From an optimization exercise on the open Yosys and OpenROAD flow, aimed at small area and a short achievable clock period; shortcuts taken in it are not production practice. Where RTL was checked, it was by simulation tests only, not by an equivalence proof against the original. The series may have gaps, and a smaller design here may also do less where the tests do not look. No functional check of the RTL was part of runs 4, 9 to 11, 16 and 17.

==> design/flow/standard.sh <==
#!/bin/bash
# synth_recipe.tcl (not shown) runs the flow's synth.tcl, then flattens the netlist and writes it again
# the make line also repeats each setting of config.mk as NAME=value (left out here)
make -C /OpenROAD-flow-scripts/flow DESIGN_CONFIG=/design/flow/config.mk WORK_HOME=/design/flow/orfs CLKGATE_MAP_FILE= SYNTH_SCRIPT=/design/flow/synth_recipe.tcl "${@:-finish}"
==> design/flow/config.mk <==
export PLATFORM = sky130hd
export DESIGN_NAME = systolic_array
export DESIGN_NICKNAME = systolic_array
export VERILOG_FILES = /design/flow/design.v
export SDC_FILE = /design/flow/constraint.sdc
export NUM_CORES = 8
export LEC_CHECK = 0
export ABC_AREA = 1
export CAP_MARGIN = 20
export CORE_MARGIN = 2
export CORE_UTILIZATION = 50
export CTS_CLUSTER_DIAMETER = 150
export CTS_CLUSTER_SIZE = 20
export PLACE_DENSITY = 0.6
export SETUP_SLACK_MARGIN = 5
export SLEW_MARGIN = 20
export SYNTH_HIERARCHICAL = 1
==> design/flow/constraint.sdc <==
create_clock -name core_clock -period 8.5 [get_ports {clk}]
set_input_delay 1.7000 -clock core_clock [delete_from_list [all_inputs] [get_ports {clk}]]
set_output_delay 1.7000 -clock core_clock [all_outputs]
set_load 0.01 [all_outputs]
==> design/flow/design.v <==
module wcopy (
    input clk,
    input [31:0] d,
    output reg [31:0] q
);
always @(posedge clk) q <= d;
endmodule
module systolic_array #(
    parameter M           = 5,
    parameter N           = 3,
    parameter K           = 4,
    parameter DATA_WIDTH  = 32
) (
    input clk,
    input rst_n,
    input [DATA_WIDTH*M-1:0] X,
    input [DATA_WIDTH*K-1:0] W,
    output reg [DATA_WIDTH*M*K-1:0] Y,
    output done
);
reg [3:0] cnt;
reg done_q;
always @(posedge clk or negedge rst_n) begin
    if (!rst_n) begin
        cnt <= 4'd0;
        done_q <= 1'b0;
    end else begin
        if (cnt != 4'd15) cnt <= cnt + 4'd1;
        if (cnt == 4'd13) done_q <= 1'b1;
    end
end
assign done = done_q;
reg [2:0] ld;     
reg [M-1:0] clr;  
reg [3:0] wy;     
reg rot;          
always @(posedge clk or negedge rst_n) begin
    if (!rst_n) begin
        ld <= 3'b001;
        clr <= {M{1'b0}};
        wy <= 4'd0;
        rot <= 1'b1;
    end else begin
        ld <= {cnt == 4'd1, cnt == 4'd0, 1'b0};
        clr <= {M{(cnt == 4'd0) | (cnt == 4'd1) | (cnt == 4'd6) | (cnt == 4'd7)}};
        wy[0] <= (cnt == 4'd5);
        rot <= (cnt <= 4'd10);
        wy[1] <= (cnt == 4'd6);
        wy[2] <= (cnt == 4'd11);
        wy[3] <= (cnt == 4'd12);
    end
end
wire ldany = |ld;
reg [31:0] wq [0:9];
wire [31:0] wq0_d = (ld[0] | ld[2]) ? W[0 +: 32] : ld[1] ? W[32 +: 32] : wq[1];
integer q;
always @(posedge clk) begin
    for (q = 0; q < 9; q = q + 1) wq[q] <= wq[q+1];
    if (ld[0] | ld[2]) begin
        wq[0] <= W[0 +: 32];  wq[3] <= W[32 +: 32];
        wq[6] <= W[64 +: 32]; wq[9] <= W[96 +: 32];
    end else if (ld[1]) begin
        wq[0] <= W[32 +: 32]; wq[3] <= W[0 +: 32];
        wq[6] <= W[96 +: 32]; wq[9] <= W[64 +: 32];
    end else begin
        wq[9] <= W[64 +: 32];
    end
end
function [15:0] bone(input [31:0] x);
    integer k;
    begin
        for (k = 0; k < 16; k = k + 1)
            bone[k] = x[2*k] ^ ((k == 0) ? 1'b0 : x[(k == 0) ? 0 : 2*k-1]);
    end
endfunction
function [15:0] btwo(input [31:0] x);
    integer k;
    reg b2, b1, b0;
    begin
        for (k = 0; k < 16; k = k + 1) begin
            b2 = x[2*k+1];
            b1 = x[2*k];
            b0 = (k == 0) ? 1'b0 : x[(k == 0) ? 0 : 2*k-1];
            btwo[k] = (b2 & ~b1 & ~b0) | (~b2 & b1 & b0);
        end
    end
endfunction
genvar i;
generate
    for (i = 0; i < M; i = i + 1) begin : row
        reg [31:0] xr0;
        wire [31:0] xr1 = Y[32*(4*i+2) +: 32];
        wire [31:0] xr2 = Y[32*(4*i+3) +: 32];
        reg [15:0] eone, etwo;       
        wire [31:0] xr0_d = ldany ? X[32*i +: 32] : xr1;
        always @(posedge clk) begin
            xr0 <= xr0_d;
            eone <= bone(xr0_d);
            etwo <= btwo(xr0_d);
        end
        wire [31:0] sum;
        wire [31:0] x = xr0;
        wire [31:0] w;
        wcopy wc (.clk(clk), .d(wq0_d), .q(w));
        wire uclr = clr[i];
        reg [31:0] acc;        
        wire [31:0] accm = uclr ? 32'd0 : acc;
        wire one0 = eone[0];
        wire two0 = etwo[0];
        wire neg0 = x[1];
        wire one1 = eone[1];
        wire two1 = etwo[1];
        wire neg1 = x[3];
        wire one2 = eone[2];
        wire two2 = etwo[2];
        wire neg2 = x[5];
        wire one3 = eone[3];
        wire two3 = etwo[3];
        wire neg3 = x[7];
        wire one4 = eone[4];
        wire two4 = etwo[4];
        wire neg4 = x[9];
        wire one5 = eone[5];
        wire two5 = etwo[5];
        wire neg5 = x[11];
        wire one6 = eone[6];
        wire two6 = etwo[6];
        wire neg6 = x[13];
        wire one7 = eone[7];
        wire two7 = etwo[7];
        wire neg7 = x[15];
        wire one8 = eone[8];
        wire two8 = etwo[8];
        wire neg8 = x[17];
        wire one9 = eone[9];
        wire two9 = etwo[9];
        wire neg9 = x[19];
        wire one10 = eone[10];
        wire two10 = etwo[10];
        wire neg10 = x[21];
        wire one11 = eone[11];
        wire two11 = etwo[11];
        wire neg11 = x[23];
        wire one12 = eone[12];
        wire two12 = etwo[12];
        wire neg12 = x[25];
        wire one13 = eone[13];
        wire two13 = etwo[13];
        wire neg13 = x[27];
        wire one14 = eone[14];
        wire two14 = etwo[14];
        wire neg14 = x[29];
        wire one15 = eone[15];
        wire two15 = etwo[15];
        wire neg15 = x[31];
        wire pp0_0 = (one0 & w[0]) ^ neg0;
        wire pp0_1 = ((one0 & w[1]) | (two0 & w[0])) ^ neg0;
        wire pp0_2 = ((one0 & w[2]) | (two0 & w[1])) ^ neg0;
        wire pp0_3 = ((one0 & w[3]) | (two0 & w[2])) ^ neg0;
        wire pp0_4 = ((one0 & w[4]) | (two0 & w[3])) ^ neg0;
        wire pp0_5 = ((one0 & w[5]) | (two0 & w[4])) ^ neg0;
        wire pp0_6 = ((one0 & w[6]) | (two0 & w[5])) ^ neg0;
        wire pp0_7 = ((one0 & w[7]) | (two0 & w[6])) ^ neg0;
        wire pp0_8 = ((one0 & w[8]) | (two0 & w[7])) ^ neg0;
        wire pp0_9 = ((one0 & w[9]) | (two0 & w[8])) ^ neg0;
        wire pp0_10 = ((one0 & w[10]) | (two0 & w[9])) ^ neg0;
        wire pp0_11 = ((one0 & w[11]) | (two0 & w[10])) ^ neg0;
        wire pp0_12 = ((one0 & w[12]) | (two0 & w[11])) ^ neg0;
        wire pp0_13 = ((one0 & w[13]) | (two0 & w[12])) ^ neg0;
        wire pp0_14 = ((one0 & w[14]) | (two0 & w[13])) ^ neg0;
        wire pp0_15 = ((one0 & w[15]) | (two0 & w[14])) ^ neg0;
        wire pp0_16 = ((one0 & w[16]) | (two0 & w[15])) ^ neg0;
        wire pp0_17 = ((one0 & w[17]) | (two0 & w[16])) ^ neg0;
        wire pp0_18 = ((one0 & w[18]) | (two0 & w[17])) ^ neg0;
        wire pp0_19 = ((one0 & w[19]) | (two0 & w[18])) ^ neg0;
        wire pp0_20 = ((one0 & w[20]) | (two0 & w[19])) ^ neg0;
        wire pp0_21 = ((one0 & w[21]) | (two0 & w[20])) ^ neg0;
        wire pp0_22 = ((one0 & w[22]) | (two0 & w[21])) ^ neg0;
        wire pp0_23 = ((one0 & w[23]) | (two0 & w[22])) ^ neg0;
        wire pp0_24 = ((one0 & w[24]) | (two0 & w[23])) ^ neg0;
        wire pp0_25 = ((one0 & w[25]) | (two0 & w[24])) ^ neg0;
        wire pp0_26 = ((one0 & w[26]) | (two0 & w[25])) ^ neg0;
        wire pp0_27 = ((one0 & w[27]) | (two0 & w[26])) ^ neg0;
        wire pp0_28 = ((one0 & w[28]) | (two0 & w[27])) ^ neg0;
        wire pp0_29 = ((one0 & w[29]) | (two0 & w[28])) ^ neg0;
        wire pp0_30 = ((one0 & w[30]) | (two0 & w[29])) ^ neg0;
        wire pp0_31 = ((one0 & w[31]) | (two0 & w[30])) ^ neg0;
        wire pp1_2 = (one1 & w[0]) ^ neg1;
        wire pp1_3 = ((one1 & w[1]) | (two1 & w[0])) ^ neg1;
        wire pp1_4 = ((one1 & w[2]) | (two1 & w[1])) ^ neg1;
        wire pp1_5 = ((one1 & w[3]) | (two1 & w[2])) ^ neg1;
        wire pp1_6 = ((one1 & w[4]) | (two1 & w[3])) ^ neg1;
        wire pp1_7 = ((one1 & w[5]) | (two1 & w[4])) ^ neg1;
        wire pp1_8 = ((one1 & w[6]) | (two1 & w[5])) ^ neg1;
        wire pp1_9 = ((one1 & w[7]) | (two1 & w[6])) ^ neg1;
        wire pp1_10 = ((one1 & w[8]) | (two1 & w[7])) ^ neg1;
        wire pp1_11 = ((one1 & w[9]) | (two1 & w[8])) ^ neg1;
        wire pp1_12 = ((one1 & w[10]) | (two1 & w[9])) ^ neg1;
        wire pp1_13 = ((one1 & w[11]) | (two1 & w[10])) ^ neg1;
        wire pp1_14 = ((one1 & w[12]) | (two1 & w[11])) ^ neg1;
        wire pp1_15 = ((one1 & w[13]) | (two1 & w[12])) ^ neg1;
        wire pp1_16 = ((one1 & w[14]) | (two1 & w[13])) ^ neg1;
        wire pp1_17 = ((one1 & w[15]) | (two1 & w[14])) ^ neg1;
        wire pp1_18 = ((one1 & w[16]) | (two1 & w[15])) ^ neg1;
        wire pp1_19 = ((one1 & w[17]) | (two1 & w[16])) ^ neg1;
        wire pp1_20 = ((one1 & w[18]) | (two1 & w[17])) ^ neg1;
        wire pp1_21 = ((one1 & w[19]) | (two1 & w[18])) ^ neg1;
        wire pp1_22 = ((one1 & w[20]) | (two1 & w[19])) ^ neg1;
        wire pp1_23 = ((one1 & w[21]) | (two1 & w[20])) ^ neg1;
        wire pp1_24 = ((one1 & w[22]) | (two1 & w[21])) ^ neg1;
        wire pp1_25 = ((one1 & w[23]) | (two1 & w[22])) ^ neg1;
        wire pp1_26 = ((one1 & w[24]) | (two1 & w[23])) ^ neg1;
        wire pp1_27 = ((one1 & w[25]) | (two1 & w[24])) ^ neg1;
        wire pp1_28 = ((one1 & w[26]) | (two1 & w[25])) ^ neg1;
        wire pp1_29 = ((one1 & w[27]) | (two1 & w[26])) ^ neg1;
        wire pp1_30 = ((one1 & w[28]) | (two1 & w[27])) ^ neg1;
        wire pp1_31 = ((one1 & w[29]) | (two1 & w[28])) ^ neg1;
        wire pp2_4 = (one2 & w[0]) ^ neg2;
        wire pp2_5 = ((one2 & w[1]) | (two2 & w[0])) ^ neg2;
        wire pp2_6 = ((one2 & w[2]) | (two2 & w[1])) ^ neg2;
        wire pp2_7 = ((one2 & w[3]) | (two2 & w[2])) ^ neg2;
        wire pp2_8 = ((one2 & w[4]) | (two2 & w[3])) ^ neg2;
        wire pp2_9 = ((one2 & w[5]) | (two2 & w[4])) ^ neg2;
        wire pp2_10 = ((one2 & w[6]) | (two2 & w[5])) ^ neg2;
        wire pp2_11 = ((one2 & w[7]) | (two2 & w[6])) ^ neg2;
        wire pp2_12 = ((one2 & w[8]) | (two2 & w[7])) ^ neg2;
        wire pp2_13 = ((one2 & w[9]) | (two2 & w[8])) ^ neg2;
        wire pp2_14 = ((one2 & w[10]) | (two2 & w[9])) ^ neg2;
        wire pp2_15 = ((one2 & w[11]) | (two2 & w[10])) ^ neg2;
        wire pp2_16 = ((one2 & w[12]) | (two2 & w[11])) ^ neg2;
        wire pp2_17 = ((one2 & w[13]) | (two2 & w[12])) ^ neg2;
        wire pp2_18 = ((one2 & w[14]) | (two2 & w[13])) ^ neg2;
        wire pp2_19 = ((one2 & w[15]) | (two2 & w[14])) ^ neg2;
        wire pp2_20 = ((one2 & w[16]) | (two2 & w[15])) ^ neg2;
        wire pp2_21 = ((one2 & w[17]) | (two2 & w[16])) ^ neg2;
        wire pp2_22 = ((one2 & w[18]) | (two2 & w[17])) ^ neg2;
        wire pp2_23 = ((one2 & w[19]) | (two2 & w[18])) ^ neg2;
        wire pp2_24 = ((one2 & w[20]) | (two2 & w[19])) ^ neg2;
        wire pp2_25 = ((one2 & w[21]) | (two2 & w[20])) ^ neg2;
        wire pp2_26 = ((one2 & w[22]) | (two2 & w[21])) ^ neg2;
        wire pp2_27 = ((one2 & w[23]) | (two2 & w[22])) ^ neg2;
        wire pp2_28 = ((one2 & w[24]) | (two2 & w[23])) ^ neg2;
        wire pp2_29 = ((one2 & w[25]) | (two2 & w[24])) ^ neg2;
        wire pp2_30 = ((one2 & w[26]) | (two2 & w[25])) ^ neg2;
        wire pp2_31 = ((one2 & w[27]) | (two2 & w[26])) ^ neg2;
        wire pp3_6 = (one3 & w[0]) ^ neg3;
        wire pp3_7 = ((one3 & w[1]) | (two3 & w[0])) ^ neg3;
        wire pp3_8 = ((one3 & w[2]) | (two3 & w[1])) ^ neg3;
        wire pp3_9 = ((one3 & w[3]) | (two3 & w[2])) ^ neg3;
        wire pp3_10 = ((one3 & w[4]) | (two3 & w[3])) ^ neg3;
        wire pp3_11 = ((one3 & w[5]) | (two3 & w[4])) ^ neg3;
        wire pp3_12 = ((one3 & w[6]) | (two3 & w[5])) ^ neg3;
        wire pp3_13 = ((one3 & w[7]) | (two3 & w[6])) ^ neg3;
        wire pp3_14 = ((one3 & w[8]) | (two3 & w[7])) ^ neg3;
        wire pp3_15 = ((one3 & w[9]) | (two3 & w[8])) ^ neg3;
        wire pp3_16 = ((one3 & w[10]) | (two3 & w[9])) ^ neg3;
        wire pp3_17 = ((one3 & w[11]) | (two3 & w[10])) ^ neg3;
        wire pp3_18 = ((one3 & w[12]) | (two3 & w[11])) ^ neg3;
        wire pp3_19 = ((one3 & w[13]) | (two3 & w[12])) ^ neg3;
        wire pp3_20 = ((one3 & w[14]) | (two3 & w[13])) ^ neg3;
        wire pp3_21 = ((one3 & w[15]) | (two3 & w[14])) ^ neg3;
        wire pp3_22 = ((one3 & w[16]) | (two3 & w[15])) ^ neg3;
        wire pp3_23 = ((one3 & w[17]) | (two3 & w[16])) ^ neg3;
        wire pp3_24 = ((one3 & w[18]) | (two3 & w[17])) ^ neg3;
        wire pp3_25 = ((one3 & w[19]) | (two3 & w[18])) ^ neg3;
        wire pp3_26 = ((one3 & w[20]) | (two3 & w[19])) ^ neg3;
        wire pp3_27 = ((one3 & w[21]) | (two3 & w[20])) ^ neg3;
        wire pp3_28 = ((one3 & w[22]) | (two3 & w[21])) ^ neg3;
        wire pp3_29 = ((one3 & w[23]) | (two3 & w[22])) ^ neg3;
        wire pp3_30 = ((one3 & w[24]) | (two3 & w[23])) ^ neg3;
        wire pp3_31 = ((one3 & w[25]) | (two3 & w[24])) ^ neg3;
        wire pp4_8 = (one4 & w[0]) ^ neg4;
        wire pp4_9 = ((one4 & w[1]) | (two4 & w[0])) ^ neg4;
        wire pp4_10 = ((one4 & w[2]) | (two4 & w[1])) ^ neg4;
        wire pp4_11 = ((one4 & w[3]) | (two4 & w[2])) ^ neg4;
        wire pp4_12 = ((one4 & w[4]) | (two4 & w[3])) ^ neg4;
        wire pp4_13 = ((one4 & w[5]) | (two4 & w[4])) ^ neg4;
        wire pp4_14 = ((one4 & w[6]) | (two4 & w[5])) ^ neg4;
        wire pp4_15 = ((one4 & w[7]) | (two4 & w[6])) ^ neg4;
        wire pp4_16 = ((one4 & w[8]) | (two4 & w[7])) ^ neg4;
        wire pp4_17 = ((one4 & w[9]) | (two4 & w[8])) ^ neg4;
        wire pp4_18 = ((one4 & w[10]) | (two4 & w[9])) ^ neg4;
        wire pp4_19 = ((one4 & w[11]) | (two4 & w[10])) ^ neg4;
        wire pp4_20 = ((one4 & w[12]) | (two4 & w[11])) ^ neg4;
        wire pp4_21 = ((one4 & w[13]) | (two4 & w[12])) ^ neg4;
        wire pp4_22 = ((one4 & w[14]) | (two4 & w[13])) ^ neg4;
        wire pp4_23 = ((one4 & w[15]) | (two4 & w[14])) ^ neg4;
        wire pp4_24 = ((one4 & w[16]) | (two4 & w[15])) ^ neg4;
        wire pp4_25 = ((one4 & w[17]) | (two4 & w[16])) ^ neg4;
        wire pp4_26 = ((one4 & w[18]) | (two4 & w[17])) ^ neg4;
        wire pp4_27 = ((one4 & w[19]) | (two4 & w[18])) ^ neg4;
        wire pp4_28 = ((one4 & w[20]) | (two4 & w[19])) ^ neg4;
        wire pp4_29 = ((one4 & w[21]) | (two4 & w[20])) ^ neg4;
        wire pp4_30 = ((one4 & w[22]) | (two4 & w[21])) ^ neg4;
        wire pp4_31 = ((one4 & w[23]) | (two4 & w[22])) ^ neg4;
        wire pp5_10 = (one5 & w[0]) ^ neg5;
        wire pp5_11 = ((one5 & w[1]) | (two5 & w[0])) ^ neg5;
        wire pp5_12 = ((one5 & w[2]) | (two5 & w[1])) ^ neg5;
        wire pp5_13 = ((one5 & w[3]) | (two5 & w[2])) ^ neg5;
        wire pp5_14 = ((one5 & w[4]) | (two5 & w[3])) ^ neg5;
        wire pp5_15 = ((one5 & w[5]) | (two5 & w[4])) ^ neg5;
        wire pp5_16 = ((one5 & w[6]) | (two5 & w[5])) ^ neg5;
        wire pp5_17 = ((one5 & w[7]) | (two5 & w[6])) ^ neg5;
        wire pp5_18 = ((one5 & w[8]) | (two5 & w[7])) ^ neg5;
        wire pp5_19 = ((one5 & w[9]) | (two5 & w[8])) ^ neg5;
        wire pp5_20 = ((one5 & w[10]) | (two5 & w[9])) ^ neg5;
        wire pp5_21 = ((one5 & w[11]) | (two5 & w[10])) ^ neg5;
        wire pp5_22 = ((one5 & w[12]) | (two5 & w[11])) ^ neg5;
        wire pp5_23 = ((one5 & w[13]) | (two5 & w[12])) ^ neg5;
        wire pp5_24 = ((one5 & w[14]) | (two5 & w[13])) ^ neg5;
        wire pp5_25 = ((one5 & w[15]) | (two5 & w[14])) ^ neg5;
        wire pp5_26 = ((one5 & w[16]) | (two5 & w[15])) ^ neg5;
        wire pp5_27 = ((one5 & w[17]) | (two5 & w[16])) ^ neg5;
        wire pp5_28 = ((one5 & w[18]) | (two5 & w[17])) ^ neg5;
        wire pp5_29 = ((one5 & w[19]) | (two5 & w[18])) ^ neg5;
        wire pp5_30 = ((one5 & w[20]) | (two5 & w[19])) ^ neg5;
        wire pp5_31 = ((one5 & w[21]) | (two5 & w[20])) ^ neg5;
        wire pp6_12 = (one6 & w[0]) ^ neg6;
        wire pp6_13 = ((one6 & w[1]) | (two6 & w[0])) ^ neg6;
        wire pp6_14 = ((one6 & w[2]) | (two6 & w[1])) ^ neg6;
        wire pp6_15 = ((one6 & w[3]) | (two6 & w[2])) ^ neg6;
        wire pp6_16 = ((one6 & w[4]) | (two6 & w[3])) ^ neg6;
        wire pp6_17 = ((one6 & w[5]) | (two6 & w[4])) ^ neg6;
        wire pp6_18 = ((one6 & w[6]) | (two6 & w[5])) ^ neg6;
        wire pp6_19 = ((one6 & w[7]) | (two6 & w[6])) ^ neg6;
        wire pp6_20 = ((one6 & w[8]) | (two6 & w[7])) ^ neg6;
        wire pp6_21 = ((one6 & w[9]) | (two6 & w[8])) ^ neg6;
        wire pp6_22 = ((one6 & w[10]) | (two6 & w[9])) ^ neg6;
        wire pp6_23 = ((one6 & w[11]) | (two6 & w[10])) ^ neg6;
        wire pp6_24 = ((one6 & w[12]) | (two6 & w[11])) ^ neg6;
        wire pp6_25 = ((one6 & w[13]) | (two6 & w[12])) ^ neg6;
        wire pp6_26 = ((one6 & w[14]) | (two6 & w[13])) ^ neg6;
        wire pp6_27 = ((one6 & w[15]) | (two6 & w[14])) ^ neg6;
        wire pp6_28 = ((one6 & w[16]) | (two6 & w[15])) ^ neg6;
        wire pp6_29 = ((one6 & w[17]) | (two6 & w[16])) ^ neg6;
        wire pp6_30 = ((one6 & w[18]) | (two6 & w[17])) ^ neg6;
        wire pp6_31 = ((one6 & w[19]) | (two6 & w[18])) ^ neg6;
        wire pp7_14 = (one7 & w[0]) ^ neg7;
        wire pp7_15 = ((one7 & w[1]) | (two7 & w[0])) ^ neg7;
        wire pp7_16 = ((one7 & w[2]) | (two7 & w[1])) ^ neg7;
        wire pp7_17 = ((one7 & w[3]) | (two7 & w[2])) ^ neg7;
        wire pp7_18 = ((one7 & w[4]) | (two7 & w[3])) ^ neg7;
        wire pp7_19 = ((one7 & w[5]) | (two7 & w[4])) ^ neg7;
        wire pp7_20 = ((one7 & w[6]) | (two7 & w[5])) ^ neg7;
        wire pp7_21 = ((one7 & w[7]) | (two7 & w[6])) ^ neg7;
        wire pp7_22 = ((one7 & w[8]) | (two7 & w[7])) ^ neg7;
        wire pp7_23 = ((one7 & w[9]) | (two7 & w[8])) ^ neg7;
        wire pp7_24 = ((one7 & w[10]) | (two7 & w[9])) ^ neg7;
        wire pp7_25 = ((one7 & w[11]) | (two7 & w[10])) ^ neg7;
        wire pp7_26 = ((one7 & w[12]) | (two7 & w[11])) ^ neg7;
        wire pp7_27 = ((one7 & w[13]) | (two7 & w[12])) ^ neg7;
        wire pp7_28 = ((one7 & w[14]) | (two7 & w[13])) ^ neg7;
        wire pp7_29 = ((one7 & w[15]) | (two7 & w[14])) ^ neg7;
        wire pp7_30 = ((one7 & w[16]) | (two7 & w[15])) ^ neg7;
        wire pp7_31 = ((one7 & w[17]) | (two7 & w[16])) ^ neg7;
        wire pp8_16 = (one8 & w[0]) ^ neg8;
        wire pp8_17 = ((one8 & w[1]) | (two8 & w[0])) ^ neg8;
        wire pp8_18 = ((one8 & w[2]) | (two8 & w[1])) ^ neg8;
        wire pp8_19 = ((one8 & w[3]) | (two8 & w[2])) ^ neg8;
        wire pp8_20 = ((one8 & w[4]) | (two8 & w[3])) ^ neg8;
        wire pp8_21 = ((one8 & w[5]) | (two8 & w[4])) ^ neg8;
        wire pp8_22 = ((one8 & w[6]) | (two8 & w[5])) ^ neg8;
        wire pp8_23 = ((one8 & w[7]) | (two8 & w[6])) ^ neg8;
        wire pp8_24 = ((one8 & w[8]) | (two8 & w[7])) ^ neg8;
        wire pp8_25 = ((one8 & w[9]) | (two8 & w[8])) ^ neg8;
        wire pp8_26 = ((one8 & w[10]) | (two8 & w[9])) ^ neg8;
        wire pp8_27 = ((one8 & w[11]) | (two8 & w[10])) ^ neg8;
        wire pp8_28 = ((one8 & w[12]) | (two8 & w[11])) ^ neg8;
        wire pp8_29 = ((one8 & w[13]) | (two8 & w[12])) ^ neg8;
        wire pp8_30 = ((one8 & w[14]) | (two8 & w[13])) ^ neg8;
        wire pp8_31 = ((one8 & w[15]) | (two8 & w[14])) ^ neg8;
        wire pp9_18 = (one9 & w[0]) ^ neg9;
        wire pp9_19 = ((one9 & w[1]) | (two9 & w[0])) ^ neg9;
        wire pp9_20 = ((one9 & w[2]) | (two9 & w[1])) ^ neg9;
        wire pp9_21 = ((one9 & w[3]) | (two9 & w[2])) ^ neg9;
        wire pp9_22 = ((one9 & w[4]) | (two9 & w[3])) ^ neg9;
        wire pp9_23 = ((one9 & w[5]) | (two9 & w[4])) ^ neg9;
        wire pp9_24 = ((one9 & w[6]) | (two9 & w[5])) ^ neg9;
        wire pp9_25 = ((one9 & w[7]) | (two9 & w[6])) ^ neg9;
        wire pp9_26 = ((one9 & w[8]) | (two9 & w[7])) ^ neg9;
        wire pp9_27 = ((one9 & w[9]) | (two9 & w[8])) ^ neg9;
        wire pp9_28 = ((one9 & w[10]) | (two9 & w[9])) ^ neg9;
        wire pp9_29 = ((one9 & w[11]) | (two9 & w[10])) ^ neg9;
        wire pp9_30 = ((one9 & w[12]) | (two9 & w[11])) ^ neg9;
        wire pp9_31 = ((one9 & w[13]) | (two9 & w[12])) ^ neg9;
        wire pp10_20 = (one10 & w[0]) ^ neg10;
        wire pp10_21 = ((one10 & w[1]) | (two10 & w[0])) ^ neg10;
        wire pp10_22 = ((one10 & w[2]) | (two10 & w[1])) ^ neg10;
        wire pp10_23 = ((one10 & w[3]) | (two10 & w[2])) ^ neg10;
        wire pp10_24 = ((one10 & w[4]) | (two10 & w[3])) ^ neg10;
        wire pp10_25 = ((one10 & w[5]) | (two10 & w[4])) ^ neg10;
        wire pp10_26 = ((one10 & w[6]) | (two10 & w[5])) ^ neg10;
        wire pp10_27 = ((one10 & w[7]) | (two10 & w[6])) ^ neg10;
        wire pp10_28 = ((one10 & w[8]) | (two10 & w[7])) ^ neg10;
        wire pp10_29 = ((one10 & w[9]) | (two10 & w[8])) ^ neg10;
        wire pp10_30 = ((one10 & w[10]) | (two10 & w[9])) ^ neg10;
        wire pp10_31 = ((one10 & w[11]) | (two10 & w[10])) ^ neg10;
        wire pp11_22 = (one11 & w[0]) ^ neg11;
        wire pp11_23 = ((one11 & w[1]) | (two11 & w[0])) ^ neg11;
        wire pp11_24 = ((one11 & w[2]) | (two11 & w[1])) ^ neg11;
        wire pp11_25 = ((one11 & w[3]) | (two11 & w[2])) ^ neg11;
        wire pp11_26 = ((one11 & w[4]) | (two11 & w[3])) ^ neg11;
        wire pp11_27 = ((one11 & w[5]) | (two11 & w[4])) ^ neg11;
        wire pp11_28 = ((one11 & w[6]) | (two11 & w[5])) ^ neg11;
        wire pp11_29 = ((one11 & w[7]) | (two11 & w[6])) ^ neg11;
        wire pp11_30 = ((one11 & w[8]) | (two11 & w[7])) ^ neg11;
        wire pp11_31 = ((one11 & w[9]) | (two11 & w[8])) ^ neg11;
        wire pp12_24 = (one12 & w[0]) ^ neg12;
        wire pp12_25 = ((one12 & w[1]) | (two12 & w[0])) ^ neg12;
        wire pp12_26 = ((one12 & w[2]) | (two12 & w[1])) ^ neg12;
        wire pp12_27 = ((one12 & w[3]) | (two12 & w[2])) ^ neg12;
        wire pp12_28 = ((one12 & w[4]) | (two12 & w[3])) ^ neg12;
        wire pp12_29 = ((one12 & w[5]) | (two12 & w[4])) ^ neg12;
        wire pp12_30 = ((one12 & w[6]) | (two12 & w[5])) ^ neg12;
        wire pp12_31 = ((one12 & w[7]) | (two12 & w[6])) ^ neg12;
        wire pp13_26 = (one13 & w[0]) ^ neg13;
        wire pp13_27 = ((one13 & w[1]) | (two13 & w[0])) ^ neg13;
        wire pp13_28 = ((one13 & w[2]) | (two13 & w[1])) ^ neg13;
        wire pp13_29 = ((one13 & w[3]) | (two13 & w[2])) ^ neg13;
        wire pp13_30 = ((one13 & w[4]) | (two13 & w[3])) ^ neg13;
        wire pp13_31 = ((one13 & w[5]) | (two13 & w[4])) ^ neg13;
        wire pp14_28 = (one14 & w[0]) ^ neg14;
        wire pp14_29 = ((one14 & w[1]) | (two14 & w[0])) ^ neg14;
        wire pp14_30 = ((one14 & w[2]) | (two14 & w[1])) ^ neg14;
        wire pp14_31 = ((one14 & w[3]) | (two14 & w[2])) ^ neg14;
        wire pp15_30 = (one15 & w[0]) ^ neg15;
        wire pp15_31 = ((one15 & w[1]) | (two15 & w[0])) ^ neg15;
        wire as1 = neg11 ^ accm[22];
        wire ac2 = neg11 & accm[22];
        wire as3 = accm[23] ^ pp0_23;
        wire ac4 = accm[23] & pp0_23;
        wire as5 = neg12 ^ accm[24] ^ pp0_24;
        wire ac6 = (neg12 & accm[24]) | (neg12 & pp0_24) | (accm[24] & pp0_24);
        wire as7 = pp1_24 ^ pp2_24;
        wire ac8 = pp1_24 & pp2_24;
        wire as9 = accm[25] ^ pp0_25 ^ pp1_25;
        wire ac10 = (accm[25] & pp0_25) | (accm[25] & pp1_25) | (pp0_25 & pp1_25);
        wire as11 = pp2_25 ^ pp3_25;
        wire ac12 = pp2_25 & pp3_25;
        wire as13 = neg13 ^ accm[26] ^ pp0_26;
        wire ac14 = (neg13 & accm[26]) | (neg13 & pp0_26) | (accm[26] & pp0_26);
        wire as15 = pp1_26 ^ pp2_26 ^ pp3_26;
        wire ac16 = (pp1_26 & pp2_26) | (pp1_26 & pp3_26) | (pp2_26 & pp3_26);
        wire as17 = pp4_26 ^ pp5_26;
        wire ac18 = pp4_26 & pp5_26;
        wire as19 = accm[27] ^ pp0_27 ^ pp1_27;
        wire ac20 = (accm[27] & pp0_27) | (accm[27] & pp1_27) | (pp0_27 & pp1_27);
        wire as21 = pp2_27 ^ pp3_27 ^ pp4_27;
        wire ac22 = (pp2_27 & pp3_27) | (pp2_27 & pp4_27) | (pp3_27 & pp4_27);
        wire as23 = pp5_27 ^ pp6_27;
        wire ac24 = pp5_27 & pp6_27;
        wire as25 = neg14 ^ accm[28] ^ pp0_28;
        wire ac26 = (neg14 & accm[28]) | (neg14 & pp0_28) | (accm[28] & pp0_28);
        wire as27 = pp1_28 ^ pp2_28 ^ pp3_28;
        wire ac28 = (pp1_28 & pp2_28) | (pp1_28 & pp3_28) | (pp2_28 & pp3_28);
        wire as29 = pp4_28 ^ pp5_28 ^ pp6_28;
        wire ac30 = (pp4_28 & pp5_28) | (pp4_28 & pp6_28) | (pp5_28 & pp6_28);
        wire as31 = pp7_28 ^ pp8_28;
        wire ac32 = pp7_28 & pp8_28;
        wire as33 = accm[29] ^ pp0_29 ^ pp1_29;
        wire ac34 = (accm[29] & pp0_29) | (accm[29] & pp1_29) | (pp0_29 & pp1_29);
        wire as35 = pp2_29 ^ pp3_29 ^ pp4_29;
        wire ac36 = (pp2_29 & pp3_29) | (pp2_29 & pp4_29) | (pp3_29 & pp4_29);
        wire as37 = pp5_29 ^ pp6_29 ^ pp7_29;
        wire ac38 = (pp5_29 & pp6_29) | (pp5_29 & pp7_29) | (pp6_29 & pp7_29);
        wire as39 = pp8_29 ^ pp9_29;
        wire ac40 = pp8_29 & pp9_29;
        wire as41 = neg15 ^ accm[30] ^ pp0_30;
        wire ac42 = (neg15 & accm[30]) | (neg15 & pp0_30) | (accm[30] & pp0_30);
        wire as43 = pp1_30 ^ pp2_30 ^ pp3_30;
        wire ac44 = (pp1_30 & pp2_30) | (pp1_30 & pp3_30) | (pp2_30 & pp3_30);
        wire as45 = pp4_30 ^ pp5_30 ^ pp6_30;
        wire ac46 = (pp4_30 & pp5_30) | (pp4_30 & pp6_30) | (pp5_30 & pp6_30);
        wire as47 = pp7_30 ^ pp8_30 ^ pp9_30;
        wire ac48 = (pp7_30 & pp8_30) | (pp7_30 & pp9_30) | (pp8_30 & pp9_30);
        wire as49 = pp10_30 ^ pp11_30;
        wire ac50 = pp10_30 & pp11_30;
        wire as51 = neg7 ^ accm[14];
        wire ac52 = neg7 & accm[14];
        wire as53 = accm[15] ^ pp0_15;
        wire ac54 = accm[15] & pp0_15;
        wire as55 = neg8 ^ accm[16] ^ pp0_16;
        wire ac56 = (neg8 & accm[16]) | (neg8 & pp0_16) | (accm[16] & pp0_16);
        wire as57 = pp1_16 ^ pp2_16;
        wire ac58 = pp1_16 & pp2_16;
        wire as59 = accm[17] ^ pp0_17 ^ pp1_17;
        wire ac60 = (accm[17] & pp0_17) | (accm[17] & pp1_17) | (pp0_17 & pp1_17);
        wire as61 = pp2_17 ^ pp3_17;
        wire ac62 = pp2_17 & pp3_17;
        wire as63 = neg9 ^ accm[18] ^ pp0_18;
        wire ac64 = (neg9 & accm[18]) | (neg9 & pp0_18) | (accm[18] & pp0_18);
        wire as65 = pp1_18 ^ pp2_18 ^ pp3_18;
        wire ac66 = (pp1_18 & pp2_18) | (pp1_18 & pp3_18) | (pp2_18 & pp3_18);
        wire as67 = pp4_18 ^ pp5_18;
        wire ac68 = pp4_18 & pp5_18;
        wire as69 = accm[19] ^ pp0_19 ^ pp1_19;
        wire ac70 = (accm[19] & pp0_19) | (accm[19] & pp1_19) | (pp0_19 & pp1_19);
        wire as71 = pp2_19 ^ pp3_19 ^ pp4_19;
        wire ac72 = (pp2_19 & pp3_19) | (pp2_19 & pp4_19) | (pp3_19 & pp4_19);
        wire as73 = pp5_19 ^ pp6_19;
        wire ac74 = pp5_19 & pp6_19;
        wire as75 = neg10 ^ accm[20] ^ pp0_20;
        wire ac76 = (neg10 & accm[20]) | (neg10 & pp0_20) | (accm[20] & pp0_20);
        wire as77 = pp1_20 ^ pp2_20 ^ pp3_20;
        wire ac78 = (pp1_20 & pp2_20) | (pp1_20 & pp3_20) | (pp2_20 & pp3_20);
        wire as79 = pp4_20 ^ pp5_20 ^ pp6_20;
        wire ac80 = (pp4_20 & pp5_20) | (pp4_20 & pp6_20) | (pp5_20 & pp6_20);
        wire as81 = pp7_20 ^ pp8_20;
        wire ac82 = pp7_20 & pp8_20;
        wire as83 = accm[21] ^ pp0_21 ^ pp1_21;
        wire ac84 = (accm[21] & pp0_21) | (accm[21] & pp1_21) | (pp0_21 & pp1_21);
        wire as85 = pp2_21 ^ pp3_21 ^ pp4_21;
        wire ac86 = (pp2_21 & pp3_21) | (pp2_21 & pp4_21) | (pp3_21 & pp4_21);
        wire as87 = pp5_21 ^ pp6_21 ^ pp7_21;
        wire ac88 = (pp5_21 & pp6_21) | (pp5_21 & pp7_21) | (pp6_21 & pp7_21);
        wire as89 = pp8_21 ^ pp9_21;
        wire ac90 = pp8_21 & pp9_21;
        wire as91 = pp0_22 ^ pp1_22 ^ pp2_22;
        wire ac92 = (pp0_22 & pp1_22) | (pp0_22 & pp2_22) | (pp1_22 & pp2_22);
        wire as93 = pp3_22 ^ pp4_22 ^ pp5_22;
        wire ac94 = (pp3_22 & pp4_22) | (pp3_22 & pp5_22) | (pp4_22 & pp5_22);
        wire as95 = pp6_22 ^ pp7_22 ^ pp8_22;
        wire ac96 = (pp6_22 & pp7_22) | (pp6_22 & pp8_22) | (pp7_22 & pp8_22);
        wire as97 = pp9_22 ^ pp10_22 ^ pp11_22;
        wire ac98 = (pp9_22 & pp10_22) | (pp9_22 & pp11_22) | (pp10_22 & pp11_22);
        wire as99 = pp1_23 ^ pp2_23 ^ pp3_23;
        wire ac100 = (pp1_23 & pp2_23) | (pp1_23 & pp3_23) | (pp2_23 & pp3_23);
        wire as101 = pp4_23 ^ pp5_23 ^ pp6_23;
        wire ac102 = (pp4_23 & pp5_23) | (pp4_23 & pp6_23) | (pp5_23 & pp6_23);
        wire as103 = pp7_23 ^ pp8_23 ^ pp9_23;
        wire ac104 = (pp7_23 & pp8_23) | (pp7_23 & pp9_23) | (pp8_23 & pp9_23);
        wire as105 = pp10_23 ^ pp11_23 ^ ac2;
        wire ac106 = (pp10_23 & pp11_23) | (pp10_23 & ac2) | (pp11_23 & ac2);
        wire as107 = pp3_24 ^ pp4_24 ^ pp5_24;
        wire ac108 = (pp3_24 & pp4_24) | (pp3_24 & pp5_24) | (pp4_24 & pp5_24);
        wire as109 = pp6_24 ^ pp7_24 ^ pp8_24;
        wire ac110 = (pp6_24 & pp7_24) | (pp6_24 & pp8_24) | (pp7_24 & pp8_24);
        wire as111 = pp9_24 ^ pp10_24 ^ pp11_24;
        wire ac112 = (pp9_24 & pp10_24) | (pp9_24 & pp11_24) | (pp10_24 & pp11_24);
        wire as113 = pp12_24 ^ as5 ^ ac4;
        wire ac114 = (pp12_24 & as5) | (pp12_24 & ac4) | (as5 & ac4);
        wire as115 = pp4_25 ^ pp5_25 ^ pp6_25;
        wire ac116 = (pp4_25 & pp5_25) | (pp4_25 & pp6_25) | (pp5_25 & pp6_25);
        wire as117 = pp7_25 ^ pp8_25 ^ pp9_25;
        wire ac118 = (pp7_25 & pp8_25) | (pp7_25 & pp9_25) | (pp8_25 & pp9_25);
        wire as119 = pp10_25 ^ pp11_25 ^ pp12_25;
        wire ac120 = (pp10_25 & pp11_25) | (pp10_25 & pp12_25) | (pp11_25 & pp12_25);
        wire as121 = ac6 ^ ac8 ^ as9;
        wire ac122 = (ac6 & ac8) | (ac6 & as9) | (ac8 & as9);
        wire as123 = pp6_26 ^ pp7_26 ^ pp8_26;
        wire ac124 = (pp6_26 & pp7_26) | (pp6_26 & pp8_26) | (pp7_26 & pp8_26);
        wire as125 = pp9_26 ^ pp10_26 ^ pp11_26;
        wire ac126 = (pp9_26 & pp10_26) | (pp9_26 & pp11_26) | (pp10_26 & pp11_26);
        wire as127 = pp12_26 ^ pp13_26 ^ as13;
        wire ac128 = (pp12_26 & pp13_26) | (pp12_26 & as13) | (pp13_26 & as13);
        wire as129 = ac10 ^ ac12 ^ as15;
        wire ac130 = (ac10 & ac12) | (ac10 & as15) | (ac12 & as15);
        wire as131 = pp7_27 ^ pp8_27 ^ pp9_27;
        wire ac132 = (pp7_27 & pp8_27) | (pp7_27 & pp9_27) | (pp8_27 & pp9_27);
        wire as133 = pp10_27 ^ pp11_27 ^ pp12_27;
        wire ac134 = (pp10_27 & pp11_27) | (pp10_27 & pp12_27) | (pp11_27 & pp12_27);
        wire as135 = pp13_27 ^ ac14 ^ ac16;
        wire ac136 = (pp13_27 & ac14) | (pp13_27 & ac16) | (ac14 & ac16);
        wire as137 = ac18 ^ as19 ^ as21;
        wire ac138 = (ac18 & as19) | (ac18 & as21) | (as19 & as21);
        wire as139 = pp9_28 ^ pp10_28 ^ pp11_28;
        wire ac140 = (pp9_28 & pp10_28) | (pp9_28 & pp11_28) | (pp10_28 & pp11_28);
        wire as141 = pp12_28 ^ pp13_28 ^ pp14_28;
        wire ac142 = (pp12_28 & pp13_28) | (pp12_28 & pp14_28) | (pp13_28 & pp14_28);
        wire as143 = as25 ^ ac20 ^ ac22;
        wire ac144 = (as25 & ac20) | (as25 & ac22) | (ac20 & ac22);
        wire as145 = ac24 ^ as27 ^ as29;
        wire ac146 = (ac24 & as27) | (ac24 & as29) | (as27 & as29);
        wire as147 = pp10_29 ^ pp11_29 ^ pp12_29;
        wire ac148 = (pp10_29 & pp11_29) | (pp10_29 & pp12_29) | (pp11_29 & pp12_29);
        wire as149 = pp13_29 ^ pp14_29 ^ ac26;
        wire ac150 = (pp13_29 & pp14_29) | (pp13_29 & ac26) | (pp14_29 & ac26);
        wire as151 = ac28 ^ ac30 ^ ac32;
        wire ac152 = (ac28 & ac30) | (ac28 & ac32) | (ac30 & ac32);
        wire as153 = as33 ^ as35 ^ as37;
        wire ac154 = (as33 & as35) | (as33 & as37) | (as35 & as37);
        wire as155 = pp12_30 ^ pp13_30 ^ pp14_30;
        wire ac156 = (pp12_30 & pp13_30) | (pp12_30 & pp14_30) | (pp13_30 & pp14_30);
        wire as157 = pp15_30 ^ as41 ^ ac34;
        wire ac158 = (pp15_30 & as41) | (pp15_30 & ac34) | (as41 & ac34);
        wire as159 = ac36 ^ ac38 ^ ac40;
        wire ac160 = (ac36 & ac38) | (ac36 & ac40) | (ac38 & ac40);
        wire as161 = as43 ^ as45 ^ as47;
        wire ac162 = (as43 & as45) | (as43 & as47) | (as45 & as47);
        wire as163 = neg4 ^ accm[8];
        wire ac164 = neg4 & accm[8];
        wire as165 = accm[9] ^ pp0_9;
        wire ac166 = accm[9] & pp0_9;
        wire as167 = neg5 ^ accm[10] ^ pp0_10;
        wire ac168 = (neg5 & accm[10]) | (neg5 & pp0_10) | (accm[10] & pp0_10);
        wire as169 = pp1_10 ^ pp2_10;
        wire ac170 = pp1_10 & pp2_10;
        wire as171 = accm[11] ^ pp0_11 ^ pp1_11;
        wire ac172 = (accm[11] & pp0_11) | (accm[11] & pp1_11) | (pp0_11 & pp1_11);
        wire as173 = pp2_11 ^ pp3_11;
        wire ac174 = pp2_11 & pp3_11;
        wire as175 = neg6 ^ accm[12] ^ pp0_12;
        wire ac176 = (neg6 & accm[12]) | (neg6 & pp0_12) | (accm[12] & pp0_12);
        wire as177 = pp1_12 ^ pp2_12 ^ pp3_12;
        wire ac178 = (pp1_12 & pp2_12) | (pp1_12 & pp3_12) | (pp2_12 & pp3_12);
        wire as179 = pp4_12 ^ pp5_12;
        wire ac180 = pp4_12 & pp5_12;
        wire as181 = accm[13] ^ pp0_13 ^ pp1_13;
        wire ac182 = (accm[13] & pp0_13) | (accm[13] & pp1_13) | (pp0_13 & pp1_13);
        wire as183 = pp2_13 ^ pp3_13 ^ pp4_13;
        wire ac184 = (pp2_13 & pp3_13) | (pp2_13 & pp4_13) | (pp3_13 & pp4_13);
        wire as185 = pp5_13 ^ pp6_13;
        wire ac186 = pp5_13 & pp6_13;
        wire as187 = pp0_14 ^ pp1_14 ^ pp2_14;
        wire ac188 = (pp0_14 & pp1_14) | (pp0_14 & pp2_14) | (pp1_14 & pp2_14);
        wire as189 = pp3_14 ^ pp4_14 ^ pp5_14;
        wire ac190 = (pp3_14 & pp4_14) | (pp3_14 & pp5_14) | (pp4_14 & pp5_14);
        wire as191 = pp6_14 ^ pp7_14 ^ as51;
        wire ac192 = (pp6_14 & pp7_14) | (pp6_14 & as51) | (pp7_14 & as51);
        wire as193 = pp1_15 ^ pp2_15 ^ pp3_15;
        wire ac194 = (pp1_15 & pp2_15) | (pp1_15 & pp3_15) | (pp2_15 & pp3_15);
        wire as195 = pp4_15 ^ pp5_15 ^ pp6_15;
        wire ac196 = (pp4_15 & pp5_15) | (pp4_15 & pp6_15) | (pp5_15 & pp6_15);
        wire as197 = pp7_15 ^ ac52 ^ as53;
        wire ac198 = (pp7_15 & ac52) | (pp7_15 & as53) | (ac52 & as53);
        wire as199 = pp3_16 ^ pp4_16 ^ pp5_16;
        wire ac200 = (pp3_16 & pp4_16) | (pp3_16 & pp5_16) | (pp4_16 & pp5_16);
        wire as201 = pp6_16 ^ pp7_16 ^ pp8_16;
        wire ac202 = (pp6_16 & pp7_16) | (pp6_16 & pp8_16) | (pp7_16 & pp8_16);
        wire as203 = as55 ^ ac54 ^ as57;
        wire ac204 = (as55 & ac54) | (as55 & as57) | (ac54 & as57);
        wire as205 = pp4_17 ^ pp5_17 ^ pp6_17;
        wire ac206 = (pp4_17 & pp5_17) | (pp4_17 & pp6_17) | (pp5_17 & pp6_17);
        wire as207 = pp7_17 ^ pp8_17 ^ ac56;
        wire ac208 = (pp7_17 & pp8_17) | (pp7_17 & ac56) | (pp8_17 & ac56);
        wire as209 = ac58 ^ as59 ^ as61;
        wire ac210 = (ac58 & as59) | (ac58 & as61) | (as59 & as61);
        wire as211 = pp6_18 ^ pp7_18 ^ pp8_18;
        wire ac212 = (pp6_18 & pp7_18) | (pp6_18 & pp8_18) | (pp7_18 & pp8_18);
        wire as213 = pp9_18 ^ as63 ^ ac60;
        wire ac214 = (pp9_18 & as63) | (pp9_18 & ac60) | (as63 & ac60);
        wire as215 = ac62 ^ as65 ^ as67;
        wire ac216 = (ac62 & as65) | (ac62 & as67) | (as65 & as67);
        wire as217 = pp7_19 ^ pp8_19 ^ pp9_19;
        wire ac218 = (pp7_19 & pp8_19) | (pp7_19 & pp9_19) | (pp8_19 & pp9_19);
        wire as219 = ac64 ^ ac66 ^ ac68;
        wire ac220 = (ac64 & ac66) | (ac64 & ac68) | (ac66 & ac68);
        wire as221 = as69 ^ as71 ^ as73;
        wire ac222 = (as69 & as71) | (as69 & as73) | (as71 & as73);
        wire as223 = pp9_20 ^ pp10_20 ^ as75;
        wire ac224 = (pp9_20 & pp10_20) | (pp9_20 & as75) | (pp10_20 & as75);
        wire as225 = ac70 ^ ac72 ^ ac74;
        wire ac226 = (ac70 & ac72) | (ac70 & ac74) | (ac72 & ac74);
        wire as227 = as77 ^ as79 ^ as81;
        wire ac228 = (as77 & as79) | (as77 & as81) | (as79 & as81);
        wire as229 = pp10_21 ^ ac76 ^ ac78;
        wire ac230 = (pp10_21 & ac76) | (pp10_21 & ac78) | (ac76 & ac78);
        wire as231 = ac80 ^ ac82 ^ as83;
        wire ac232 = (ac80 & ac82) | (ac80 & as83) | (ac82 & as83);
        wire as233 = as85 ^ as87 ^ as89;
        wire ac234 = (as85 & as87) | (as85 & as89) | (as87 & as89);
        wire as235 = as1 ^ ac84 ^ ac86;
        wire ac236 = (as1 & ac84) | (as1 & ac86) | (ac84 & ac86);
        wire as237 = ac88 ^ ac90 ^ as91;
        wire ac238 = (ac88 & ac90) | (ac88 & as91) | (ac90 & as91);
        wire as239 = as93 ^ as95 ^ as97;
        wire ac240 = (as93 & as95) | (as93 & as97) | (as95 & as97);
        wire as241 = as3 ^ ac92 ^ ac94;
        wire ac242 = (as3 & ac92) | (as3 & ac94) | (ac92 & ac94);
        wire as243 = ac96 ^ ac98 ^ as99;
        wire ac244 = (ac96 & ac98) | (ac96 & as99) | (ac98 & as99);
        wire as245 = as101 ^ as103 ^ as105;
        wire ac246 = (as101 & as103) | (as101 & as105) | (as103 & as105);
        wire as247 = as7 ^ ac100 ^ ac102;
        wire ac248 = (as7 & ac100) | (as7 & ac102) | (ac100 & ac102);
        wire as249 = ac104 ^ ac106 ^ as107;
        wire ac250 = (ac104 & ac106) | (ac104 & as107) | (ac106 & as107);
        wire as251 = as109 ^ as111 ^ as113;
        wire ac252 = (as109 & as111) | (as109 & as113) | (as111 & as113);
        wire as253 = as11 ^ ac108 ^ ac110;
        wire ac254 = (as11 & ac108) | (as11 & ac110) | (ac108 & ac110);
        wire as255 = ac112 ^ ac114 ^ as115;
        wire ac256 = (ac112 & ac114) | (ac112 & as115) | (ac114 & as115);
        wire as257 = as117 ^ as119 ^ as121;
        wire ac258 = (as117 & as119) | (as117 & as121) | (as119 & as121);
        wire as259 = as17 ^ ac116 ^ ac118;
        wire ac260 = (as17 & ac116) | (as17 & ac118) | (ac116 & ac118);
        wire as261 = ac120 ^ as123 ^ as125;
        wire ac262 = (ac120 & as123) | (ac120 & as125) | (as123 & as125);
        wire as263 = as127 ^ ac122 ^ as129;
        wire ac264 = (as127 & ac122) | (as127 & as129) | (ac122 & as129);
        wire as265 = as23 ^ ac124 ^ ac126;
        wire ac266 = (as23 & ac124) | (as23 & ac126) | (ac124 & ac126);
        wire as267 = ac128 ^ as131 ^ as133;
        wire ac268 = (ac128 & as131) | (ac128 & as133) | (as131 & as133);
        wire as269 = as135 ^ ac130 ^ as137;
        wire ac270 = (as135 & ac130) | (as135 & as137) | (ac130 & as137);
        wire as271 = as31 ^ ac132 ^ ac134;
        wire ac272 = (as31 & ac132) | (as31 & ac134) | (ac132 & ac134);
        wire as273 = ac136 ^ as139 ^ as141;
        wire ac274 = (ac136 & as139) | (ac136 & as141) | (as139 & as141);
        wire as275 = ac138 ^ as143 ^ as145;
        wire ac276 = (ac138 & as143) | (ac138 & as145) | (as143 & as145);
        wire as277 = as39 ^ ac140 ^ ac142;
        wire ac278 = (as39 & ac140) | (as39 & ac142) | (ac140 & ac142);
        wire as279 = as147 ^ as149 ^ ac144;
        wire ac280 = (as147 & as149) | (as147 & ac144) | (as149 & ac144);
        wire as281 = ac146 ^ as151 ^ as153;
        wire ac282 = (ac146 & as151) | (ac146 & as153) | (as151 & as153);
        wire as283 = as49 ^ ac148 ^ ac150;
        wire ac284 = (as49 & ac148) | (as49 & ac150) | (ac148 & ac150);
        wire as285 = as155 ^ as157 ^ ac152;
        wire ac286 = (as155 & as157) | (as155 & ac152) | (as157 & ac152);
        wire as287 = ac154 ^ as159 ^ as161;
        wire ac288 = (ac154 & as159) | (ac154 & as161) | (as159 & as161);
        wire as289 = neg2 ^ accm[4];
        wire ac290 = neg2 & accm[4];
        wire as291 = accm[5] ^ pp0_5;
        wire ac292 = accm[5] & pp0_5;
        wire as293 = neg3 ^ accm[6] ^ pp0_6;
        wire ac294 = (neg3 & accm[6]) | (neg3 & pp0_6) | (accm[6] & pp0_6);
        wire as295 = pp1_6 ^ pp2_6;
        wire ac296 = pp1_6 & pp2_6;
        wire as297 = accm[7] ^ pp0_7 ^ pp1_7;
        wire ac298 = (accm[7] & pp0_7) | (accm[7] & pp1_7) | (pp0_7 & pp1_7);
        wire as299 = pp2_7 ^ pp3_7;
        wire ac300 = pp2_7 & pp3_7;
        wire as301 = pp0_8 ^ pp1_8 ^ pp2_8;
        wire ac302 = (pp0_8 & pp1_8) | (pp0_8 & pp2_8) | (pp1_8 & pp2_8);
        wire as303 = pp3_8 ^ pp4_8 ^ as163;
        wire ac304 = (pp3_8 & pp4_8) | (pp3_8 & as163) | (pp4_8 & as163);
        wire as305 = pp1_9 ^ pp2_9 ^ pp3_9;
        wire ac306 = (pp1_9 & pp2_9) | (pp1_9 & pp3_9) | (pp2_9 & pp3_9);
        wire as307 = pp4_9 ^ ac164 ^ as165;
        wire ac308 = (pp4_9 & ac164) | (pp4_9 & as165) | (ac164 & as165);
        wire as309 = pp3_10 ^ pp4_10 ^ pp5_10;
        wire ac310 = (pp3_10 & pp4_10) | (pp3_10 & pp5_10) | (pp4_10 & pp5_10);
        wire as311 = as167 ^ ac166 ^ as169;
        wire ac312 = (as167 & ac166) | (as167 & as169) | (ac166 & as169);
        wire as313 = pp4_11 ^ pp5_11 ^ ac168;
        wire ac314 = (pp4_11 & pp5_11) | (pp4_11 & ac168) | (pp5_11 & ac168);
        wire as315 = ac170 ^ as171 ^ as173;
        wire ac316 = (ac170 & as171) | (ac170 & as173) | (as171 & as173);
        wire as317 = pp6_12 ^ as175 ^ ac172;
        wire ac318 = (pp6_12 & as175) | (pp6_12 & ac172) | (as175 & ac172);
        wire as319 = ac174 ^ as177 ^ as179;
        wire ac320 = (ac174 & as177) | (ac174 & as179) | (as177 & as179);
        wire as321 = ac176 ^ ac178 ^ ac180;
        wire ac322 = (ac176 & ac178) | (ac176 & ac180) | (ac178 & ac180);
        wire as323 = as181 ^ as183 ^ as185;
        wire ac324 = (as181 & as183) | (as181 & as185) | (as183 & as185);
        wire as325 = ac182 ^ ac184 ^ ac186;
        wire ac326 = (ac182 & ac184) | (ac182 & ac186) | (ac184 & ac186);
        wire as327 = as187 ^ as189 ^ as191;
        wire ac328 = (as187 & as189) | (as187 & as191) | (as189 & as191);
        wire as329 = ac188 ^ ac190 ^ ac192;
        wire ac330 = (ac188 & ac190) | (ac188 & ac192) | (ac190 & ac192);
        wire as331 = as193 ^ as195 ^ as197;
        wire ac332 = (as193 & as195) | (as193 & as197) | (as195 & as197);
        wire as333 = ac194 ^ ac196 ^ ac198;
        wire ac334 = (ac194 & ac196) | (ac194 & ac198) | (ac196 & ac198);
        wire as335 = as199 ^ as201 ^ as203;
        wire ac336 = (as199 & as201) | (as199 & as203) | (as201 & as203);
        wire as337 = ac200 ^ ac202 ^ as205;
        wire ac338 = (ac200 & ac202) | (ac200 & as205) | (ac202 & as205);
        wire as339 = as207 ^ ac204 ^ as209;
        wire ac340 = (as207 & ac204) | (as207 & as209) | (ac204 & as209);
        wire as341 = ac206 ^ ac208 ^ as211;
        wire ac342 = (ac206 & ac208) | (ac206 & as211) | (ac208 & as211);
        wire as343 = as213 ^ ac210 ^ as215;
        wire ac344 = (as213 & ac210) | (as213 & as215) | (ac210 & as215);
        wire as345 = ac212 ^ ac214 ^ as217;
        wire ac346 = (ac212 & ac214) | (ac212 & as217) | (ac214 & as217);
        wire as347 = ac216 ^ as219 ^ as221;
        wire ac348 = (ac216 & as219) | (ac216 & as221) | (as219 & as221);
        wire as349 = ac218 ^ as223 ^ ac220;
        wire ac350 = (ac218 & as223) | (ac218 & ac220) | (as223 & ac220);
        wire as351 = ac222 ^ as225 ^ as227;
        wire ac352 = (ac222 & as225) | (ac222 & as227) | (as225 & as227);
        wire as353 = ac224 ^ as229 ^ ac226;
        wire ac354 = (ac224 & as229) | (ac224 & ac226) | (as229 & ac226);
        wire as355 = ac228 ^ as231 ^ as233;
        wire ac356 = (ac228 & as231) | (ac228 & as233) | (as231 & as233);
        wire as357 = ac230 ^ ac232 ^ ac234;
        wire ac358 = (ac230 & ac232) | (ac230 & ac234) | (ac232 & ac234);
        wire as359 = as235 ^ as237 ^ as239;
        wire ac360 = (as235 & as237) | (as235 & as239) | (as237 & as239);
        wire as361 = ac236 ^ ac238 ^ ac240;
        wire ac362 = (ac236 & ac238) | (ac236 & ac240) | (ac238 & ac240);
        wire as363 = as241 ^ as243 ^ as245;
        wire ac364 = (as241 & as243) | (as241 & as245) | (as243 & as245);
        wire as365 = ac242 ^ ac244 ^ ac246;
        wire ac366 = (ac242 & ac244) | (ac242 & ac246) | (ac244 & ac246);
        wire as367 = as247 ^ as249 ^ as251;
        wire ac368 = (as247 & as249) | (as247 & as251) | (as249 & as251);
        wire as369 = ac248 ^ ac250 ^ ac252;
        wire ac370 = (ac248 & ac250) | (ac248 & ac252) | (ac250 & ac252);
        wire as371 = as253 ^ as255 ^ as257;
        wire ac372 = (as253 & as255) | (as253 & as257) | (as255 & as257);
        wire as373 = ac254 ^ ac256 ^ ac258;
        wire ac374 = (ac254 & ac256) | (ac254 & ac258) | (ac256 & ac258);
        wire as375 = as259 ^ as261 ^ as263;
        wire ac376 = (as259 & as261) | (as259 & as263) | (as261 & as263);
        wire as377 = ac260 ^ ac262 ^ as265;
        wire ac378 = (ac260 & ac262) | (ac260 & as265) | (ac262 & as265);
        wire as379 = as267 ^ ac264 ^ as269;
        wire ac380 = (as267 & ac264) | (as267 & as269) | (ac264 & as269);
        wire as381 = ac266 ^ ac268 ^ as271;
        wire ac382 = (ac266 & ac268) | (ac266 & as271) | (ac268 & as271);
        wire as383 = as273 ^ ac270 ^ as275;
        wire ac384 = (as273 & ac270) | (as273 & as275) | (ac270 & as275);
        wire as385 = ac272 ^ ac274 ^ as277;
        wire ac386 = (ac272 & ac274) | (ac272 & as277) | (ac274 & as277);
        wire as387 = as279 ^ ac276 ^ as281;
        wire ac388 = (as279 & ac276) | (as279 & as281) | (ac276 & as281);
        wire as389 = ac278 ^ ac280 ^ as283;
        wire ac390 = (ac278 & ac280) | (ac278 & as283) | (ac280 & as283);
        wire as391 = as285 ^ ac282 ^ as287;
        wire ac392 = (as285 & ac282) | (as285 & as287) | (ac282 & as287);
        wire ax393 = accm[31] ^ pp0_31;
        wire ax394 = pp1_31 ^ pp2_31;
        wire ax395 = pp3_31 ^ pp4_31;
        wire ax396 = pp5_31 ^ pp6_31;
        wire ax397 = pp7_31 ^ pp8_31;
        wire ax398 = pp9_31 ^ pp10_31;
        wire ax399 = pp11_31 ^ pp12_31;
        wire ax400 = pp13_31 ^ pp14_31;
        wire ax401 = pp15_31 ^ ac42;
        wire ax402 = ax393 ^ ax394;
        wire ax403 = ax395 ^ ax396;
        wire ax404 = ax397 ^ ax398;
        wire ax405 = ax399 ^ ax400;
        wire ax406 = ax401 ^ ac44;
        wire ax407 = ac46 ^ ac48;
        wire ax408 = ac50 ^ ac156;
        wire ax409 = ac158 ^ ax402;
        wire ax410 = ax403 ^ ax404;
        wire ax411 = ax405 ^ ax406;
        wire ax412 = ax407 ^ ax408;
        wire ax413 = ax409 ^ ax410;
        wire ax414 = ac160 ^ ac162;
        wire ax415 = ac284 ^ ac286;
        wire ax416 = ax411 ^ ax412;
        wire ax417 = ax413 ^ ax414;
        reg ra_0_0;
        reg ra_0_1;
        reg ra_0_2;
        reg ra_1_0;
        reg ra_1_1;
        reg ra_2_0;
        reg ra_2_1;
        reg ra_2_2;
        reg ra_2_3;
        reg ra_3_0;
        reg ra_3_1;
        reg ra_3_2;
        reg ra_4_0;
        reg ra_4_1;
        reg ra_4_2;
        reg ra_4_3;
        reg ra_5_0;
        reg ra_5_1;
        reg ra_5_2;
        reg ra_5_3;
        reg ra_6_0;
        reg ra_6_1;
        reg ra_6_2;
        reg ra_6_3;
        reg ra_7_0;
        reg ra_7_1;
        reg ra_7_2;
        reg ra_7_3;
        reg ra_8_0;
        reg ra_8_1;
        reg ra_8_2;
        reg ra_8_3;
        reg ra_9_0;
        reg ra_9_1;
        reg ra_9_2;
        reg ra_9_3;
        reg ra_10_0;
        reg ra_10_1;
        reg ra_10_2;
        reg ra_10_3;
        reg ra_11_0;
        reg ra_11_1;
        reg ra_11_2;
        reg ra_11_3;
        reg ra_12_0;
        reg ra_12_1;
        reg ra_12_2;
        reg ra_12_3;
        reg ra_13_0;
        reg ra_13_1;
        reg ra_13_2;
        reg ra_13_3;
        reg ra_14_0;
        reg ra_14_1;
        reg ra_14_2;
        reg ra_14_3;
        reg ra_15_0;
        reg ra_15_1;
        reg ra_15_2;
        reg ra_15_3;
        reg ra_16_0;
        reg ra_16_1;
        reg ra_16_2;
        reg ra_16_3;
        reg ra_17_0;
        reg ra_17_1;
        reg ra_17_2;
        reg ra_17_3;
        reg ra_18_0;
        reg ra_18_1;
        reg ra_18_2;
        reg ra_18_3;
        reg ra_19_0;
        reg ra_19_1;
        reg ra_19_2;
        reg ra_19_3;
        reg ra_20_0;
        reg ra_20_1;
        reg ra_20_2;
        reg ra_20_3;
        reg ra_21_0;
        reg ra_21_1;
        reg ra_21_2;
        reg ra_21_3;
        reg ra_22_0;
        reg ra_22_1;
        reg ra_22_2;
        reg ra_22_3;
        reg ra_23_0;
        reg ra_23_1;
        reg ra_23_2;
        reg ra_23_3;
        reg ra_24_0;
        reg ra_24_1;
        reg ra_24_2;
        reg ra_24_3;
        reg ra_25_0;
        reg ra_25_1;
        reg ra_25_2;
        reg ra_25_3;
        reg ra_26_0;
        reg ra_26_1;
        reg ra_26_2;
        reg ra_26_3;
        reg ra_27_0;
        reg ra_27_1;
        reg ra_27_2;
        reg ra_27_3;
        reg ra_28_0;
        reg ra_28_1;
        reg ra_28_2;
        reg ra_28_3;
        reg ra_29_0;
        reg ra_29_1;
        reg ra_29_2;
        reg ra_29_3;
        reg ra_30_0;
        reg ra_30_1;
        reg ra_30_2;
        reg ra_30_3;
        reg ra_31_0;
        reg ra_31_1;
        reg ra_31_2;
        reg ra_31_3;
        reg ra_31_4;
        reg ra_31_5;
        always @(posedge clk) begin
          ra_0_0 <= neg0;
          ra_0_1 <= accm[0];
          ra_0_2 <= pp0_0;
          ra_1_0 <= accm[1];
          ra_1_1 <= pp0_1;
          ra_2_0 <= neg1;
          ra_2_1 <= accm[2];
          ra_2_2 <= pp0_2;
          ra_2_3 <= pp1_2;
          ra_3_0 <= accm[3];
          ra_3_1 <= pp0_3;
          ra_3_2 <= pp1_3;
          ra_4_0 <= pp0_4;
          ra_4_1 <= pp1_4;
          ra_4_2 <= pp2_4;
          ra_4_3 <= as289;
          ra_5_0 <= pp1_5;
          ra_5_1 <= pp2_5;
          ra_5_2 <= ac290;
          ra_5_3 <= as291;
          ra_6_0 <= pp3_6;
          ra_6_1 <= ac292;
          ra_6_2 <= as293;
          ra_6_3 <= as295;
          ra_7_0 <= ac294;
          ra_7_1 <= ac296;
          ra_7_2 <= as297;
          ra_7_3 <= as299;
          ra_8_0 <= ac298;
          ra_8_1 <= ac300;
          ra_8_2 <= as301;
          ra_8_3 <= as303;
          ra_9_0 <= ac302;
          ra_9_1 <= ac304;
          ra_9_2 <= as305;
          ra_9_3 <= as307;
          ra_10_0 <= ac306;
          ra_10_1 <= ac308;
          ra_10_2 <= as309;
          ra_10_3 <= as311;
          ra_11_0 <= ac310;
          ra_11_1 <= ac312;
          ra_11_2 <= as313;
          ra_11_3 <= as315;
          ra_12_0 <= ac314;
          ra_12_1 <= ac316;
          ra_12_2 <= as317;
          ra_12_3 <= as319;
          ra_13_0 <= ac318;
          ra_13_1 <= ac320;
          ra_13_2 <= as321;
          ra_13_3 <= as323;
          ra_14_0 <= ac322;
          ra_14_1 <= ac324;
          ra_14_2 <= as325;
          ra_14_3 <= as327;
          ra_15_0 <= ac326;
          ra_15_1 <= ac328;
          ra_15_2 <= as329;
          ra_15_3 <= as331;
          ra_16_0 <= ac330;
          ra_16_1 <= ac332;
          ra_16_2 <= as333;
          ra_16_3 <= as335;
          ra_17_0 <= ac334;
          ra_17_1 <= ac336;
          ra_17_2 <= as337;
          ra_17_3 <= as339;
          ra_18_0 <= ac338;
          ra_18_1 <= ac340;
          ra_18_2 <= as341;
          ra_18_3 <= as343;
          ra_19_0 <= ac342;
          ra_19_1 <= ac344;
          ra_19_2 <= as345;
          ra_19_3 <= as347;
          ra_20_0 <= ac346;
          ra_20_1 <= ac348;
          ra_20_2 <= as349;
          ra_20_3 <= as351;
          ra_21_0 <= ac350;
          ra_21_1 <= ac352;
          ra_21_2 <= as353;
          ra_21_3 <= as355;
          ra_22_0 <= ac354;
          ra_22_1 <= ac356;
          ra_22_2 <= as357;
          ra_22_3 <= as359;
          ra_23_0 <= ac358;
          ra_23_1 <= ac360;
          ra_23_2 <= as361;
          ra_23_3 <= as363;
          ra_24_0 <= ac362;
          ra_24_1 <= ac364;
          ra_24_2 <= as365;
          ra_24_3 <= as367;
          ra_25_0 <= ac366;
          ra_25_1 <= ac368;
          ra_25_2 <= as369;
          ra_25_3 <= as371;
          ra_26_0 <= ac370;
          ra_26_1 <= ac372;
          ra_26_2 <= as373;
          ra_26_3 <= as375;
          ra_27_0 <= ac374;
          ra_27_1 <= ac376;
          ra_27_2 <= as377;
          ra_27_3 <= as379;
          ra_28_0 <= ac378;
          ra_28_1 <= ac380;
          ra_28_2 <= as381;
          ra_28_3 <= as383;
          ra_29_0 <= ac382;
          ra_29_1 <= ac384;
          ra_29_2 <= as385;
          ra_29_3 <= as387;
          ra_30_0 <= ac386;
          ra_30_1 <= ac388;
          ra_30_2 <= as389;
          ra_30_3 <= as391;
          ra_31_0 <= ax415;
          ra_31_1 <= ax416;
          ra_31_2 <= ac288;
          ra_31_3 <= ac390;
          ra_31_4 <= ac392;
          ra_31_5 <= ax417;
        end
        wire bs1 = ra_2_0 ^ ra_2_1;
        wire bc2 = ra_2_0 & ra_2_1;
        wire bs3 = ra_3_0 ^ ra_3_1;
        wire bc4 = ra_3_0 & ra_3_1;
        wire bs5 = ra_4_0 ^ ra_4_1 ^ ra_4_2;
        wire bc6 = (ra_4_0 & ra_4_1) | (ra_4_0 & ra_4_2) | (ra_4_1 & ra_4_2);
        wire bs7 = ra_5_0 ^ ra_5_1 ^ ra_5_2;
        wire bc8 = (ra_5_0 & ra_5_1) | (ra_5_0 & ra_5_2) | (ra_5_1 & ra_5_2);
        wire bs9 = ra_6_0 ^ ra_6_1 ^ ra_6_2;
        wire bc10 = (ra_6_0 & ra_6_1) | (ra_6_0 & ra_6_2) | (ra_6_1 & ra_6_2);
        wire bs11 = ra_7_0 ^ ra_7_1 ^ ra_7_2;
        wire bc12 = (ra_7_0 & ra_7_1) | (ra_7_0 & ra_7_2) | (ra_7_1 & ra_7_2);
        wire bs13 = ra_8_0 ^ ra_8_1 ^ ra_8_2;
        wire bc14 = (ra_8_0 & ra_8_1) | (ra_8_0 & ra_8_2) | (ra_8_1 & ra_8_2);
        wire bs15 = ra_9_0 ^ ra_9_1 ^ ra_9_2;
        wire bc16 = (ra_9_0 & ra_9_1) | (ra_9_0 & ra_9_2) | (ra_9_1 & ra_9_2);
        wire bs17 = ra_10_0 ^ ra_10_1 ^ ra_10_2;
        wire bc18 = (ra_10_0 & ra_10_1) | (ra_10_0 & ra_10_2) | (ra_10_1 & ra_10_2);
        wire bs19 = ra_11_0 ^ ra_11_1 ^ ra_11_2;
        wire bc20 = (ra_11_0 & ra_11_1) | (ra_11_0 & ra_11_2) | (ra_11_1 & ra_11_2);
        wire bs21 = ra_12_0 ^ ra_12_1 ^ ra_12_2;
        wire bc22 = (ra_12_0 & ra_12_1) | (ra_12_0 & ra_12_2) | (ra_12_1 & ra_12_2);
        wire bs23 = ra_13_0 ^ ra_13_1 ^ ra_13_2;
        wire bc24 = (ra_13_0 & ra_13_1) | (ra_13_0 & ra_13_2) | (ra_13_1 & ra_13_2);
        wire bs25 = ra_14_0 ^ ra_14_1 ^ ra_14_2;
        wire bc26 = (ra_14_0 & ra_14_1) | (ra_14_0 & ra_14_2) | (ra_14_1 & ra_14_2);
        wire bs27 = ra_15_0 ^ ra_15_1 ^ ra_15_2;
        wire bc28 = (ra_15_0 & ra_15_1) | (ra_15_0 & ra_15_2) | (ra_15_1 & ra_15_2);
        wire bs29 = ra_16_0 ^ ra_16_1 ^ ra_16_2;
        wire bc30 = (ra_16_0 & ra_16_1) | (ra_16_0 & ra_16_2) | (ra_16_1 & ra_16_2);
        wire bs31 = ra_17_0 ^ ra_17_1 ^ ra_17_2;
        wire bc32 = (ra_17_0 & ra_17_1) | (ra_17_0 & ra_17_2) | (ra_17_1 & ra_17_2);
        wire bs33 = ra_18_0 ^ ra_18_1 ^ ra_18_2;
        wire bc34 = (ra_18_0 & ra_18_1) | (ra_18_0 & ra_18_2) | (ra_18_1 & ra_18_2);
        wire bs35 = ra_19_0 ^ ra_19_1 ^ ra_19_2;
        wire bc36 = (ra_19_0 & ra_19_1) | (ra_19_0 & ra_19_2) | (ra_19_1 & ra_19_2);
        wire bs37 = ra_20_0 ^ ra_20_1 ^ ra_20_2;
        wire bc38 = (ra_20_0 & ra_20_1) | (ra_20_0 & ra_20_2) | (ra_20_1 & ra_20_2);
        wire bs39 = ra_21_0 ^ ra_21_1 ^ ra_21_2;
        wire bc40 = (ra_21_0 & ra_21_1) | (ra_21_0 & ra_21_2) | (ra_21_1 & ra_21_2);
        wire bs41 = ra_22_0 ^ ra_22_1 ^ ra_22_2;
        wire bc42 = (ra_22_0 & ra_22_1) | (ra_22_0 & ra_22_2) | (ra_22_1 & ra_22_2);
        wire bs43 = ra_23_0 ^ ra_23_1 ^ ra_23_2;
        wire bc44 = (ra_23_0 & ra_23_1) | (ra_23_0 & ra_23_2) | (ra_23_1 & ra_23_2);
        wire bs45 = ra_24_0 ^ ra_24_1 ^ ra_24_2;
        wire bc46 = (ra_24_0 & ra_24_1) | (ra_24_0 & ra_24_2) | (ra_24_1 & ra_24_2);
        wire bs47 = ra_25_0 ^ ra_25_1 ^ ra_25_2;
        wire bc48 = (ra_25_0 & ra_25_1) | (ra_25_0 & ra_25_2) | (ra_25_1 & ra_25_2);
        wire bs49 = ra_26_0 ^ ra_26_1 ^ ra_26_2;
        wire bc50 = (ra_26_0 & ra_26_1) | (ra_26_0 & ra_26_2) | (ra_26_1 & ra_26_2);
        wire bs51 = ra_27_0 ^ ra_27_1 ^ ra_27_2;
        wire bc52 = (ra_27_0 & ra_27_1) | (ra_27_0 & ra_27_2) | (ra_27_1 & ra_27_2);
        wire bs53 = ra_28_0 ^ ra_28_1 ^ ra_28_2;
        wire bc54 = (ra_28_0 & ra_28_1) | (ra_28_0 & ra_28_2) | (ra_28_1 & ra_28_2);
        wire bs55 = ra_29_0 ^ ra_29_1 ^ ra_29_2;
        wire bc56 = (ra_29_0 & ra_29_1) | (ra_29_0 & ra_29_2) | (ra_29_1 & ra_29_2);
        wire bs57 = ra_30_0 ^ ra_30_1 ^ ra_30_2;
        wire bc58 = (ra_30_0 & ra_30_1) | (ra_30_0 & ra_30_2) | (ra_30_1 & ra_30_2);
        wire bs59 = ra_0_0 ^ ra_0_1;
        wire bc60 = ra_0_0 & ra_0_1;
        wire bs61 = ra_1_0 ^ ra_1_1;
        wire bc62 = ra_1_0 & ra_1_1;
        wire bs63 = ra_2_2 ^ ra_2_3 ^ bs1;
        wire bc64 = (ra_2_2 & ra_2_3) | (ra_2_2 & bs1) | (ra_2_3 & bs1);
        wire bs65 = ra_3_2 ^ bc2 ^ bs3;
        wire bc66 = (ra_3_2 & bc2) | (ra_3_2 & bs3) | (bc2 & bs3);
        wire bs67 = ra_4_3 ^ bc4 ^ bs5;
        wire bc68 = (ra_4_3 & bc4) | (ra_4_3 & bs5) | (bc4 & bs5);
        wire bs69 = ra_5_3 ^ bc6 ^ bs7;
        wire bc70 = (ra_5_3 & bc6) | (ra_5_3 & bs7) | (bc6 & bs7);
        wire bs71 = ra_6_3 ^ bc8 ^ bs9;
        wire bc72 = (ra_6_3 & bc8) | (ra_6_3 & bs9) | (bc8 & bs9);
        wire bs73 = ra_7_3 ^ bc10 ^ bs11;
        wire bc74 = (ra_7_3 & bc10) | (ra_7_3 & bs11) | (bc10 & bs11);
        wire bs75 = ra_8_3 ^ bc12 ^ bs13;
        wire bc76 = (ra_8_3 & bc12) | (ra_8_3 & bs13) | (bc12 & bs13);
        wire bs77 = ra_9_3 ^ bc14 ^ bs15;
        wire bc78 = (ra_9_3 & bc14) | (ra_9_3 & bs15) | (bc14 & bs15);
        wire bs79 = ra_10_3 ^ bc16 ^ bs17;
        wire bc80 = (ra_10_3 & bc16) | (ra_10_3 & bs17) | (bc16 & bs17);
        wire bs81 = ra_11_3 ^ bc18 ^ bs19;
        wire bc82 = (ra_11_3 & bc18) | (ra_11_3 & bs19) | (bc18 & bs19);
        wire bs83 = ra_12_3 ^ bc20 ^ bs21;
        wire bc84 = (ra_12_3 & bc20) | (ra_12_3 & bs21) | (bc20 & bs21);
        wire bs85 = ra_13_3 ^ bc22 ^ bs23;
        wire bc86 = (ra_13_3 & bc22) | (ra_13_3 & bs23) | (bc22 & bs23);
        wire bs87 = ra_14_3 ^ bc24 ^ bs25;
        wire bc88 = (ra_14_3 & bc24) | (ra_14_3 & bs25) | (bc24 & bs25);
        wire bs89 = ra_15_3 ^ bc26 ^ bs27;
        wire bc90 = (ra_15_3 & bc26) | (ra_15_3 & bs27) | (bc26 & bs27);
        wire bs91 = ra_16_3 ^ bc28 ^ bs29;
        wire bc92 = (ra_16_3 & bc28) | (ra_16_3 & bs29) | (bc28 & bs29);
        wire bs93 = ra_17_3 ^ bc30 ^ bs31;
        wire bc94 = (ra_17_3 & bc30) | (ra_17_3 & bs31) | (bc30 & bs31);
        wire bs95 = ra_18_3 ^ bc32 ^ bs33;
        wire bc96 = (ra_18_3 & bc32) | (ra_18_3 & bs33) | (bc32 & bs33);
        wire bs97 = ra_19_3 ^ bc34 ^ bs35;
        wire bc98 = (ra_19_3 & bc34) | (ra_19_3 & bs35) | (bc34 & bs35);
        wire bs99 = ra_20_3 ^ bc36 ^ bs37;
        wire bc100 = (ra_20_3 & bc36) | (ra_20_3 & bs37) | (bc36 & bs37);
        wire bs101 = ra_21_3 ^ bc38 ^ bs39;
        wire bc102 = (ra_21_3 & bc38) | (ra_21_3 & bs39) | (bc38 & bs39);
        wire bs103 = ra_22_3 ^ bc40 ^ bs41;
        wire bc104 = (ra_22_3 & bc40) | (ra_22_3 & bs41) | (bc40 & bs41);
        wire bs105 = ra_23_3 ^ bc42 ^ bs43;
        wire bc106 = (ra_23_3 & bc42) | (ra_23_3 & bs43) | (bc42 & bs43);
        wire bs107 = ra_24_3 ^ bc44 ^ bs45;
        wire bc108 = (ra_24_3 & bc44) | (ra_24_3 & bs45) | (bc44 & bs45);
        wire bs109 = ra_25_3 ^ bc46 ^ bs47;
        wire bc110 = (ra_25_3 & bc46) | (ra_25_3 & bs47) | (bc46 & bs47);
        wire bs111 = ra_26_3 ^ bc48 ^ bs49;
        wire bc112 = (ra_26_3 & bc48) | (ra_26_3 & bs49) | (bc48 & bs49);
        wire bs113 = ra_27_3 ^ bc50 ^ bs51;
        wire bc114 = (ra_27_3 & bc50) | (ra_27_3 & bs51) | (bc50 & bs51);
        wire bs115 = ra_28_3 ^ bc52 ^ bs53;
        wire bc116 = (ra_28_3 & bc52) | (ra_28_3 & bs53) | (bc52 & bs53);
        wire bs117 = ra_29_3 ^ bc54 ^ bs55;
        wire bc118 = (ra_29_3 & bc54) | (ra_29_3 & bs55) | (bc54 & bs55);
        wire bs119 = ra_30_3 ^ bc56 ^ bs57;
        wire bc120 = (ra_30_3 & bc56) | (ra_30_3 & bs57) | (bc56 & bs57);
        wire bx121 = ra_31_0 ^ ra_31_1;
        wire bx122 = ra_31_2 ^ ra_31_3;
        wire bx123 = ra_31_4 ^ ra_31_5;
        wire bx124 = bx121 ^ bx122;
        wire bx125 = bx123 ^ bc58;
        wire bx126 = bx124 ^ bx125;
        wire [31:0] r0 = {bc120, bc118, bc116, bc114, bc112, bc110, bc108, bc106, bc104, bc102, bc100, bc98, bc96, bc94, bc92, bc90, bc88, bc86, bc84, bc82, bc80, bc78, bc76, bc74, bc72, bc70, bc68, bc66, bc64, bc62, bc60, ra_0_2};
        wire [31:0] r1 = {bx126, bs119, bs117, bs115, bs113, bs111, bs109, bs107, bs105, bs103, bs101, bs99, bs97, bs95, bs93, bs91, bs89, bs87, bs85, bs83, bs81, bs79, bs77, bs75, bs73, bs71, bs69, bs67, bs65, bs63, bs61, bs59};
        assign sum = r0 + r1;
        always @(posedge clk) acc <= sum;
        always @(posedge clk) begin
            if (wy[0]) Y[32*(4*i+0) +: 32] <= sum;
            if (wy[1]) Y[32*(4*i+1) +: 32] <= sum;
            if (wy[2]) Y[32*(4*i+2) +: 32] <= sum;
            else if (rot) Y[32*(4*i+2) +: 32] <= xr2;
            if (wy[3]) Y[32*(4*i+3) +: 32] <= sum;
            else if (rot) Y[32*(4*i+3) +: 32] <= xr0;
        end
    end
endgenerate
endmodule
==> design/flow/flow/run.sh <==
#!/bin/bash
# The standard layout with two changes:
#  - input and output ports are buffered with plain buffers (buf_1) instead
#    of the delay cells buffer_ports picks by default;
#  - after the standard synthesis, fa_polarity.py complements some full
#    adders (a full adder is self-dual) so that fewer inverters are needed
#    between them; registers and all other cells are unchanged.
set -euo pipefail
export BUFFER_PORTS_ARGS="-buffer_cell sky130_fd_sc_hd__buf_1"
RES=orfs/results/${FLOW_PLATFORM}/systolic_array/base
bash standard.sh synth > make_synth.log 2>&1
python3 flow/fa_polarity.py $RES/1_2_yosys.v $RES/1_2_yosys.pol.v > fa_polarity.log 2>&1
cp $RES/1_2_yosys.v 1_2_yosys.standard.v
mv $RES/1_2_yosys.pol.v $RES/1_2_yosys.v
rm -f $RES/1_synth.odb $RES/1_synth.sdc
bash standard.sh > make_layout.log 2>&1
==> design/flow/flow/fa_polarity.py <==
#!/usr/bin/env python3
"""Remove inverters around full adders in a mapped netlist.

A full adder is self-dual: complementing its three inputs complements both
outputs.  This script chooses, for each sky130 fa cell, whether to use it in
complemented form so that as few inverters as possible are needed, removes
the netlist's inverters (inv/clkinv) and inserts one inverter per net that
still needs a complemented copy.  Registers, ports and every other cell are
left as they are; the netlist computes the same function.

usage: fa_polarity.py IN.v OUT.v
"""
import re, sys, random, collections

src = open(sys.argv[1]).read()
cell_re = re.compile(r'^(\s*)(sky130_fd_sc_hd__\w+)\s+(\S+)\s*\((.*?)\);\s*$', re.S | re.M)
pin_re = re.compile(r'\.(\w+)\(([^()]*)\)')
OUTPINS = {'X', 'Y', 'Q', 'Q_N', 'SUM', 'COUT', 'HI', 'LO'}

m = re.search(r'^\s*module\s+(\w+)\s*\(([^)]*)\);', src, re.M)
ports = set(p.strip() for p in m.group(2).split(','))
def is_port_net(n):
    base = n.split('[')[0].strip()
    return base in ports

cells = []   # [typ, name, pins(dict pin->net), span]
for mm in cell_re.finditer(src):
    typ = mm.group(2).split('__')[1]
    pins = {p: n.strip() for p, n in pin_re.findall(mm.group(4))}
    cells.append([typ, mm.group(3), pins, mm.span()])

def is_inv(t): return re.match(r'(clk)?inv_\d+$', t) is not None
def is_fa(t): return re.match(r'fa_\d+$', t) is not None

drv = {}
for i, (t, n, pins, _) in enumerate(cells):
    for p, net in pins.items():
        if p in OUTPINS:
            drv[net] = i
# inverters we may remove: those whose output is not a port
removable = set()
for i, (t, n, pins, _) in enumerate(cells):
    if is_inv(t) and not is_port_net(pins['Y']):
        removable.add(i)

def source(net):
    par = 0
    seen = 0
    while net in drv and drv[net] in removable:
        par ^= 1
        net = cells[drv[net]][2]['A']
        seen += 1
        assert seen < 100
    return net, par

# every input pin of a kept cell: (cell, pin, source net, parity)
uses = []
for i, (t, n, pins, _) in enumerate(cells):
    if i in removable:
        continue
    for p, net in pins.items():
        if p in OUTPINS:
            continue
        if not (net.startswith('_') or net.startswith('\\') or re.match(r'[A-Za-z]', net)):
            continue  # constants
        s, par = source(net)
        uses.append((i, p, s, par))

fas = [i for i, c in enumerate(cells) if is_fa(c[0])]
flip = collections.defaultdict(int)
bysrc = collections.defaultdict(list)
for u in uses:
    bysrc[u[2]].append(u)

def netcost(s):
    d = drv.get(s)
    fd = flip[d] if d is not None else 0
    need1 = any(par ^ fd ^ flip[i] for (i, p, _, par) in bysrc[s])
    return 1 if need1 else 0

famnets = collections.defaultdict(set)
for s, us in bysrc.items():
    d = drv.get(s)
    if d is not None and is_fa(cells[d][0]):
        famnets[d].add(s)
    for (i, p, _, par) in us:
        if is_fa(cells[i][0]):
            famnets[i].add(s)

def total():
    return sum(netcost(s) for s in bysrc)

before = total()
rng = random.Random(1)
best = before
order = list(fas)
for rnd in range(40):
    rng.shuffle(order)
    changed = False
    for f in order:
        nets = famnets[f]
        b = sum(netcost(s) for s in nets)
        flip[f] ^= 1
        a = sum(netcost(s) for s in nets)
        if a < b or (a == b and rng.random() < 0.3):
            changed = changed or a < b
        else:
            flip[f] ^= 1
    cur = total()
    if cur < best:
        best = cur
        bestflip = dict(flip)
    if rnd > 10 and not changed:
        break
if best < before:
    flip = collections.defaultdict(int, bestflip)
else:
    flip = collections.defaultdict(int)
after = total()

# rewrite
newinv = {}
newwires = []
def inverted(s):
    if s not in newinv:
        k = len(newinv)
        w = f"_polinv{k}_"
        newinv[s] = w
        newwires.append(w)
    return newinv[s]

out_cells = {}
for i, (t, n, pins, span) in enumerate(cells):
    if i in removable:
        out_cells[i] = None
        continue
    np = dict(pins)
    for p, net in pins.items():
        if p in OUTPINS:
            continue
    out_cells[i] = np
for (i, p, s, par) in uses:
    d = drv.get(s)
    fd = flip[d] if d is not None else 0
    need = par ^ fd ^ flip[i]
    out_cells[i][p] = inverted(s) if need else s

def esc(v):
    return v + " " if v.startswith("\\") else v

def fmt(t, n, pins, indent):
    body = ",\n".join(f"{indent}  .{p}({esc(v)})" for p, v in pins.items())
    return f"{indent}sky130_fd_sc_hd__{t} {n} (\n{body}\n{indent});"

pieces = []
last = 0
for i, (t, n, pins, span) in enumerate(cells):
    pieces.append(src[last:span[0]])
    last = span[1]
    if out_cells[i] is None:
        continue
    # keep original formatting of the instance, only pin values change
    indent = re.match(r'\s*', src[span[0]:span[1]]).group(0).lstrip('\n')
    pieces.append("\n" + fmt(t, n, out_cells[i], indent if indent else "  "))
pieces.append(src[last:])
text = "".join(pieces)
# declarations and new inverters
decl = "".join(f"  wire {w};\n" for w in newwires)
insts = "".join(f"  sky130_fd_sc_hd__inv_1 _polinvc{k}_ (\n    .A({esc(s)}),\n    .Y({w})\n  );\n"
                for k, (s, w) in enumerate(newinv.items()))
pos = text.rfind("endmodule")
text = text[:pos] + insts + text[pos:]
# wires right after the module's port list declarations: before first cell
first = cell_re.search(text).start()
text = text[:first] + "\n" + decl + text[first:]
open(sys.argv[2], "w").write(text)
print(f"fa_polarity: {len(fas)} full adders, {sum(flip.values())} complemented; "
      f"inverters {len(removable)} removable -> {len(newinv)} inserted (cost before flips {before})",
      file=sys.stderr)
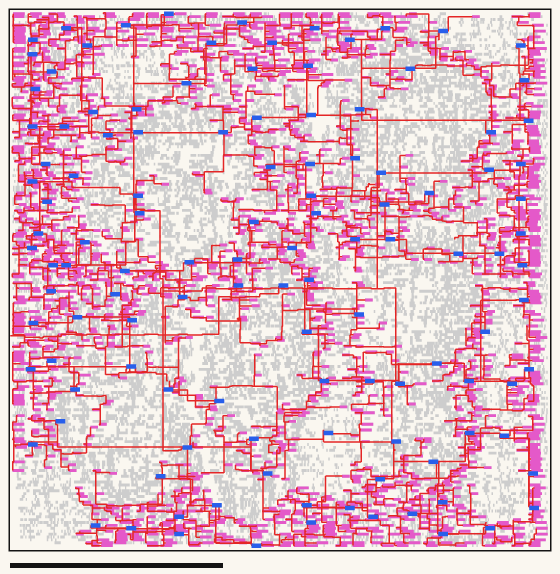
Fig. 1. Routed clock nets over the placement (run 1).
Bar = 200 um.
flip-flops: shown in magenta, count 2207. cells driving clock nets: shown in blue, count 120. clock wires: shown in red, length 26.3 mm.
Position of the flops: spread over the die. There are 121 routed clock nets.

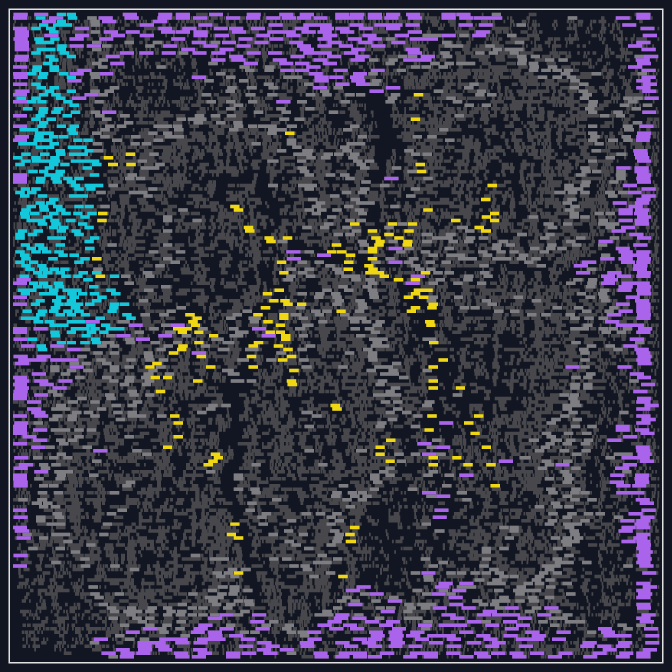
Fig. 2. Sequential cells coloured by netlist name (run 1).
Other sequential cells in the stronger grey, the rest of the logic in the fainter grey.
row.wc.q: shown in yellow, flops 160, where centre. wq: shown in cyan, flops 288. Y: shown in purple, flops 640, where spread over the die.
Another 1119 sequential cells are not coloured.

==> impl_metrics.json, run 1 <==
{
  "syn_area_sq_mm": 0.1271,
  "inv_count": 1849,
  "cpMaxStageDelayCell": "buf_1",
  "nonClkBufAreaFrac": 0.05617,
  "cp.depth": 1,
  "timing.rr.start": "row[0].ra_19_0",
  "dieArea_sq_mm": 0.2582,
  "cts_buffer_depth": 3,
  "fmax_ghz": 0.2844,
  "setup_tns_ns": 0,
  "timing.hold.ws_ns": 0.2987,
  "grt_pass1_vias": 101800,
  "num_antenna_cells": 38,
  "port-buffer-count": 930,
  "cp.required_ns": 6.80,
  "largest_reg_flops": 640,
  "die_h_um": 508.1,
  "critPathKind": "flop to output port",
  "hold_viol": 0,
  "cts_setup_buffers": 203,
  "post-place-cells": 17150,
  "multi_input_area_share": 0.4802,
  "hold_start": "wq[3][6]",
  "area_growth_pct": 12.43,
  "seq_share": 0.3558,
  "syn_inst": 13310,
  "ios": 931,
  "antenna_found_initial": 52,
  "dieWidth_um": 508.1,
  "fin_area_sq_mm": 0.1429,
  "clkTransAtPathRegs_ns": 0.09,
  "drc": 0,
  "tightest_slew_ns": 1.215,
  "multiInputGateArea_sq_mm": 0.06860,
  "nNonClkBuffers": 1459,
  "taps": 3366,
  "num-clock-buffers": 201,
  "dominant-cell-class": "multi-input gates",
  "num-multi-input-gates": 8634,
  "min_path_type": "flop to flop",
  "r2r_end": "Y[28]",
  "final.fill_count": 23010,
  "nets": 16010,
  "drt_iter0_drc": 11300,
  "crit_fanout": 2,
  "clock_latency_ns": 0.89,
  "cts_tree": "built",
  "crit_start": "Y[325]",
  "vias": 102600,
  "path_delay_family": "buffers and inverters",
  "start_kind": "flop",
  "avgRoutedWirePerCell_um": 29.22,
  "timing.critical_path.buf_inv": 1,
  "layout_setup_ws_ns": 4.984,
  "first_pass_iters": 8,
  "holdBufCountCts": 0,
  "cts_buffers": 120,
  "slew_headroom": 0.1899,
  "setup_violations": 0,
  "endpoint_kind": "output port",
  "regArea_sq_mm": 0.05083,
  "min_period_ns": 3.516,
  "drv_cap": 0,
  "clk_share": 0.02446,
  "grtUsageTotal": 0.3935,
  "r2r_cells": 10,
  "rows": 185,
  "largestRegisters": "Y (640), wq (288)",
  "hold_path_depth": 0,
  "grt_pass1_wl_mm": 731.4,
  "post_cts_resized": 332,
  "avgSynthCellArea_sq_um": 9.543,
  "slowest_delay_ns": 0.56,
  "gp_congestion": 0.9824,
  "grt_max_degree": 130,
  "viasPerCell": 5.777,
  "core_area_sq_mm": 0.2535,
  "path_cells": "buf_1",
  "dpl_cell_area_sq_mm": 0.1339,
  "grt_setup_unrepaired": "yes",
  "finalMaxSlewViolations": 0,
  "dpl.hpwl_mm": 381.0,
  "ys.warnings.count": 9,
  "instances_no_fill": 17760,
  "r2r_setup_slack_ns": 4.99,
  "drtAntennaViolNets": 0,
  "top_register": "Y",
  "skew_ns": 0.1111,
  "crit_end": "Y[325]",
  "cp.arrival_ns": 1.82,
  "htreeDepth": 3,
  "wl_mm": 519.0,
  "start_util": 0.5013,
  "fin_crit_sh": 0.4136,
  "place_ws_ns": 3.879,
  "status": "complete, no violations",
  "drive_gt1_frac": 0.09772,
  "syn_nets": 15050,
  "hold_end": "wq[2][6]",
  "overflow": 0
}
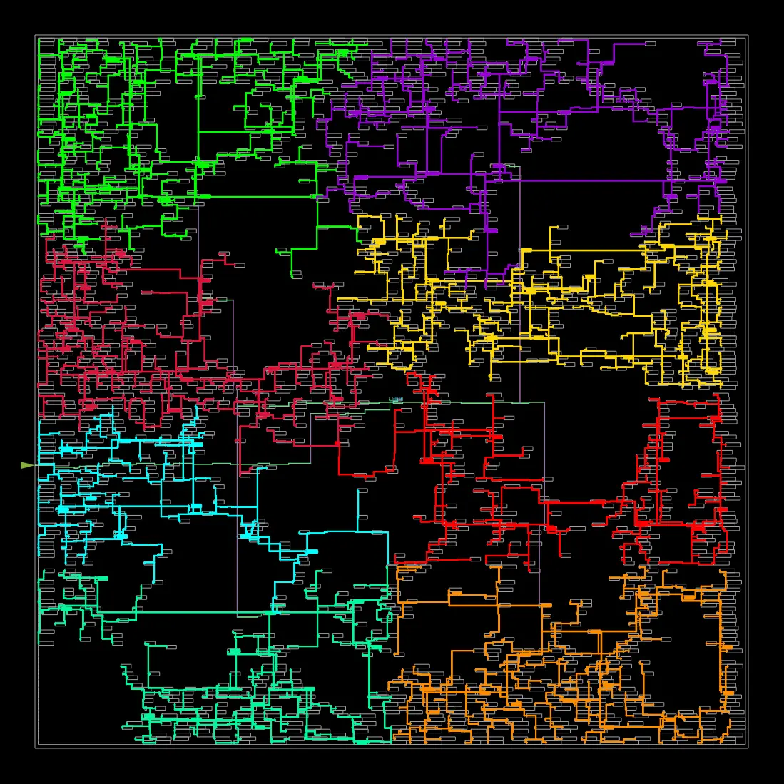
Fig. 3. Clock tree after CTS (run 1).
CTS Sinks: 2207
FFs & Latches: 2207
Root Buffer: clkbuf_16

-- run 1: cell usage in the layout, fill, tap and decap left out, drive strengths merged, types with 3 or more instances in the layout --
cell / n
or2: 6
and2: 73
xor2: 1452
o22ai: 1251
nand2: 2603
edfxtp: 640
dfxtp: 1553
buf: 1455
a21o: 7
diode: 38
nand4: 12
fa: 1130
o21bai: 22
clkinv: 9
nand3: 470
nor3: 27
nand3b: 41
o21ai: 528
dfrtp: 12
xnor2: 64
clkinvlp: 187
mux2: 36
a21oi: 169
ha: 314
clkbuf: 204
inv: 1661
nor2: 412
o21a: 3
nand2b: 5
-- run 1: metrics by stage --
step | utilization
after floorplan | -
after global placement | 0.5281
after detailed placement | 0.5281
after CTS | 0.5540
after global routing | 0.5633
final | 0.5636
-- run 1: metal layers --
metal	up-vias	track usage	part of all wire
met5	-	0	0.00044
met4	34	0.2471	0.076
met3	1311	0.08396	0.093
met2	5671	0.6145	0.45
met1	50980	0.4985	0.38
li1	44620	-	-
--- run 2 (diff from run 1) ---
--- a/design/flow/config.mk
+++ b/design/flow/config.mk
@@ -8,10 +8,10 @@
 export ABC_AREA = 1
 export CAP_MARGIN = 20
 export CORE_MARGIN = 2
-export CORE_UTILIZATION = 50
+export CORE_UTILIZATION = 45
 export CTS_CLUSTER_DIAMETER = 150
 export CTS_CLUSTER_SIZE = 20
-export PLACE_DENSITY = 0.6
+export PLACE_DENSITY = 0.55
 export SETUP_SLACK_MARGIN = 5
 export SLEW_MARGIN = 20
 export SYNTH_HIERARCHICAL = 1
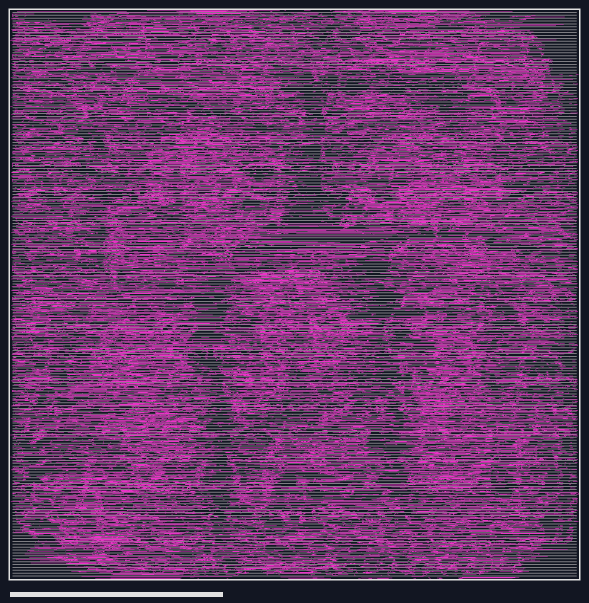
Fig. 4. Met1 routing (run 2).
Bar = 200 um. Supply wires on this layer in grey.
14865 nets have wire on it. The layer carries 206 mm of wire. The layer holds 39% of the routed length. The longest straight run is 142 um.

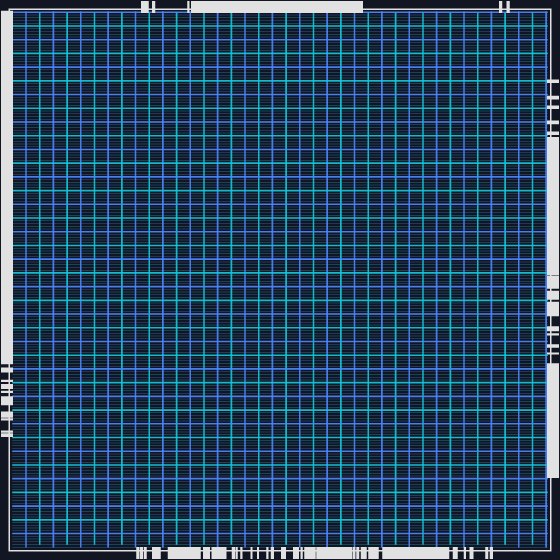
Fig. 5. Supply network (run 2).
Pins as bars on the die edge.
VDD: shown in cyan. VSS: shown in blue.
931 signal pins sit on the boundary. 196 met1 rails follow the rows. The core has 195 rows.

==> run 2 against run 1 <==
Synthesized cell count unchanged. Maximum frequency increased by 0.15%.
==> impl_metrics.json, run 2 <==
{
  "tightest_slew_ns": 1.278,
  "seq_share": 0.3535,
  "fin_crit_sh": 0.4130,
  "top_register": "Y",
  "r2r_end": "row[4].ra_24_3",
  "grt_pass1_vias": 102000,
  "ios": 931,
  "clock-root-buffer": "clkbuf_16",
  "start_util": 0.4513,
  "cp.required_ns": 9.31,
  "status": "complete, no violations",
  "syn_nets": 15050,
  "r2r_cells": 7,
  "timing.rr.start": "row[4].wc.q[11]",
  "setup_violations": 0,
  "rows": 195,
  "die_h_um": 535.4,
  "drtAntennaViolNets": 0,
  "crit_fanout": 10,
  "grt_pass1_wl_mm": 740.8,
  "timing.critical_path.buf_inv": 2,
  "vias": 102200,
  "grtUsageTotal": 0.3588,
  "hold_viol": 0,
  "num-multi-input-gates": 8632,
  "hold_start": "wq[3][20]",
  "overflow": 0,
  "num-clock-buffers": 203,
  "place_ws_ns": 4.243,
  "hold_path_depth": 0,
  "r2r_setup_slack_ns": 4.99,
  "antenna_found_initial": 64,
  "port-buffer-count": 930,
  "drv_cap": 0,
  "cts_tree": "built",
  "slew_headroom": 0.1451,
  "dieArea_sq_mm": 0.2866,
  "layout_setup_ws_ns": 4.989,
  "nNonClkBuffers": 1484,
  "avgRoutedWirePerCell_um": 29.15,
  "clock_latency_ns": 0.95,
  "hold_end": "wq[2][20]",
  "avgSynthCellArea_sq_um": 9.543,
  "crit_start": "row[4].wc.q[11]",
  "clk_share": 0.02426,
  "cp.arrival_ns": 4.32,
  "mostFrequentLayoutCells": "nand2_1 (2555), inv_1 (1661), dfxtp_1 (1464)",
  "multi_input_area_share": 0.4774,
  "ys.warnings.count": 9,
  "drive_gt1_frac": 0.09903,
  "mostFrequentLayoutCell": "nand2_1",
  "num_antenna_cells": 46,
  "dpl.hpwl_mm": 389.4,
  "largest_reg_flops": 640,
  "drt_iter0_drc": 10740,
  "endpoint_kind": "flop",
  "inv_count": 1841,
  "nets": 16020,
  "cp.depth": 7,
  "nonClkBufAreaFrac": 0.05923,
  "dieWidth_um": 535.4,
  "dominant-cell-class": "multi-input gates",
  "critPathKind": "flop to flop",
  "clock_sinks": 2207
}
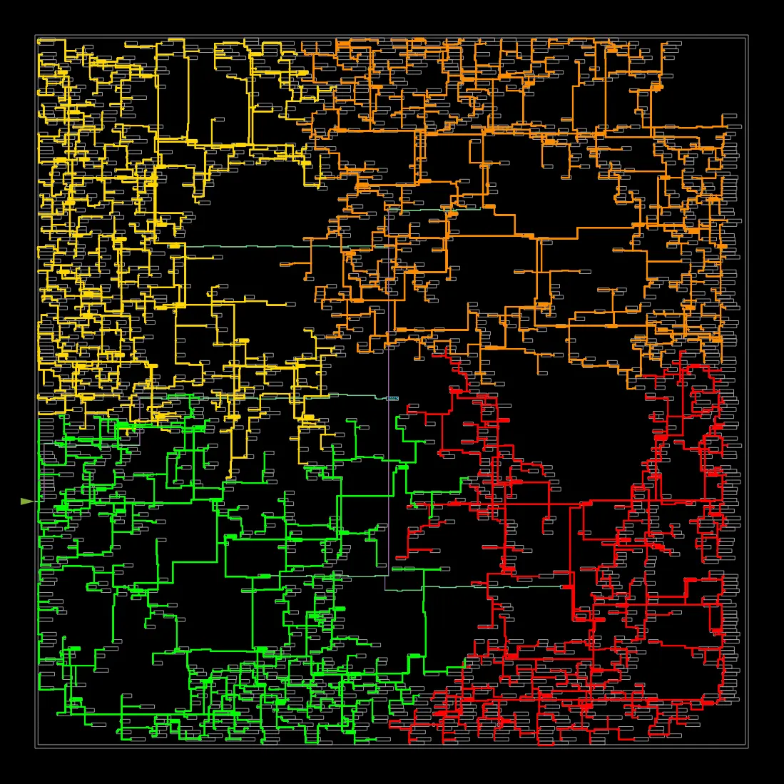
Fig. 6. Clock tree after CTS (run 2).
H-tree depth: 3
CTS buffer count: 124

==> run 2: metrics by stage <==
| stage | hold slack [ns] | cells | utilization | instance area (sq um) |
|---|---|---|---|---|
| after floorplan | 0.3096 | 13310 | - | 127100 |
| after global placement | 0.3096 | 17540 | 0.4777 | 134500 |
| after detailed placement | 0.3121 | 17550 | 0.4778 | 134500 |
| after CTS | 0.3113 | 18000 | 0.5017 | 141300 |
| after global routing | 0.3162 | 18120 | 0.5105 | 143700 |
| final | 0.3101 | 18160 | 0.5108 | 143800 |
==> run 2: per-layer routing <==
metal / global-route usage / routed length (um) / up-vias / part of all wire
li1: - / - / 44640 / -
met1: 0.4554 / 206200 / 50950 / 0.39
met2: 0.5799 / 244200 / 5329 / 0.46
met3: 0.06918 / 44220 / 1210 / 0.084
met4: 0.1905 / 34430 / 44 / 0.065
met5: 0 / 294 / - / 0.00056
==> run 2: repair_timing <==
item,CTS,global route
endpoints found under the hold margin,0,0
setup endpoints to repair,566,432
hold buffers,0,0
gates resized for setup,352,392
pin swaps,5,26
gates cloned,31,7
setup buffers,218,105
--- run 3 (diff from run 2) ---
==> design/flow/flow/run.sh (replaced) <==
#!/bin/bash
# The standard layout with two changes:
#  - input and output ports are buffered with plain buffers (buf_2) instead
#    of the delay cells buffer_ports picks by default;
#  - after the standard synthesis, fa_polarity.py complements some full
#    adders (a full adder is self-dual) so that fewer inverters are needed
#    between them; registers and all other cells are unchanged.
set -euo pipefail
export BUFFER_PORTS_ARGS="-buffer_cell sky130_fd_sc_hd__buf_2"
RES=orfs/results/${FLOW_PLATFORM}/systolic_array/base
bash standard.sh synth > make_synth.log 2>&1
python3 flow/fa_polarity.py $RES/1_2_yosys.v $RES/1_2_yosys.pol.v > fa_polarity.log 2>&1
cp $RES/1_2_yosys.v 1_2_yosys.standard.v
mv $RES/1_2_yosys.pol.v $RES/1_2_yosys.v
rm -f $RES/1_synth.odb $RES/1_synth.sdc
bash standard.sh > make_layout.log 2>&1
--- a/design/flow/config.mk
+++ b/design/flow/config.mk
@@ -8,10 +8,10 @@
 export ABC_AREA = 1
 export CAP_MARGIN = 20
 export CORE_MARGIN = 2
-export CORE_UTILIZATION = 45
+export CORE_UTILIZATION = 60
 export CTS_CLUSTER_DIAMETER = 150
 export CTS_CLUSTER_SIZE = 20
-export PLACE_DENSITY = 0.55
+export PLACE_DENSITY = 0.7
 export SETUP_SLACK_MARGIN = 5
 export SLEW_MARGIN = 20
 export SYNTH_HIERARCHICAL = 1
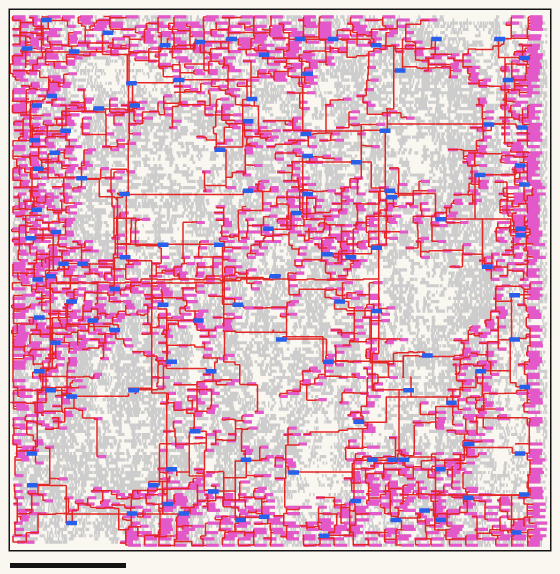
Fig. 7. Routed clock nets over the placement (run 3).
Bar = 100 um.
cells driving clock nets: shown in blue, count 120. flip-flops: shown in magenta, count 2207. clock wires: shown in red, length 25.0 mm.
There are 121 routed clock nets. Position of the flops: spread over the die.

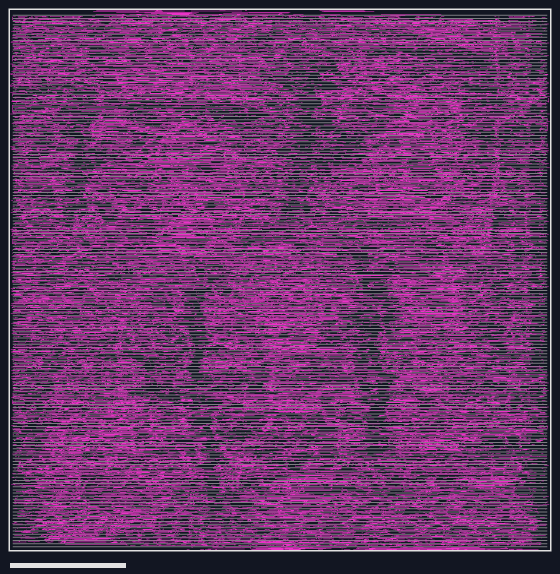
Fig. 8. Met1 routing (run 3).
Bar = 100 um. Supply wires on this layer in grey.
The longest straight run is 140 um. The wires run mostly horizontal. 14876 nets have wire on it. The layer carries 172 mm of wire. The layer holds 35% of the routed length.

==> run 3 against run 2 <==
Final cell count shrank 5.1%. Critical path type unchanged. Synthesized area is the same. Non-clock buffer count shrank 16. Count of clock-buffer cells in the layout grew 4. Die area shrank 25%. Highest routed layer unchanged. Clock skew shrank 0.0075 ns. Still clean. Register-to-register slack lost 0.04 ns.
==> impl_metrics.json, run 3 <==
{
  "status": "complete, no violations",
  "port-buffer-count": 930,
  "drc": 0,
  "wl_mm": 499.4,
  "core_area_sq_mm": 0.2100,
  "cpMaxStageDelayCell": "fa_1",
  "antenna_found_initial": 53,
  "cp.required_ns": 9.07,
  "layout_setup_ws_ns": 4.951,
  "min_period_ns": 3.549,
  "syn_inst": 13310,
  "syn_nets": 15050,
  "drive_gt1_frac": 0.1641,
  "viasPerCell": 6.132,
  "critPathKind": "flop to flop",
  "slowest_delay_ns": 0.57,
  "first_pass_iters": 8,
  "grt_max_degree": 105,
  "timing.critical_path.buf_inv": 0,
  "fmax_ghz": 0.2817,
  "ios": 931,
  "grt_setup_unrepaired": "yes",
  "holdBufCountCts": 0,
  "clkTransAtPathRegs_ns": 0.10,
  "syn_area_sq_mm": 0.1271,
  "setup_tns_ns": 0,
  "post_cts_resized": 294,
  "top_register": "Y",
  "grt_pass1_wl_mm": 711.4,
  "area_growth_pct": 12.82,
  "htreeDepth": 3,
  "path_delay_family": "adder cells",
  "mostFrequentLayoutCell": "nand2_1",
  "clock_sinks": 2207,
  "fin_crit_sh": 0.4176,
  "dpl_cell_area_sq_mm": 0.1340,
  "cts_buffer_depth": 3,
  "setup_violations": 0,
  "grt_pass1_vias": 105200,
  "endpoint_kind": "flop",
  "cts_tree": "built",
  "hold_viol": 0,
  "largestRegisters": "Y (640), wq (288)",
  "grtUsageTotal": 0.4525,
  "timing.critical_path.mode_cell": "nand2_1",
  "final_core_util": 0.6826,
  "slew_headroom": 0.1864,
  "min_path_type": "flop to flop",
  "mostFrequentLayoutCells": "nand2_1 (2539), inv_1 (1639), dfxtp_1 (1454)",
  "final.fill_count": 16320,
  "finalMaxSlewViolations": 0,
  "dpl.hpwl_mm": 362.6,
  "path_cells": "fa_1 > fa_1 > ha_1 > nand2_1 > nand2_1 > a21oi_1 > nand2_2 > nand2_1 > nand2_1 > nand2_2 > nand3_1 > and2_1",
  "tightest_slew_ns": 1.220,
  "timing.hold.ws_ns": 0.3040,
  "overflow": 0,
  "drv_cap": 0,
  "instances_no_fill": 17220,
  "cp.arrival_ns": 4.12,
  "cts_setup_buffers": 235,
  "skew_ns": 0.06972,
  "start_util": 0.6050,
  "avgRoutedWirePerCell_um": 29.00,
  "post-place-cells": 16550,
  "crit_fanout": 4,
  "die_h_um": 464.2,
  "dieWidth_um": 464.2,
  "clock-root-buffer": "clkbuf_16",
  "start_kind": "flop",
  "drtAntennaViolNets": 0,
  "ys.warnings.count": 9,
  "place_ws_ns": 3.893,
  "fin_area_sq_mm": 0.1433,
  "rows": 168,
  "dieArea_sq_mm": 0.2155,
  "avgSynthCellArea_sq_um": 9.543,
  "drt_iter0_drc": 13830,
  "clock_latency_ns": 0.89,
  "gp_congestion": 1.032,
  "largest_reg_flops": 640,
  "nets": 16020,
  "vias": 105600
}
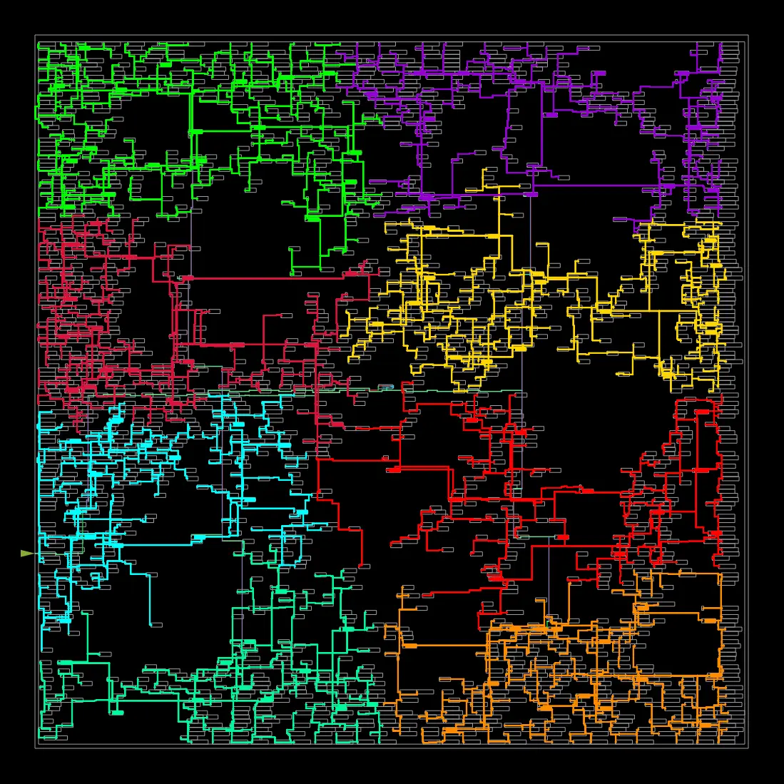
Fig. 9. Clock tree after CTS (run 3).
CTS buffer count: 120

## run 3: worst paths after layout
check,slack [ns],startpoint,to,cells past startpoint
setup / recovery,4.95,row[2].ra_6_0,Y[287],12
hold / removal,0.30,wq[5][25],wq[4][25],0
setup reg to reg,4.95,row[2].ra_6_0,Y[287],12
hold reg to reg,0.30,wq[5][25],wq[4][25],0
max in group asynchronous,7.25,rst_n,wy[1],1
min in group asynchronous,0.82,rst_n,ld[2],1
## run 3: routing by layer
layer  part of all wire  GRT usage  wire [um]
met1               0.35     0.5473     172300
met3               0.12     0.1230      58960
met4               0.10     0.3611      49890
met5            0.00064          0        321
met2               0.44     0.6829     217900
## run 3: final cells by class
| class | count | area, sq um | area share |
|---|---|---|---|
| diodes | 41 | 102.6 | 0.0007158 |
| clock buffers | 207 | 3372 | 0.02352 |
| clock inverters | 7 | 133.9 | 0.0009340 |
| inverters | 1812 | 7446 | 0.05195 |
| multi-input cells | 8632 | 68550 | 0.4783 |
| flip-flops and latches | 2207 | 50880 | 0.3549 |
| well taps | 2805 | 3510 | 0.02448 |
| repair buffers | 1468 | 9125 | 0.06366 |
| repair inverters | 44 | 220.2 | 0.001536 |
--- run 4 (diff from run 3) ---
--- a/design/flow/design.v
+++ b/design/flow/design.v
@@ -1224,7 +1224,123 @@
         wire bx126 = bx124 ^ bx125;
         wire [31:0] r0 = {bc120, bc118, bc116, bc114, bc112, bc110, bc108, bc106, bc104, bc102, bc100, bc98, bc96, bc94, bc92, bc90, bc88, bc86, bc84, bc82, bc80, bc78, bc76, bc74, bc72, bc70, bc68, bc66, bc64, bc62, bc60, ra_0_2};
         wire [31:0] r1 = {bx126, bs119, bs117, bs115, bs113, bs111, bs109, bs107, bs105, bs103, bs101, bs99, bs97, bs95, bs93, bs91, bs89, bs87, bs85, bs83, bs81, bs79, bs77, bs75, bs73, bs71, bs69, bs67, bs65, bs63, bs61, bs59};
-        assign sum = r0 + r1;
+        wire [31:0] cg0 = r0 & r1;
+        wire [31:0] cp0 = r0 ^ r1;
+        wire bg1 = cg0[1] | (cp0[1] & cg0[0]);
+        wire bp1 = cp0[1] & cp0[0];
+        wire bg2 = cg0[3] | (cp0[3] & cg0[2]);
+        wire bp2 = cp0[3] & cp0[2];
+        wire bg3 = cg0[5] | (cp0[5] & cg0[4]);
+        wire bp3 = cp0[5] & cp0[4];
+        wire bg4 = cg0[7] | (cp0[7] & cg0[6]);
+        wire bp4 = cp0[7] & cp0[6];
+        wire bg5 = cg0[9] | (cp0[9] & cg0[8]);
+        wire bp5 = cp0[9] & cp0[8];
+        wire bg6 = cg0[11] | (cp0[11] & cg0[10]);
+        wire bp6 = cp0[11] & cp0[10];
+        wire bg7 = cg0[13] | (cp0[13] & cg0[12]);
+        wire bp7 = cp0[13] & cp0[12];
+        wire bg8 = cg0[15] | (cp0[15] & cg0[14]);
+        wire bp8 = cp0[15] & cp0[14];
+        wire bg9 = cg0[17] | (cp0[17] & cg0[16]);
+        wire bp9 = cp0[17] & cp0[16];
+        wire bg10 = cg0[19] | (cp0[19] & cg0[18]);
+        wire bp10 = cp0[19] & cp0[18];
+        wire bg11 = cg0[21] | (cp0[21] & cg0[20]);
+        wire bp11 = cp0[21] & cp0[20];
+        wire bg12 = cg0[23] | (cp0[23] & cg0[22]);
+        wire bp12 = cp0[23] & cp0[22];
+        wire bg13 = cg0[25] | (cp0[25] & cg0[24]);
+        wire bp13 = cp0[25] & cp0[24];
+        wire bg14 = cg0[27] | (cp0[27] & cg0[26]);
+        wire bp14 = cp0[27] & cp0[26];
+        wire bg15 = cg0[29] | (cp0[29] & cg0[28]);
+        wire bp15 = cp0[29] & cp0[28];
+        wire bg16 = cg0[31] | (cp0[31] & cg0[30]);
+        wire bp16 = cp0[31] & cp0[30];
+        wire bg17 = bg2 | (bp2 & bg1);
+        wire bp17 = bp2 & bp1;
+        wire bg18 = bg4 | (bp4 & bg3);
+        wire bp18 = bp4 & bp3;
+        wire bg19 = bg6 | (bp6 & bg5);
+        wire bp19 = bp6 & bp5;
+        wire bg20 = bg8 | (bp8 & bg7);
+        wire bp20 = bp8 & bp7;
+        wire bg21 = bg10 | (bp10 & bg9);
+        wire bp21 = bp10 & bp9;
+        wire bg22 = bg12 | (bp12 & bg11);
+        wire bp22 = bp12 & bp11;
+        wire bg23 = bg14 | (bp14 & bg13);
+        wire bp23 = bp14 & bp13;
+        wire bg24 = bg16 | (bp16 & bg15);
+        wire bp24 = bp16 & bp15;
+        wire bg25 = bg18 | (bp18 & bg17);
+        wire bp25 = bp18 & bp17;
+        wire bg26 = bg20 | (bp20 & bg19);
+        wire bp26 = bp20 & bp19;
+        wire bg27 = bg22 | (bp22 & bg21);
+        wire bp27 = bp22 & bp21;
+        wire bg28 = bg24 | (bp24 & bg23);
+        wire bp28 = bp24 & bp23;
+        wire bg29 = bg26 | (bp26 & bg25);
+        wire bp29 = bp26 & bp25;
+        wire bg30 = bg28 | (bp28 & bg27);
+        wire bp30 = bp28 & bp27;
+        wire bg31 = bg30 | (bp30 & bg29);
+        wire bp31 = bp30 & bp29;
+        wire bg32 = bg27 | (bp27 & bg29);
+        wire bp32 = bp27 & bp29;
+        wire bg33 = bg19 | (bp19 & bg25);
+        wire bp33 = bp19 & bp25;
+        wire bg34 = bg21 | (bp21 & bg29);
+        wire bp34 = bp21 & bp29;
+        wire bg35 = bg23 | (bp23 & bg32);
+        wire bp35 = bp23 & bp32;
+        wire bg36 = bg3 | (bp3 & bg17);
+        wire bp36 = bp3 & bp17;
+        wire bg37 = bg5 | (bp5 & bg25);
+        wire bp37 = bp5 & bp25;
+        wire bg38 = bg7 | (bp7 & bg33);
+        wire bp38 = bp7 & bp33;
+        wire bg39 = bg9 | (bp9 & bg29);
+        wire bp39 = bp9 & bp29;
+        wire bg40 = bg11 | (bp11 & bg34);
+        wire bp40 = bp11 & bp34;
+        wire bg41 = bg13 | (bp13 & bg32);
+        wire bp41 = bp13 & bp32;
+        wire bg42 = bg15 | (bp15 & bg35);
+        wire bp42 = bp15 & bp35;
+        wire bg43 = cg0[2] | (cp0[2] & bg1);
+        wire bp43 = cp0[2] & bp1;
+        wire bg44 = cg0[4] | (cp0[4] & bg17);
+        wire bp44 = cp0[4] & bp17;
+        wire bg45 = cg0[6] | (cp0[6] & bg36);
+        wire bp45 = cp0[6] & bp36;
+        wire bg46 = cg0[8] | (cp0[8] & bg25);
+        wire bp46 = cp0[8] & bp25;
+        wire bg47 = cg0[10] | (cp0[10] & bg37);
+        wire bp47 = cp0[10] & bp37;
+        wire bg48 = cg0[12] | (cp0[12] & bg33);
+        wire bp48 = cp0[12] & bp33;
+        wire bg49 = cg0[14] | (cp0[14] & bg38);
+        wire bp49 = cp0[14] & bp38;
+        wire bg50 = cg0[16] | (cp0[16] & bg29);
+        wire bp50 = cp0[16] & bp29;
+        wire bg51 = cg0[18] | (cp0[18] & bg39);
+        wire bp51 = cp0[18] & bp39;
+        wire bg52 = cg0[20] | (cp0[20] & bg34);
+        wire bp52 = cp0[20] & bp34;
+        wire bg53 = cg0[22] | (cp0[22] & bg40);
+        wire bp53 = cp0[22] & bp40;
+        wire bg54 = cg0[24] | (cp0[24] & bg32);
+        wire bp54 = cp0[24] & bp32;
+        wire bg55 = cg0[26] | (cp0[26] & bg41);
+        wire bp55 = cp0[26] & bp41;
+        wire bg56 = cg0[28] | (cp0[28] & bg35);
+        wire bp56 = cp0[28] & bp35;
+        wire bg57 = cg0[30] | (cp0[30] & bg42);
+        wire bp57 = cp0[30] & bp42;
+        assign sum = {cp0[31] ^ bg57, cp0[30] ^ bg42, cp0[29] ^ bg56, cp0[28] ^ bg35, cp0[27] ^ bg55, cp0[26] ^ bg41, cp0[25] ^ bg54, cp0[24] ^ bg32, cp0[23] ^ bg53, cp0[22] ^ bg40, cp0[21] ^ bg52, cp0[20] ^ bg34, cp0[19] ^ bg51, cp0[18] ^ bg39, cp0[17] ^ bg50, cp0[16] ^ bg29, cp0[15] ^ bg49, cp0[14] ^ bg38, cp0[13] ^ bg48, cp0[12] ^ bg33, cp0[11] ^ bg47, cp0[10] ^ bg37, cp0[9] ^ bg46, cp0[8] ^ bg25, cp0[7] ^ bg45, cp0[6] ^ bg36, cp0[5] ^ bg44, cp0[4] ^ bg17, cp0[3] ^ bg43, cp0[2] ^ bg1, cp0[1] ^ cg0[0], cp0[0]};
         always @(posedge clk) acc <= sum;
         always @(posedge clk) begin
             if (wy[0]) Y[32*(4*i+0) +: 32] <= sum;
==> design/flow/flow/run.sh (replaced) <==
#!/bin/bash
# The standard layout with two changes:
#  - input and output ports are buffered with plain buffers (buf_1) instead
#    of the delay cells buffer_ports picks by default;
#  - after the standard synthesis, fa_polarity.py complements some full
#    adders (a full adder is self-dual) so that fewer inverters are needed
#    between them; registers and all other cells are unchanged.
set -euo pipefail
export BUFFER_PORTS_ARGS="-buffer_cell sky130_fd_sc_hd__buf_1"
RES=orfs/results/${FLOW_PLATFORM}/systolic_array/base
bash standard.sh synth > make_synth.log 2>&1
python3 flow/fa_polarity.py $RES/1_2_yosys.v $RES/1_2_yosys.pol.v > fa_polarity.log 2>&1
cp $RES/1_2_yosys.v 1_2_yosys.standard.v
mv $RES/1_2_yosys.pol.v $RES/1_2_yosys.v
rm -f $RES/1_synth.odb $RES/1_synth.sdc
bash standard.sh > make_layout.log 2>&1
--- a/design/flow/config.mk
+++ b/design/flow/config.mk
@@ -8,10 +8,10 @@
 export ABC_AREA = 1
 export CAP_MARGIN = 20
 export CORE_MARGIN = 2
-export CORE_UTILIZATION = 60
+export CORE_UTILIZATION = 55
 export CTS_CLUSTER_DIAMETER = 150
 export CTS_CLUSTER_SIZE = 20
-export PLACE_DENSITY = 0.7
+export PLACE_DENSITY = 0.65
 export SETUP_SLACK_MARGIN = 5
 export SLEW_MARGIN = 20
 export SYNTH_HIERARCHICAL = 1
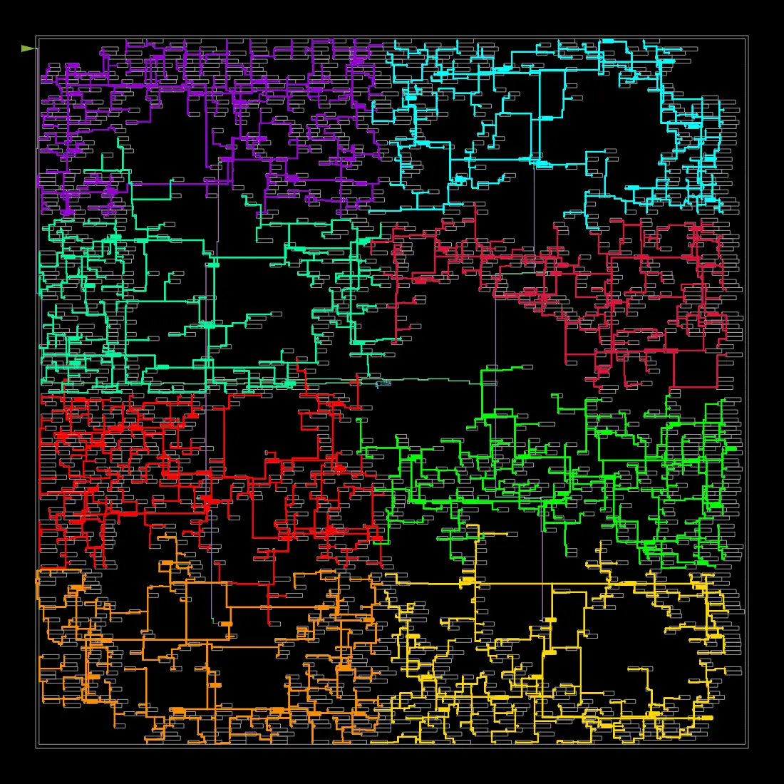
Fig. 10. Clock tree after CTS (run 4).

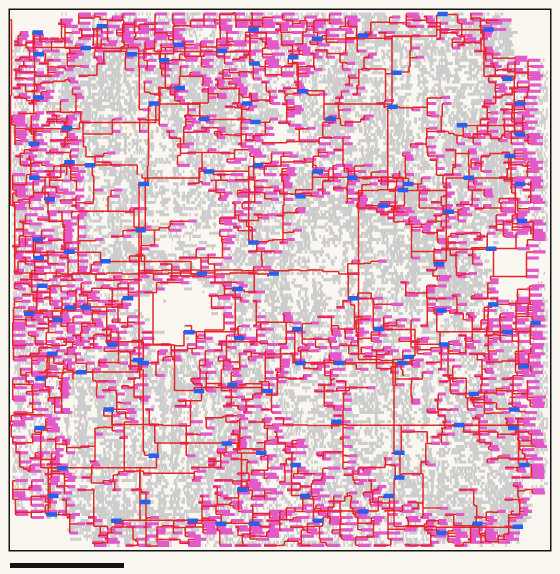
Fig. 11. Routed clock nets over the placement (run 4).
Bar = 100 um.
cells driving clock nets: shown in blue, count 120. flip-flops: shown in magenta, count 2207. clock wires: shown in red, length 25.7 mm.
Position of the flops: spread over the die. There are 121 routed clock nets.

==> run 4 against run 3 <==
Still clean on timing, DRC and antenna. Core utilization is 4.5 points lower. Synthesized area fell by 3.8%. Routed wire length fell by 9.8%. Maximum frequency shrank 12%. Flip-flop and latch count did not move. Worst hold slack improved by 0.015 ns. Clock skew decreased by 0.023 ns.
==> impl_metrics.json, run 4 <==
{
  "hold_start": "wq[2][28]",
  "setup_tns_ns": 0,
  "start_kind": "flop",
  "dpl_cell_area_sq_mm": 0.1285,
  "dpl.hpwl_mm": 315.2,
  "drc": 0,
  "nets": 14870,
  "syn_nets": 13730,
  "setup_violations": 0,
  "timing.critical_path.buf_inv": 8,
  "wl_mm": 450.3,
  "drtAntennaViolNets": 0,
  "cts_buffers": 120,
  "r2r_setup_slack_ns": 4.46,
  "timing.hold.ws_ns": 0.3194,
  "grt_setup_unrepaired": "yes",
  "status": "complete, no violations",
  "grt_pass1_wl_mm": 637.7,
  "largest_reg_flops": 640,
  "hold_viol": 0,
  "min_period_ns": 4.044,
  "htreeDepth": 3,
  "slowest_delay_ns": 0.60,
  "start_util": 0.5515,
  "drive_gt1_frac": 0.1327,
  "first_pass_iters": 8,
  "tightest_slew_ns": 1.209,
  "die_h_um": 475.4,
  "hold_end": "wq[1][28]",
  "clkTransAtPathRegs_ns": 0.09,
  "antenna_found_initial": 64,
  "place_ws_ns": 4.127,
  "path_cells": "fa_1 > fa_1 > ha_4 > buf_4 > buf_4 > nand3_4 > nor2_2 > nand2_2 > nand2_4 > buf_6 > buf_6 > buf_6 > buf_6 > nand2_4 > nand3_4 > buf_6 > a21oi_4 > fa_2 > clkinvlp_4",
  "rows": 173,
  "drt_iter0_drc": 11120,
  "skew_ns": 0.04674,
  "r2r_cells": 19,
  "instances_no_fill": 16210,
  "cpMaxStageDelayCell": "fa_2",
  "mostFrequentLayoutCell": "nand2_1",
  "dieWidth_um": 475.4,
  "holdBufCountCts": 0,
  "layout_setup_ws_ns": 4.457,
  "core_area_sq_mm": 0.2217,
  "endpoint_kind": "flop",
  "timing.critical_path.mode_cell": "buf_6",
  "area_growth_pct": 15.60,
  "port-buffer-count": 930,
  "r2r_end": "Y[278]",
  "post-place-cells": 15340,
  "cts_tree": "built",
  "final_core_util": 0.6375,
  "avgRoutedWirePerCell_um": 27.78,
  "drv_cap": 0,
  "crit_end": "Y[278]",
  "gp_congestion": 0.9633,
  "crit_start": "row[2].ra_9_1",
  "fin_crit_sh": 0.4757,
  "dieArea_sq_mm": 0.2260,
  "grt_max_degree": 127,
  "grtUsageTotal": 0.3878,
  "mostFrequentLayoutCells": "nand2_1 (1745), dfxtp_1 (1480), inv_1 (1414)",
  "top_register": "Y",
  "cts_buffer_depth": 3,
  "largestRegisters": "Y (640), wq (288)",
  "clock_latency_ns": 0.86,
  "fmax_ghz": 0.2473,
  "crit_fanout": 3,
  "cp.required_ns": 9.05,
  "overflow": 0,
  "syn_area_sq_mm": 0.1222,
  "grt_pass1_vias": 93940,
  "slew_headroom": 0.1941,
  "syn_inst": 11930
}
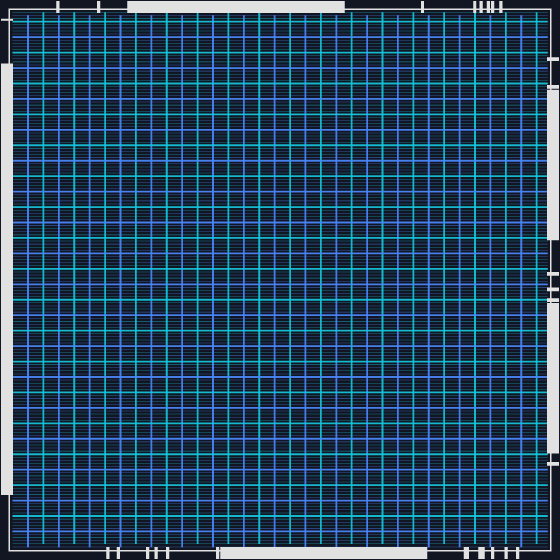
Fig. 12. Supply network (run 4).
Pins as bars on the die edge.
VSS: shown in blue. VDD: shown in cyan.
931 signal pins sit on the boundary. 34 straps on met4. 174 met1 rails follow the rows. 34 straps on met5.

## run 4: cell type report
| type | count | area (sq um) |
|---|---|---|
| clock inverter | 7 | 152.6 |
| inverter | 1611 | 6643 |
| sequential | 2207 | 50790 |
| fill | 18120 | 80350 |
| antenna | 67 | 167.7 |
| multi-input combinational | 7451 | 66230 |
| clock buffer | 209 | 3337 |
| tap | 2975 | 3722 |
| timing repair inverter | 35 | 175.2 |
| timing repair buffer | 1646 | 10070 |
## run 4: timing repair
action	4_1_cts	5_1_grt
gates resized for setup	586	516
setup buffers	264	283
cloned	33	7
pin swaps	252	273
endpoints found under the setup margin	855	590
## run 4: per-layer routing
metal,vias to the layer above,routed length (um),global-route usage
met5,-,276,0
met4,40,30240,0.2241
met3,1367,51700,0.1030
met2,6021,199100,0.5865
met1,47020,169000,0.5042
li1,40730,-,-
--- run 5 (diff from run 4) ---
--- a/design/flow/design.v
+++ b/design/flow/design.v
@@ -1226,121 +1226,167 @@
         wire [31:0] r1 = {bx126, bs119, bs117, bs115, bs113, bs111, bs109, bs107, bs105, bs103, bs101, bs99, bs97, bs95, bs93, bs91, bs89, bs87, bs85, bs83, bs81, bs79, bs77, bs75, bs73, bs71, bs69, bs67, bs65, bs63, bs61, bs59};
         wire [31:0] cg0 = r0 & r1;
         wire [31:0] cp0 = r0 ^ r1;
-        wire bg1 = cg0[1] | (cp0[1] & cg0[0]);
-        wire bp1 = cp0[1] & cp0[0];
-        wire bg2 = cg0[3] | (cp0[3] & cg0[2]);
-        wire bp2 = cp0[3] & cp0[2];
-        wire bg3 = cg0[5] | (cp0[5] & cg0[4]);
-        wire bp3 = cp0[5] & cp0[4];
-        wire bg4 = cg0[7] | (cp0[7] & cg0[6]);
-        wire bp4 = cp0[7] & cp0[6];
-        wire bg5 = cg0[9] | (cp0[9] & cg0[8]);
-        wire bp5 = cp0[9] & cp0[8];
-        wire bg6 = cg0[11] | (cp0[11] & cg0[10]);
-        wire bp6 = cp0[11] & cp0[10];
-        wire bg7 = cg0[13] | (cp0[13] & cg0[12]);
-        wire bp7 = cp0[13] & cp0[12];
-        wire bg8 = cg0[15] | (cp0[15] & cg0[14]);
-        wire bp8 = cp0[15] & cp0[14];
-        wire bg9 = cg0[17] | (cp0[17] & cg0[16]);
-        wire bp9 = cp0[17] & cp0[16];
-        wire bg10 = cg0[19] | (cp0[19] & cg0[18]);
-        wire bp10 = cp0[19] & cp0[18];
-        wire bg11 = cg0[21] | (cp0[21] & cg0[20]);
-        wire bp11 = cp0[21] & cp0[20];
-        wire bg12 = cg0[23] | (cp0[23] & cg0[22]);
-        wire bp12 = cp0[23] & cp0[22];
-        wire bg13 = cg0[25] | (cp0[25] & cg0[24]);
-        wire bp13 = cp0[25] & cp0[24];
-        wire bg14 = cg0[27] | (cp0[27] & cg0[26]);
-        wire bp14 = cp0[27] & cp0[26];
-        wire bg15 = cg0[29] | (cp0[29] & cg0[28]);
-        wire bp15 = cp0[29] & cp0[28];
-        wire bg16 = cg0[31] | (cp0[31] & cg0[30]);
-        wire bp16 = cp0[31] & cp0[30];
-        wire bg17 = bg2 | (bp2 & bg1);
-        wire bp17 = bp2 & bp1;
-        wire bg18 = bg4 | (bp4 & bg3);
-        wire bp18 = bp4 & bp3;
-        wire bg19 = bg6 | (bp6 & bg5);
-        wire bp19 = bp6 & bp5;
-        wire bg20 = bg8 | (bp8 & bg7);
-        wire bp20 = bp8 & bp7;
-        wire bg21 = bg10 | (bp10 & bg9);
-        wire bp21 = bp10 & bp9;
-        wire bg22 = bg12 | (bp12 & bg11);
-        wire bp22 = bp12 & bp11;
-        wire bg23 = bg14 | (bp14 & bg13);
-        wire bp23 = bp14 & bp13;
-        wire bg24 = bg16 | (bp16 & bg15);
-        wire bp24 = bp16 & bp15;
-        wire bg25 = bg18 | (bp18 & bg17);
-        wire bp25 = bp18 & bp17;
-        wire bg26 = bg20 | (bp20 & bg19);
-        wire bp26 = bp20 & bp19;
-        wire bg27 = bg22 | (bp22 & bg21);
-        wire bp27 = bp22 & bp21;
-        wire bg28 = bg24 | (bp24 & bg23);
-        wire bp28 = bp24 & bp23;
-        wire bg29 = bg26 | (bp26 & bg25);
-        wire bp29 = bp26 & bp25;
-        wire bg30 = bg28 | (bp28 & bg27);
-        wire bp30 = bp28 & bp27;
-        wire bg31 = bg30 | (bp30 & bg29);
-        wire bp31 = bp30 & bp29;
-        wire bg32 = bg27 | (bp27 & bg29);
-        wire bp32 = bp27 & bp29;
-        wire bg33 = bg19 | (bp19 & bg25);
-        wire bp33 = bp19 & bp25;
-        wire bg34 = bg21 | (bp21 & bg29);
-        wire bp34 = bp21 & bp29;
-        wire bg35 = bg23 | (bp23 & bg32);
-        wire bp35 = bp23 & bp32;
-        wire bg36 = bg3 | (bp3 & bg17);
-        wire bp36 = bp3 & bp17;
-        wire bg37 = bg5 | (bp5 & bg25);
-        wire bp37 = bp5 & bp25;
-        wire bg38 = bg7 | (bp7 & bg33);
-        wire bp38 = bp7 & bp33;
-        wire bg39 = bg9 | (bp9 & bg29);
-        wire bp39 = bp9 & bp29;
-        wire bg40 = bg11 | (bp11 & bg34);
-        wire bp40 = bp11 & bp34;
-        wire bg41 = bg13 | (bp13 & bg32);
-        wire bp41 = bp13 & bp32;
-        wire bg42 = bg15 | (bp15 & bg35);
-        wire bp42 = bp15 & bp35;
-        wire bg43 = cg0[2] | (cp0[2] & bg1);
-        wire bp43 = cp0[2] & bp1;
-        wire bg44 = cg0[4] | (cp0[4] & bg17);
-        wire bp44 = cp0[4] & bp17;
-        wire bg45 = cg0[6] | (cp0[6] & bg36);
-        wire bp45 = cp0[6] & bp36;
-        wire bg46 = cg0[8] | (cp0[8] & bg25);
-        wire bp46 = cp0[8] & bp25;
-        wire bg47 = cg0[10] | (cp0[10] & bg37);
-        wire bp47 = cp0[10] & bp37;
-        wire bg48 = cg0[12] | (cp0[12] & bg33);
-        wire bp48 = cp0[12] & bp33;
-        wire bg49 = cg0[14] | (cp0[14] & bg38);
-        wire bp49 = cp0[14] & bp38;
-        wire bg50 = cg0[16] | (cp0[16] & bg29);
-        wire bp50 = cp0[16] & bp29;
-        wire bg51 = cg0[18] | (cp0[18] & bg39);
-        wire bp51 = cp0[18] & bp39;
-        wire bg52 = cg0[20] | (cp0[20] & bg34);
-        wire bp52 = cp0[20] & bp34;
-        wire bg53 = cg0[22] | (cp0[22] & bg40);
-        wire bp53 = cp0[22] & bp40;
-        wire bg54 = cg0[24] | (cp0[24] & bg32);
-        wire bp54 = cp0[24] & bp32;
-        wire bg55 = cg0[26] | (cp0[26] & bg41);
-        wire bp55 = cp0[26] & bp41;
-        wire bg56 = cg0[28] | (cp0[28] & bg35);
-        wire bp56 = cp0[28] & bp35;
-        wire bg57 = cg0[30] | (cp0[30] & bg42);
-        wire bp57 = cp0[30] & bp42;
-        assign sum = {cp0[31] ^ bg57, cp0[30] ^ bg42, cp0[29] ^ bg56, cp0[28] ^ bg35, cp0[27] ^ bg55, cp0[26] ^ bg41, cp0[25] ^ bg54, cp0[24] ^ bg32, cp0[23] ^ bg53, cp0[22] ^ bg40, cp0[21] ^ bg52, cp0[20] ^ bg34, cp0[19] ^ bg51, cp0[18] ^ bg39, cp0[17] ^ bg50, cp0[16] ^ bg29, cp0[15] ^ bg49, cp0[14] ^ bg38, cp0[13] ^ bg48, cp0[12] ^ bg33, cp0[11] ^ bg47, cp0[10] ^ bg37, cp0[9] ^ bg46, cp0[8] ^ bg25, cp0[7] ^ bg45, cp0[6] ^ bg36, cp0[5] ^ bg44, cp0[4] ^ bg17, cp0[3] ^ bg43, cp0[2] ^ bg1, cp0[1] ^ cg0[0], cp0[0]};
+        wire sg1_1 = cg0[1] | (cp0[1] & cg0[0]);
+        wire sp1_1 = cp0[1] & cp0[0];
+        wire sg1_3 = cg0[3] | (cp0[3] & cg0[2]);
+        wire sp1_3 = cp0[3] & cp0[2];
+        wire sg1_5 = cg0[5] | (cp0[5] & cg0[4]);
+        wire sp1_5 = cp0[5] & cp0[4];
+        wire sg1_7 = cg0[7] | (cp0[7] & cg0[6]);
+        wire sp1_7 = cp0[7] & cp0[6];
+        wire sg1_9 = cg0[9] | (cp0[9] & cg0[8]);
+        wire sp1_9 = cp0[9] & cp0[8];
+        wire sg1_11 = cg0[11] | (cp0[11] & cg0[10]);
+        wire sp1_11 = cp0[11] & cp0[10];
+        wire sg1_13 = cg0[13] | (cp0[13] & cg0[12]);
+        wire sp1_13 = cp0[13] & cp0[12];
+        wire sg1_15 = cg0[15] | (cp0[15] & cg0[14]);
+        wire sp1_15 = cp0[15] & cp0[14];
+        wire sg1_17 = cg0[17] | (cp0[17] & cg0[16]);
+        wire sp1_17 = cp0[17] & cp0[16];
+        wire sg1_19 = cg0[19] | (cp0[19] & cg0[18]);
+        wire sp1_19 = cp0[19] & cp0[18];
+        wire sg1_21 = cg0[21] | (cp0[21] & cg0[20]);
+        wire sp1_21 = cp0[21] & cp0[20];
+        wire sg1_23 = cg0[23] | (cp0[23] & cg0[22]);
+        wire sp1_23 = cp0[23] & cp0[22];
+        wire sg1_25 = cg0[25] | (cp0[25] & cg0[24]);
+        wire sp1_25 = cp0[25] & cp0[24];
+        wire sg1_27 = cg0[27] | (cp0[27] & cg0[26]);
+        wire sp1_27 = cp0[27] & cp0[26];
+        wire sg1_29 = cg0[29] | (cp0[29] & cg0[28]);
+        wire sp1_29 = cp0[29] & cp0[28];
+        wire sg1_31 = cg0[31] | (cp0[31] & cg0[30]);
+        wire sp1_31 = cp0[31] & cp0[30];
+        wire sg2_2 = cg0[2] | (cp0[2] & sg1_1);
+        wire sp2_2 = cp0[2] & sp1_1;
+        wire sg2_3 = sg1_3 | (sp1_3 & sg1_1);
+        wire sp2_3 = sp1_3 & sp1_1;
+        wire sg2_6 = cg0[6] | (cp0[6] & sg1_5);
+        wire sp2_6 = cp0[6] & sp1_5;
+        wire sg2_7 = sg1_7 | (sp1_7 & sg1_5);
+        wire sp2_7 = sp1_7 & sp1_5;
+        wire sg2_10 = cg0[10] | (cp0[10] & sg1_9);
+        wire sp2_10 = cp0[10] & sp1_9;
+        wire sg2_11 = sg1_11 | (sp1_11 & sg1_9);
+        wire sp2_11 = sp1_11 & sp1_9;
+        wire sg2_14 = cg0[14] | (cp0[14] & sg1_13);
+        wire sp2_14 = cp0[14] & sp1_13;
+        wire sg2_15 = sg1_15 | (sp1_15 & sg1_13);
+        wire sp2_15 = sp1_15 & sp1_13;
+        wire sg2_18 = cg0[18] | (cp0[18] & sg1_17);
+        wire sp2_18 = cp0[18] & sp1_17;
+        wire sg2_19 = sg1_19 | (sp1_19 & sg1_17);
+        wire sp2_19 = sp1_19 & sp1_17;
+        wire sg2_22 = cg0[22] | (cp0[22] & sg1_21);
+        wire sp2_22 = cp0[22] & sp1_21;
+        wire sg2_23 = sg1_23 | (sp1_23 & sg1_21);
+        wire sp2_23 = sp1_23 & sp1_21;
+        wire sg2_26 = cg0[26] | (cp0[26] & sg1_25);
+        wire sp2_26 = cp0[26] & sp1_25;
+        wire sg2_27 = sg1_27 | (sp1_27 & sg1_25);
+        wire sp2_27 = sp1_27 & sp1_25;
+        wire sg2_30 = cg0[30] | (cp0[30] & sg1_29);
+        wire sp2_30 = cp0[30] & sp1_29;
+        wire sg2_31 = sg1_31 | (sp1_31 & sg1_29);
+        wire sp2_31 = sp1_31 & sp1_29;
+        wire sg3_4 = cg0[4] | (cp0[4] & sg2_3);
+        wire sp3_4 = cp0[4] & sp2_3;
+        wire sg3_5 = sg1_5 | (sp1_5 & sg2_3);
+        wire sp3_5 = sp1_5 & sp2_3;
+        wire sg3_6 = sg2_6 | (sp2_6 & sg2_3);
+        wire sp3_6 = sp2_6 & sp2_3;
+        wire sg3_7 = sg2_7 | (sp2_7 & sg2_3);
+        wire sp3_7 = sp2_7 & sp2_3;
+        wire sg3_12 = cg0[12] | (cp0[12] & sg2_11);
+        wire sp3_12 = cp0[12] & sp2_11;
+        wire sg3_13 = sg1_13 | (sp1_13 & sg2_11);
+        wire sp3_13 = sp1_13 & sp2_11;
+        wire sg3_14 = sg2_14 | (sp2_14 & sg2_11);
+        wire sp3_14 = sp2_14 & sp2_11;
+        wire sg3_15 = sg2_15 | (sp2_15 & sg2_11);
+        wire sp3_15 = sp2_15 & sp2_11;
+        wire sg3_20 = cg0[20] | (cp0[20] & sg2_19);
+        wire sp3_20 = cp0[20] & sp2_19;
+        wire sg3_21 = sg1_21 | (sp1_21 & sg2_19);
+        wire sp3_21 = sp1_21 & sp2_19;
+        wire sg3_22 = sg2_22 | (sp2_22 & sg2_19);
+        wire sp3_22 = sp2_22 & sp2_19;
+        wire sg3_23 = sg2_23 | (sp2_23 & sg2_19);
+        wire sp3_23 = sp2_23 & sp2_19;
+        wire sg3_28 = cg0[28] | (cp0[28] & sg2_27);
+        wire sp3_28 = cp0[28] & sp2_27;
+        wire sg3_29 = sg1_29 | (sp1_29 & sg2_27);
+        wire sp3_29 = sp1_29 & sp2_27;
+        wire sg3_30 = sg2_30 | (sp2_30 & sg2_27);
+        wire sp3_30 = sp2_30 & sp2_27;
+        wire sg3_31 = sg2_31 | (sp2_31 & sg2_27);
+        wire sp3_31 = sp2_31 & sp2_27;
+        wire sg4_8 = cg0[8] | (cp0[8] & sg3_7);
+        wire sp4_8 = cp0[8] & sp3_7;
+        wire sg4_9 = sg1_9 | (sp1_9 & sg3_7);
+        wire sp4_9 = sp1_9 & sp3_7;
+        wire sg4_10 = sg2_10 | (sp2_10 & sg3_7);
+        wire sp4_10 = sp2_10 & sp3_7;
+        wire sg4_11 = sg2_11 | (sp2_11 & sg3_7);
+        wire sp4_11 = sp2_11 & sp3_7;
+        wire sg4_12 = sg3_12 | (sp3_12 & sg3_7);
+        wire sp4_12 = sp3_12 & sp3_7;
+        wire sg4_13 = sg3_13 | (sp3_13 & sg3_7);
+        wire sp4_13 = sp3_13 & sp3_7;
+        wire sg4_14 = sg3_14 | (sp3_14 & sg3_7);
+        wire sp4_14 = sp3_14 & sp3_7;
+        wire sg4_15 = sg3_15 | (sp3_15 & sg3_7);
+        wire sp4_15 = sp3_15 & sp3_7;
+        wire sg4_24 = cg0[24] | (cp0[24] & sg3_23);
+        wire sp4_24 = cp0[24] & sp3_23;
+        wire sg4_25 = sg1_25 | (sp1_25 & sg3_23);
+        wire sp4_25 = sp1_25 & sp3_23;
+        wire sg4_26 = sg2_26 | (sp2_26 & sg3_23);
+        wire sp4_26 = sp2_26 & sp3_23;
+        wire sg4_27 = sg2_27 | (sp2_27 & sg3_23);
+        wire sp4_27 = sp2_27 & sp3_23;
+        wire sg4_28 = sg3_28 | (sp3_28 & sg3_23);
+        wire sp4_28 = sp3_28 & sp3_23;
+        wire sg4_29 = sg3_29 | (sp3_29 & sg3_23);
+        wire sp4_29 = sp3_29 & sp3_23;
+        wire sg4_30 = sg3_30 | (sp3_30 & sg3_23);
+        wire sp4_30 = sp3_30 & sp3_23;
+        wire sg4_31 = sg3_31 | (sp3_31 & sg3_23);
+        wire sp4_31 = sp3_31 & sp3_23;
+        wire sg5_16 = cg0[16] | (cp0[16] & sg4_15);
+        wire sp5_16 = cp0[16] & sp4_15;
+        wire sg5_17 = sg1_17 | (sp1_17 & sg4_15);
+        wire sp5_17 = sp1_17 & sp4_15;
+        wire sg5_18 = sg2_18 | (sp2_18 & sg4_15);
+        wire sp5_18 = sp2_18 & sp4_15;
+        wire sg5_19 = sg2_19 | (sp2_19 & sg4_15);
+        wire sp5_19 = sp2_19 & sp4_15;
+        wire sg5_20 = sg3_20 | (sp3_20 & sg4_15);
+        wire sp5_20 = sp3_20 & sp4_15;
+        wire sg5_21 = sg3_21 | (sp3_21 & sg4_15);
+        wire sp5_21 = sp3_21 & sp4_15;
+        wire sg5_22 = sg3_22 | (sp3_22 & sg4_15);
+        wire sp5_22 = sp3_22 & sp4_15;
+        wire sg5_23 = sg3_23 | (sp3_23 & sg4_15);
+        wire sp5_23 = sp3_23 & sp4_15;
+        wire sg5_24 = sg4_24 | (sp4_24 & sg4_15);
+        wire sp5_24 = sp4_24 & sp4_15;
+        wire sg5_25 = sg4_25 | (sp4_25 & sg4_15);
+        wire sp5_25 = sp4_25 & sp4_15;
+        wire sg5_26 = sg4_26 | (sp4_26 & sg4_15);
+        wire sp5_26 = sp4_26 & sp4_15;
+        wire sg5_27 = sg4_27 | (sp4_27 & sg4_15);
+        wire sp5_27 = sp4_27 & sp4_15;
+        wire sg5_28 = sg4_28 | (sp4_28 & sg4_15);
+        wire sp5_28 = sp4_28 & sp4_15;
+        wire sg5_29 = sg4_29 | (sp4_29 & sg4_15);
+        wire sp5_29 = sp4_29 & sp4_15;
+        wire sg5_30 = sg4_30 | (sp4_30 & sg4_15);
+        wire sp5_30 = sp4_30 & sp4_15;
+        wire sg5_31 = sg4_31 | (sp4_31 & sg4_15);
+        wire sp5_31 = sp4_31 & sp4_15;
+        assign sum = {cp0[31] ^ sg5_30, cp0[30] ^ sg5_29, cp0[29] ^ sg5_28, cp0[28] ^ sg5_27, cp0[27] ^ sg5_26, cp0[26] ^ sg5_25, cp0[25] ^ sg5_24, cp0[24] ^ sg5_23, cp0[23] ^ sg5_22, cp0[22] ^ sg5_21, cp0[21] ^ sg5_20, cp0[20] ^ sg5_19, cp0[19] ^ sg5_18, cp0[18] ^ sg5_17, cp0[17] ^ sg5_16, cp0[16] ^ sg4_15, cp0[15] ^ sg4_14, cp0[14] ^ sg4_13, cp0[13] ^ sg4_12, cp0[12] ^ sg4_11, cp0[11] ^ sg4_10, cp0[10] ^ sg4_9, cp0[9] ^ sg4_8, cp0[8] ^ sg3_7, cp0[7] ^ sg3_6, cp0[6] ^ sg3_5, cp0[5] ^ sg3_4, cp0[4] ^ sg2_3, cp0[3] ^ sg2_2, cp0[2] ^ sg1_1, cp0[1] ^ cg0[0], cp0[0]};
         always @(posedge clk) acc <= sum;
         always @(posedge clk) begin
             if (wy[0]) Y[32*(4*i+0) +: 32] <= sum;
--- a/design/flow/config.mk
+++ b/design/flow/config.mk
@@ -8,10 +8,10 @@
 export ABC_AREA = 1
 export CAP_MARGIN = 20
 export CORE_MARGIN = 2
-export CORE_UTILIZATION = 55
+export CORE_UTILIZATION = 50
 export CTS_CLUSTER_DIAMETER = 150
 export CTS_CLUSTER_SIZE = 20
-export PLACE_DENSITY = 0.65
+export PLACE_DENSITY = 0.6
 export SETUP_SLACK_MARGIN = 5
 export SLEW_MARGIN = 20
 export SYNTH_HIERARCHICAL = 1
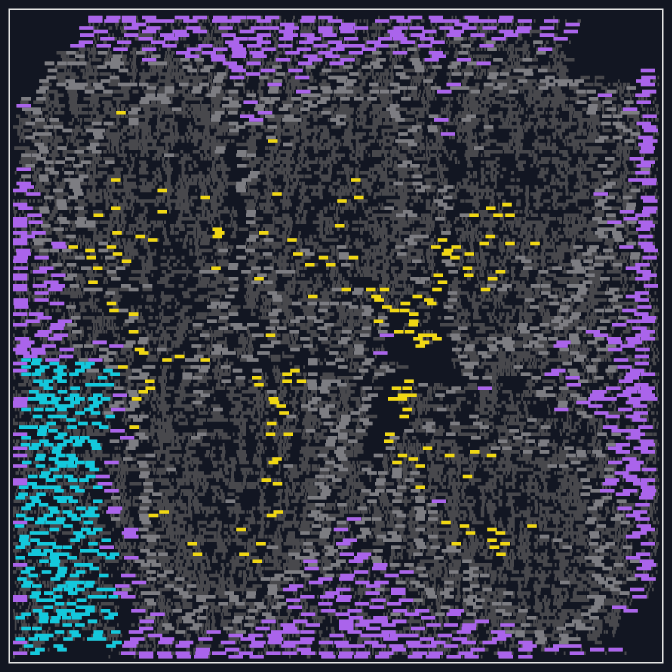
Fig. 13. Sequential cells coloured by netlist name (run 5).
Other sequential cells in the stronger grey, the rest of the logic in the fainter grey.
Y: shown in purple, flops 640, where spread over the die. row.wc.q: shown in yellow, flops 160. wq: shown in cyan, flops 288.
Another 1119 sequential cells are not coloured.

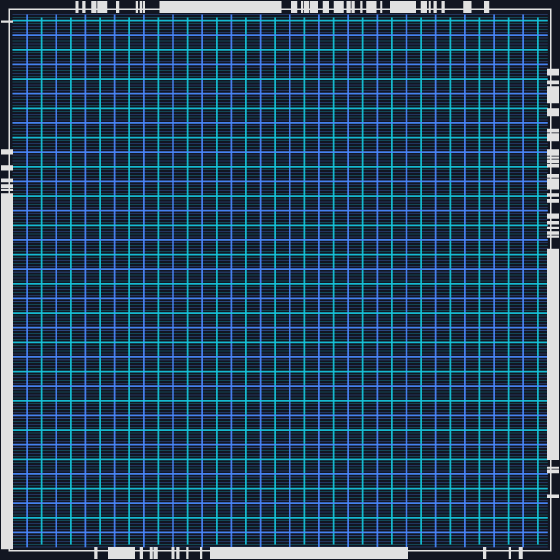
Fig. 14. Supply network (run 5).
Pins as bars on the die edge.
VDD: shown in cyan. VSS: shown in blue.
The core has 182 rows. 36 straps on met5. 183 met1 rails follow the rows. 931 signal pins sit on the boundary.

==> run 5 against run 4 <==
Still clean. Synthesized cell count is 5.3% higher. Die area is 12% higher. Core utilization is 7.3 points lower. Setup slack better by 0.55 ns. Via count is 1.8% higher. Critical endpoint is now row[0].ra_24_3. Critical path depth is 12 lower.
==> impl_metrics.json, run 5 <==
{
  "status": "complete, no violations",
  "cpMaxStageDelayCell": "inv_1",
  "fmax_ghz": 0.2861,
  "wl_met1_mm": 175.6,
  "drc": 0,
  "grt_pass1_wl_mm": 657.4,
  "use_met2": 0.5722,
  "drtAntennaViolNets": 0,
  "path_delay_family": "adder cells",
  "syn_nets": 14320,
  "dieArea_sq_mm": 0.2521,
  "clock_latency_ns": 0.89,
  "overflow": 0,
  "grtUsageTotal": 0.3552,
  "drv_cap": 0,
  "highest_layer": "met5",
  "crit_fanout": 24,
  "first_pass_iters": 6,
  "mostFrequentLayoutCells": "nand2_1 (2145), inv_1 (1535), dfxtp_1 (1507)",
  "clk_share": 0.02530,
  "core_area_sq_mm": 0.2464,
  "skew_ns": 0.06272,
  "wl_met2_mm": 211.7,
  "post_cts_resized": 198,
  "largest_reg_flops": 640,
  "avgSynthCellArea_sq_um": 9.872,
  "clock-root-buffer": "clkbuf_16",
  "timing.critical_path.mode_cell": "fa_1",
  "tightest_slew_ns": 1.287,
  "endpoint_kind": "flop",
  "antenna_found_initial": 68,
  "cts_tree": "built",
  "met1_usage": 0.4491,
  "seq_cells": 2207,
  "syn_inst": 12570,
  "regArea_sq_mm": 0.05075,
  "top_register": "Y",
  "layout_setup_ws_ns": 5.004,
  "multi_input_area_share": 0.4726,
  "seq_share": 0.3646,
  "setup_tns_ns": 0,
  "timing.critical_path.buf_inv": 2,
  "vias": 96850,
  "slowest_delay_ns": 0.81,
  "area_growth_pct": 12.19,
  "dpl.hpwl_mm": 324.8,
  "setup_violations": 0,
  "ys.warnings.count": 9,
  "inv_count": 1706,
  "htreeDepth": 3,
  "min_path_type": "flop to flop",
  "wl_mm": 458.5,
  "nets": 15250,
  "critPathKind": "flop to flop",
  "cts_buffer_depth": 3,
  "num-multi-input-gates": 8020,
  "syn_area_sq_mm": 0.1241,
  "slew_headroom": 0.1420,
  "grt.busiest_layer": "met2",
  "gp_congestion": 0.9650,
  "mostFrequentLayoutCell": "nand2_1",
  "port-buffer-count": 930,
  "multiInputGateArea_sq_mm": 0.06578,
  "cts_setup_buffers": 159,
  "cts_buffers": 120,
  "finalMaxSlewViolations": 0,
  "rows": 182,
  "hold_viol": 0,
  "start_kind": "flop",
  "grt_setup_unrepaired": "yes",
  "min_period_ns": 3.496,
  "nonClkBufAreaFrac": 0.05633,
  "drive_gt1_frac": 0.08492,
  "fin_crit_sh": 0.4112,
  "final.fill_count": 21980,
  "wl_met3_mm": 41.28,
  "nNonClkBuffers": 1446,
  "clock_sinks": 2207,
  "use_met3": 0.07203,
  "num_antenna_cells": 64,
  "largestRegisters": "Y (640), wq (288)",
  "cp.arrival_ns": 4.19,
  "drt_iter0_drc": 9583,
  "holdBufCountCts": 0,
  "grt_pass1_vias": 97360,
  "num-clock-buffers": 204,
  "clkTransAtPathRegs_ns": 0.10,
  "dieWidth_um": 502.1,
  "place_ws_ns": 4.049,
  "cp.required_ns": 9.19,
  "viasPerCell": 5.709,
  "dominant-cell-class": "multi-input gates",
  "avgRoutedWirePerCell_um": 27.03,
  "start_util": 0.5036,
  "path_cells": "inv_1 > o22ai_1 > xor2_1 > fa_1 > inv_1 > fa_1 > fa_1",
  "taps": 3312,
  "ios": 931,
  "grt_max_degree": 193,
  "die_h_um": 502.1
}
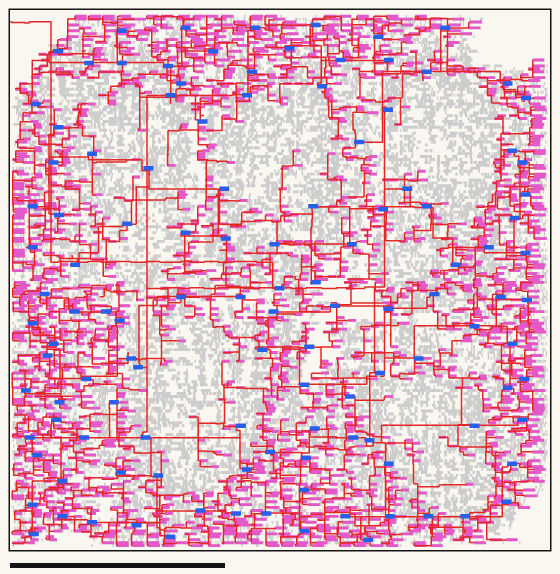
Fig. 15. Routed clock nets over the placement (run 5).
Bar = 200 um.
flip-flops: shown in magenta, count 2207. clock wires: shown in red, length 26.4 mm. cells driving clock nets: shown in blue, count 120.
Position of the flops: spread over the die.

-- run 5: per-stage QoR --
stage                     cells  hold slack [ns]  instance area (sq um)    util
final                     16970           0.3110                 139200  0.5649
after global routing      16920           0.3221                 139100  0.5645
after CTS                 16730           0.3060                 136600  0.5546
after detailed placement  16330           0.3121                 130900  0.5312
after global placement    16330           0.3097                 130800  0.5309
after floorplan           12570           0.3096                 124100       -
-- run 5: final timing paths --
kind / startpoint / endpoint / slack, ns / depth (start not counted)
worst max-delay path: row[0].wc.q[7] / row[0].ra_24_3 / 5.00 / 7
worst max register to register: row[0].wc.q[7] / row[0].ra_24_3 / 5.00 / 7
min in group asynchronous: rst_n / ld[1] / 1.03 / 1
worst min-delay path: wq[8][27] / wq[7][27] / 0.31 / 0
max in group asynchronous: rst_n / wy[1] / 6.70 / 1
worst min register to register: wq[8][27] / wq[7][27] / 0.31 / 0
--- run 6 (diff from run 5) ---
--- a/design/flow/config.mk
+++ b/design/flow/config.mk
@@ -8,10 +8,10 @@
 export ABC_AREA = 1
 export CAP_MARGIN = 20
 export CORE_MARGIN = 2
-export CORE_UTILIZATION = 50
+export CORE_UTILIZATION = 55
 export CTS_CLUSTER_DIAMETER = 150
 export CTS_CLUSTER_SIZE = 20
-export PLACE_DENSITY = 0.6
+export PLACE_DENSITY = 0.65
 export SETUP_SLACK_MARGIN = 5
 export SLEW_MARGIN = 20
 export SYNTH_HIERARCHICAL = 1
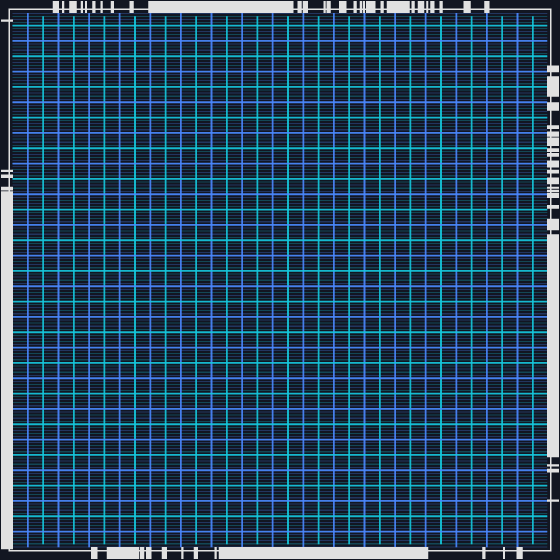
Fig. 16. Supply network (run 6).
Pins as bars on the die edge.
VDD: shown in cyan. VSS: shown in blue.
34 straps on met5. The core has 174 rows. 931 signal pins sit on the boundary.

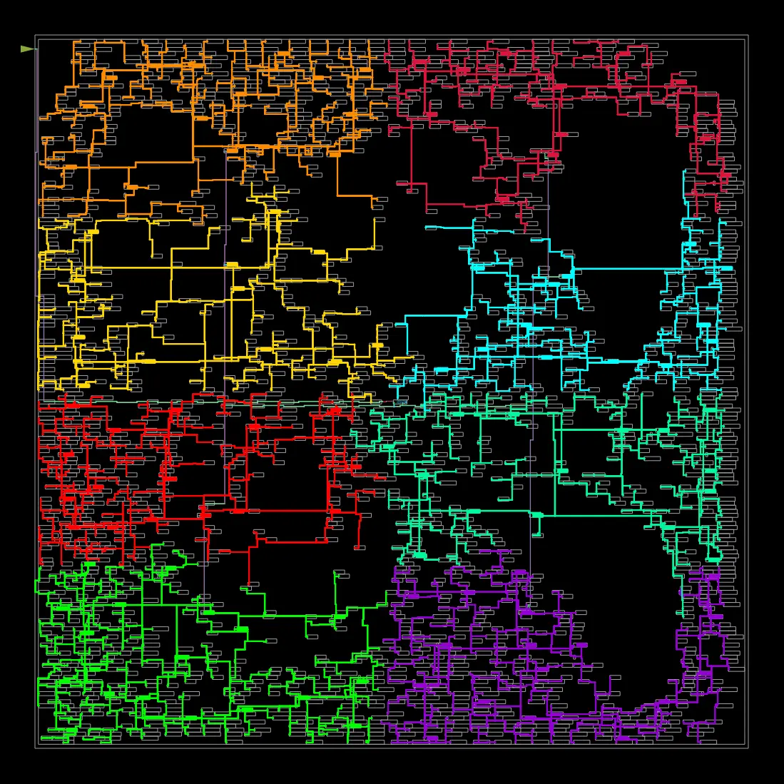
Fig. 17. Clock tree after CTS (run 6).

==> run 6 against run 5 <==
Still clean on timing, DRC and antenna. Clock skew fell by 0.0023 ns. Non-clock buffer count shrank 42. Count of clock-buffer cells in the layout decreased by 10. Setup slack got worse by 0.00051 ns. Design area is 0.76% lower. Register-to-register slack about the same. Worst hold slack better by 0.0050 ns. Critical endpoint is now Y[55]. Largest cell class unchanged.
==> impl_metrics.json, run 6 <==
{
  "cts_tree": "built",
  "ios": 931,
  "start_kind": "flop",
  "skew_ns": 0.06037,
  "grt_max_degree": 160,
  "seq_cells": 2207,
  "first_pass_iters": 14,
  "drv_cap": 0,
  "drtAntennaViolNets": 0,
  "avgRoutedWirePerCell_um": 26.81,
  "clkTransAtPathRegs_ns": 0.09,
  "syn_nets": 14320,
  "ys.warnings.count": 9,
  "r2r_setup_slack_ns": 5.00,
  "antenna_found_initial": 64,
  "largest_reg_flops": 640,
  "crit_start": "row[0].ra_8_0",
  "clock_latency_ns": 0.85,
  "port-buffer-count": 930,
  "nonClkBufAreaFrac": 0.05358,
  "grt_setup_unrepaired": "yes",
  "vias": 96760,
  "final.fill_count": 19160,
  "mostFrequentLayoutCell": "nand2_1",
  "inv_count": 1711,
  "die_h_um": 479.0,
  "multiInputGateArea_sq_mm": 0.06565,
  "timing.rr.start": "row[0].ra_8_0",
  "cts_buffer_depth": 3,
  "dieArea_sq_mm": 0.2294,
  "dieWidth_um": 479.0,
  "setup_violations": 0,
  "cts_setup_buffers": 164,
  "cp.depth": 14,
  "nets": 15210,
  "core_area_sq_mm": 0.2245,
  "endpoint_kind": "flop",
  "taps": 2992,
  "r2r_end": "Y[55]",
  "rows": 174,
  "timing.critical_path.mode_cell": "nand2_1",
  "min_period_ns": 3.496,
  "crit_fanout": 11,
  "regArea_sq_mm": 0.05071,
  "avgSynthCellArea_sq_um": 9.872,
  "syn_area_sq_mm": 0.1241,
  "slew_headroom": 0.1922,
  "syn_inst": 12570,
  "cts_buffers": 120,
  "start_util": 0.5528,
  "fin_crit_sh": 0.4113,
  "fin_area_sq_mm": 0.1381,
  "largestRegisters": "Y (640), wq (288)",
  "clock-root-buffer": "clkbuf_16",
  "viasPerCell": 5.829,
  "hold_viol": 0,
  "cp.required_ns": 9.07,
  "finalMaxSlewViolations": 0,
  "crit_end": "Y[55]",
  "multi_input_area_share": 0.4752,
  "seq_share": 0.3671,
  "grtUsageTotal": 0.3808,
  "path_delay_family": "adder cells",
  "num-multi-input-gates": 8020,
  "dpl.hpwl_mm": 315.4,
  "clk_share": 0.02504,
  "holdBufCountCts": 0,
  "drc": 0,
  "wl_mm": 445.1,
  "drt_iter0_drc": 9692,
  "htreeDepth": 3,
  "cp.arrival_ns": 4.06,
  "top_register": "Y",
  "timing.critical_path.buf_inv": 2,
  "setup_tns_ns": 0,
  "grt_pass1_vias": 97710,
  "tightest_slew_ns": 1.212,
  "critPathKind": "flop to flop",
  "fmax_ghz": 0.2860,
  "overflow": 0,
  "r2r_cells": 14,
  "cpMaxStageDelayCell": "fa_1",
  "mostFrequentLayoutCells": "nand2_1 (2149), inv_1 (1532), dfxtp_1 (1530)",
  "grt_pass1_wl_mm": 645.2,
  "clock_sinks": 2207,
  "drive_gt1_frac": 0.08018,
  "gp_congestion": 0.9767,
  "post_cts_resized": 181,
  "dpl_cell_area_sq_mm": 0.1303,
  "slowest_delay_ns": 0.59,
  "num-clock-buffers": 194,
  "num_antenna_cells": 62,
  "min_path_type": "flop to flop",
  "dominant-cell-class": "multi-input gates",
  "nNonClkBuffers": 1404,
  "final_core_util": 0.6155,
  "area_growth_pct": 11.34,
  "path_cells": "fa_1 > fa_2 > ha_1 > nand2_1 > inv_1 > nand3_1 > nor3_2 > nand2_4 > nand2_4 > buf_12 > nand2_1 > nand2_1 > nand2_1 > and2_1",
  "status": "complete, no violations"
}
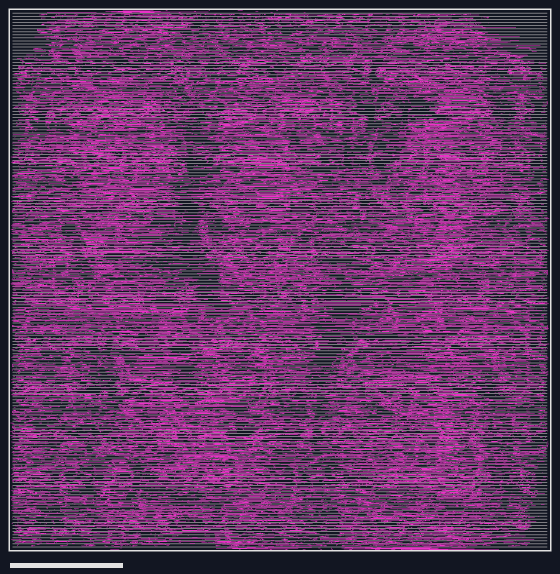
Fig. 18. Met1 routing (run 6).
Bar = 100 um. Supply wires on this layer in grey.
The longest straight run is 151 um. The wires run mostly horizontal. The layer carries 165 mm of wire. The layer holds 37% of the routed length.

run 6: how the worst min path moves through the flow:
stage / startpoint / end / slack [ns] / cells past startpoint
floorplan: wq[2][0] / wq[1][0] / 0.31 / 0
detailed placement: wq[2][13] / wq[1][13] / 0.31 / 0
finish: wq[2][9] / wq[1][9] / 0.32 / 0
global placement: wq[9][20] / wq[8][20] / 0.31 / 0
CTS: wq[5][16] / wq[4][16] / 0.32 / 0
global route: wq[2][19] / wq[1][19] / 0.32 / 0
run 6: per-layer routing:
layer  wire length, um  vias to the layer above  track usage
met5               298                        -            0
met3             42250                     1388      0.08155
li1                  -                    42260            -
met1            165400                    47570       0.4727
met4             30600                       42       0.2186
met2            206500                     5504       0.6170
run 6: metrics by stage:
stage	setup WS (ns)	instances	hold WS (ns)
3_5_place_dp	3.920	16000	0.3121
2_1_floorplan	5.108	12570	0.3096
3_3_place_gp	3.985	16000	0.3097
6_report	5.004	16600	0.3160
4_1_cts	4.897	16400	0.3191
5_1_grt	4.934	16550	0.3231
--- run 7 (diff from run 6) ---
--- a/design/flow/config.mk
+++ b/design/flow/config.mk
@@ -9,8 +9,8 @@
 export CAP_MARGIN = 20
 export CORE_MARGIN = 2
 export CORE_UTILIZATION = 55
-export CTS_CLUSTER_DIAMETER = 150
-export CTS_CLUSTER_SIZE = 20
+export CTS_CLUSTER_DIAMETER = 120
+export CTS_CLUSTER_SIZE = 24
 export PLACE_DENSITY = 0.65
 export SETUP_SLACK_MARGIN = 5
 export SLEW_MARGIN = 20
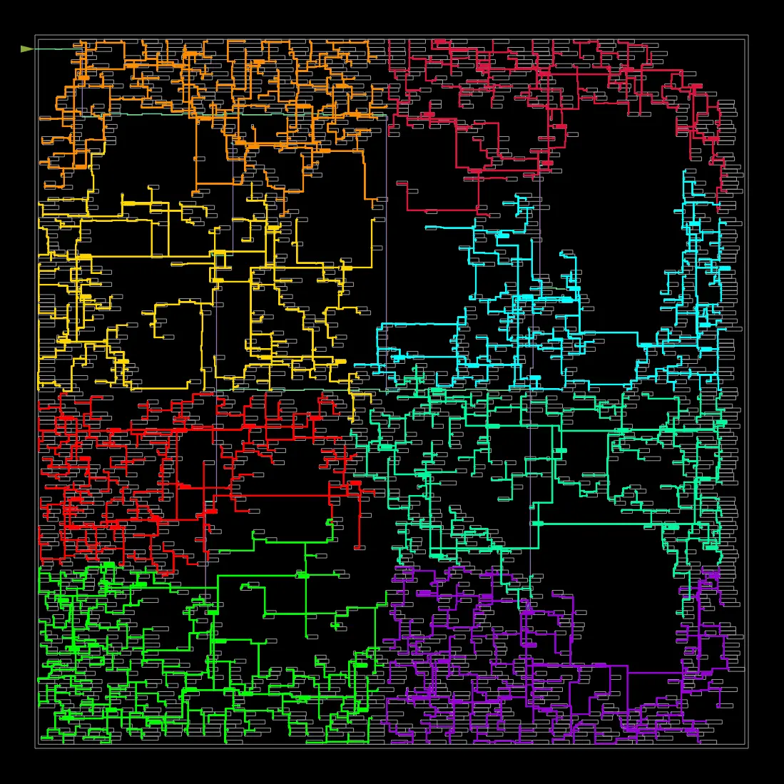
Fig. 19. Clock tree after CTS (run 7).
CTS buffer count: 103

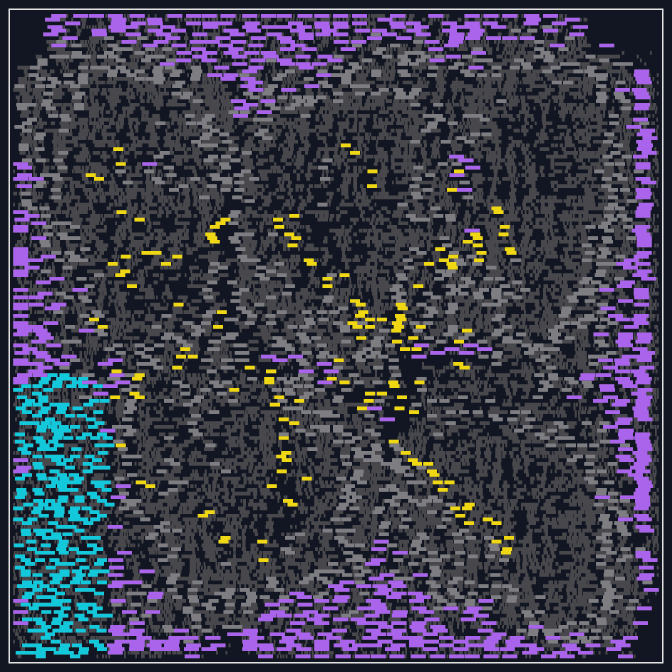
Fig. 20. Sequential cells coloured by netlist name (run 7).
Other sequential cells in the stronger grey, the rest of the logic in the fainter grey.
wq: shown in cyan, flops 288, where lower left. Y: shown in purple, flops 640, where spread over the die. row.wc.q: shown in yellow, flops 160.

==> run 7 against run 6 <==
Still clean on timing, DRC and antenna. Register-to-register slack hardly changed. Count of clock-buffer cells in the layout is 25 lower. Die area stayed put. Critical path depth is 8 lower. Synthesized area stayed put. Final cell count is 0.20% lower. Sequential share of layout area is 0.13 points higher.
==> impl_metrics.json, run 7 <==
{
  "avgRoutedWirePerCell_um": 26.73,
  "grtUsageTotal": 0.3795,
  "drive_gt1_frac": 0.07869,
  "endpoint_kind": "flop",
  "timing.critical_path.mode_cell": "fa_1",
  "gp_congestion": 0.9767,
  "timing.critical_path.buf_inv": 1,
  "holdBufCountCts": 0,
  "drc": 0,
  "grt_pass1_wl_mm": 643.4,
  "cts_setup_buffers": 153,
  "clock-root-buffer": "clkbuf_16",
  "timing.hold.ws_ns": 0.3258,
  "path_delay_family": "adder cells",
  "syn_inst": 12570,
  "min_period_ns": 3.492,
  "cpMaxStageDelayCell": "clkinvlp_2",
  "regArea_sq_mm": 0.05071,
  "slowest_delay_ns": 0.68,
  "htreeDepth": 3,
  "fin_crit_sh": 0.4109,
  "wl_met2_mm": 205.7,
  "die_h_um": 479.0,
  "nets": 15190,
  "port-buffer-count": 930,
  "layout_setup_ws_ns": 5.008,
  "first_pass_iters": 9,
  "top_register": "Y",
  "dpl.hpwl_mm": 315.4,
  "cp.required_ns": 9.18,
  "crit_fanout": 11,
  "setup_violations": 0,
  "avgSynthCellArea_sq_um": 9.872,
  "highest_layer": "met5",
  "status": "complete, no violations",
  "grt_setup_unrepaired": "yes",
  "slew_headroom": 0.1579,
  "cp.arrival_ns": 4.17,
  "ys.warnings.count": 9,
  "dieWidth_um": 479.0,
  "cts_buffer_depth": 3,
  "core_area_sq_mm": 0.2245,
  "drtAntennaViolNets": 0,
  "critPathKind": "flop to flop",
  "dieArea_sq_mm": 0.2294,
  "largestRegisters": "Y (640), wq (288)",
  "wl_met3_mm": 41.63,
  "dpl_cell_area_sq_mm": 0.1303,
  "wl_mm": 442.8,
  "place_ws_ns": 3.920,
  "largest_reg_flops": 640,
  "path_cells": "clkinvlp_2 > o22ai_1 > xor2_1 > fa_1 > fa_1 > fa_1",
  "antenna_found_initial": 61,
  "skew_ns": 0.05723,
  "syn_nets": 14320,
  "cts_tree": "built",
  "ios": 931,
  "start_util": 0.5528,
  "use_met3": 0.07855,
  "setup_tns_ns": 0,
  "grt.busiest_layer": "met2",
  "final.fill_count": 19200,
  "mostFrequentLayoutCell": "nand2_1",
  "tightest_slew_ns": 1.263,
  "post_cts_resized": 180,
  "start_kind": "flop",
  "fmax_ghz": 0.2863,
  "wl_met1_mm": 165.7,
  "mostFrequentLayoutCells": "nand2_1 (2147), inv_1 (1535), dfxtp_1 (1530)",
  "use_met2": 0.6153,
  "grt_pass1_vias": 97270,
  "area_growth_pct": 10.94,
  "grt_max_degree": 160,
  "hold_viol": 0,
  "min_path_type": "flop to flop",
  "clock_sinks": 2207,
  "syn_area_sq_mm": 0.1241,
  "overflow": 0,
  "drv_cap": 0,
  "drt_iter0_drc": 9973,
  "multiInputGateArea_sq_mm": 0.06563,
  "clkTransAtPathRegs_ns": 0.11,
  "met1_usage": 0.4734,
  "rows": 174,
  "vias": 96560,
  "finalMaxSlewViolations": 0,
  "fin_area_sq_mm": 0.1376,
  "clock_latency_ns": 0.84,
  "viasPerCell": 5.829
}
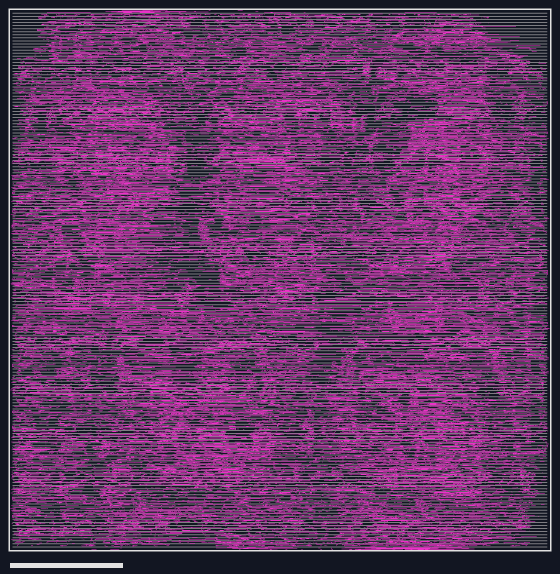
Fig. 21. Met1 routing (run 7).
Bar = 100 um. Supply wires on this layer in grey.
The layer holds 37% of the routed length. The longest straight run is 188 um. 14002 nets have wire on it. The layer carries 166 mm of wire. The wires run mostly horizontal.

-- run 7: worst paths after layout --
check	slack, ns	end	startpoint	cells after the start
max	5.01	row[2].ra_20_3	row[2].eone[4]	6
min	0.33	wq[4][9]	wq[5][9]	0
max reg2reg	5.01	row[2].ra_20_3	row[2].eone[4]	6
min reg2reg	0.33	wq[4][9]	wq[5][9]	0
max in group asynchronous	7.31	wy[1]	rst_n	1
min in group asynchronous	0.82	done_q	rst_n	1
-- run 7: cell type report --
cell class,count,share of cell area
antenna,51,0.0009272
clock buffer,169,0.02060
clock inverter,14,0.001400
inverter,1677,0.04967
multi-input combinational,8019,0.4768
sequential,2207,0.3684
tap,2992,0.02720
timing repair buffer,1402,0.05371
timing repair inverter,34,0.001282
-- run 7: through the flow --
step                  util  std cells
floorplan                -      12570
global placement    0.5803      16000
detailed placement  0.5804      16000
CTS                 0.6036      16370
global route        0.6129      16540
finish              0.6132      16570
--- run 8 (diff from run 7) ---
--- a/design/flow/config.mk
+++ b/design/flow/config.mk
@@ -15,3 +15,4 @@
 export SETUP_SLACK_MARGIN = 5
 export SLEW_MARGIN = 20
 export SYNTH_HIERARCHICAL = 1
+export TNS_END_PERCENT = 50
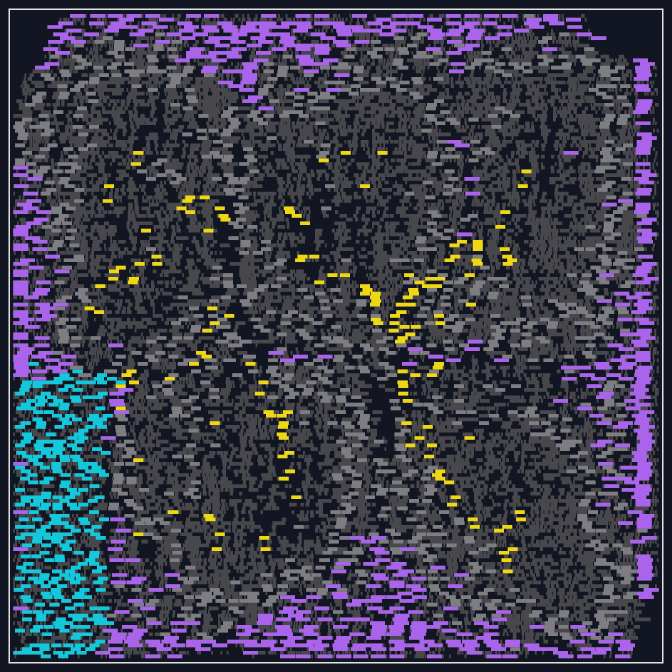
Fig. 22. Sequential cells coloured by netlist name (run 8).
Other sequential cells in the stronger grey, the rest of the logic in the fainter grey.
Y: shown in purple, flops 640, where spread over the die. wq: shown in cyan, flops 288. row.wc.q: shown in yellow, flops 160.
Another 1119 sequential cells are not coloured.

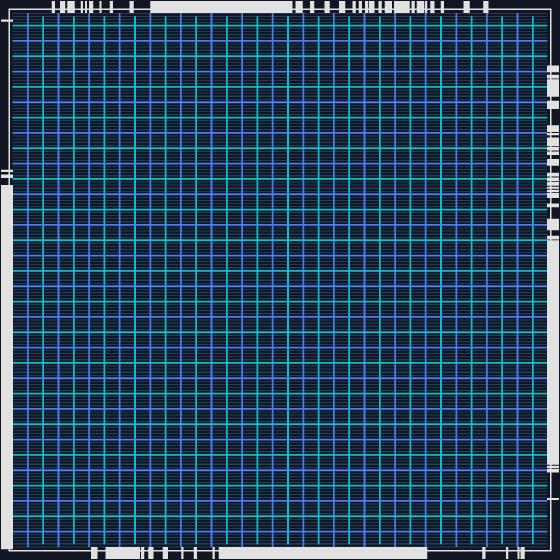
Fig. 23. Supply network (run 8).
Pins as bars on the die edge.
VSS: shown in blue. VDD: shown in cyan.
The core has 174 rows. 175 met1 rails follow the rows. 34 straps on met4. 34 straps on met5. 931 signal pins sit on the boundary.

==> run 8 against run 7 <==
Still clean. Register-to-register slack worse by 0.03 ns. Via count is 0.20% higher. Final cell count hardly changed. Count of clock-buffer cells in the layout increased by 2. Setup slack worse by 0.031 ns. Die area unchanged. Sequential share of layout area is 0.065 points lower. Non-clock buffer count increased by 17. Critical path type unchanged. Highest routed layer unchanged.
==> impl_metrics.json, run 8 <==
{
  "overflow": 0,
  "largestRegisters": "Y (640), wq (288)",
  "timing.critical_path.mode_cell": "fa_1",
  "avgSynthCellArea_sq_um": 9.872,
  "multiInputGateArea_sq_mm": 0.06565,
  "htreeDepth": 3,
  "hold_viol": 0,
  "cp.depth": 7,
  "r2r_cells": 7,
  "cp.arrival_ns": 4.20,
  "dpl_cell_area_sq_mm": 0.1302,
  "mostFrequentLayoutCells": "nand2_1 (2147), inv_1 (1528), dfxtp_1 (1521)",
  "core_area_sq_mm": 0.2245,
  "min_path_type": "flop to flop",
  "path_cells": "clkinvlp_2 > o22ai_1 > xor2_1 > fa_1 > inv_1 > fa_1 > fa_1",
  "grt_setup_unrepaired": "yes",
  "instances_no_fill": 16580,
  "clock-root-buffer": "clkbuf_16",
  "path_delay_family": "adder cells",
  "crit_end": "row[0].ra_22_3",
  "drtAntennaViolNets": 0,
  "viasPerCell": 5.837,
  "clock_latency_ns": 0.86,
  "regArea_sq_mm": 0.05073,
  "slowest_delay_ns": 0.76,
  "hold_start": "wq[3][12]",
  "antenna_found_initial": 69,
  "timing.critical_path.buf_inv": 2,
  "hold_end": "wq[2][12]",
  "drt_iter0_drc": 10070,
  "top_register": "Y",
  "syn_inst": 12570,
  "mostFrequentLayoutCell": "nand2_1",
  "drc": 0,
  "ios": 931,
  "post-place-cells": 15990,
  "nets": 15210,
  "clock_sinks": 2207,
  "first_pass_iters": 8,
  "syn_nets": 14320,
  "layout_setup_ws_ns": 4.977,
  "r2r_setup_slack_ns": 4.98,
  "setup_violations": 0,
  "fin_area_sq_mm": 0.1380,
  "gp_congestion": 0.9729,
  "cts_buffers": 103,
  "cp.required_ns": 9.17,
  "crit_start": "row[0].etwo[3]",
  "ys.warnings.count": 9,
  "r2r_end": "row[0].ra_22_3",
  "grtUsageTotal": 0.3796,
  "slew_headroom": 0.1948,
  "grt_pass1_vias": 97100,
  "final_core_util": 0.6146,
  "final.fill_count": 19140,
  "syn_area_sq_mm": 0.1241,
  "fmax_ghz": 0.2839,
  "min_period_ns": 3.523,
  "tightest_slew_ns": 1.204,
  "critPathKind": "flop to flop",
  "grt_pass1_wl_mm": 644.2,
  "timing.hold.ws_ns": 0.3131,
  "status": "complete, no violations",
  "crit_fanout": 12,
  "grt_max_degree": 162,
  "area_growth_pct": 11.19,
  "port-buffer-count": 930,
  "vias": 96750,
  "endpoint_kind": "flop",
  "avgRoutedWirePerCell_um": 26.82,
  "start_util": 0.5528,
  "finalMaxSlewViolations": 0,
  "cpMaxStageDelayCell": "clkinvlp_2",
  "hold_path_depth": 0,
  "timing.rr.start": "row[0].etwo[3]",
  "skew_ns": 0.07288,
  "holdBufCountCts": 0,
  "rows": 174,
  "clkTransAtPathRegs_ns": 0.10,
  "largest_reg_flops": 640,
  "fin_crit_sh": 0.4145,
  "place_ws_ns": 3.772,
  "dieArea_sq_mm": 0.2294,
  "die_h_um": 479.0,
  "cts_tree": "built",
  "cts_buffer_depth": 3,
  "start_kind": "flop",
  "wl_mm": 444.6,
  "drv_cap": 0,
  "drive_gt1_frac": 0.08074,
  "setup_tns_ns": 0,
  "dpl.hpwl_mm": 317.5,
  "dieWidth_um": 479.0
}
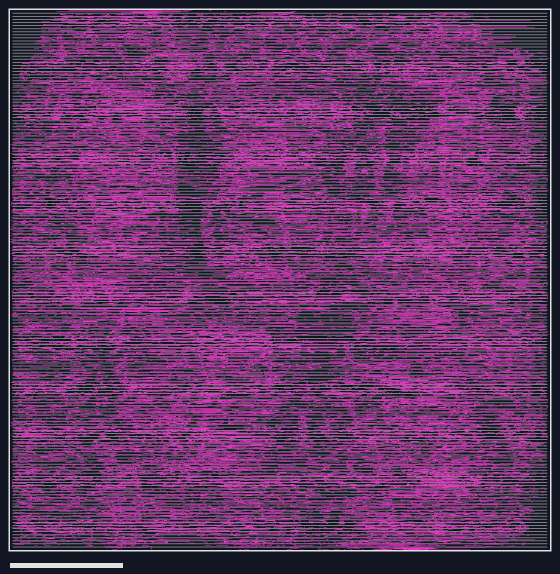
Fig. 24. Met1 routing (run 8).
Bar = 100 um. Supply wires on this layer in grey.
The longest straight run is 160 um. The wires run mostly horizontal. 13996 nets have wire on it. The layer carries 166 mm of wire. The layer holds 37% of the routed length.

==> run 8: cell count changes in the layout (fill, tap and decap cells not counted), sizes merged <==
| cell | change |
|---|---|
| buf | +15 |
| diode | -4 |
| clkbuf | +4 |
| bufinv | +2 |
| clkinvlp | -5 |
| inv | -1 |
==> run 8: timing repair <==
item	4_1_cts	5_1_grt
cloned	30	5
endpoints found under the hold margin	0	0
pin swaps	13	50
resized for setup	172	219
endpoints found under the setup margin	630	606
setup buffers	177	136
==> run 8: area by class of cell <==
| type | count | area share |
|---|---|---|
| clock inverters | 14 | 0.001741 |
| repair inverters | 30 | 0.001088 |
| clock buffers | 171 | 0.02053 |
| well taps | 2992 | 0.02714 |
| repair buffers | 1419 | 0.05552 |
| flip-flops and latches | 2207 | 0.3678 |
| inverters | 1677 | 0.04949 |
| diodes | 47 | 0.0008526 |
| multi-input cells | 8019 | 0.4759 |
==> run 8: layer usage <==
metal	vias up	track usage	routed length, um
met5	-	0	274
met4	40	0.2153	31110
met3	1375	0.08183	42760
met2	5410	0.6068	204400
met1	47650	0.4790	166100
li1	42280	-	-
--- run 9 (diff from run 8) ---
--- a/design/flow/design.v
+++ b/design/flow/design.v
@@ -85,6 +85,13 @@
         end
     end
 endfunction
+wire [31:0] wsh [0:2];
+genvar c;
+generate
+    for (c = 0; c < 3; c = c + 1) begin : wcp
+        wcopy wc (.clk(clk), .d(wq0_d), .q(wsh[c]));
+    end
+endgenerate
 genvar i;
 generate
     for (i = 0; i < M; i = i + 1) begin : row
@@ -100,8 +107,7 @@
         end
         wire [31:0] sum;
         wire [31:0] x = xr0;
-        wire [31:0] w;
-        wcopy wc (.clk(clk), .d(wq0_d), .q(w));
+        wire [31:0] w = wsh[i * 3 / 5];
         wire uclr = clr[i];
         reg [31:0] acc;        
         wire [31:0] accm = uclr ? 32'd0 : acc;
--- a/design/flow/config.mk
+++ b/design/flow/config.mk
@@ -15,4 +15,3 @@
 export SETUP_SLACK_MARGIN = 5
 export SLEW_MARGIN = 20
 export SYNTH_HIERARCHICAL = 1
-export TNS_END_PERCENT = 50
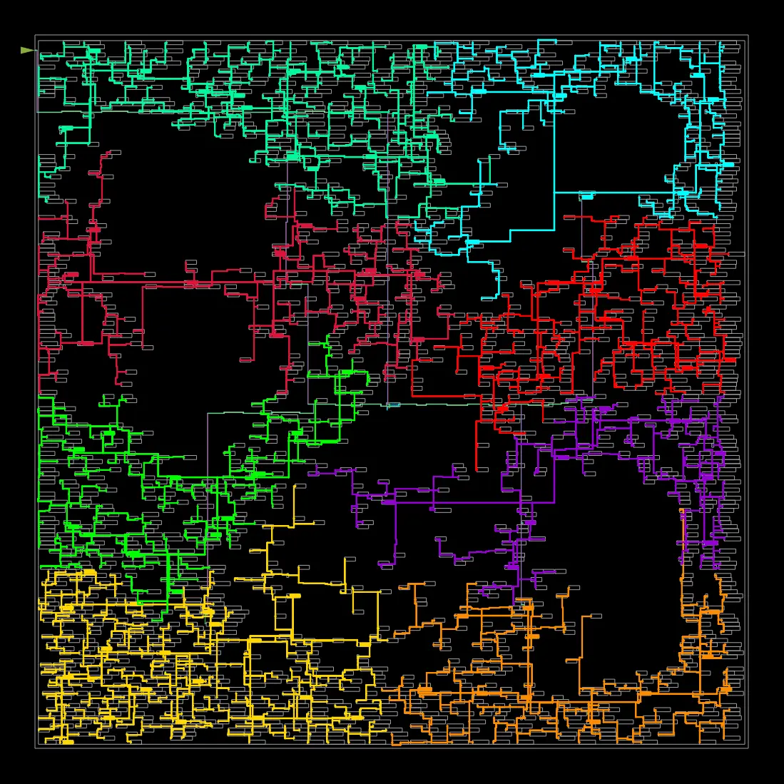
Fig. 25. Clock tree after CTS (run 9).
CTS buffer count: 100
CTS Sinks: 2143

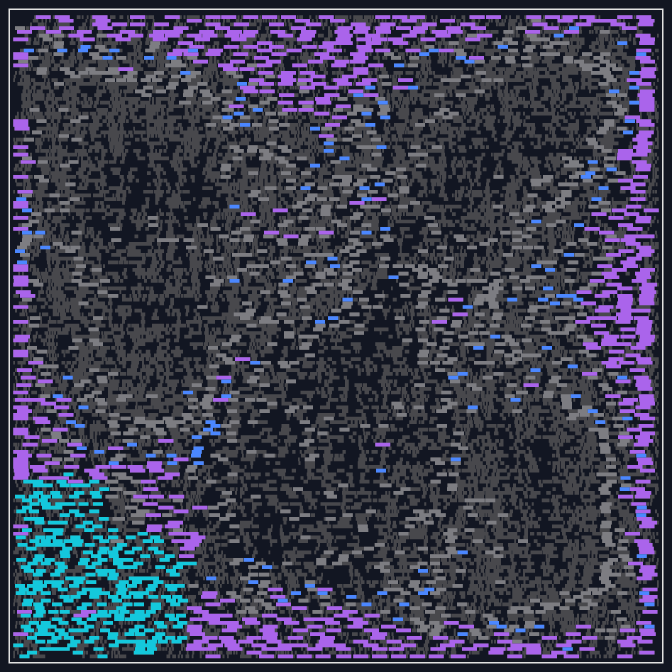
Fig. 26. Sequential cells coloured by netlist name (run 9).
Other sequential cells in the stronger grey, the rest of the logic in the fainter grey.
wq: shown in cyan, flops 288, where lower left. row.acc: shown in blue, flops 160, where spread over the die. Y: shown in purple, flops 640, where spread over the die.

==> run 9 against run 8 <==
Still clean. Largest cell class unchanged. Final cell count down 1.0%. Setup slack worse by 0.027 ns. Critical endpoint is now row[0].etwo[2]. Critical path depth rose by 1. Via count is 0.47% higher.
==> impl_metrics.json, run 9 <==
{
  "slowest_delay_ns": 0.73,
  "dieArea_sq_mm": 0.2276,
  "finalMaxSlewViolations": 0,
  "post-place-cells": 15860,
  "num-clock-buffers": 171,
  "clock-root-buffer": "clkbuf_16",
  "endpoint_kind": "flop",
  "num-multi-input-gates": 8010,
  "drc": 0,
  "nets": 15080,
  "rows": 173,
  "path_cells": "buf_6 > nor2_4 > nand2_8 > buf_12 > o21ai_2 > inv_1 > nand3_1 > nand2_1",
  "core_area_sq_mm": 0.2223,
  "instances_no_fill": 16410,
  "nonClkBufAreaFrac": 0.05820,
  "fmax_ghz": 0.2817,
  "setup_violations": 0,
  "syn_nets": 14190,
  "hold_viol": 0,
  "skew_ns": 0.1099,
  "start_kind": "flop",
  "grt_max_degree": 193,
  "avgRoutedWirePerCell_um": 28.25,
  "regArea_sq_mm": 0.04952,
  "inv_count": 1625,
  "gp_congestion": 0.9699,
  "seq_cells": 2143,
  "die_h_um": 477.1,
  "timing.hold.ws_ns": 0.2704,
  "multi_input_area_share": 0.4807,
  "final_core_util": 0.6154,
  "overflow": 0,
  "r2r_setup_slack_ns": 4.95,
  "cp.required_ns": 9.20,
  "top_register": "Y",
  "num_antenna_cells": 29,
  "dpl_cell_area_sq_mm": 0.1292,
  "start_util": 0.5537,
  "critPathKind": "flop to flop",
  "cp.arrival_ns": 4.25,
  "clk_share": 0.02224,
  "dieWidth_um": 477.1,
  "taps": 2975,
  "cts_tree": "built",
  "tightest_slew_ns": 1.202,
  "ys.warnings.count": 10,
  "dominant-cell-class": "multi-input gates",
  "avgSynthCellArea_sq_um": 9.891,
  "grt_pass1_wl_mm": 666.7,
  "layout_setup_ws_ns": 4.950,
  "vias": 97200,
  "dpl.hpwl_mm": 331.0,
  "path_delay_family": "buffers and inverters",
  "viasPerCell": 5.923,
  "place_ws_ns": 4.248,
  "drive_gt1_frac": 0.08914,
  "grtUsageTotal": 0.4002,
  "largest_reg_flops": 640,
  "drv_cap": 0,
  "grt_setup_unrepaired": "yes",
  "grt.busiest_layer": "met2",
  "grt_pass1_vias": 96690,
  "syn_area_sq_mm": 0.1231,
  "fin_crit_sh": 0.4176,
  "ios": 931,
  "cts_buffer_depth": 3,
  "min_path_type": "flop to flop",
  "port-buffer-count": 930,
  "syn_inst": 12450,
  "use_met2": 0.6213,
  "largestRegisters": "Y (640), wq (288), row.acc (160)",
  "clkTransAtPathRegs_ns": 0.10,
  "area_growth_pct": 11.14,
  "drtAntennaViolNets": 0,
  "multiInputGateArea_sq_mm": 0.06577,
  "min_period_ns": 3.550,
  "mostFrequentLayoutCells": "nand2_1 (2117), inv_1 (1438), dfxtp_1 (1423)",
  "htreeDepth": 3,
  "nNonClkBuffers": 1448,
  "fin_area_sq_mm": 0.1368,
  "clock_latency_ns": 0.90,
  "mostFrequentLayoutCell": "nand2_1",
  "slew_headroom": 0.1930,
  "status": "complete, no violations",
  "use_met3": 0.08523
}
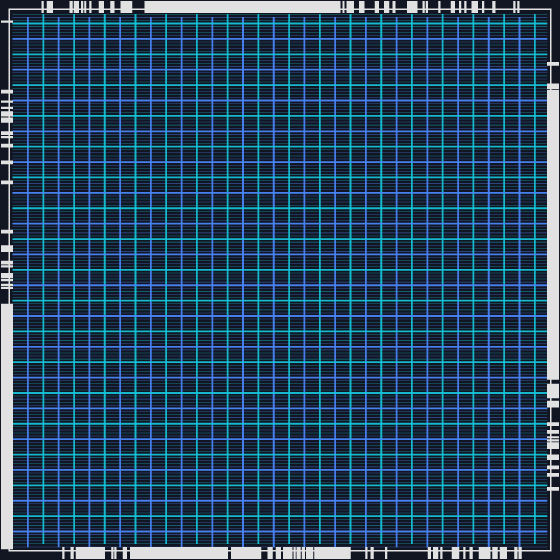
Fig. 27. Supply network (run 9).
Pins as bars on the die edge.
VDD: shown in cyan. VSS: shown in blue.
174 met1 rails follow the rows. 34 straps on met4. 931 signal pins sit on the boundary. The core has 173 rows. 34 straps on met5.

[run 9: cell count changes in the layout (fill, tap and decap cells not counted), sizes merged, moves of 18 or more]
cell | before | now
inv | 1549 | 1455
dfxtp | 1553 | 1489
nand2 | 2182 | 2139
buf | 1415 | 1443
nand3b | 18 | 42
a21oi | 121 | 103
diode | 47 | 29
[run 9: timing repair]
| item | 4_1_cts | 5_1_grt |
|---|---|---|
| gates resized for setup | 221 | 241 |
| setup endpoints to repair | 406 | 300 |
| pin swaps | 10 | 20 |
| gates cloned | 35 | 8 |
| setup buffers | 206 | 96 |
| hold buffers | 0 | 0 |
[run 9: final timing paths]
check,startpoint,to,cells after the start
setup / recovery,ld[2],row[0].etwo[2],8
hold / removal,wq[6][1],wq[5][1],0
setup reg to reg,ld[2],row[0].etwo[2],8
hold reg to reg,wq[6][1],wq[5][1],0
max in group asynchronous,rst_n,clr[0],1
min in group asynchronous,rst_n,done_q,1
[run 9: layer usage]
metal / routed length, um / up-vias
li1: - / 41910
met1: 176500 / 48160
met2: 208800 / 5828
met3: 46620 / 1277
met4: 31430 / 24
met5: 172 / -
--- run 10 (diff from run 9) ---
--- a/design/flow/config.mk
+++ b/design/flow/config.mk
@@ -9,8 +9,8 @@
 export CAP_MARGIN = 20
 export CORE_MARGIN = 2
 export CORE_UTILIZATION = 55
-export CTS_CLUSTER_DIAMETER = 120
-export CTS_CLUSTER_SIZE = 24
+export CTS_CLUSTER_DIAMETER = 150
+export CTS_CLUSTER_SIZE = 20
 export PLACE_DENSITY = 0.65
 export SETUP_SLACK_MARGIN = 5
 export SLEW_MARGIN = 20
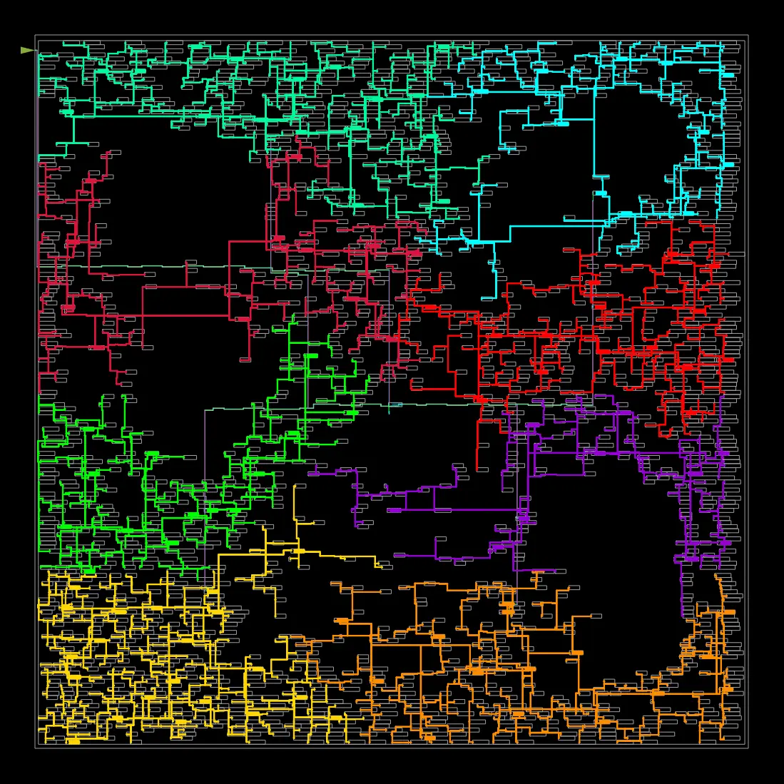
Fig. 28. Clock tree after CTS (run 10).
CTS buffer count: 117
FFs & Latches: 2143

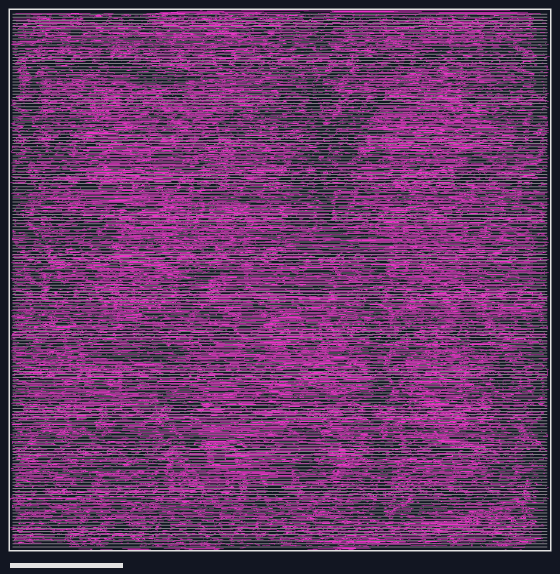
Fig. 29. Met1 routing (run 10).
Bar = 100 um. Supply wires on this layer in grey.
The longest straight run is 175 um. The wires run mostly horizontal.

==> run 10 against run 9 <==
Global-route usage barely moved. Critical path depth increased by 1. Core utilization increased by 0.19 points. First-iteration DRC count grew 0.69%. Setup slack gained 0.0080 ns.
==> impl_metrics.json, run 10 <==
{
  "start_kind": "flop",
  "grt_pass1_wl_mm": 667.4,
  "mostFrequentLayoutCells": "nand2_1 (2117), inv_1 (1442), dfxtp_1 (1428)",
  "dpl_cell_area_sq_mm": 0.1292,
  "dieArea_sq_mm": 0.2276,
  "cts_tree": "built",
  "min_path_type": "flop to flop",
  "clock-root-buffer": "clkbuf_16",
  "syn_area_sq_mm": 0.1231,
  "timing.critical_path.mode_cell": "fa_1",
  "nonClkBufAreaFrac": 0.05788,
  "overflow": 0,
  "status": "complete, no violations",
  "path_cells": "clkinvlp_4 > buf_4 > o22ai_1 > xor2_1 > fa_1 > fa_1 > inv_1 > fa_1 > fa_1",
  "nNonClkBuffers": 1446,
  "fin_crit_sh": 0.4167,
  "clock_sinks": 2143,
  "largestRegisters": "Y (640), wq (288), row.acc (160)",
  "ios": 931,
  "dieWidth_um": 477.1,
  "post-place-cells": 15860,
  "drive_gt1_frac": 0.08869,
  "drv_cap": 0,
  "timing.hold.ws_ns": 0.2935,
  "layout_setup_ws_ns": 4.958,
  "die_h_um": 477.1,
  "gp_congestion": 0.9699,
  "fin_area_sq_mm": 0.1372,
  "fmax_ghz": 0.2824,
  "start_util": 0.5537,
  "finalMaxSlewViolations": 0,
  "antenna_found_initial": 41,
  "area_growth_pct": 11.48,
  "port-buffer-count": 930,
  "grtUsageTotal": 0.4005,
  "clock_latency_ns": 0.89,
  "num-multi-input-gates": 8010,
  "grt_setup_unrepaired": "yes",
  "nets": 15090,
  "ys.warnings.count": 10,
  "grt_pass1_vias": 97130,
  "dpl.hpwl_mm": 331.0,
  "vias": 97180,
  "taps": 2975,
  "largest_reg_flops": 640,
  "setup_tns_ns": 0,
  "regArea_sq_mm": 0.04951,
  "clkTransAtPathRegs_ns": 0.09,
  "avgRoutedWirePerCell_um": 28.24,
  "multiInputGateArea_sq_mm": 0.06582,
  "path_delay_family": "adder cells",
  "grt_max_degree": 193,
  "mostFrequentLayoutCell": "nand2_1",
  "clk_share": 0.02522,
  "htreeDepth": 3,
  "final_core_util": 0.6173,
  "hold_viol": 0,
  "instances_no_fill": 16430,
  "multi_input_area_share": 0.4797,
  "core_area_sq_mm": 0.2223,
  "drc": 0,
  "syn_inst": 12450,
  "place_ws_ns": 4.248,
  "skew_ns": 0.09814,
  "drtAntennaViolNets": 0,
  "timing.critical_path.buf_inv": 3,
  "slowest_delay_ns": 0.56,
  "avgSynthCellArea_sq_um": 9.891,
  "cp.required_ns": 9.18,
  "wl_mm": 464.2,
  "seq_share": 0.3608,
  "cp.arrival_ns": 4.22,
  "first_pass_iters": 8,
  "drt_iter0_drc": 10900,
  "top_register": "Y",
  "final.fill_count": 18860,
  "setup_violations": 0,
  "viasPerCell": 5.914,
  "dominant-cell-class": "multi-input gates",
  "endpoint_kind": "flop"
}
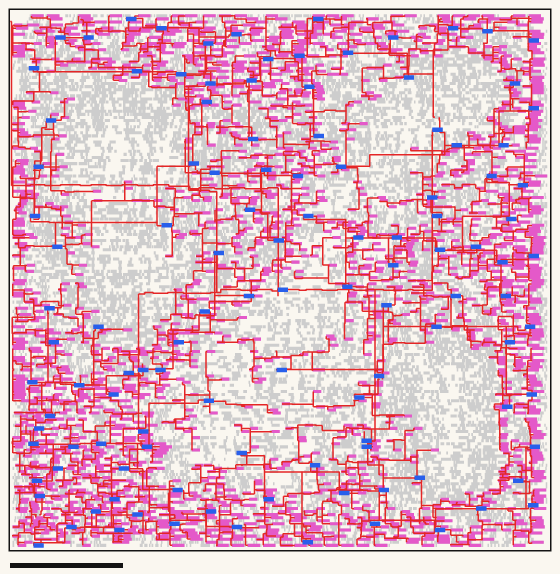
Fig. 30. Routed clock nets over the placement (run 10).
Bar = 100 um.
clock wires: shown in red, length 24.7 mm. flip-flops: shown in magenta, count 2143. cells driving clock nets: shown in blue, count 117.
There are 118 routed clock nets. Position of the flops: spread over the die.

==> run 10: routing by layer <==
layer  global-route usage  up-vias  wire, um
met3              0.08537     1275     45820
met4               0.2276       30     32120
li1                     -    41970         -
met1               0.5195    48230    177300
met2               0.6240     5673    208800
met5                    0        -       201
==> run 10: final timing paths <==
path	start	endpoint	slack [ns]	depth (start not counted)
max in group asynchronous	rst_n	wy[2]	6.94	1
hold reg to reg	wq[6][1]	wq[5][1]	0.29	0
setup / recovery	row[1].eone[7]	row[1].ra_30_3	4.96	9
setup reg to reg	row[1].eone[7]	row[1].ra_30_3	4.96	9
min in group asynchronous	rst_n	cnt[1]	0.91	1
hold / removal	wq[6][1]	wq[5][1]	0.29	0
==> run 10: timing repair <==
action                                  in CTS  in global routing
resized for setup                          219                229
endpoints found under the setup margin     406                240
pin swaps                                   10                 28
hold buffers                                 0                  0
buffers inserted                           200                100
gates cloned                                33                  8
--- run 11 (diff from run 10) ---
--- a/design/flow/design.v
+++ b/design/flow/design.v
@@ -85,10 +85,10 @@
         end
     end
 endfunction
-wire [31:0] wsh [0:2];
+wire [31:0] wsh [0:0];
 genvar c;
 generate
-    for (c = 0; c < 3; c = c + 1) begin : wcp
+    for (c = 0; c < 1; c = c + 1) begin : wcp
         wcopy wc (.clk(clk), .d(wq0_d), .q(wsh[c]));
     end
 endgenerate
@@ -107,7 +107,7 @@
         end
         wire [31:0] sum;
         wire [31:0] x = xr0;
-        wire [31:0] w = wsh[i * 3 / 5];
+        wire [31:0] w = wsh[i * 1 / 5];
         wire uclr = clr[i];
         reg [31:0] acc;        
         wire [31:0] accm = uclr ? 32'd0 : acc;
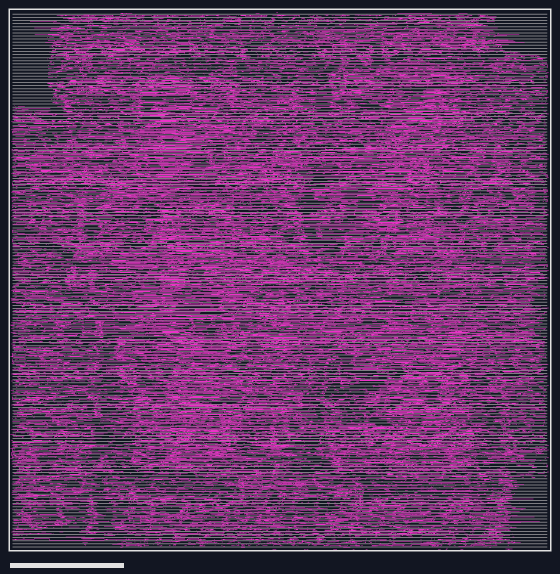
Fig. 31. Met1 routing (run 11).
Bar = 100 um. Supply wires on this layer in grey.
13665 nets have wire on it. The wires run mostly horizontal.

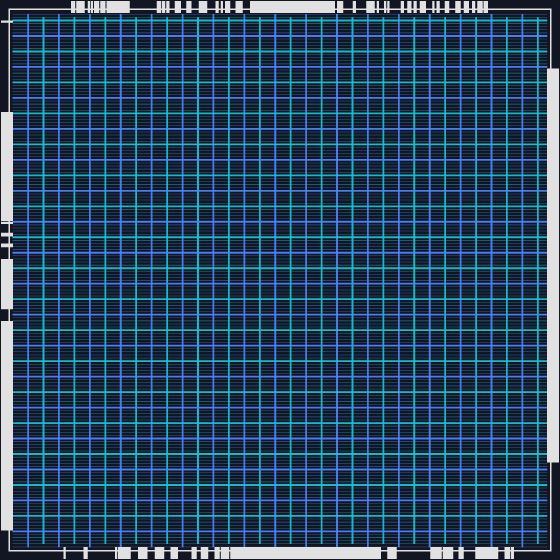
Fig. 32. Supply network (run 11).
Pins as bars on the die edge.
VSS: shown in blue. VDD: shown in cyan.
173 met1 rails follow the rows. 931 signal pins sit on the boundary. The core has 172 rows. 34 straps on met4. 34 straps on met5.

==> run 11 against run 10 <==
Final cell count fell by 1.2%. First-iteration DRC count is 5.3% higher. Clock skew is 0.043 ns lower. Sequential share of layout area is 0.78 points lower. Design area is 0.36% lower. Count of clock-buffer cells in the layout down 3. Global-route usage is 0.37 points lower. Register-to-register slack worse by 0.08 ns.
==> impl_metrics.json, run 11 <==
{
  "status": "complete, no violations",
  "r2r_end": "row[4].etwo[3]",
  "r2r_setup_slack_ns": 4.87,
  "cp.arrival_ns": 4.29,
  "holdBufCountCts": 0,
  "rows": 172,
  "area_growth_pct": 12.37,
  "cpMaxStageDelayCell": "o21ai_4",
  "dpl_cell_area_sq_mm": 0.1276,
  "grtUsageTotal": 0.3968,
  "mostFrequentLayoutCells": "nand2_1 (2122), inv_1 (1412), xor2_1 (1403)",
  "grt_pass1_vias": 96710,
  "nets": 14910,
  "syn_area_sq_mm": 0.1217,
  "top_register": "Y",
  "highest_layer": "met5",
  "final.fill_count": 18340,
  "grt_setup_unrepaired": "yes",
  "min_path_type": "flop to flop",
  "mostFrequentLayoutCell": "nand2_1",
  "drive_gt1_frac": 0.08528,
  "wl_met1_mm": 171.9,
  "skew_ns": 0.05467,
  "timing.hold.ws_ns": 0.3238,
  "finalMaxSlewViolations": 0,
  "dieArea_sq_mm": 0.2250,
  "final_core_util": 0.6222,
  "die_h_um": 474.4,
  "multiInputGateArea_sq_mm": 0.06597,
  "post-place-cells": 15710,
  "regArea_sq_mm": 0.04826,
  "start_kind": "flop",
  "drt_iter0_drc": 11470,
  "ios": 931,
  "drv_cap": 0,
  "hold_start": "wq[3][21]",
  "syn_inst": 12360,
  "wl_met3_mm": 58.00,
  "hold_viol": 0,
  "grt_max_degree": 114,
  "gp_congestion": 0.9841,
  "dieWidth_um": 474.4,
  "min_period_ns": 3.625,
  "dpl.hpwl_mm": 305.4,
  "setup_tns_ns": 0,
  "first_pass_iters": 10,
  "endpoint_kind": "flop",
  "largest_reg_flops": 640,
  "grt_pass1_wl_mm": 651.8,
  "timing.rr.start": "ld[0]",
  "hold_end": "wq[2][21]",
  "use_met3": 0.1292,
  "crit_fanout": 113,
  "clock_latency_ns": 0.88,
  "drc": 0,
  "htreeDepth": 3,
  "wl_met2_mm": 197.4,
  "grt.busiest_layer": "met2",
  "path_cells": "buf_8 > nor2_4 > buf_6 > nand2_8 > buf_16 > o21ai_4 > inv_1 > nand3_1 > nand2_1",
  "r2r_cells": 9,
  "tightest_slew_ns": 1.153,
  "largestRegisters": "Y (640), wq (288), row.acc (160)",
  "met1_usage": 0.5038,
  "overflow": 0,
  "post_cts_resized": 333,
  "core_area_sq_mm": 0.2197,
  "port-buffer-count": 930,
  "fin_crit_sh": 0.4265,
  "use_met2": 0.5916,
  "slowest_delay_ns": 0.51,
  "setup_violations": 0
}
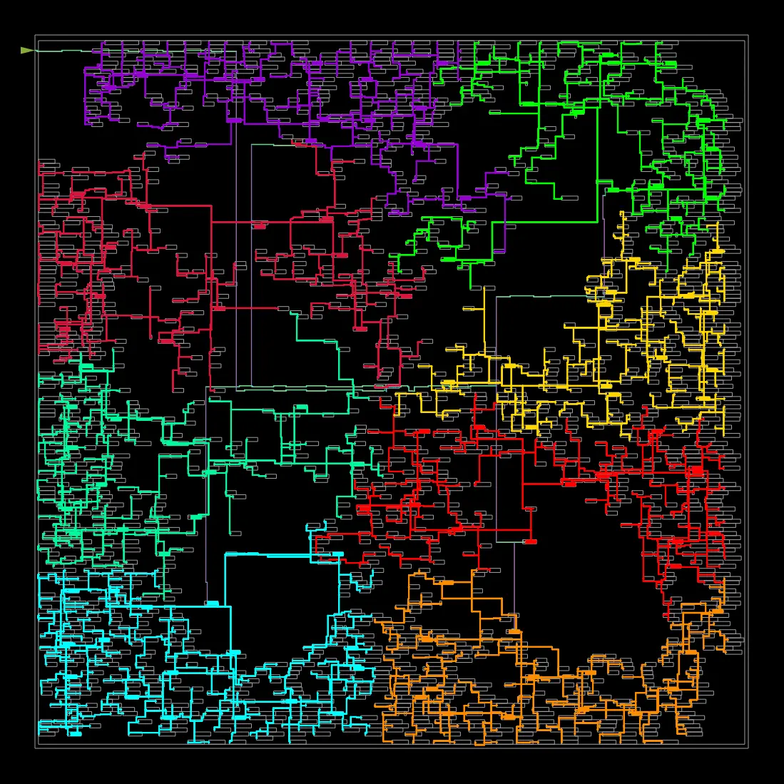
Fig. 33. Clock tree after CTS (run 11).
CTS buffer count: 113
CTS Sinks: 2079

[run 11: worst max-delay path: cells and delay by family, from the launching register on]
| kind | cells | cell delay, ns |
|---|---|---|
| flip-flops | 1 | 0.38 |
| AND/OR/NAND/NOR | 4 | 0.92 |
| buffers and inverters | 4 | 1.31 |
| AO/OA/AOI/OAI | 1 | 0.51 |
[run 11: final cells by class]
cell class | count | share of cell area
tap | 2958 | 0.02707
sequential | 2079 | 0.3530
antenna | 24 | 0.0004393
inverter | 1533 | 0.04713
timing repair inverter | 20 | 0.0009884
timing repair buffer | 1413 | 0.06466
clock inverter | 7 | 0.001245
multi-input combinational | 8004 | 0.4825
clock buffer | 195 | 0.02293
[run 11: worst max path at each step]
stage                    start              to  slack [ns]
2_1_floorplan            wy[3]          Y[100]        5.12
3_3_place_gp   wcp[0].wc.q[14]  row[4].ra_30_3        3.54
3_5_place_dp   wcp[0].wc.q[14]  row[4].ra_30_3        3.49
4_1_cts         row[4].xr0[17]  row[4].ra_30_3        4.90
5_1_grt                  ld[0]  row[4].etwo[3]        4.85
6_report                 ld[0]  row[4].etwo[3]        4.87
--- run 12 (diff from run 11) ---
--- a/design/flow/design.v
+++ b/design/flow/design.v
@@ -85,10 +85,10 @@
         end
     end
 endfunction
-wire [31:0] wsh [0:0];
+wire [31:0] wsh [0:1];
 genvar c;
 generate
-    for (c = 0; c < 1; c = c + 1) begin : wcp
+    for (c = 0; c < 2; c = c + 1) begin : wcp
         wcopy wc (.clk(clk), .d(wq0_d), .q(wsh[c]));
     end
 endgenerate
@@ -107,7 +107,7 @@
         end
         wire [31:0] sum;
         wire [31:0] x = xr0;
-        wire [31:0] w = wsh[i * 1 / 5];
+        wire [31:0] w = wsh[i * 2 / 5];
         wire uclr = clr[i];
         reg [31:0] acc;        
         wire [31:0] accm = uclr ? 32'd0 : acc;
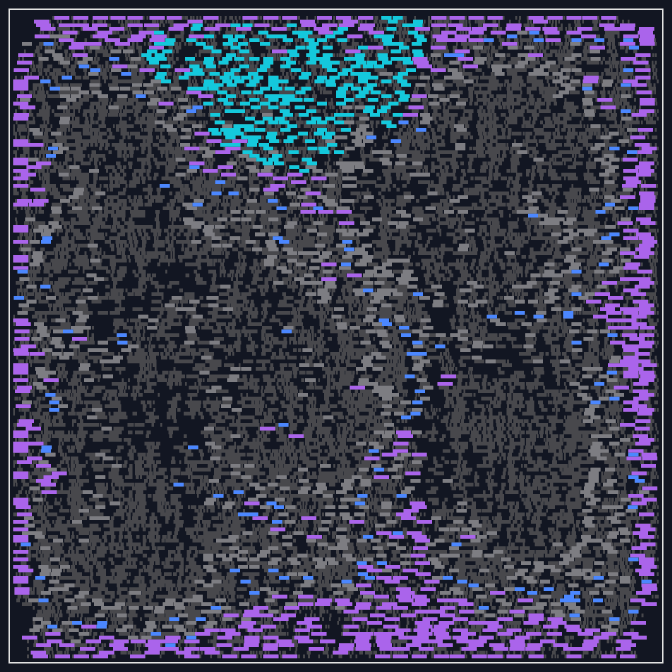
Fig. 34. Sequential cells coloured by netlist name (run 12).
Other sequential cells in the stronger grey, the rest of the logic in the fainter grey.
Y: shown in purple, flops 640, where spread over the die. row.acc: shown in blue, flops 160, where spread over the die. wq: shown in cyan, flops 288, where top centre.

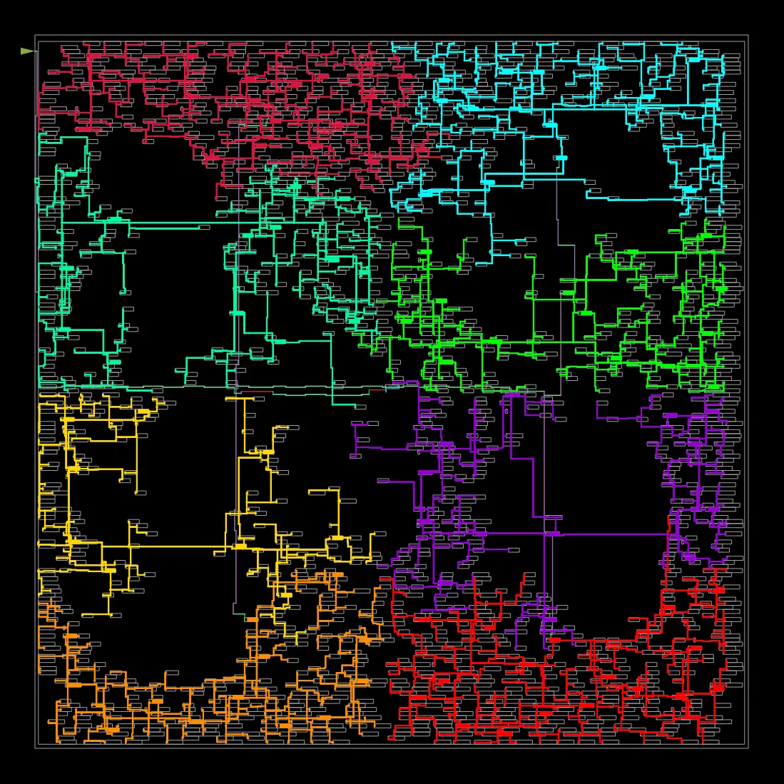
Fig. 35. Clock tree after CTS (run 12).
CTS Sinks: 2111
FFs & Latches: 2111

==> run 12 against run 11 <==
Design area increased by 0.11%. Synthesized cell count is 0.91% lower. Clock skew is 0.034 ns higher. Critical path depth fell by 8. Via count decreased by 1.2%. Worst hold slack improved by 0.0033 ns. Critical endpoint is now Y[360].
==> impl_metrics.json, run 12 <==
{
  "status": "complete, no violations",
  "die_h_um": 474.9,
  "grt_pass1_vias": 95600,
  "vias": 95940,
  "start_kind": "flop",
  "cts_buffers": 115,
  "fin_crit_sh": 0.4120,
  "wl_met3_mm": 42.67,
  "cts_buffer_depth": 3,
  "syn_inst": 12250,
  "viasPerCell": 5.915,
  "post_cts_resized": 279,
  "gp_congestion": 0.9579,
  "avgRoutedWirePerCell_um": 28.43,
  "instances_no_fill": 16220,
  "dpl.hpwl_mm": 321.3,
  "grtUsageTotal": 0.3960,
  "final_core_util": 0.6223,
  "cp.required_ns": 6.80,
  "grt_max_degree": 145,
  "clock_latency_ns": 0.88,
  "place_ws_ns": 4.064,
  "syn_nets": 14000,
  "met1_usage": 0.5016,
  "fmax_ghz": 0.2856,
  "min_path_type": "flop to flop",
  "use_met3": 0.07628,
  "avgSynthCellArea_sq_um": 9.957,
  "largestRegisters": "Y (640), wq (288), row.acc (160)",
  "ys.warnings.count": 10,
  "wl_met2_mm": 211.7,
  "htreeDepth": 3,
  "port-buffer-count": 930,
  "drc": 0,
  "slew_headroom": 0.1883,
  "setup_tns_ns": 0,
  "cpMaxStageDelayCell": "buf_1",
  "antenna_found_initial": 31,
  "nets": 14890,
  "use_met2": 0.6280,
  "dpl_cell_area_sq_mm": 0.1279,
  "dieArea_sq_mm": 0.2255,
  "holdBufCountCts": 0,
  "timing.hold.ws_ns": 0.3272,
  "core_area_sq_mm": 0.2199,
  "layout_setup_ws_ns": 4.998,
  "grt_pass1_wl_mm": 650.4,
  "ios": 931,
  "hold_viol": 0,
  "min_period_ns": 3.502,
  "post-place-cells": 15630,
  "critPathKind": "flop to output port",
  "rows": 172,
  "skew_ns": 0.08869,
  "top_register": "Y",
  "cp.arrival_ns": 1.80,
  "endpoint_kind": "output port",
  "mostFrequentLayoutCells": "nand2_1 (1893), xor2_1 (1403), inv_1 (1403)",
  "mostFrequentLayoutCell": "nand2_1",
  "clock-root-buffer": "clkbuf_16",
  "final.fill_count": 18450,
  "largest_reg_flops": 640,
  "wl_met1_mm": 172.7,
  "setup_violations": 0,
  "drive_gt1_frac": 0.09822,
  "tightest_slew_ns": 1.217,
  "syn_area_sq_mm": 0.1219,
  "overflow": 0,
  "cts_setup_buffers": 168,
  "crit_fanout": 2,
  "r2r_setup_slack_ns": 5.00,
  "path_delay_family": "buffers and inverters",
  "dieWidth_um": 474.9,
  "highest_layer": "met5",
  "drtAntennaViolNets": 0,
  "drt_iter0_drc": 11210,
  "cts_tree": "built",
  "wl_mm": 461.1,
  "timing.critical_path.buf_inv": 1,
  "finalMaxSlewViolations": 0,
  "grt.busiest_layer": "met2",
  "fin_area_sq_mm": 0.1369,
  "slowest_delay_ns": 0.55,
  "path_cells": "buf_1",
  "first_pass_iters": 6,
  "start_util": 0.5544,
  "area_growth_pct": 12.24,
  "drv_cap": 0,
  "grt_setup_unrepaired": "yes",
  "clkTransAtPathRegs_ns": 0.09
}
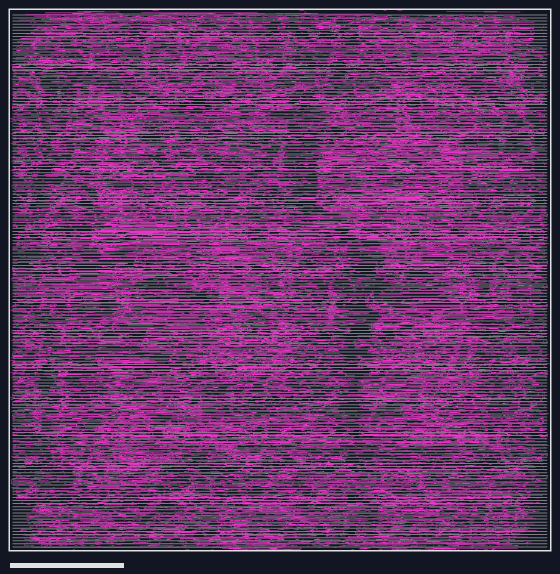
Fig. 36. Met1 routing (run 12).
Bar = 100 um. Supply wires on this layer in grey.
The longest straight run is 216 um. The layer holds 37% of the routed length. 13772 nets have wire on it.

==> run 12: cell type report <==
class | instances | area (sq um) | share of cell area
well taps | 2958 | 3701 | 0.02704
clock buffers | 201 | 3201 | 0.02338
repair inverters | 17 | 106.4 | 0.0007771
clock inverters | 9 | 191.4 | 0.001399
multi-input cells | 7869 | 65690 | 0.4800
diodes | 26 | 65.06 | 0.0004754
flip-flops and latches | 2111 | 48920 | 0.3575
repair buffers | 1486 | 8665 | 0.06331
inverters | 1543 | 6325 | 0.04621
==> run 12: path summary, 6_finish.rpt <==
kind,start,to,cells past startpoint
max,Y[360],Y[360],1
min in group asynchronous,rst_n,cnt[3],1
min,wq[3][18],wq[2][18],0
max reg2reg,wcp[1].wc.q[28],row[3].ra_29_3,8
max in group asynchronous,rst_n,clr[0],1
min reg2reg,wq[3][18],wq[2][18],0
--- run 13 (diff from run 12) ---
--- a/design/flow/config.mk
+++ b/design/flow/config.mk
@@ -8,10 +8,10 @@
 export ABC_AREA = 1
 export CAP_MARGIN = 20
 export CORE_MARGIN = 2
-export CORE_UTILIZATION = 55
+export CORE_UTILIZATION = 48
 export CTS_CLUSTER_DIAMETER = 150
 export CTS_CLUSTER_SIZE = 20
-export PLACE_DENSITY = 0.65
+export PLACE_DENSITY = 0.58
 export SETUP_SLACK_MARGIN = 5
 export SLEW_MARGIN = 20
 export SYNTH_HIERARCHICAL = 1
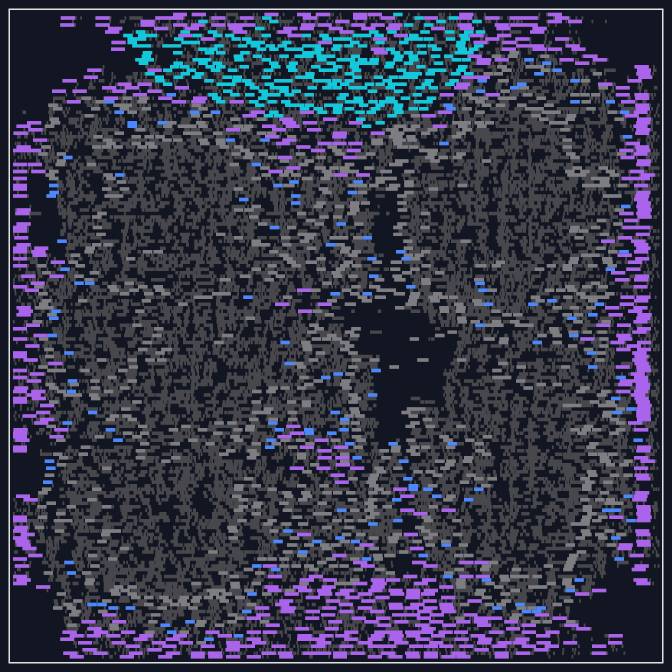
Fig. 37. Sequential cells coloured by netlist name (run 13).
Other sequential cells in the stronger grey, the rest of the logic in the fainter grey.
wq: shown in cyan, flops 288, where top centre. row.acc: shown in blue, flops 160, where spread over the die. Y: shown in purple, flops 640, where spread over the die.
Another 1023 sequential cells are not coloured.

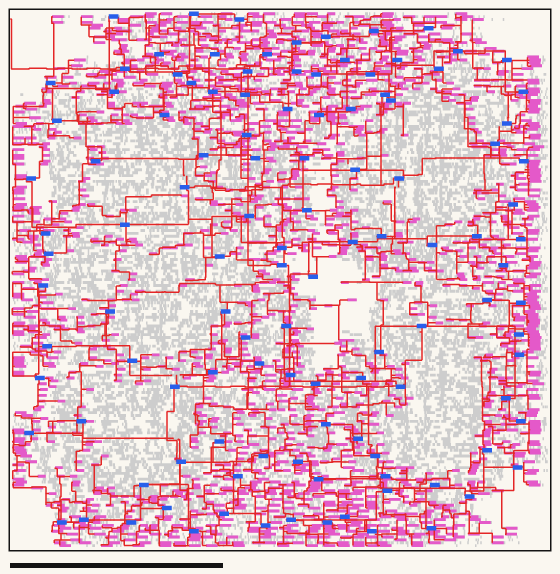
Fig. 38. Routed clock nets over the placement (run 13).
Bar = 200 um.
clock wires: shown in red, length 25.8 mm. cells driving clock nets: shown in blue, count 115. flip-flops: shown in magenta, count 2111.
Position of the flops: spread over the die. There are 116 routed clock nets.

==> run 13 against run 12 <==
Core utilization is 8.4 points lower. Register-to-register slack better by 0.02 ns. Global-route usage is 5.7 points lower. Synthesized cell count stayed put. Critical path depth is 8 higher. Die area is 14% higher. First-iteration DRC count is 9.2% lower. Worst hold slack worse by 0.0012 ns. Via count is 1.8% lower. Critical path type is now flop to flop. Critical endpoint is now row[2].ra_29_3.
==> impl_metrics.json, run 13 <==
{
  "port-buffer-count": 930,
  "dpl_cell_area_sq_mm": 0.1285,
  "grt_max_degree": 107,
  "nets": 14850,
  "fmax_ghz": 0.2872,
  "met1_usage": 0.4272,
  "grt_pass1_vias": 94680,
  "clock-root-buffer": "clkbuf_16",
  "drtAntennaViolNets": 0,
  "cp.arrival_ns": 4.23,
  "htreeDepth": 3,
  "holdBufCountCts": 0,
  "ios": 931,
  "avgRoutedWirePerCell_um": 27.18,
  "place_ws_ns": 4.312,
  "timing.rr.start": "row[2].eone[1]",
  "final.fill_count": 22870,
  "wl_met2_mm": 211.8,
  "syn_inst": 12250,
  "gp_congestion": 0.9632,
  "start_util": 0.4811,
  "drv_cap": 0,
  "wl_met1_mm": 173.5,
  "viasPerCell": 5.687,
  "rows": 185,
  "use_met2": 0.5541,
  "clock_sinks": 2111,
  "instances_no_fill": 16570,
  "mostFrequentLayoutCells": "nand2_1 (1898), xor2_1 (1411), inv_1 (1399)",
  "highest_layer": "met5",
  "vias": 94240,
  "drt_iter0_drc": 10180,
  "overflow": 0,
  "avgSynthCellArea_sq_um": 9.957,
  "skew_ns": 0.07651,
  "post_cts_resized": 257,
  "min_period_ns": 3.482,
  "clkTransAtPathRegs_ns": 0.11,
  "cts_buffer_depth": 3,
  "grt_setup_unrepaired": "yes",
  "dpl.hpwl_mm": 318.1,
  "dieArea_sq_mm": 0.2581,
  "hold_end": "wq[4][28]",
  "slew_headroom": 0.1829,
  "syn_area_sq_mm": 0.1219,
  "crit_end": "row[2].ra_29_3",
  "dieWidth_um": 508.0,
  "setup_tns_ns": 0,
  "r2r_cells": 9,
  "cp.required_ns": 9.25,
  "r2r_end": "row[2].ra_29_3",
  "status": "complete, no violations",
  "grt_pass1_wl_mm": 643.3,
  "crit_start": "row[2].eone[1]",
  "grt.busiest_layer": "met2",
  "hold_viol": 0,
  "antenna_found_initial": 23,
  "hold_start": "wq[5][28]",
  "start_kind": "flop",
  "fin_crit_sh": 0.4097,
  "cts_setup_buffers": 168,
  "final_core_util": 0.5383,
  "critPathKind": "flop to flop",
  "crit_fanout": 28,
  "layout_setup_ws_ns": 5.018,
  "hold_path_depth": 0,
  "endpoint_kind": "flop",
  "mostFrequentLayoutCell": "nand2_1",
  "wl_met3_mm": 36.77,
  "finalMaxSlewViolations": 0,
  "core_area_sq_mm": 0.2535,
  "post-place-cells": 16040,
  "min_path_type": "flop to flop",
  "timing.hold.ws_ns": 0.3260,
  "wl_mm": 450.5,
  "first_pass_iters": 8,
  "cts_tree": "built",
  "setup_violations": 0,
  "drive_gt1_frac": 0.09141,
  "largestRegisters": "Y (640), wq (288), row.acc (160)",
  "area_growth_pct": 11.89,
  "fin_area_sq_mm": 0.1364,
  "largest_reg_flops": 640,
  "tightest_slew_ns": 1.226,
  "top_register": "Y",
  "die_h_um": 508.0,
  "use_met3": 0.06268,
  "syn_nets": 14000,
  "clock_latency_ns": 0.87,
  "drc": 0,
  "r2r_setup_slack_ns": 5.02,
  "grtUsageTotal": 0.3392,
  "ys.warnings.count": 10
}
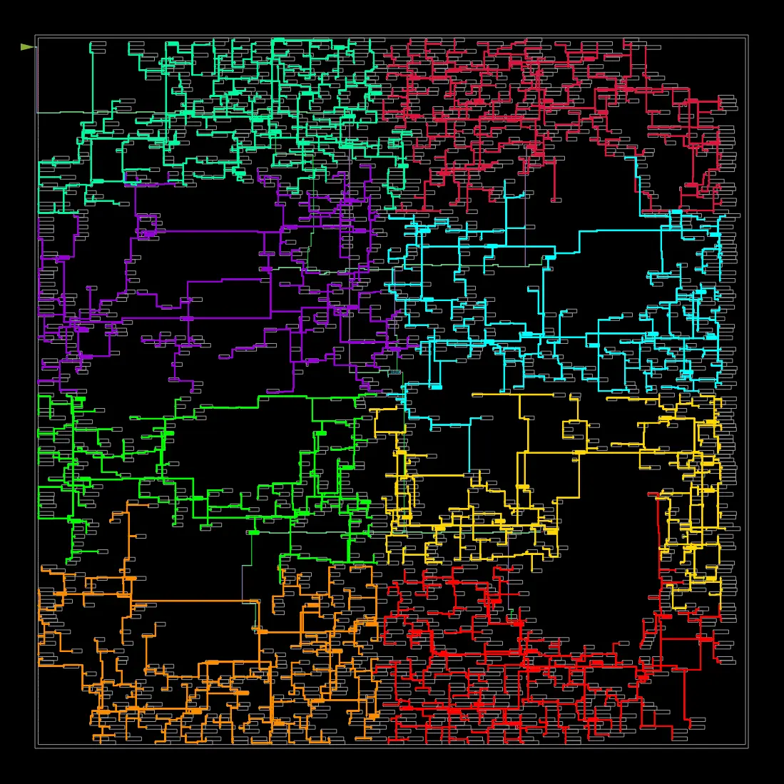
Fig. 39. Clock tree after CTS (run 13).
CTS buffer count: 115

-- run 13: cell types whose count changed in the layout (fill, tap and decap cells not counted), sizes merged, moves of 3 or more --
cell | previous run | this run
clkbuf | 212 | 201
clkinv | 14 | 10
clkinvlp | 118 | 130
diode | 26 | 23
inv | 1436 | 1430
buf | 1472 | 1433
-- run 13: critical path: stages (launching register included) --
cell and delay (ns):
dfxtp_1 0.40, inv_1 0.08, buf_4 0.39, o22ai_1 0.17
xor2_1 0.19, fa_1 0.55, inv_1 0.08, fa_1 0.49
fa_1 0.59, fa_1 0.43
-- run 13: cell type report --
class,count,area (sq um),share of cell area
tap,3366,4212,0.03087
timing repair inverter,20,118.9,0.0008712
timing repair buffer,1443,8260,0.06054
multi-input combinational,7865,65230,0.4780
clock inverter,8,151.4,0.001110
antenna,23,57.56,0.0004218
clock buffer,192,3188,0.02337
sequential,2111,48910,0.3585
inverter,1543,6315,0.04628
--- run 14 (diff from run 13) ---
--- a/design/flow/config.mk
+++ b/design/flow/config.mk
@@ -8,10 +8,10 @@
 export ABC_AREA = 1
 export CAP_MARGIN = 20
 export CORE_MARGIN = 2
-export CORE_UTILIZATION = 48
+export CORE_UTILIZATION = 50
 export CTS_CLUSTER_DIAMETER = 150
 export CTS_CLUSTER_SIZE = 20
-export PLACE_DENSITY = 0.58
+export PLACE_DENSITY = 0.6
 export SETUP_SLACK_MARGIN = 5
 export SLEW_MARGIN = 20
 export SYNTH_HIERARCHICAL = 1
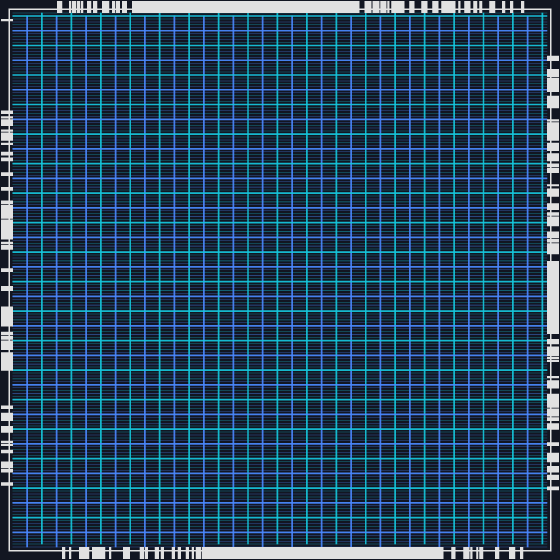
Fig. 40. Supply network (run 14).
Pins as bars on the die edge.
VDD: shown in cyan. VSS: shown in blue.
182 met1 rails follow the rows. The core has 181 rows. 931 signal pins sit on the boundary. 36 straps on met5. 36 straps on met4.

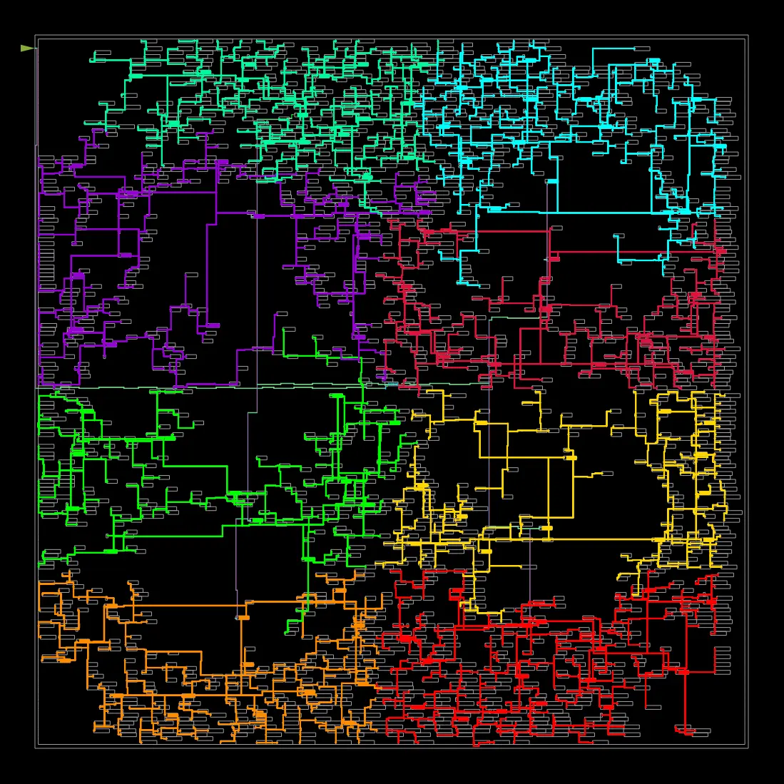
Fig. 41. Clock tree after CTS (run 14).
CTS buffer count: 116

==> run 14 against run 13 <==
Still clean on timing, DRC and antenna. Final cell count down 1.3%. Register-to-register slack better by 0.02 ns. Setup slack better by 0.016 ns. Worst hold slack worse by 0.020 ns. Maximum frequency up 0.45%. Global-route usage up 0.97 points. Via count up 0.13%. Synthesized cell count unchanged. Clock skew down 0.023 ns. Sequential share of layout area up 0.16 points. Critical path type unchanged. Critical endpoint is now row[3].ra_24_3.
==> impl_metrics.json, run 14 <==
{
  "skew_ns": 0.05385,
  "vias": 94360,
  "cp.required_ns": 9.30,
  "dieArea_sq_mm": 0.2479,
  "post_cts_resized": 208,
  "fmax_ghz": 0.2885,
  "grt_pass1_wl_mm": 641.6,
  "final_core_util": 0.5592,
  "dieWidth_um": 497.9,
  "overflow": 0,
  "hold_viol": 0,
  "syn_nets": 14000,
  "wl_met2_mm": 205.0,
  "mostFrequentLayoutCells": "nand2_1 (1899), inv_1 (1416), xor2_1 (1407)",
  "fin_crit_sh": 0.4079,
  "r2r_end": "row[3].ra_24_3",
  "highest_layer": "met5",
  "min_period_ns": 3.467,
  "holdBufCountCts": 0,
  "drtAntennaViolNets": 0,
  "finalMaxSlewViolations": 0,
  "tightest_slew_ns": 1.256,
  "core_area_sq_mm": 0.2428,
  "timing.hold.ws_ns": 0.3057,
  "fin_area_sq_mm": 0.1358,
  "hold_path_depth": 0,
  "setup_tns_ns": 0,
  "endpoint_kind": "flop",
  "post-place-cells": 15860,
  "timing.critical_path.buf_inv": 2,
  "timing.critical_path.mode_cell": "fa_1",
  "slowest_delay_ns": 0.54,
  "hold_start": "wq[3][25]",
  "grtUsageTotal": 0.3489,
  "drt_iter0_drc": 9849,
  "wl_met3_mm": 39.16,
  "min_path_type": "flop to flop",
  "cpMaxStageDelayCell": "fa_1",
  "path_cells": "clkinvlp_4 > buf_4 > o22ai_1 > xor2_2 > fa_1 > fa_1 > fa_1 > fa_1",
  "start_kind": "flop",
  "avgSynthCellArea_sq_um": 9.957,
  "syn_inst": 12250,
  "place_ws_ns": 4.334,
  "wl_met1_mm": 168.8,
  "final.fill_count": 21560,
  "port-buffer-count": 930,
  "status": "complete, no violations",
  "rows": 181,
  "layout_setup_ws_ns": 5.033,
  "syn_area_sq_mm": 0.1219,
  "instances_no_fill": 16360,
  "hold_end": "wq[2][25]",
  "antenna_found_initial": 24,
  "critPathKind": "flop to flop",
  "clock-root-buffer": "clkbuf_16",
  "use_met3": 0.06769,
  "cts_tree": "built",
  "slew_headroom": 0.1626,
  "multiInputGateArea_sq_mm": 0.06525,
  "htreeDepth": 3,
  "largestRegisters": "Y (640), wq (288), row.acc (160)",
  "r2r_cells": 8,
  "drive_gt1_frac": 0.08702,
  "clock_sinks": 2111,
  "area_growth_pct": 11.34,
  "crit_fanout": 3,
  "grt_max_degree": 120,
  "die_h_um": 497.9,
  "nets": 14810,
  "timing.rr.start": "wcp[1].wc.q[23]",
  "r2r_setup_slack_ns": 5.03,
  "cp.arrival_ns": 4.27,
  "drv_cap": 0,
  "viasPerCell": 5.769,
  "cts_buffer_depth": 3,
  "clkTransAtPathRegs_ns": 0.09,
  "mostFrequentLayoutCell": "nand2_1",
  "grt_pass1_vias": 94750,
  "top_register": "Y",
  "use_met2": 0.5621,
  "path_delay_family": "adder cells",
  "ys.warnings.count": 10,
  "first_pass_iters": 6,
  "regArea_sq_mm": 0.04889,
  "wl_mm": 443.7,
  "ios": 931,
  "met1_usage": 0.4420,
  "gp_congestion": 0.9587,
  "largest_reg_flops": 640,
  "grt_setup_unrepaired": "yes",
  "start_util": 0.5023,
  "setup_violations": 0,
  "avgRoutedWirePerCell_um": 27.12,
  "drc": 0
}
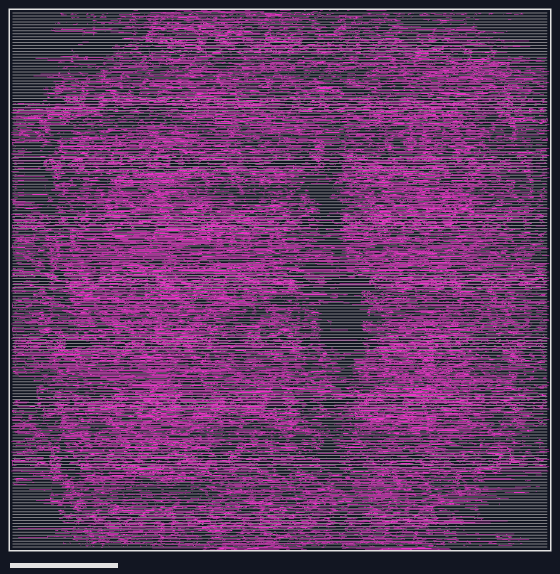
Fig. 42. Met1 routing (run 14).
Bar = 100 um. Supply wires on this layer in grey.
13680 nets have wire on it. The layer holds 38% of the routed length. The wires run mostly horizontal. The longest straight run is 170 um. The layer carries 169 mm of wire.

[run 14: worst max-delay path by stage]
stage	from	to	slack [ns]	cells after the start
floorplan	wcp[0].wc.q[12]	row[1].ra_30_3	5.08	10
global placement	ld[2]	wcp[1].wc.q[19]	4.36	6
detailed placement	ld[2]	wcp[1].wc.q[19]	4.33	6
CTS	row[3].eone[3]	row[3].ra_22_3	4.90	7
global route	row[2].ra_12_0	Y[318]	4.94	14
finish	wcp[1].wc.q[23]	row[3].ra_24_3	5.03	8
[run 14: cell type report]
cell class | count | area share
repair buffers | 1403 | 0.05804
clock buffers | 199 | 0.02399
flip-flops and latches | 2111 | 0.3601
clock inverters | 7 | 0.0009861
well taps | 3202 | 0.02951
multi-input cells | 7864 | 0.4806
inverters | 1543 | 0.04576
repair inverters | 20 | 0.0008202
diodes | 9 | 0.0001659
--- run 15 (diff from run 14) ---
--- a/design/flow/config.mk
+++ b/design/flow/config.mk
@@ -12,6 +12,6 @@
 export CTS_CLUSTER_DIAMETER = 150
 export CTS_CLUSTER_SIZE = 20
 export PLACE_DENSITY = 0.6
-export SETUP_SLACK_MARGIN = 5
+export SETUP_SLACK_MARGIN = 4.8
 export SLEW_MARGIN = 20
 export SYNTH_HIERARCHICAL = 1
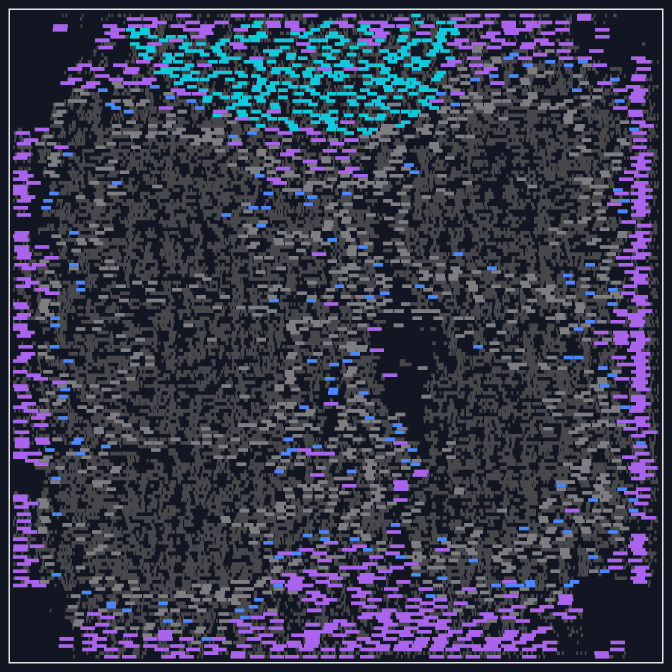
Fig. 43. Sequential cells coloured by netlist name (run 15).
Other sequential cells in the stronger grey, the rest of the logic in the fainter grey.
row.acc: shown in blue, flops 160, where spread over the die. Y: shown in purple, flops 640, where spread over the die. wq: shown in cyan, flops 288, where top centre.
Another 1023 sequential cells are not coloured.

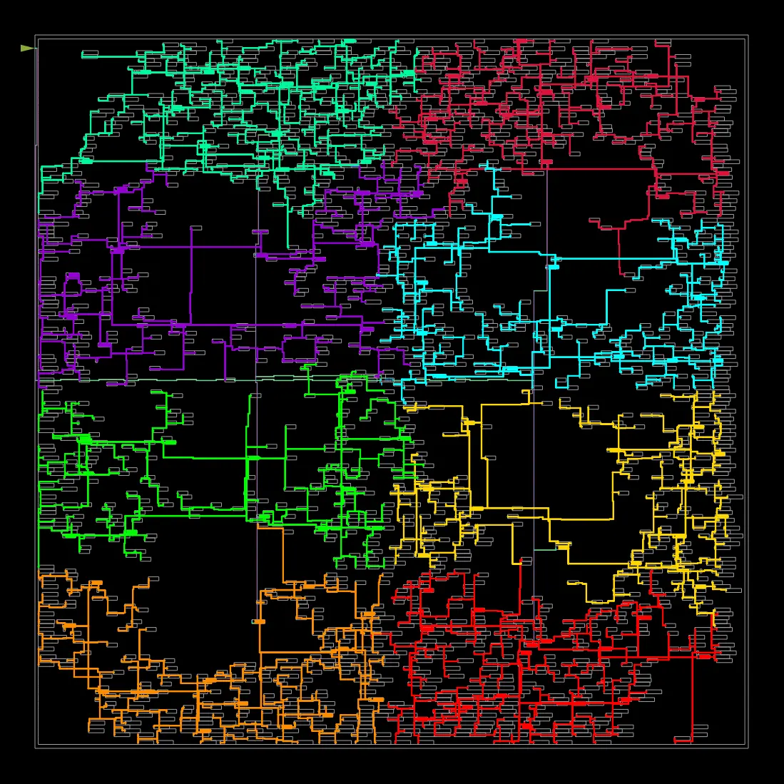
Fig. 44. Clock tree after CTS (run 15).

==> run 15 against run 14 <==
Still clean on timing, DRC and antenna. Sequential share of layout area grew 0.60 points. Register-to-register slack worse by 0.22 ns. First-iteration DRC count is 4.7% higher. Largest cell class unchanged. Highest routed layer unchanged.
==> impl_metrics.json, run 15 <==
{
  "status": "complete, no violations",
  "clock-root-buffer": "clkbuf_16",
  "grt_max_degree": 112,
  "regArea_sq_mm": 0.04879,
  "hold_path_depth": 0,
  "place_ws_ns": 4.212,
  "cts_buffer_depth": 3,
  "viasPerCell": 5.758,
  "cts_tree": "built",
  "timing.critical_path.mode_cell": "fa_1",
  "drt_iter0_drc": 10310,
  "hold_viol": 0,
  "path_cells": "inv_4 > buf_6 > o22ai_1 > xor2_1 > fa_1 > inv_1 > fa_1 > fa_1",
  "inv_count": 1553,
  "clk_share": 0.02564,
  "instances_no_fill": 16230,
  "crit_start": "wcp[1].wc.q[1]",
  "ys.warnings.count": 10,
  "dieWidth_um": 497.9,
  "wl_mm": 439.8,
  "nNonClkBuffers": 1275,
  "setup_violations": 0,
  "clkTransAtPathRegs_ns": 0.09,
  "layout_setup_ws_ns": 4.817,
  "clock_sinks": 2111,
  "dpl_cell_area_sq_mm": 0.1282,
  "die_h_um": 497.9,
  "syn_area_sq_mm": 0.1219,
  "timing.rr.start": "wcp[1].wc.q[1]",
  "r2r_end": "row[3].ra_29_3",
  "seq_cells": 2111,
  "cts_buffers": 116,
  "finalMaxSlewViolations": 0,
  "htreeDepth": 3,
  "grtUsageTotal": 0.3474,
  "crit_fanout": 37,
  "largestRegisters": "Y (640), wq (288), row.acc (160)",
  "final_core_util": 0.5490,
  "post-place-cells": 15870,
  "crit_end": "row[3].ra_29_3",
  "r2r_setup_slack_ns": 4.82,
  "port-buffer-count": 930,
  "mostFrequentLayoutCell": "nand2_1",
  "syn_inst": 12250,
  "holdBufCountCts": 0,
  "overflow": 0,
  "fmax_ghz": 0.2715,
  "area_growth_pct": 9.296,
  "dpl.hpwl_mm": 317.8,
  "r2r_cells": 8,
  "nets": 14670,
  "largest_reg_flops": 640,
  "multiInputGateArea_sq_mm": 0.06458,
  "fin_crit_sh": 0.4333,
  "slew_headroom": 0.2086,
  "min_path_type": "flop to flop",
  "wl_met1_mm": 170.8,
  "critPathKind": "flop to flop",
  "nonClkBufAreaFrac": 0.04778,
  "num-multi-input-gates": 7863,
  "top_register": "Y",
  "highest_layer": "met5",
  "avgRoutedWirePerCell_um": 27.10,
  "tightest_slew_ns": 1.183,
  "taps": 3202,
  "drv_cap": 0,
  "start_util": 0.5023,
  "gp_congestion": 0.9476,
  "num_antenna_cells": 17,
  "core_area_sq_mm": 0.2428,
  "multi_input_area_share": 0.4846,
  "avgSynthCellArea_sq_um": 9.957,
  "fin_area_sq_mm": 0.1333,
  "final.fill_count": 21760,
  "cp.arrival_ns": 4.42,
  "slowest_delay_ns": 0.74,
  "first_pass_iters": 8,
  "antenna_found_initial": 30,
  "seq_share": 0.3661,
  "mostFrequentLayoutCells": "nand2_1 (1906), inv_1 (1464), dfxtp_1 (1437)",
  "drive_gt1_frac": 0.06226,
  "wl_met2_mm": 204.6,
  "endpoint_kind": "flop",
  "drtAntennaViolNets": 0,
  "wl_met3_mm": 36.36,
  "dieArea_sq_mm": 0.2479,
  "grt_pass1_vias": 94100,
  "setup_tns_ns": 0,
  "timing.hold.ws_ns": 0.3114,
  "grt_pass1_wl_mm": 638.5,
  "dominant-cell-class": "multi-input gates",
  "cpMaxStageDelayCell": "dfxtp_1",
  "hold_start": "wq[2][9]",
  "drc": 0,
  "syn_nets": 14000,
  "ios": 931,
  "rows": 181,
  "grt_setup_unrepaired": "no",
  "cp.required_ns": 9.23,
  "vias": 93440,
  "min_period_ns": 3.683,
  "hold_end": "wq[1][9]",
  "clock_latency_ns": 0.87,
  "num-clock-buffers": 198,
  "start_kind": "flop",
  "skew_ns": 0.04649
}
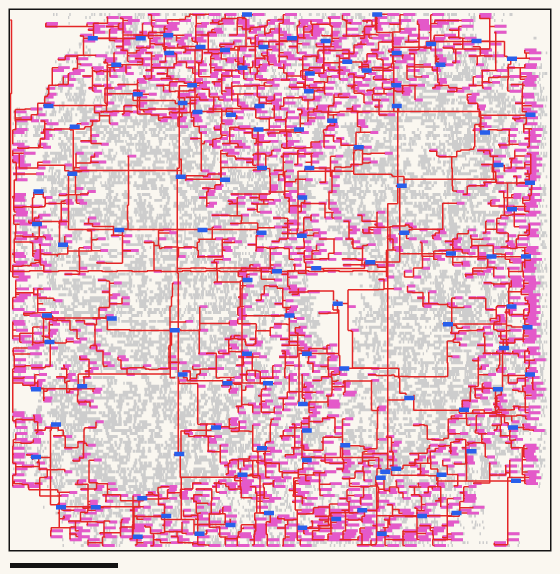
Fig. 45. Routed clock nets over the placement (run 15).
Bar = 100 um.
flip-flops: shown in magenta, count 2111. clock wires: shown in red, length 25.5 mm. cells driving clock nets: shown in blue, count 116.
There are 117 routed clock nets.

## run 15: repair_timing
item / 4_1_cts / 5_1_grt
pin swaps: 6 / 5
resized for setup: 59 / 95
cloned: 4 / 6
endpoints found under the setup margin: 214 / 105
setup buffers: 45 / 76
## run 15: routing by layer
metal / vias up / global-route usage
li1: 40900 / -
met1: 46490 / 0.4460
met2: 4958 / 0.5600
met3: 1090 / 0.06111
met4: 10 / 0.1879
met5: - / 0
## run 15: worst max-delay path, delay by kind of cell, from the launching register on
family          cells  cell delay [ns]
fa+ha+maj           3             1.41
buf+inv             3             0.74
xor+xnor            1             0.36
compound gates      1             0.26
flops               1             0.74
--- run 16 (diff from run 15) ---
--- a/design/flow/design.v
+++ b/design/flow/design.v
@@ -85,29 +85,33 @@
         end
     end
 endfunction
-wire [31:0] wsh [0:1];
-genvar c;
-generate
-    for (c = 0; c < 2; c = c + 1) begin : wcp
-        wcopy wc (.clk(clk), .d(wq0_d), .q(wsh[c]));
-    end
-endgenerate
-genvar i;
+integer xb;
+genvar i, k;
 generate
     for (i = 0; i < M; i = i + 1) begin : row
-        reg [31:0] xr0;
+        reg [15:0] xodd;
+        wire [31:0] xr0;
         wire [31:0] xr1 = Y[32*(4*i+2) +: 32];
         wire [31:0] xr2 = Y[32*(4*i+3) +: 32];
         reg [15:0] eone, etwo;       
+        for (k = 0; k < 16; k = k + 1) begin : xd
+            assign xr0[2*k+1] = xodd[k];
+            if (k == 0) begin : b0
+                assign xr0[0] = eone[0];
+            end else begin : bk
+                assign xr0[2*k] = eone[k] ^ xodd[k-1];
+            end
+        end
         wire [31:0] xr0_d = ldany ? X[32*i +: 32] : xr1;
         always @(posedge clk) begin
-            xr0 <= xr0_d;
+            for (xb = 0; xb < 16; xb = xb + 1) xodd[xb] <= xr0_d[2*xb+1];
             eone <= bone(xr0_d);
             etwo <= btwo(xr0_d);
         end
         wire [31:0] sum;
         wire [31:0] x = xr0;
-        wire [31:0] w = wsh[i * 2 / 5];
+        wire [31:0] w;
+        wcopy wc (.clk(clk), .d(wq0_d), .q(w));
         wire uclr = clr[i];
         reg [31:0] acc;        
         wire [31:0] accm = uclr ? 32'd0 : acc;
--- a/design/flow/config.mk
+++ b/design/flow/config.mk
@@ -8,10 +8,10 @@
 export ABC_AREA = 1
 export CAP_MARGIN = 20
 export CORE_MARGIN = 2
-export CORE_UTILIZATION = 50
+export CORE_UTILIZATION = 55
 export CTS_CLUSTER_DIAMETER = 150
 export CTS_CLUSTER_SIZE = 20
-export PLACE_DENSITY = 0.6
-export SETUP_SLACK_MARGIN = 4.8
+export PLACE_DENSITY = 0.65
+export SETUP_SLACK_MARGIN = 5
 export SLEW_MARGIN = 20
 export SYNTH_HIERARCHICAL = 1
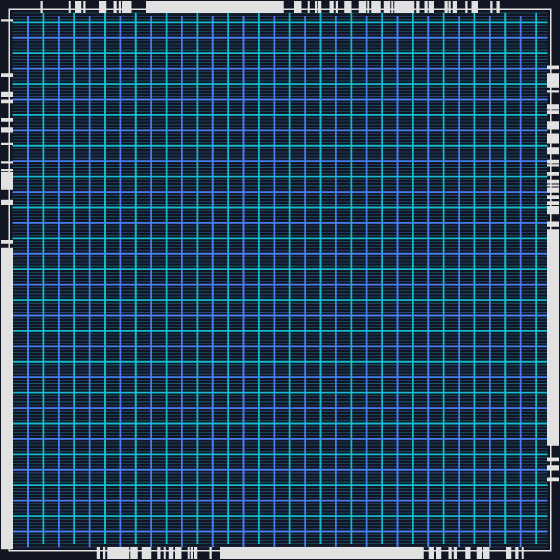
Fig. 46. Supply network (run 16).
Pins as bars on the die edge.
VSS: shown in blue. VDD: shown in cyan.
34 straps on met5. The core has 173 rows.

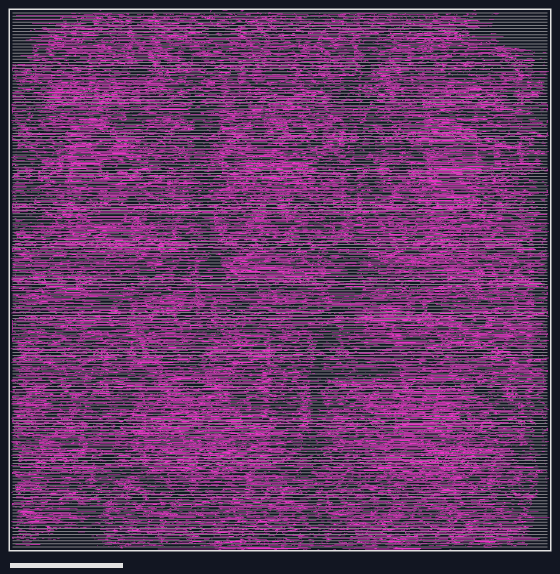
Fig. 47. Met1 routing (run 16).
Bar = 100 um. Supply wires on this layer in grey.
The layer carries 165 mm of wire. The wires run mostly horizontal. The layer holds 37% of the routed length. 13895 nets have wire on it. The longest straight run is 124 um.

==> run 16 against run 15 <==
Core utilization rose by 7.1 points. Final cell count rose by 1.6%. Flip-flop and latch count rose by 21. Count of clock-buffer cells in the layout did not move. Via count rose by 3.7%. Routed wire length rose by 1.7%. Design area rose by 3.1%. Critical path depth fell by 1. Synthesized area rose by 0.48%. Critical endpoint is now row[1].etwo[1]. Highest routed layer unchanged.
==> impl_metrics.json, run 16 <==
{
  "status": "complete, no violations",
  "clock_latency_ns": 0.85,
  "area_growth_pct": 12.18,
  "overflow": 0,
  "hold_end": "wq[7][18]",
  "top_register": "Y",
  "mostFrequentLayoutCells": "nand2_1 (2015), dfxtp_1 (1439), xor2_1 (1407)",
  "layout_setup_ws_ns": 4.663,
  "finalMaxSlewViolations": 0,
  "crit_end": "row[1].etwo[1]",
  "crit_start": "ld[2]",
  "dieArea_sq_mm": 0.2266,
  "drt_iter0_drc": 9764,
  "largestRegisters": "Y (640), wq (288)",
  "grt_max_degree": 193,
  "ios": 931,
  "grt_pass1_vias": 97240,
  "dieWidth_um": 476.0,
  "die_h_um": 476.0,
  "hold_path_depth": 0,
  "cp.arrival_ns": 4.51,
  "drv_cap": 0,
  "mostFrequentLayoutCell": "nand2_1",
  "rows": 173,
  "cts_buffer_depth": 3,
  "syn_nets": 14160,
  "drive_gt1_frac": 0.08119,
  "setup_tns_ns": 0,
  "vias": 96860,
  "cp.required_ns": 9.17,
  "core_area_sq_mm": 0.2219,
  "fin_area_sq_mm": 0.1375,
  "cts_tree": "built",
  "slowest_delay_ns": 0.67,
  "r2r_cells": 7,
  "crit_fanout": 88,
  "grt_pass1_wl_mm": 642.8,
  "cts_buffers": 116,
  "clock-root-buffer": "clkbuf_16",
  "drc": 0,
  "gp_congestion": 0.9603,
  "instances_no_fill": 16490,
  "clkTransAtPathRegs_ns": 0.09,
  "ys.warnings.count": 9,
  "r2r_setup_slack_ns": 4.66,
  "timing.rr.start": "ld[2]",
  "critPathKind": "flop to flop",
  "setup_violations": 0,
  "dpl.hpwl_mm": 314.1,
  "syn_inst": 12410,
  "cpMaxStageDelayCell": "o21ai_1",
  "place_ws_ns": 4.011,
  "grtUsageTotal": 0.3878,
  "timing.hold.ws_ns": 0.3192,
  "drtAntennaViolNets": 0,
  "r2r_end": "row[1].etwo[1]",
  "syn_area_sq_mm": 0.1225,
  "start_kind": "flop",
  "skew_ns": 0.05519,
  "antenna_found_initial": 61,
  "post-place-cells": 15820,
  "viasPerCell": 5.873,
  "final_core_util": 0.6195,
  "avgRoutedWirePerCell_um": 27.12,
  "fin_crit_sh": 0.4514,
  "wl_mm": 447.2,
  "hold_start": "wq[8][18]",
  "clock_sinks": 2132,
  "dpl_cell_area_sq_mm": 0.1290,
  "slew_headroom": 0.1495,
  "tightest_slew_ns": 1.276,
  "port-buffer-count": 930,
  "fmax_ghz": 0.2606,
  "grt_setup_unrepaired": "yes",
  "min_period_ns": 3.837,
  "largest_reg_flops": 640,
  "holdBufCountCts": 0,
  "start_util": 0.5523,
  "hold_viol": 0,
  "htreeDepth": 3
}
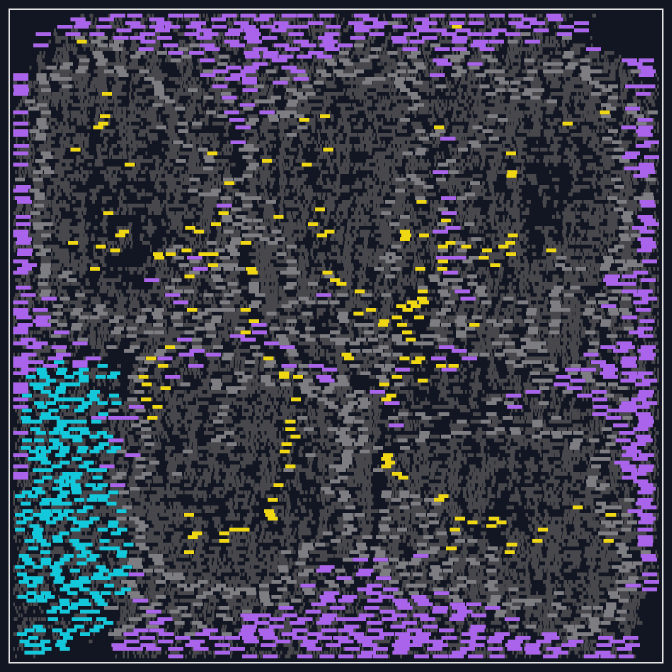
Fig. 48. Sequential cells coloured by netlist name (run 16).
Other sequential cells in the stronger grey, the rest of the logic in the fainter grey.
row.wc.q: shown in yellow, flops 160. wq: shown in cyan, flops 288, where lower left. Y: shown in purple, flops 640, where spread over the die.
Another 1044 sequential cells are not coloured.

==> run 16: final cells by class <==
class,instances,area (sq um)
fillers,18720,84420
multi-input cells,8068,66150
flip-flops and latches,2132,49240
repair buffers,1481,8289
inverters,1528,6305
well taps,2975,3722
clock buffers,198,3253
repair inverters,37,193.9
diodes,67,167.7
clock inverters,6,135.1
==> run 16: metal layers <==
metal	GRT usage	wire length [um]	share of wire	vias up
met1	0.4744	165300	0.37	47790
met2	0.6146	205600	0.46	5575
met4	0.2543	33270	0.074	34
li1	-	-	-	42140
met5	0	227	0.00051	-
met3	0.09179	42860	0.096	1320
==> run 16: critical path: cells and delay by family (launching register included) <==
| kind | cells | cell delay (ns) |
|---|---|---|
| AO/OA/AOI/OAI | 2 | 1.26 |
| buffers and inverters | 2 | 0.66 |
| flip-flops | 1 | 0.40 |
| AND/OR/NAND/NOR | 3 | 0.99 |
==> run 16: timing repair <==
item                                    4_1_cts  5_1_grt
pin swaps                                    18       33
endpoints found under the setup margin      784      449
gates resized for setup                     185      226
setup buffers                               156      200
cloned                                       35        5
--- run 17 (diff from run 16) ---
--- a/design/flow/config.mk
+++ b/design/flow/config.mk
@@ -8,10 +8,10 @@
 export ABC_AREA = 1
 export CAP_MARGIN = 20
 export CORE_MARGIN = 2
-export CORE_UTILIZATION = 55
+export CORE_UTILIZATION = 50
 export CTS_CLUSTER_DIAMETER = 150
 export CTS_CLUSTER_SIZE = 20
-export PLACE_DENSITY = 0.65
+export PLACE_DENSITY = 0.6
 export SETUP_SLACK_MARGIN = 5
 export SLEW_MARGIN = 20
 export SYNTH_HIERARCHICAL = 1
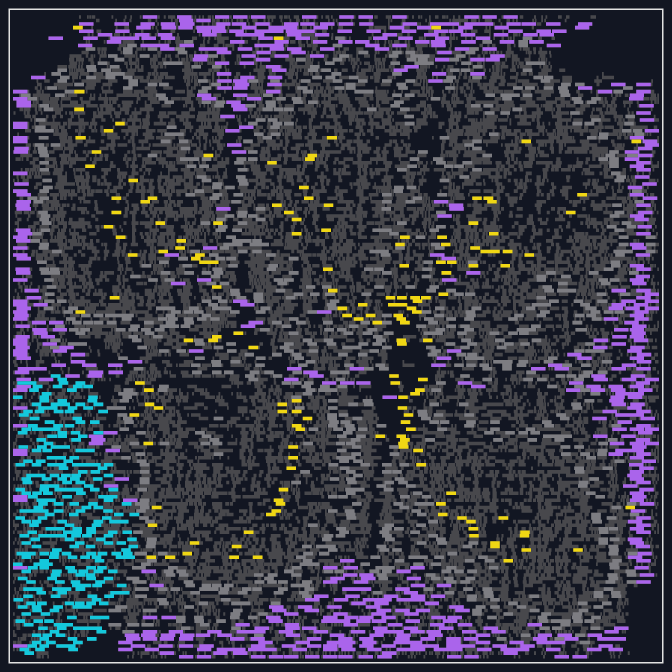
Fig. 49. Sequential cells coloured by netlist name (run 17).
Other sequential cells in the stronger grey, the rest of the logic in the fainter grey.
Y: shown in purple, flops 640, where spread over the die. row.wc.q: shown in yellow, flops 160. wq: shown in cyan, flops 288, where lower left.

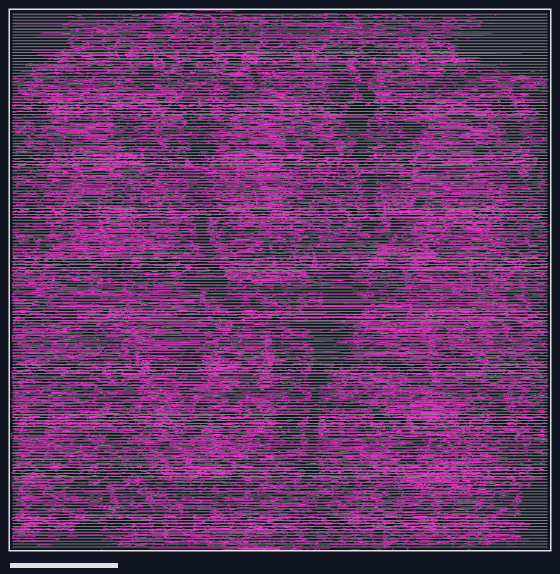
Fig. 50. Met1 routing (run 17).
Bar = 100 um. Supply wires on this layer in grey.
The longest straight run is 167 um. 13909 nets have wire on it. The wires run mostly horizontal.

==> run 17 against run 16 <==
Routed wire length grew 0.32%. Via count decreased by 1.5%. Global-route usage fell by 3.6 points. First-iteration DRC count fell by 2.4%. Die area increased by 9.9%. Clock skew up 0.027 ns. Synthesized cell count unchanged. Register-to-register slack better by 0.13 ns. Worst hold slack about the same. Critical path depth did not move. Synthesized area unchanged.
==> impl_metrics.json, run 17 <==
{
  "syn_nets": 14160,
  "post_cts_resized": 184,
  "ys.warnings.count": 9,
  "grt_pass1_wl_mm": 646.2,
  "critPathKind": "flop to flop",
  "crit_fanout": 107,
  "grt_max_degree": 193,
  "area_growth_pct": 12.25,
  "largest_reg_flops": 640,
  "cpMaxStageDelayCell": "o21ai_1",
  "die_h_um": 499.0,
  "place_ws_ns": 4.037,
  "clock-root-buffer": "clkbuf_16",
  "cts_buffer_depth": 3,
  "dieWidth_um": 499.0,
  "hold_path_depth": 0,
  "drv_cap": 0,
  "crit_start": "ld[2]",
  "r2r_end": "row[0].etwo[15]",
  "dieArea_sq_mm": 0.2490,
  "first_pass_iters": 6,
  "hold_viol": 0,
  "min_path_type": "flop to flop",
  "rows": 181,
  "clock_sinks": 2132,
  "holdBufCountCts": 0,
  "grtUsageTotal": 0.3516,
  "start_kind": "flop",
  "endpoint_kind": "flop",
  "slowest_delay_ns": 1.01,
  "clock_latency_ns": 0.86,
  "timing.rr.start": "ld[2]",
  "avgSynthCellArea_sq_um": 9.873,
  "final.fill_count": 21460,
  "cts_setup_buffers": 140,
  "grt_pass1_vias": 96580,
  "status": "complete, no violations",
  "r2r_setup_slack_ns": 4.80,
  "drt_iter0_drc": 9532,
  "ios": 931,
  "r2r_cells": 7,
  "drc": 0,
  "viasPerCell": 5.715,
  "start_util": 0.5033,
  "core_area_sq_mm": 0.2435,
  "gp_congestion": 0.9594,
  "drtAntennaViolNets": 0,
  "tightest_slew_ns": 1.232,
  "multiInputGateArea_sq_mm": 0.06632,
  "setup_tns_ns": 0,
  "cts_buffers": 116,
  "slew_headroom": 0.1787,
  "mostFrequentLayoutCell": "nand2_1",
  "fin_crit_sh": 0.4357,
  "min_period_ns": 3.703,
  "vias": 95400,
  "grt_setup_unrepaired": "yes",
  "finalMaxSlewViolations": 0,
  "wl_mm": 448.6,
  "avgRoutedWirePerCell_um": 26.88,
  "cp.arrival_ns": 4.42,
  "cts_tree": "built",
  "nets": 15070,
  "mostFrequentLayoutCells": "nand2_1 (2014), dfxtp_1 (1433), xor2_1 (1401)",
  "hold_end": "wq[2][11]",
  "top_register": "Y",
  "overflow": 0,
  "crit_end": "row[0].etwo[15]",
  "htreeDepth": 3,
  "fmax_ghz": 0.2700,
  "drive_gt1_frac": 0.07827,
  "syn_inst": 12410,
  "largestRegisters": "Y (640), wq (288)",
  "skew_ns": 0.08223,
  "layout_setup_ws_ns": 4.797,
  "hold_start": "wq[3][11]",
  "setup_violations": 0,
  "antenna_found_initial": 57,
  "syn_area_sq_mm": 0.1225,
  "path_cells": "buf_4 > nor2_4 > nand2_8 > buf_12 > o21ai_1 > nor2_1 > a211oi_1",
  "dpl.hpwl_mm": 321.9,
  "cp.required_ns": 9.22,
  "timing.hold.ws_ns": 0.3191,
  "clkTransAtPathRegs_ns": 0.09,
  "regArea_sq_mm": 0.04925,
  "port-buffer-count": 930
}
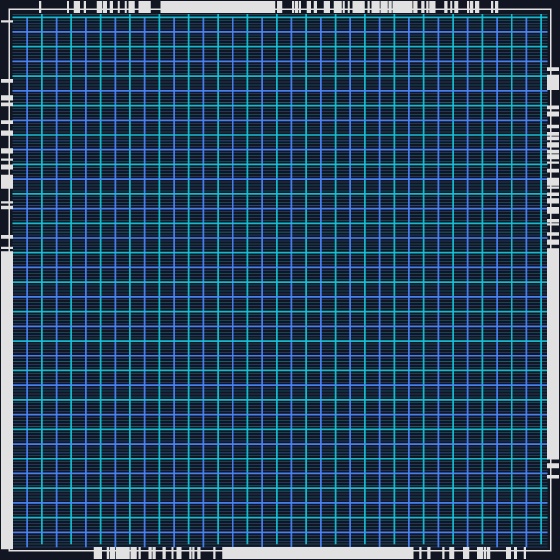
Fig. 51. Supply network (run 17).
Pins as bars on the die edge.
VSS: shown in blue. VDD: shown in cyan.
The core has 181 rows. 36 straps on met5.

[run 17: final cells by class]
cell class	count	area share
Antenna cell	74	0.001346
Clock buffer	200	0.02340
Clock inverter	8	0.001346
Inverter	1528	0.04524
Multi-Input combinational cell	8068	0.4822
Sequential cell	2132	0.3581
Tap cell	3202	0.02913
Timing Repair Buffer	1459	0.05845
Timing Repair inverter	20	0.0007915
[run 17: metrics by stage]
stage	utilization	std cells	cell area (sq um)
floorplan	-	12410	122500
global placement	0.5315	16070	129400
finish	0.5649	16690	137500
CTS	0.5544	16440	135000
global route	0.5644	16640	137400
detailed placement	0.5320	16080	129500
[run 17: routing by layer]
layer	part of all wire	wire (um)	vias to the layer above	global-route usage
met5	0.00064	286	-	0
met2	0.47	209600	4827	0.5657
met1	0.38	170000	47290	0.4348
li1	-	-	42080	-
met4	0.067	30210	20	0.2130
met3	0.086	38580	1182	0.07453
[run 17: critical path: cells and delay by family (launching register included)]
kind	cells	cell delay, ns
AOI/OAI and AO/OA	2	1.25
and+or+nand+nor	3	0.88
buffers and inverters	2	0.61
DFF	1	0.40

re-timing with driven ports:
In the flow no input, the clock included, has a driving cell. The finished layouts below were timed again as built, in two steps.
Step 1: set_driving_cell puts a clkbuf_16 on clk and a buf_2 on each other input, an assumption about the parent block.
Step 2, shift: input delay + t, output delay - t, t = (earliest + latest rising clock arrival at the registers) / 2. This alone moves slack from input paths to output paths.
a / b / c = ideal ports / drivers / drivers and shift; a / b = the first two.
run	t (ns)	setup slack, ns	hold slack, ns
run 1	0.916	4.984 / 4.905 / 4.993	0.299 / 0.299 / 0.299
run 2	0.994	4.989 / 4.966 / 4.989	0.310 / 0.310 / 0.310
run 3	0.933	4.951 / 4.900 / 4.951	0.304 / 0.304 / 0.304
run 4	0.943	4.457 / 4.457 / 4.457	0.319 / 0.319 / 0.319
run 5	0.948	5.004 / 4.973 / 5.004	0.311 / 0.311 / 0.311
run 6	0.938	5.004 / 4.940 / 5.004	0.316 / 0.316 / 0.316
run 7	0.919	5.008 / 4.900 / 5.008	0.326 / 0.326 / 0.326
run 8	0.918	4.977 / 4.977 / 4.977	0.313 / 0.313 / 0.313
run 9	0.955	4.950 / 4.926 / 4.950	0.270 / 0.270 / 0.270
run 10	0.952	4.958 / 4.893 / 4.958	0.293 / 0.293 / 0.293
run 11	0.956	4.875 / 4.875 / 4.875	0.324 / 0.324 / 0.324
run 12	0.932	4.998 / 4.897 / 5.003	0.327 / 0.327 / 0.327
run 13	0.944	5.018 / 4.957 / 5.018	0.326 / 0.326 / 0.326
run 14	0.952	5.033 / 4.935 / 5.033	0.306 / 0.306 / 0.306
run 15	0.941	4.817 / 4.817 / 4.817	0.311 / 0.311 / 0.311
run 16	0.935	4.663 / 4.663 / 4.663	0.319 / 0.319 / 0.319
run 17	0.934	4.797 / 4.797 / 4.797	0.319 / 0.319 / 0.319
After both steps setup and hold are still met in every run listed.
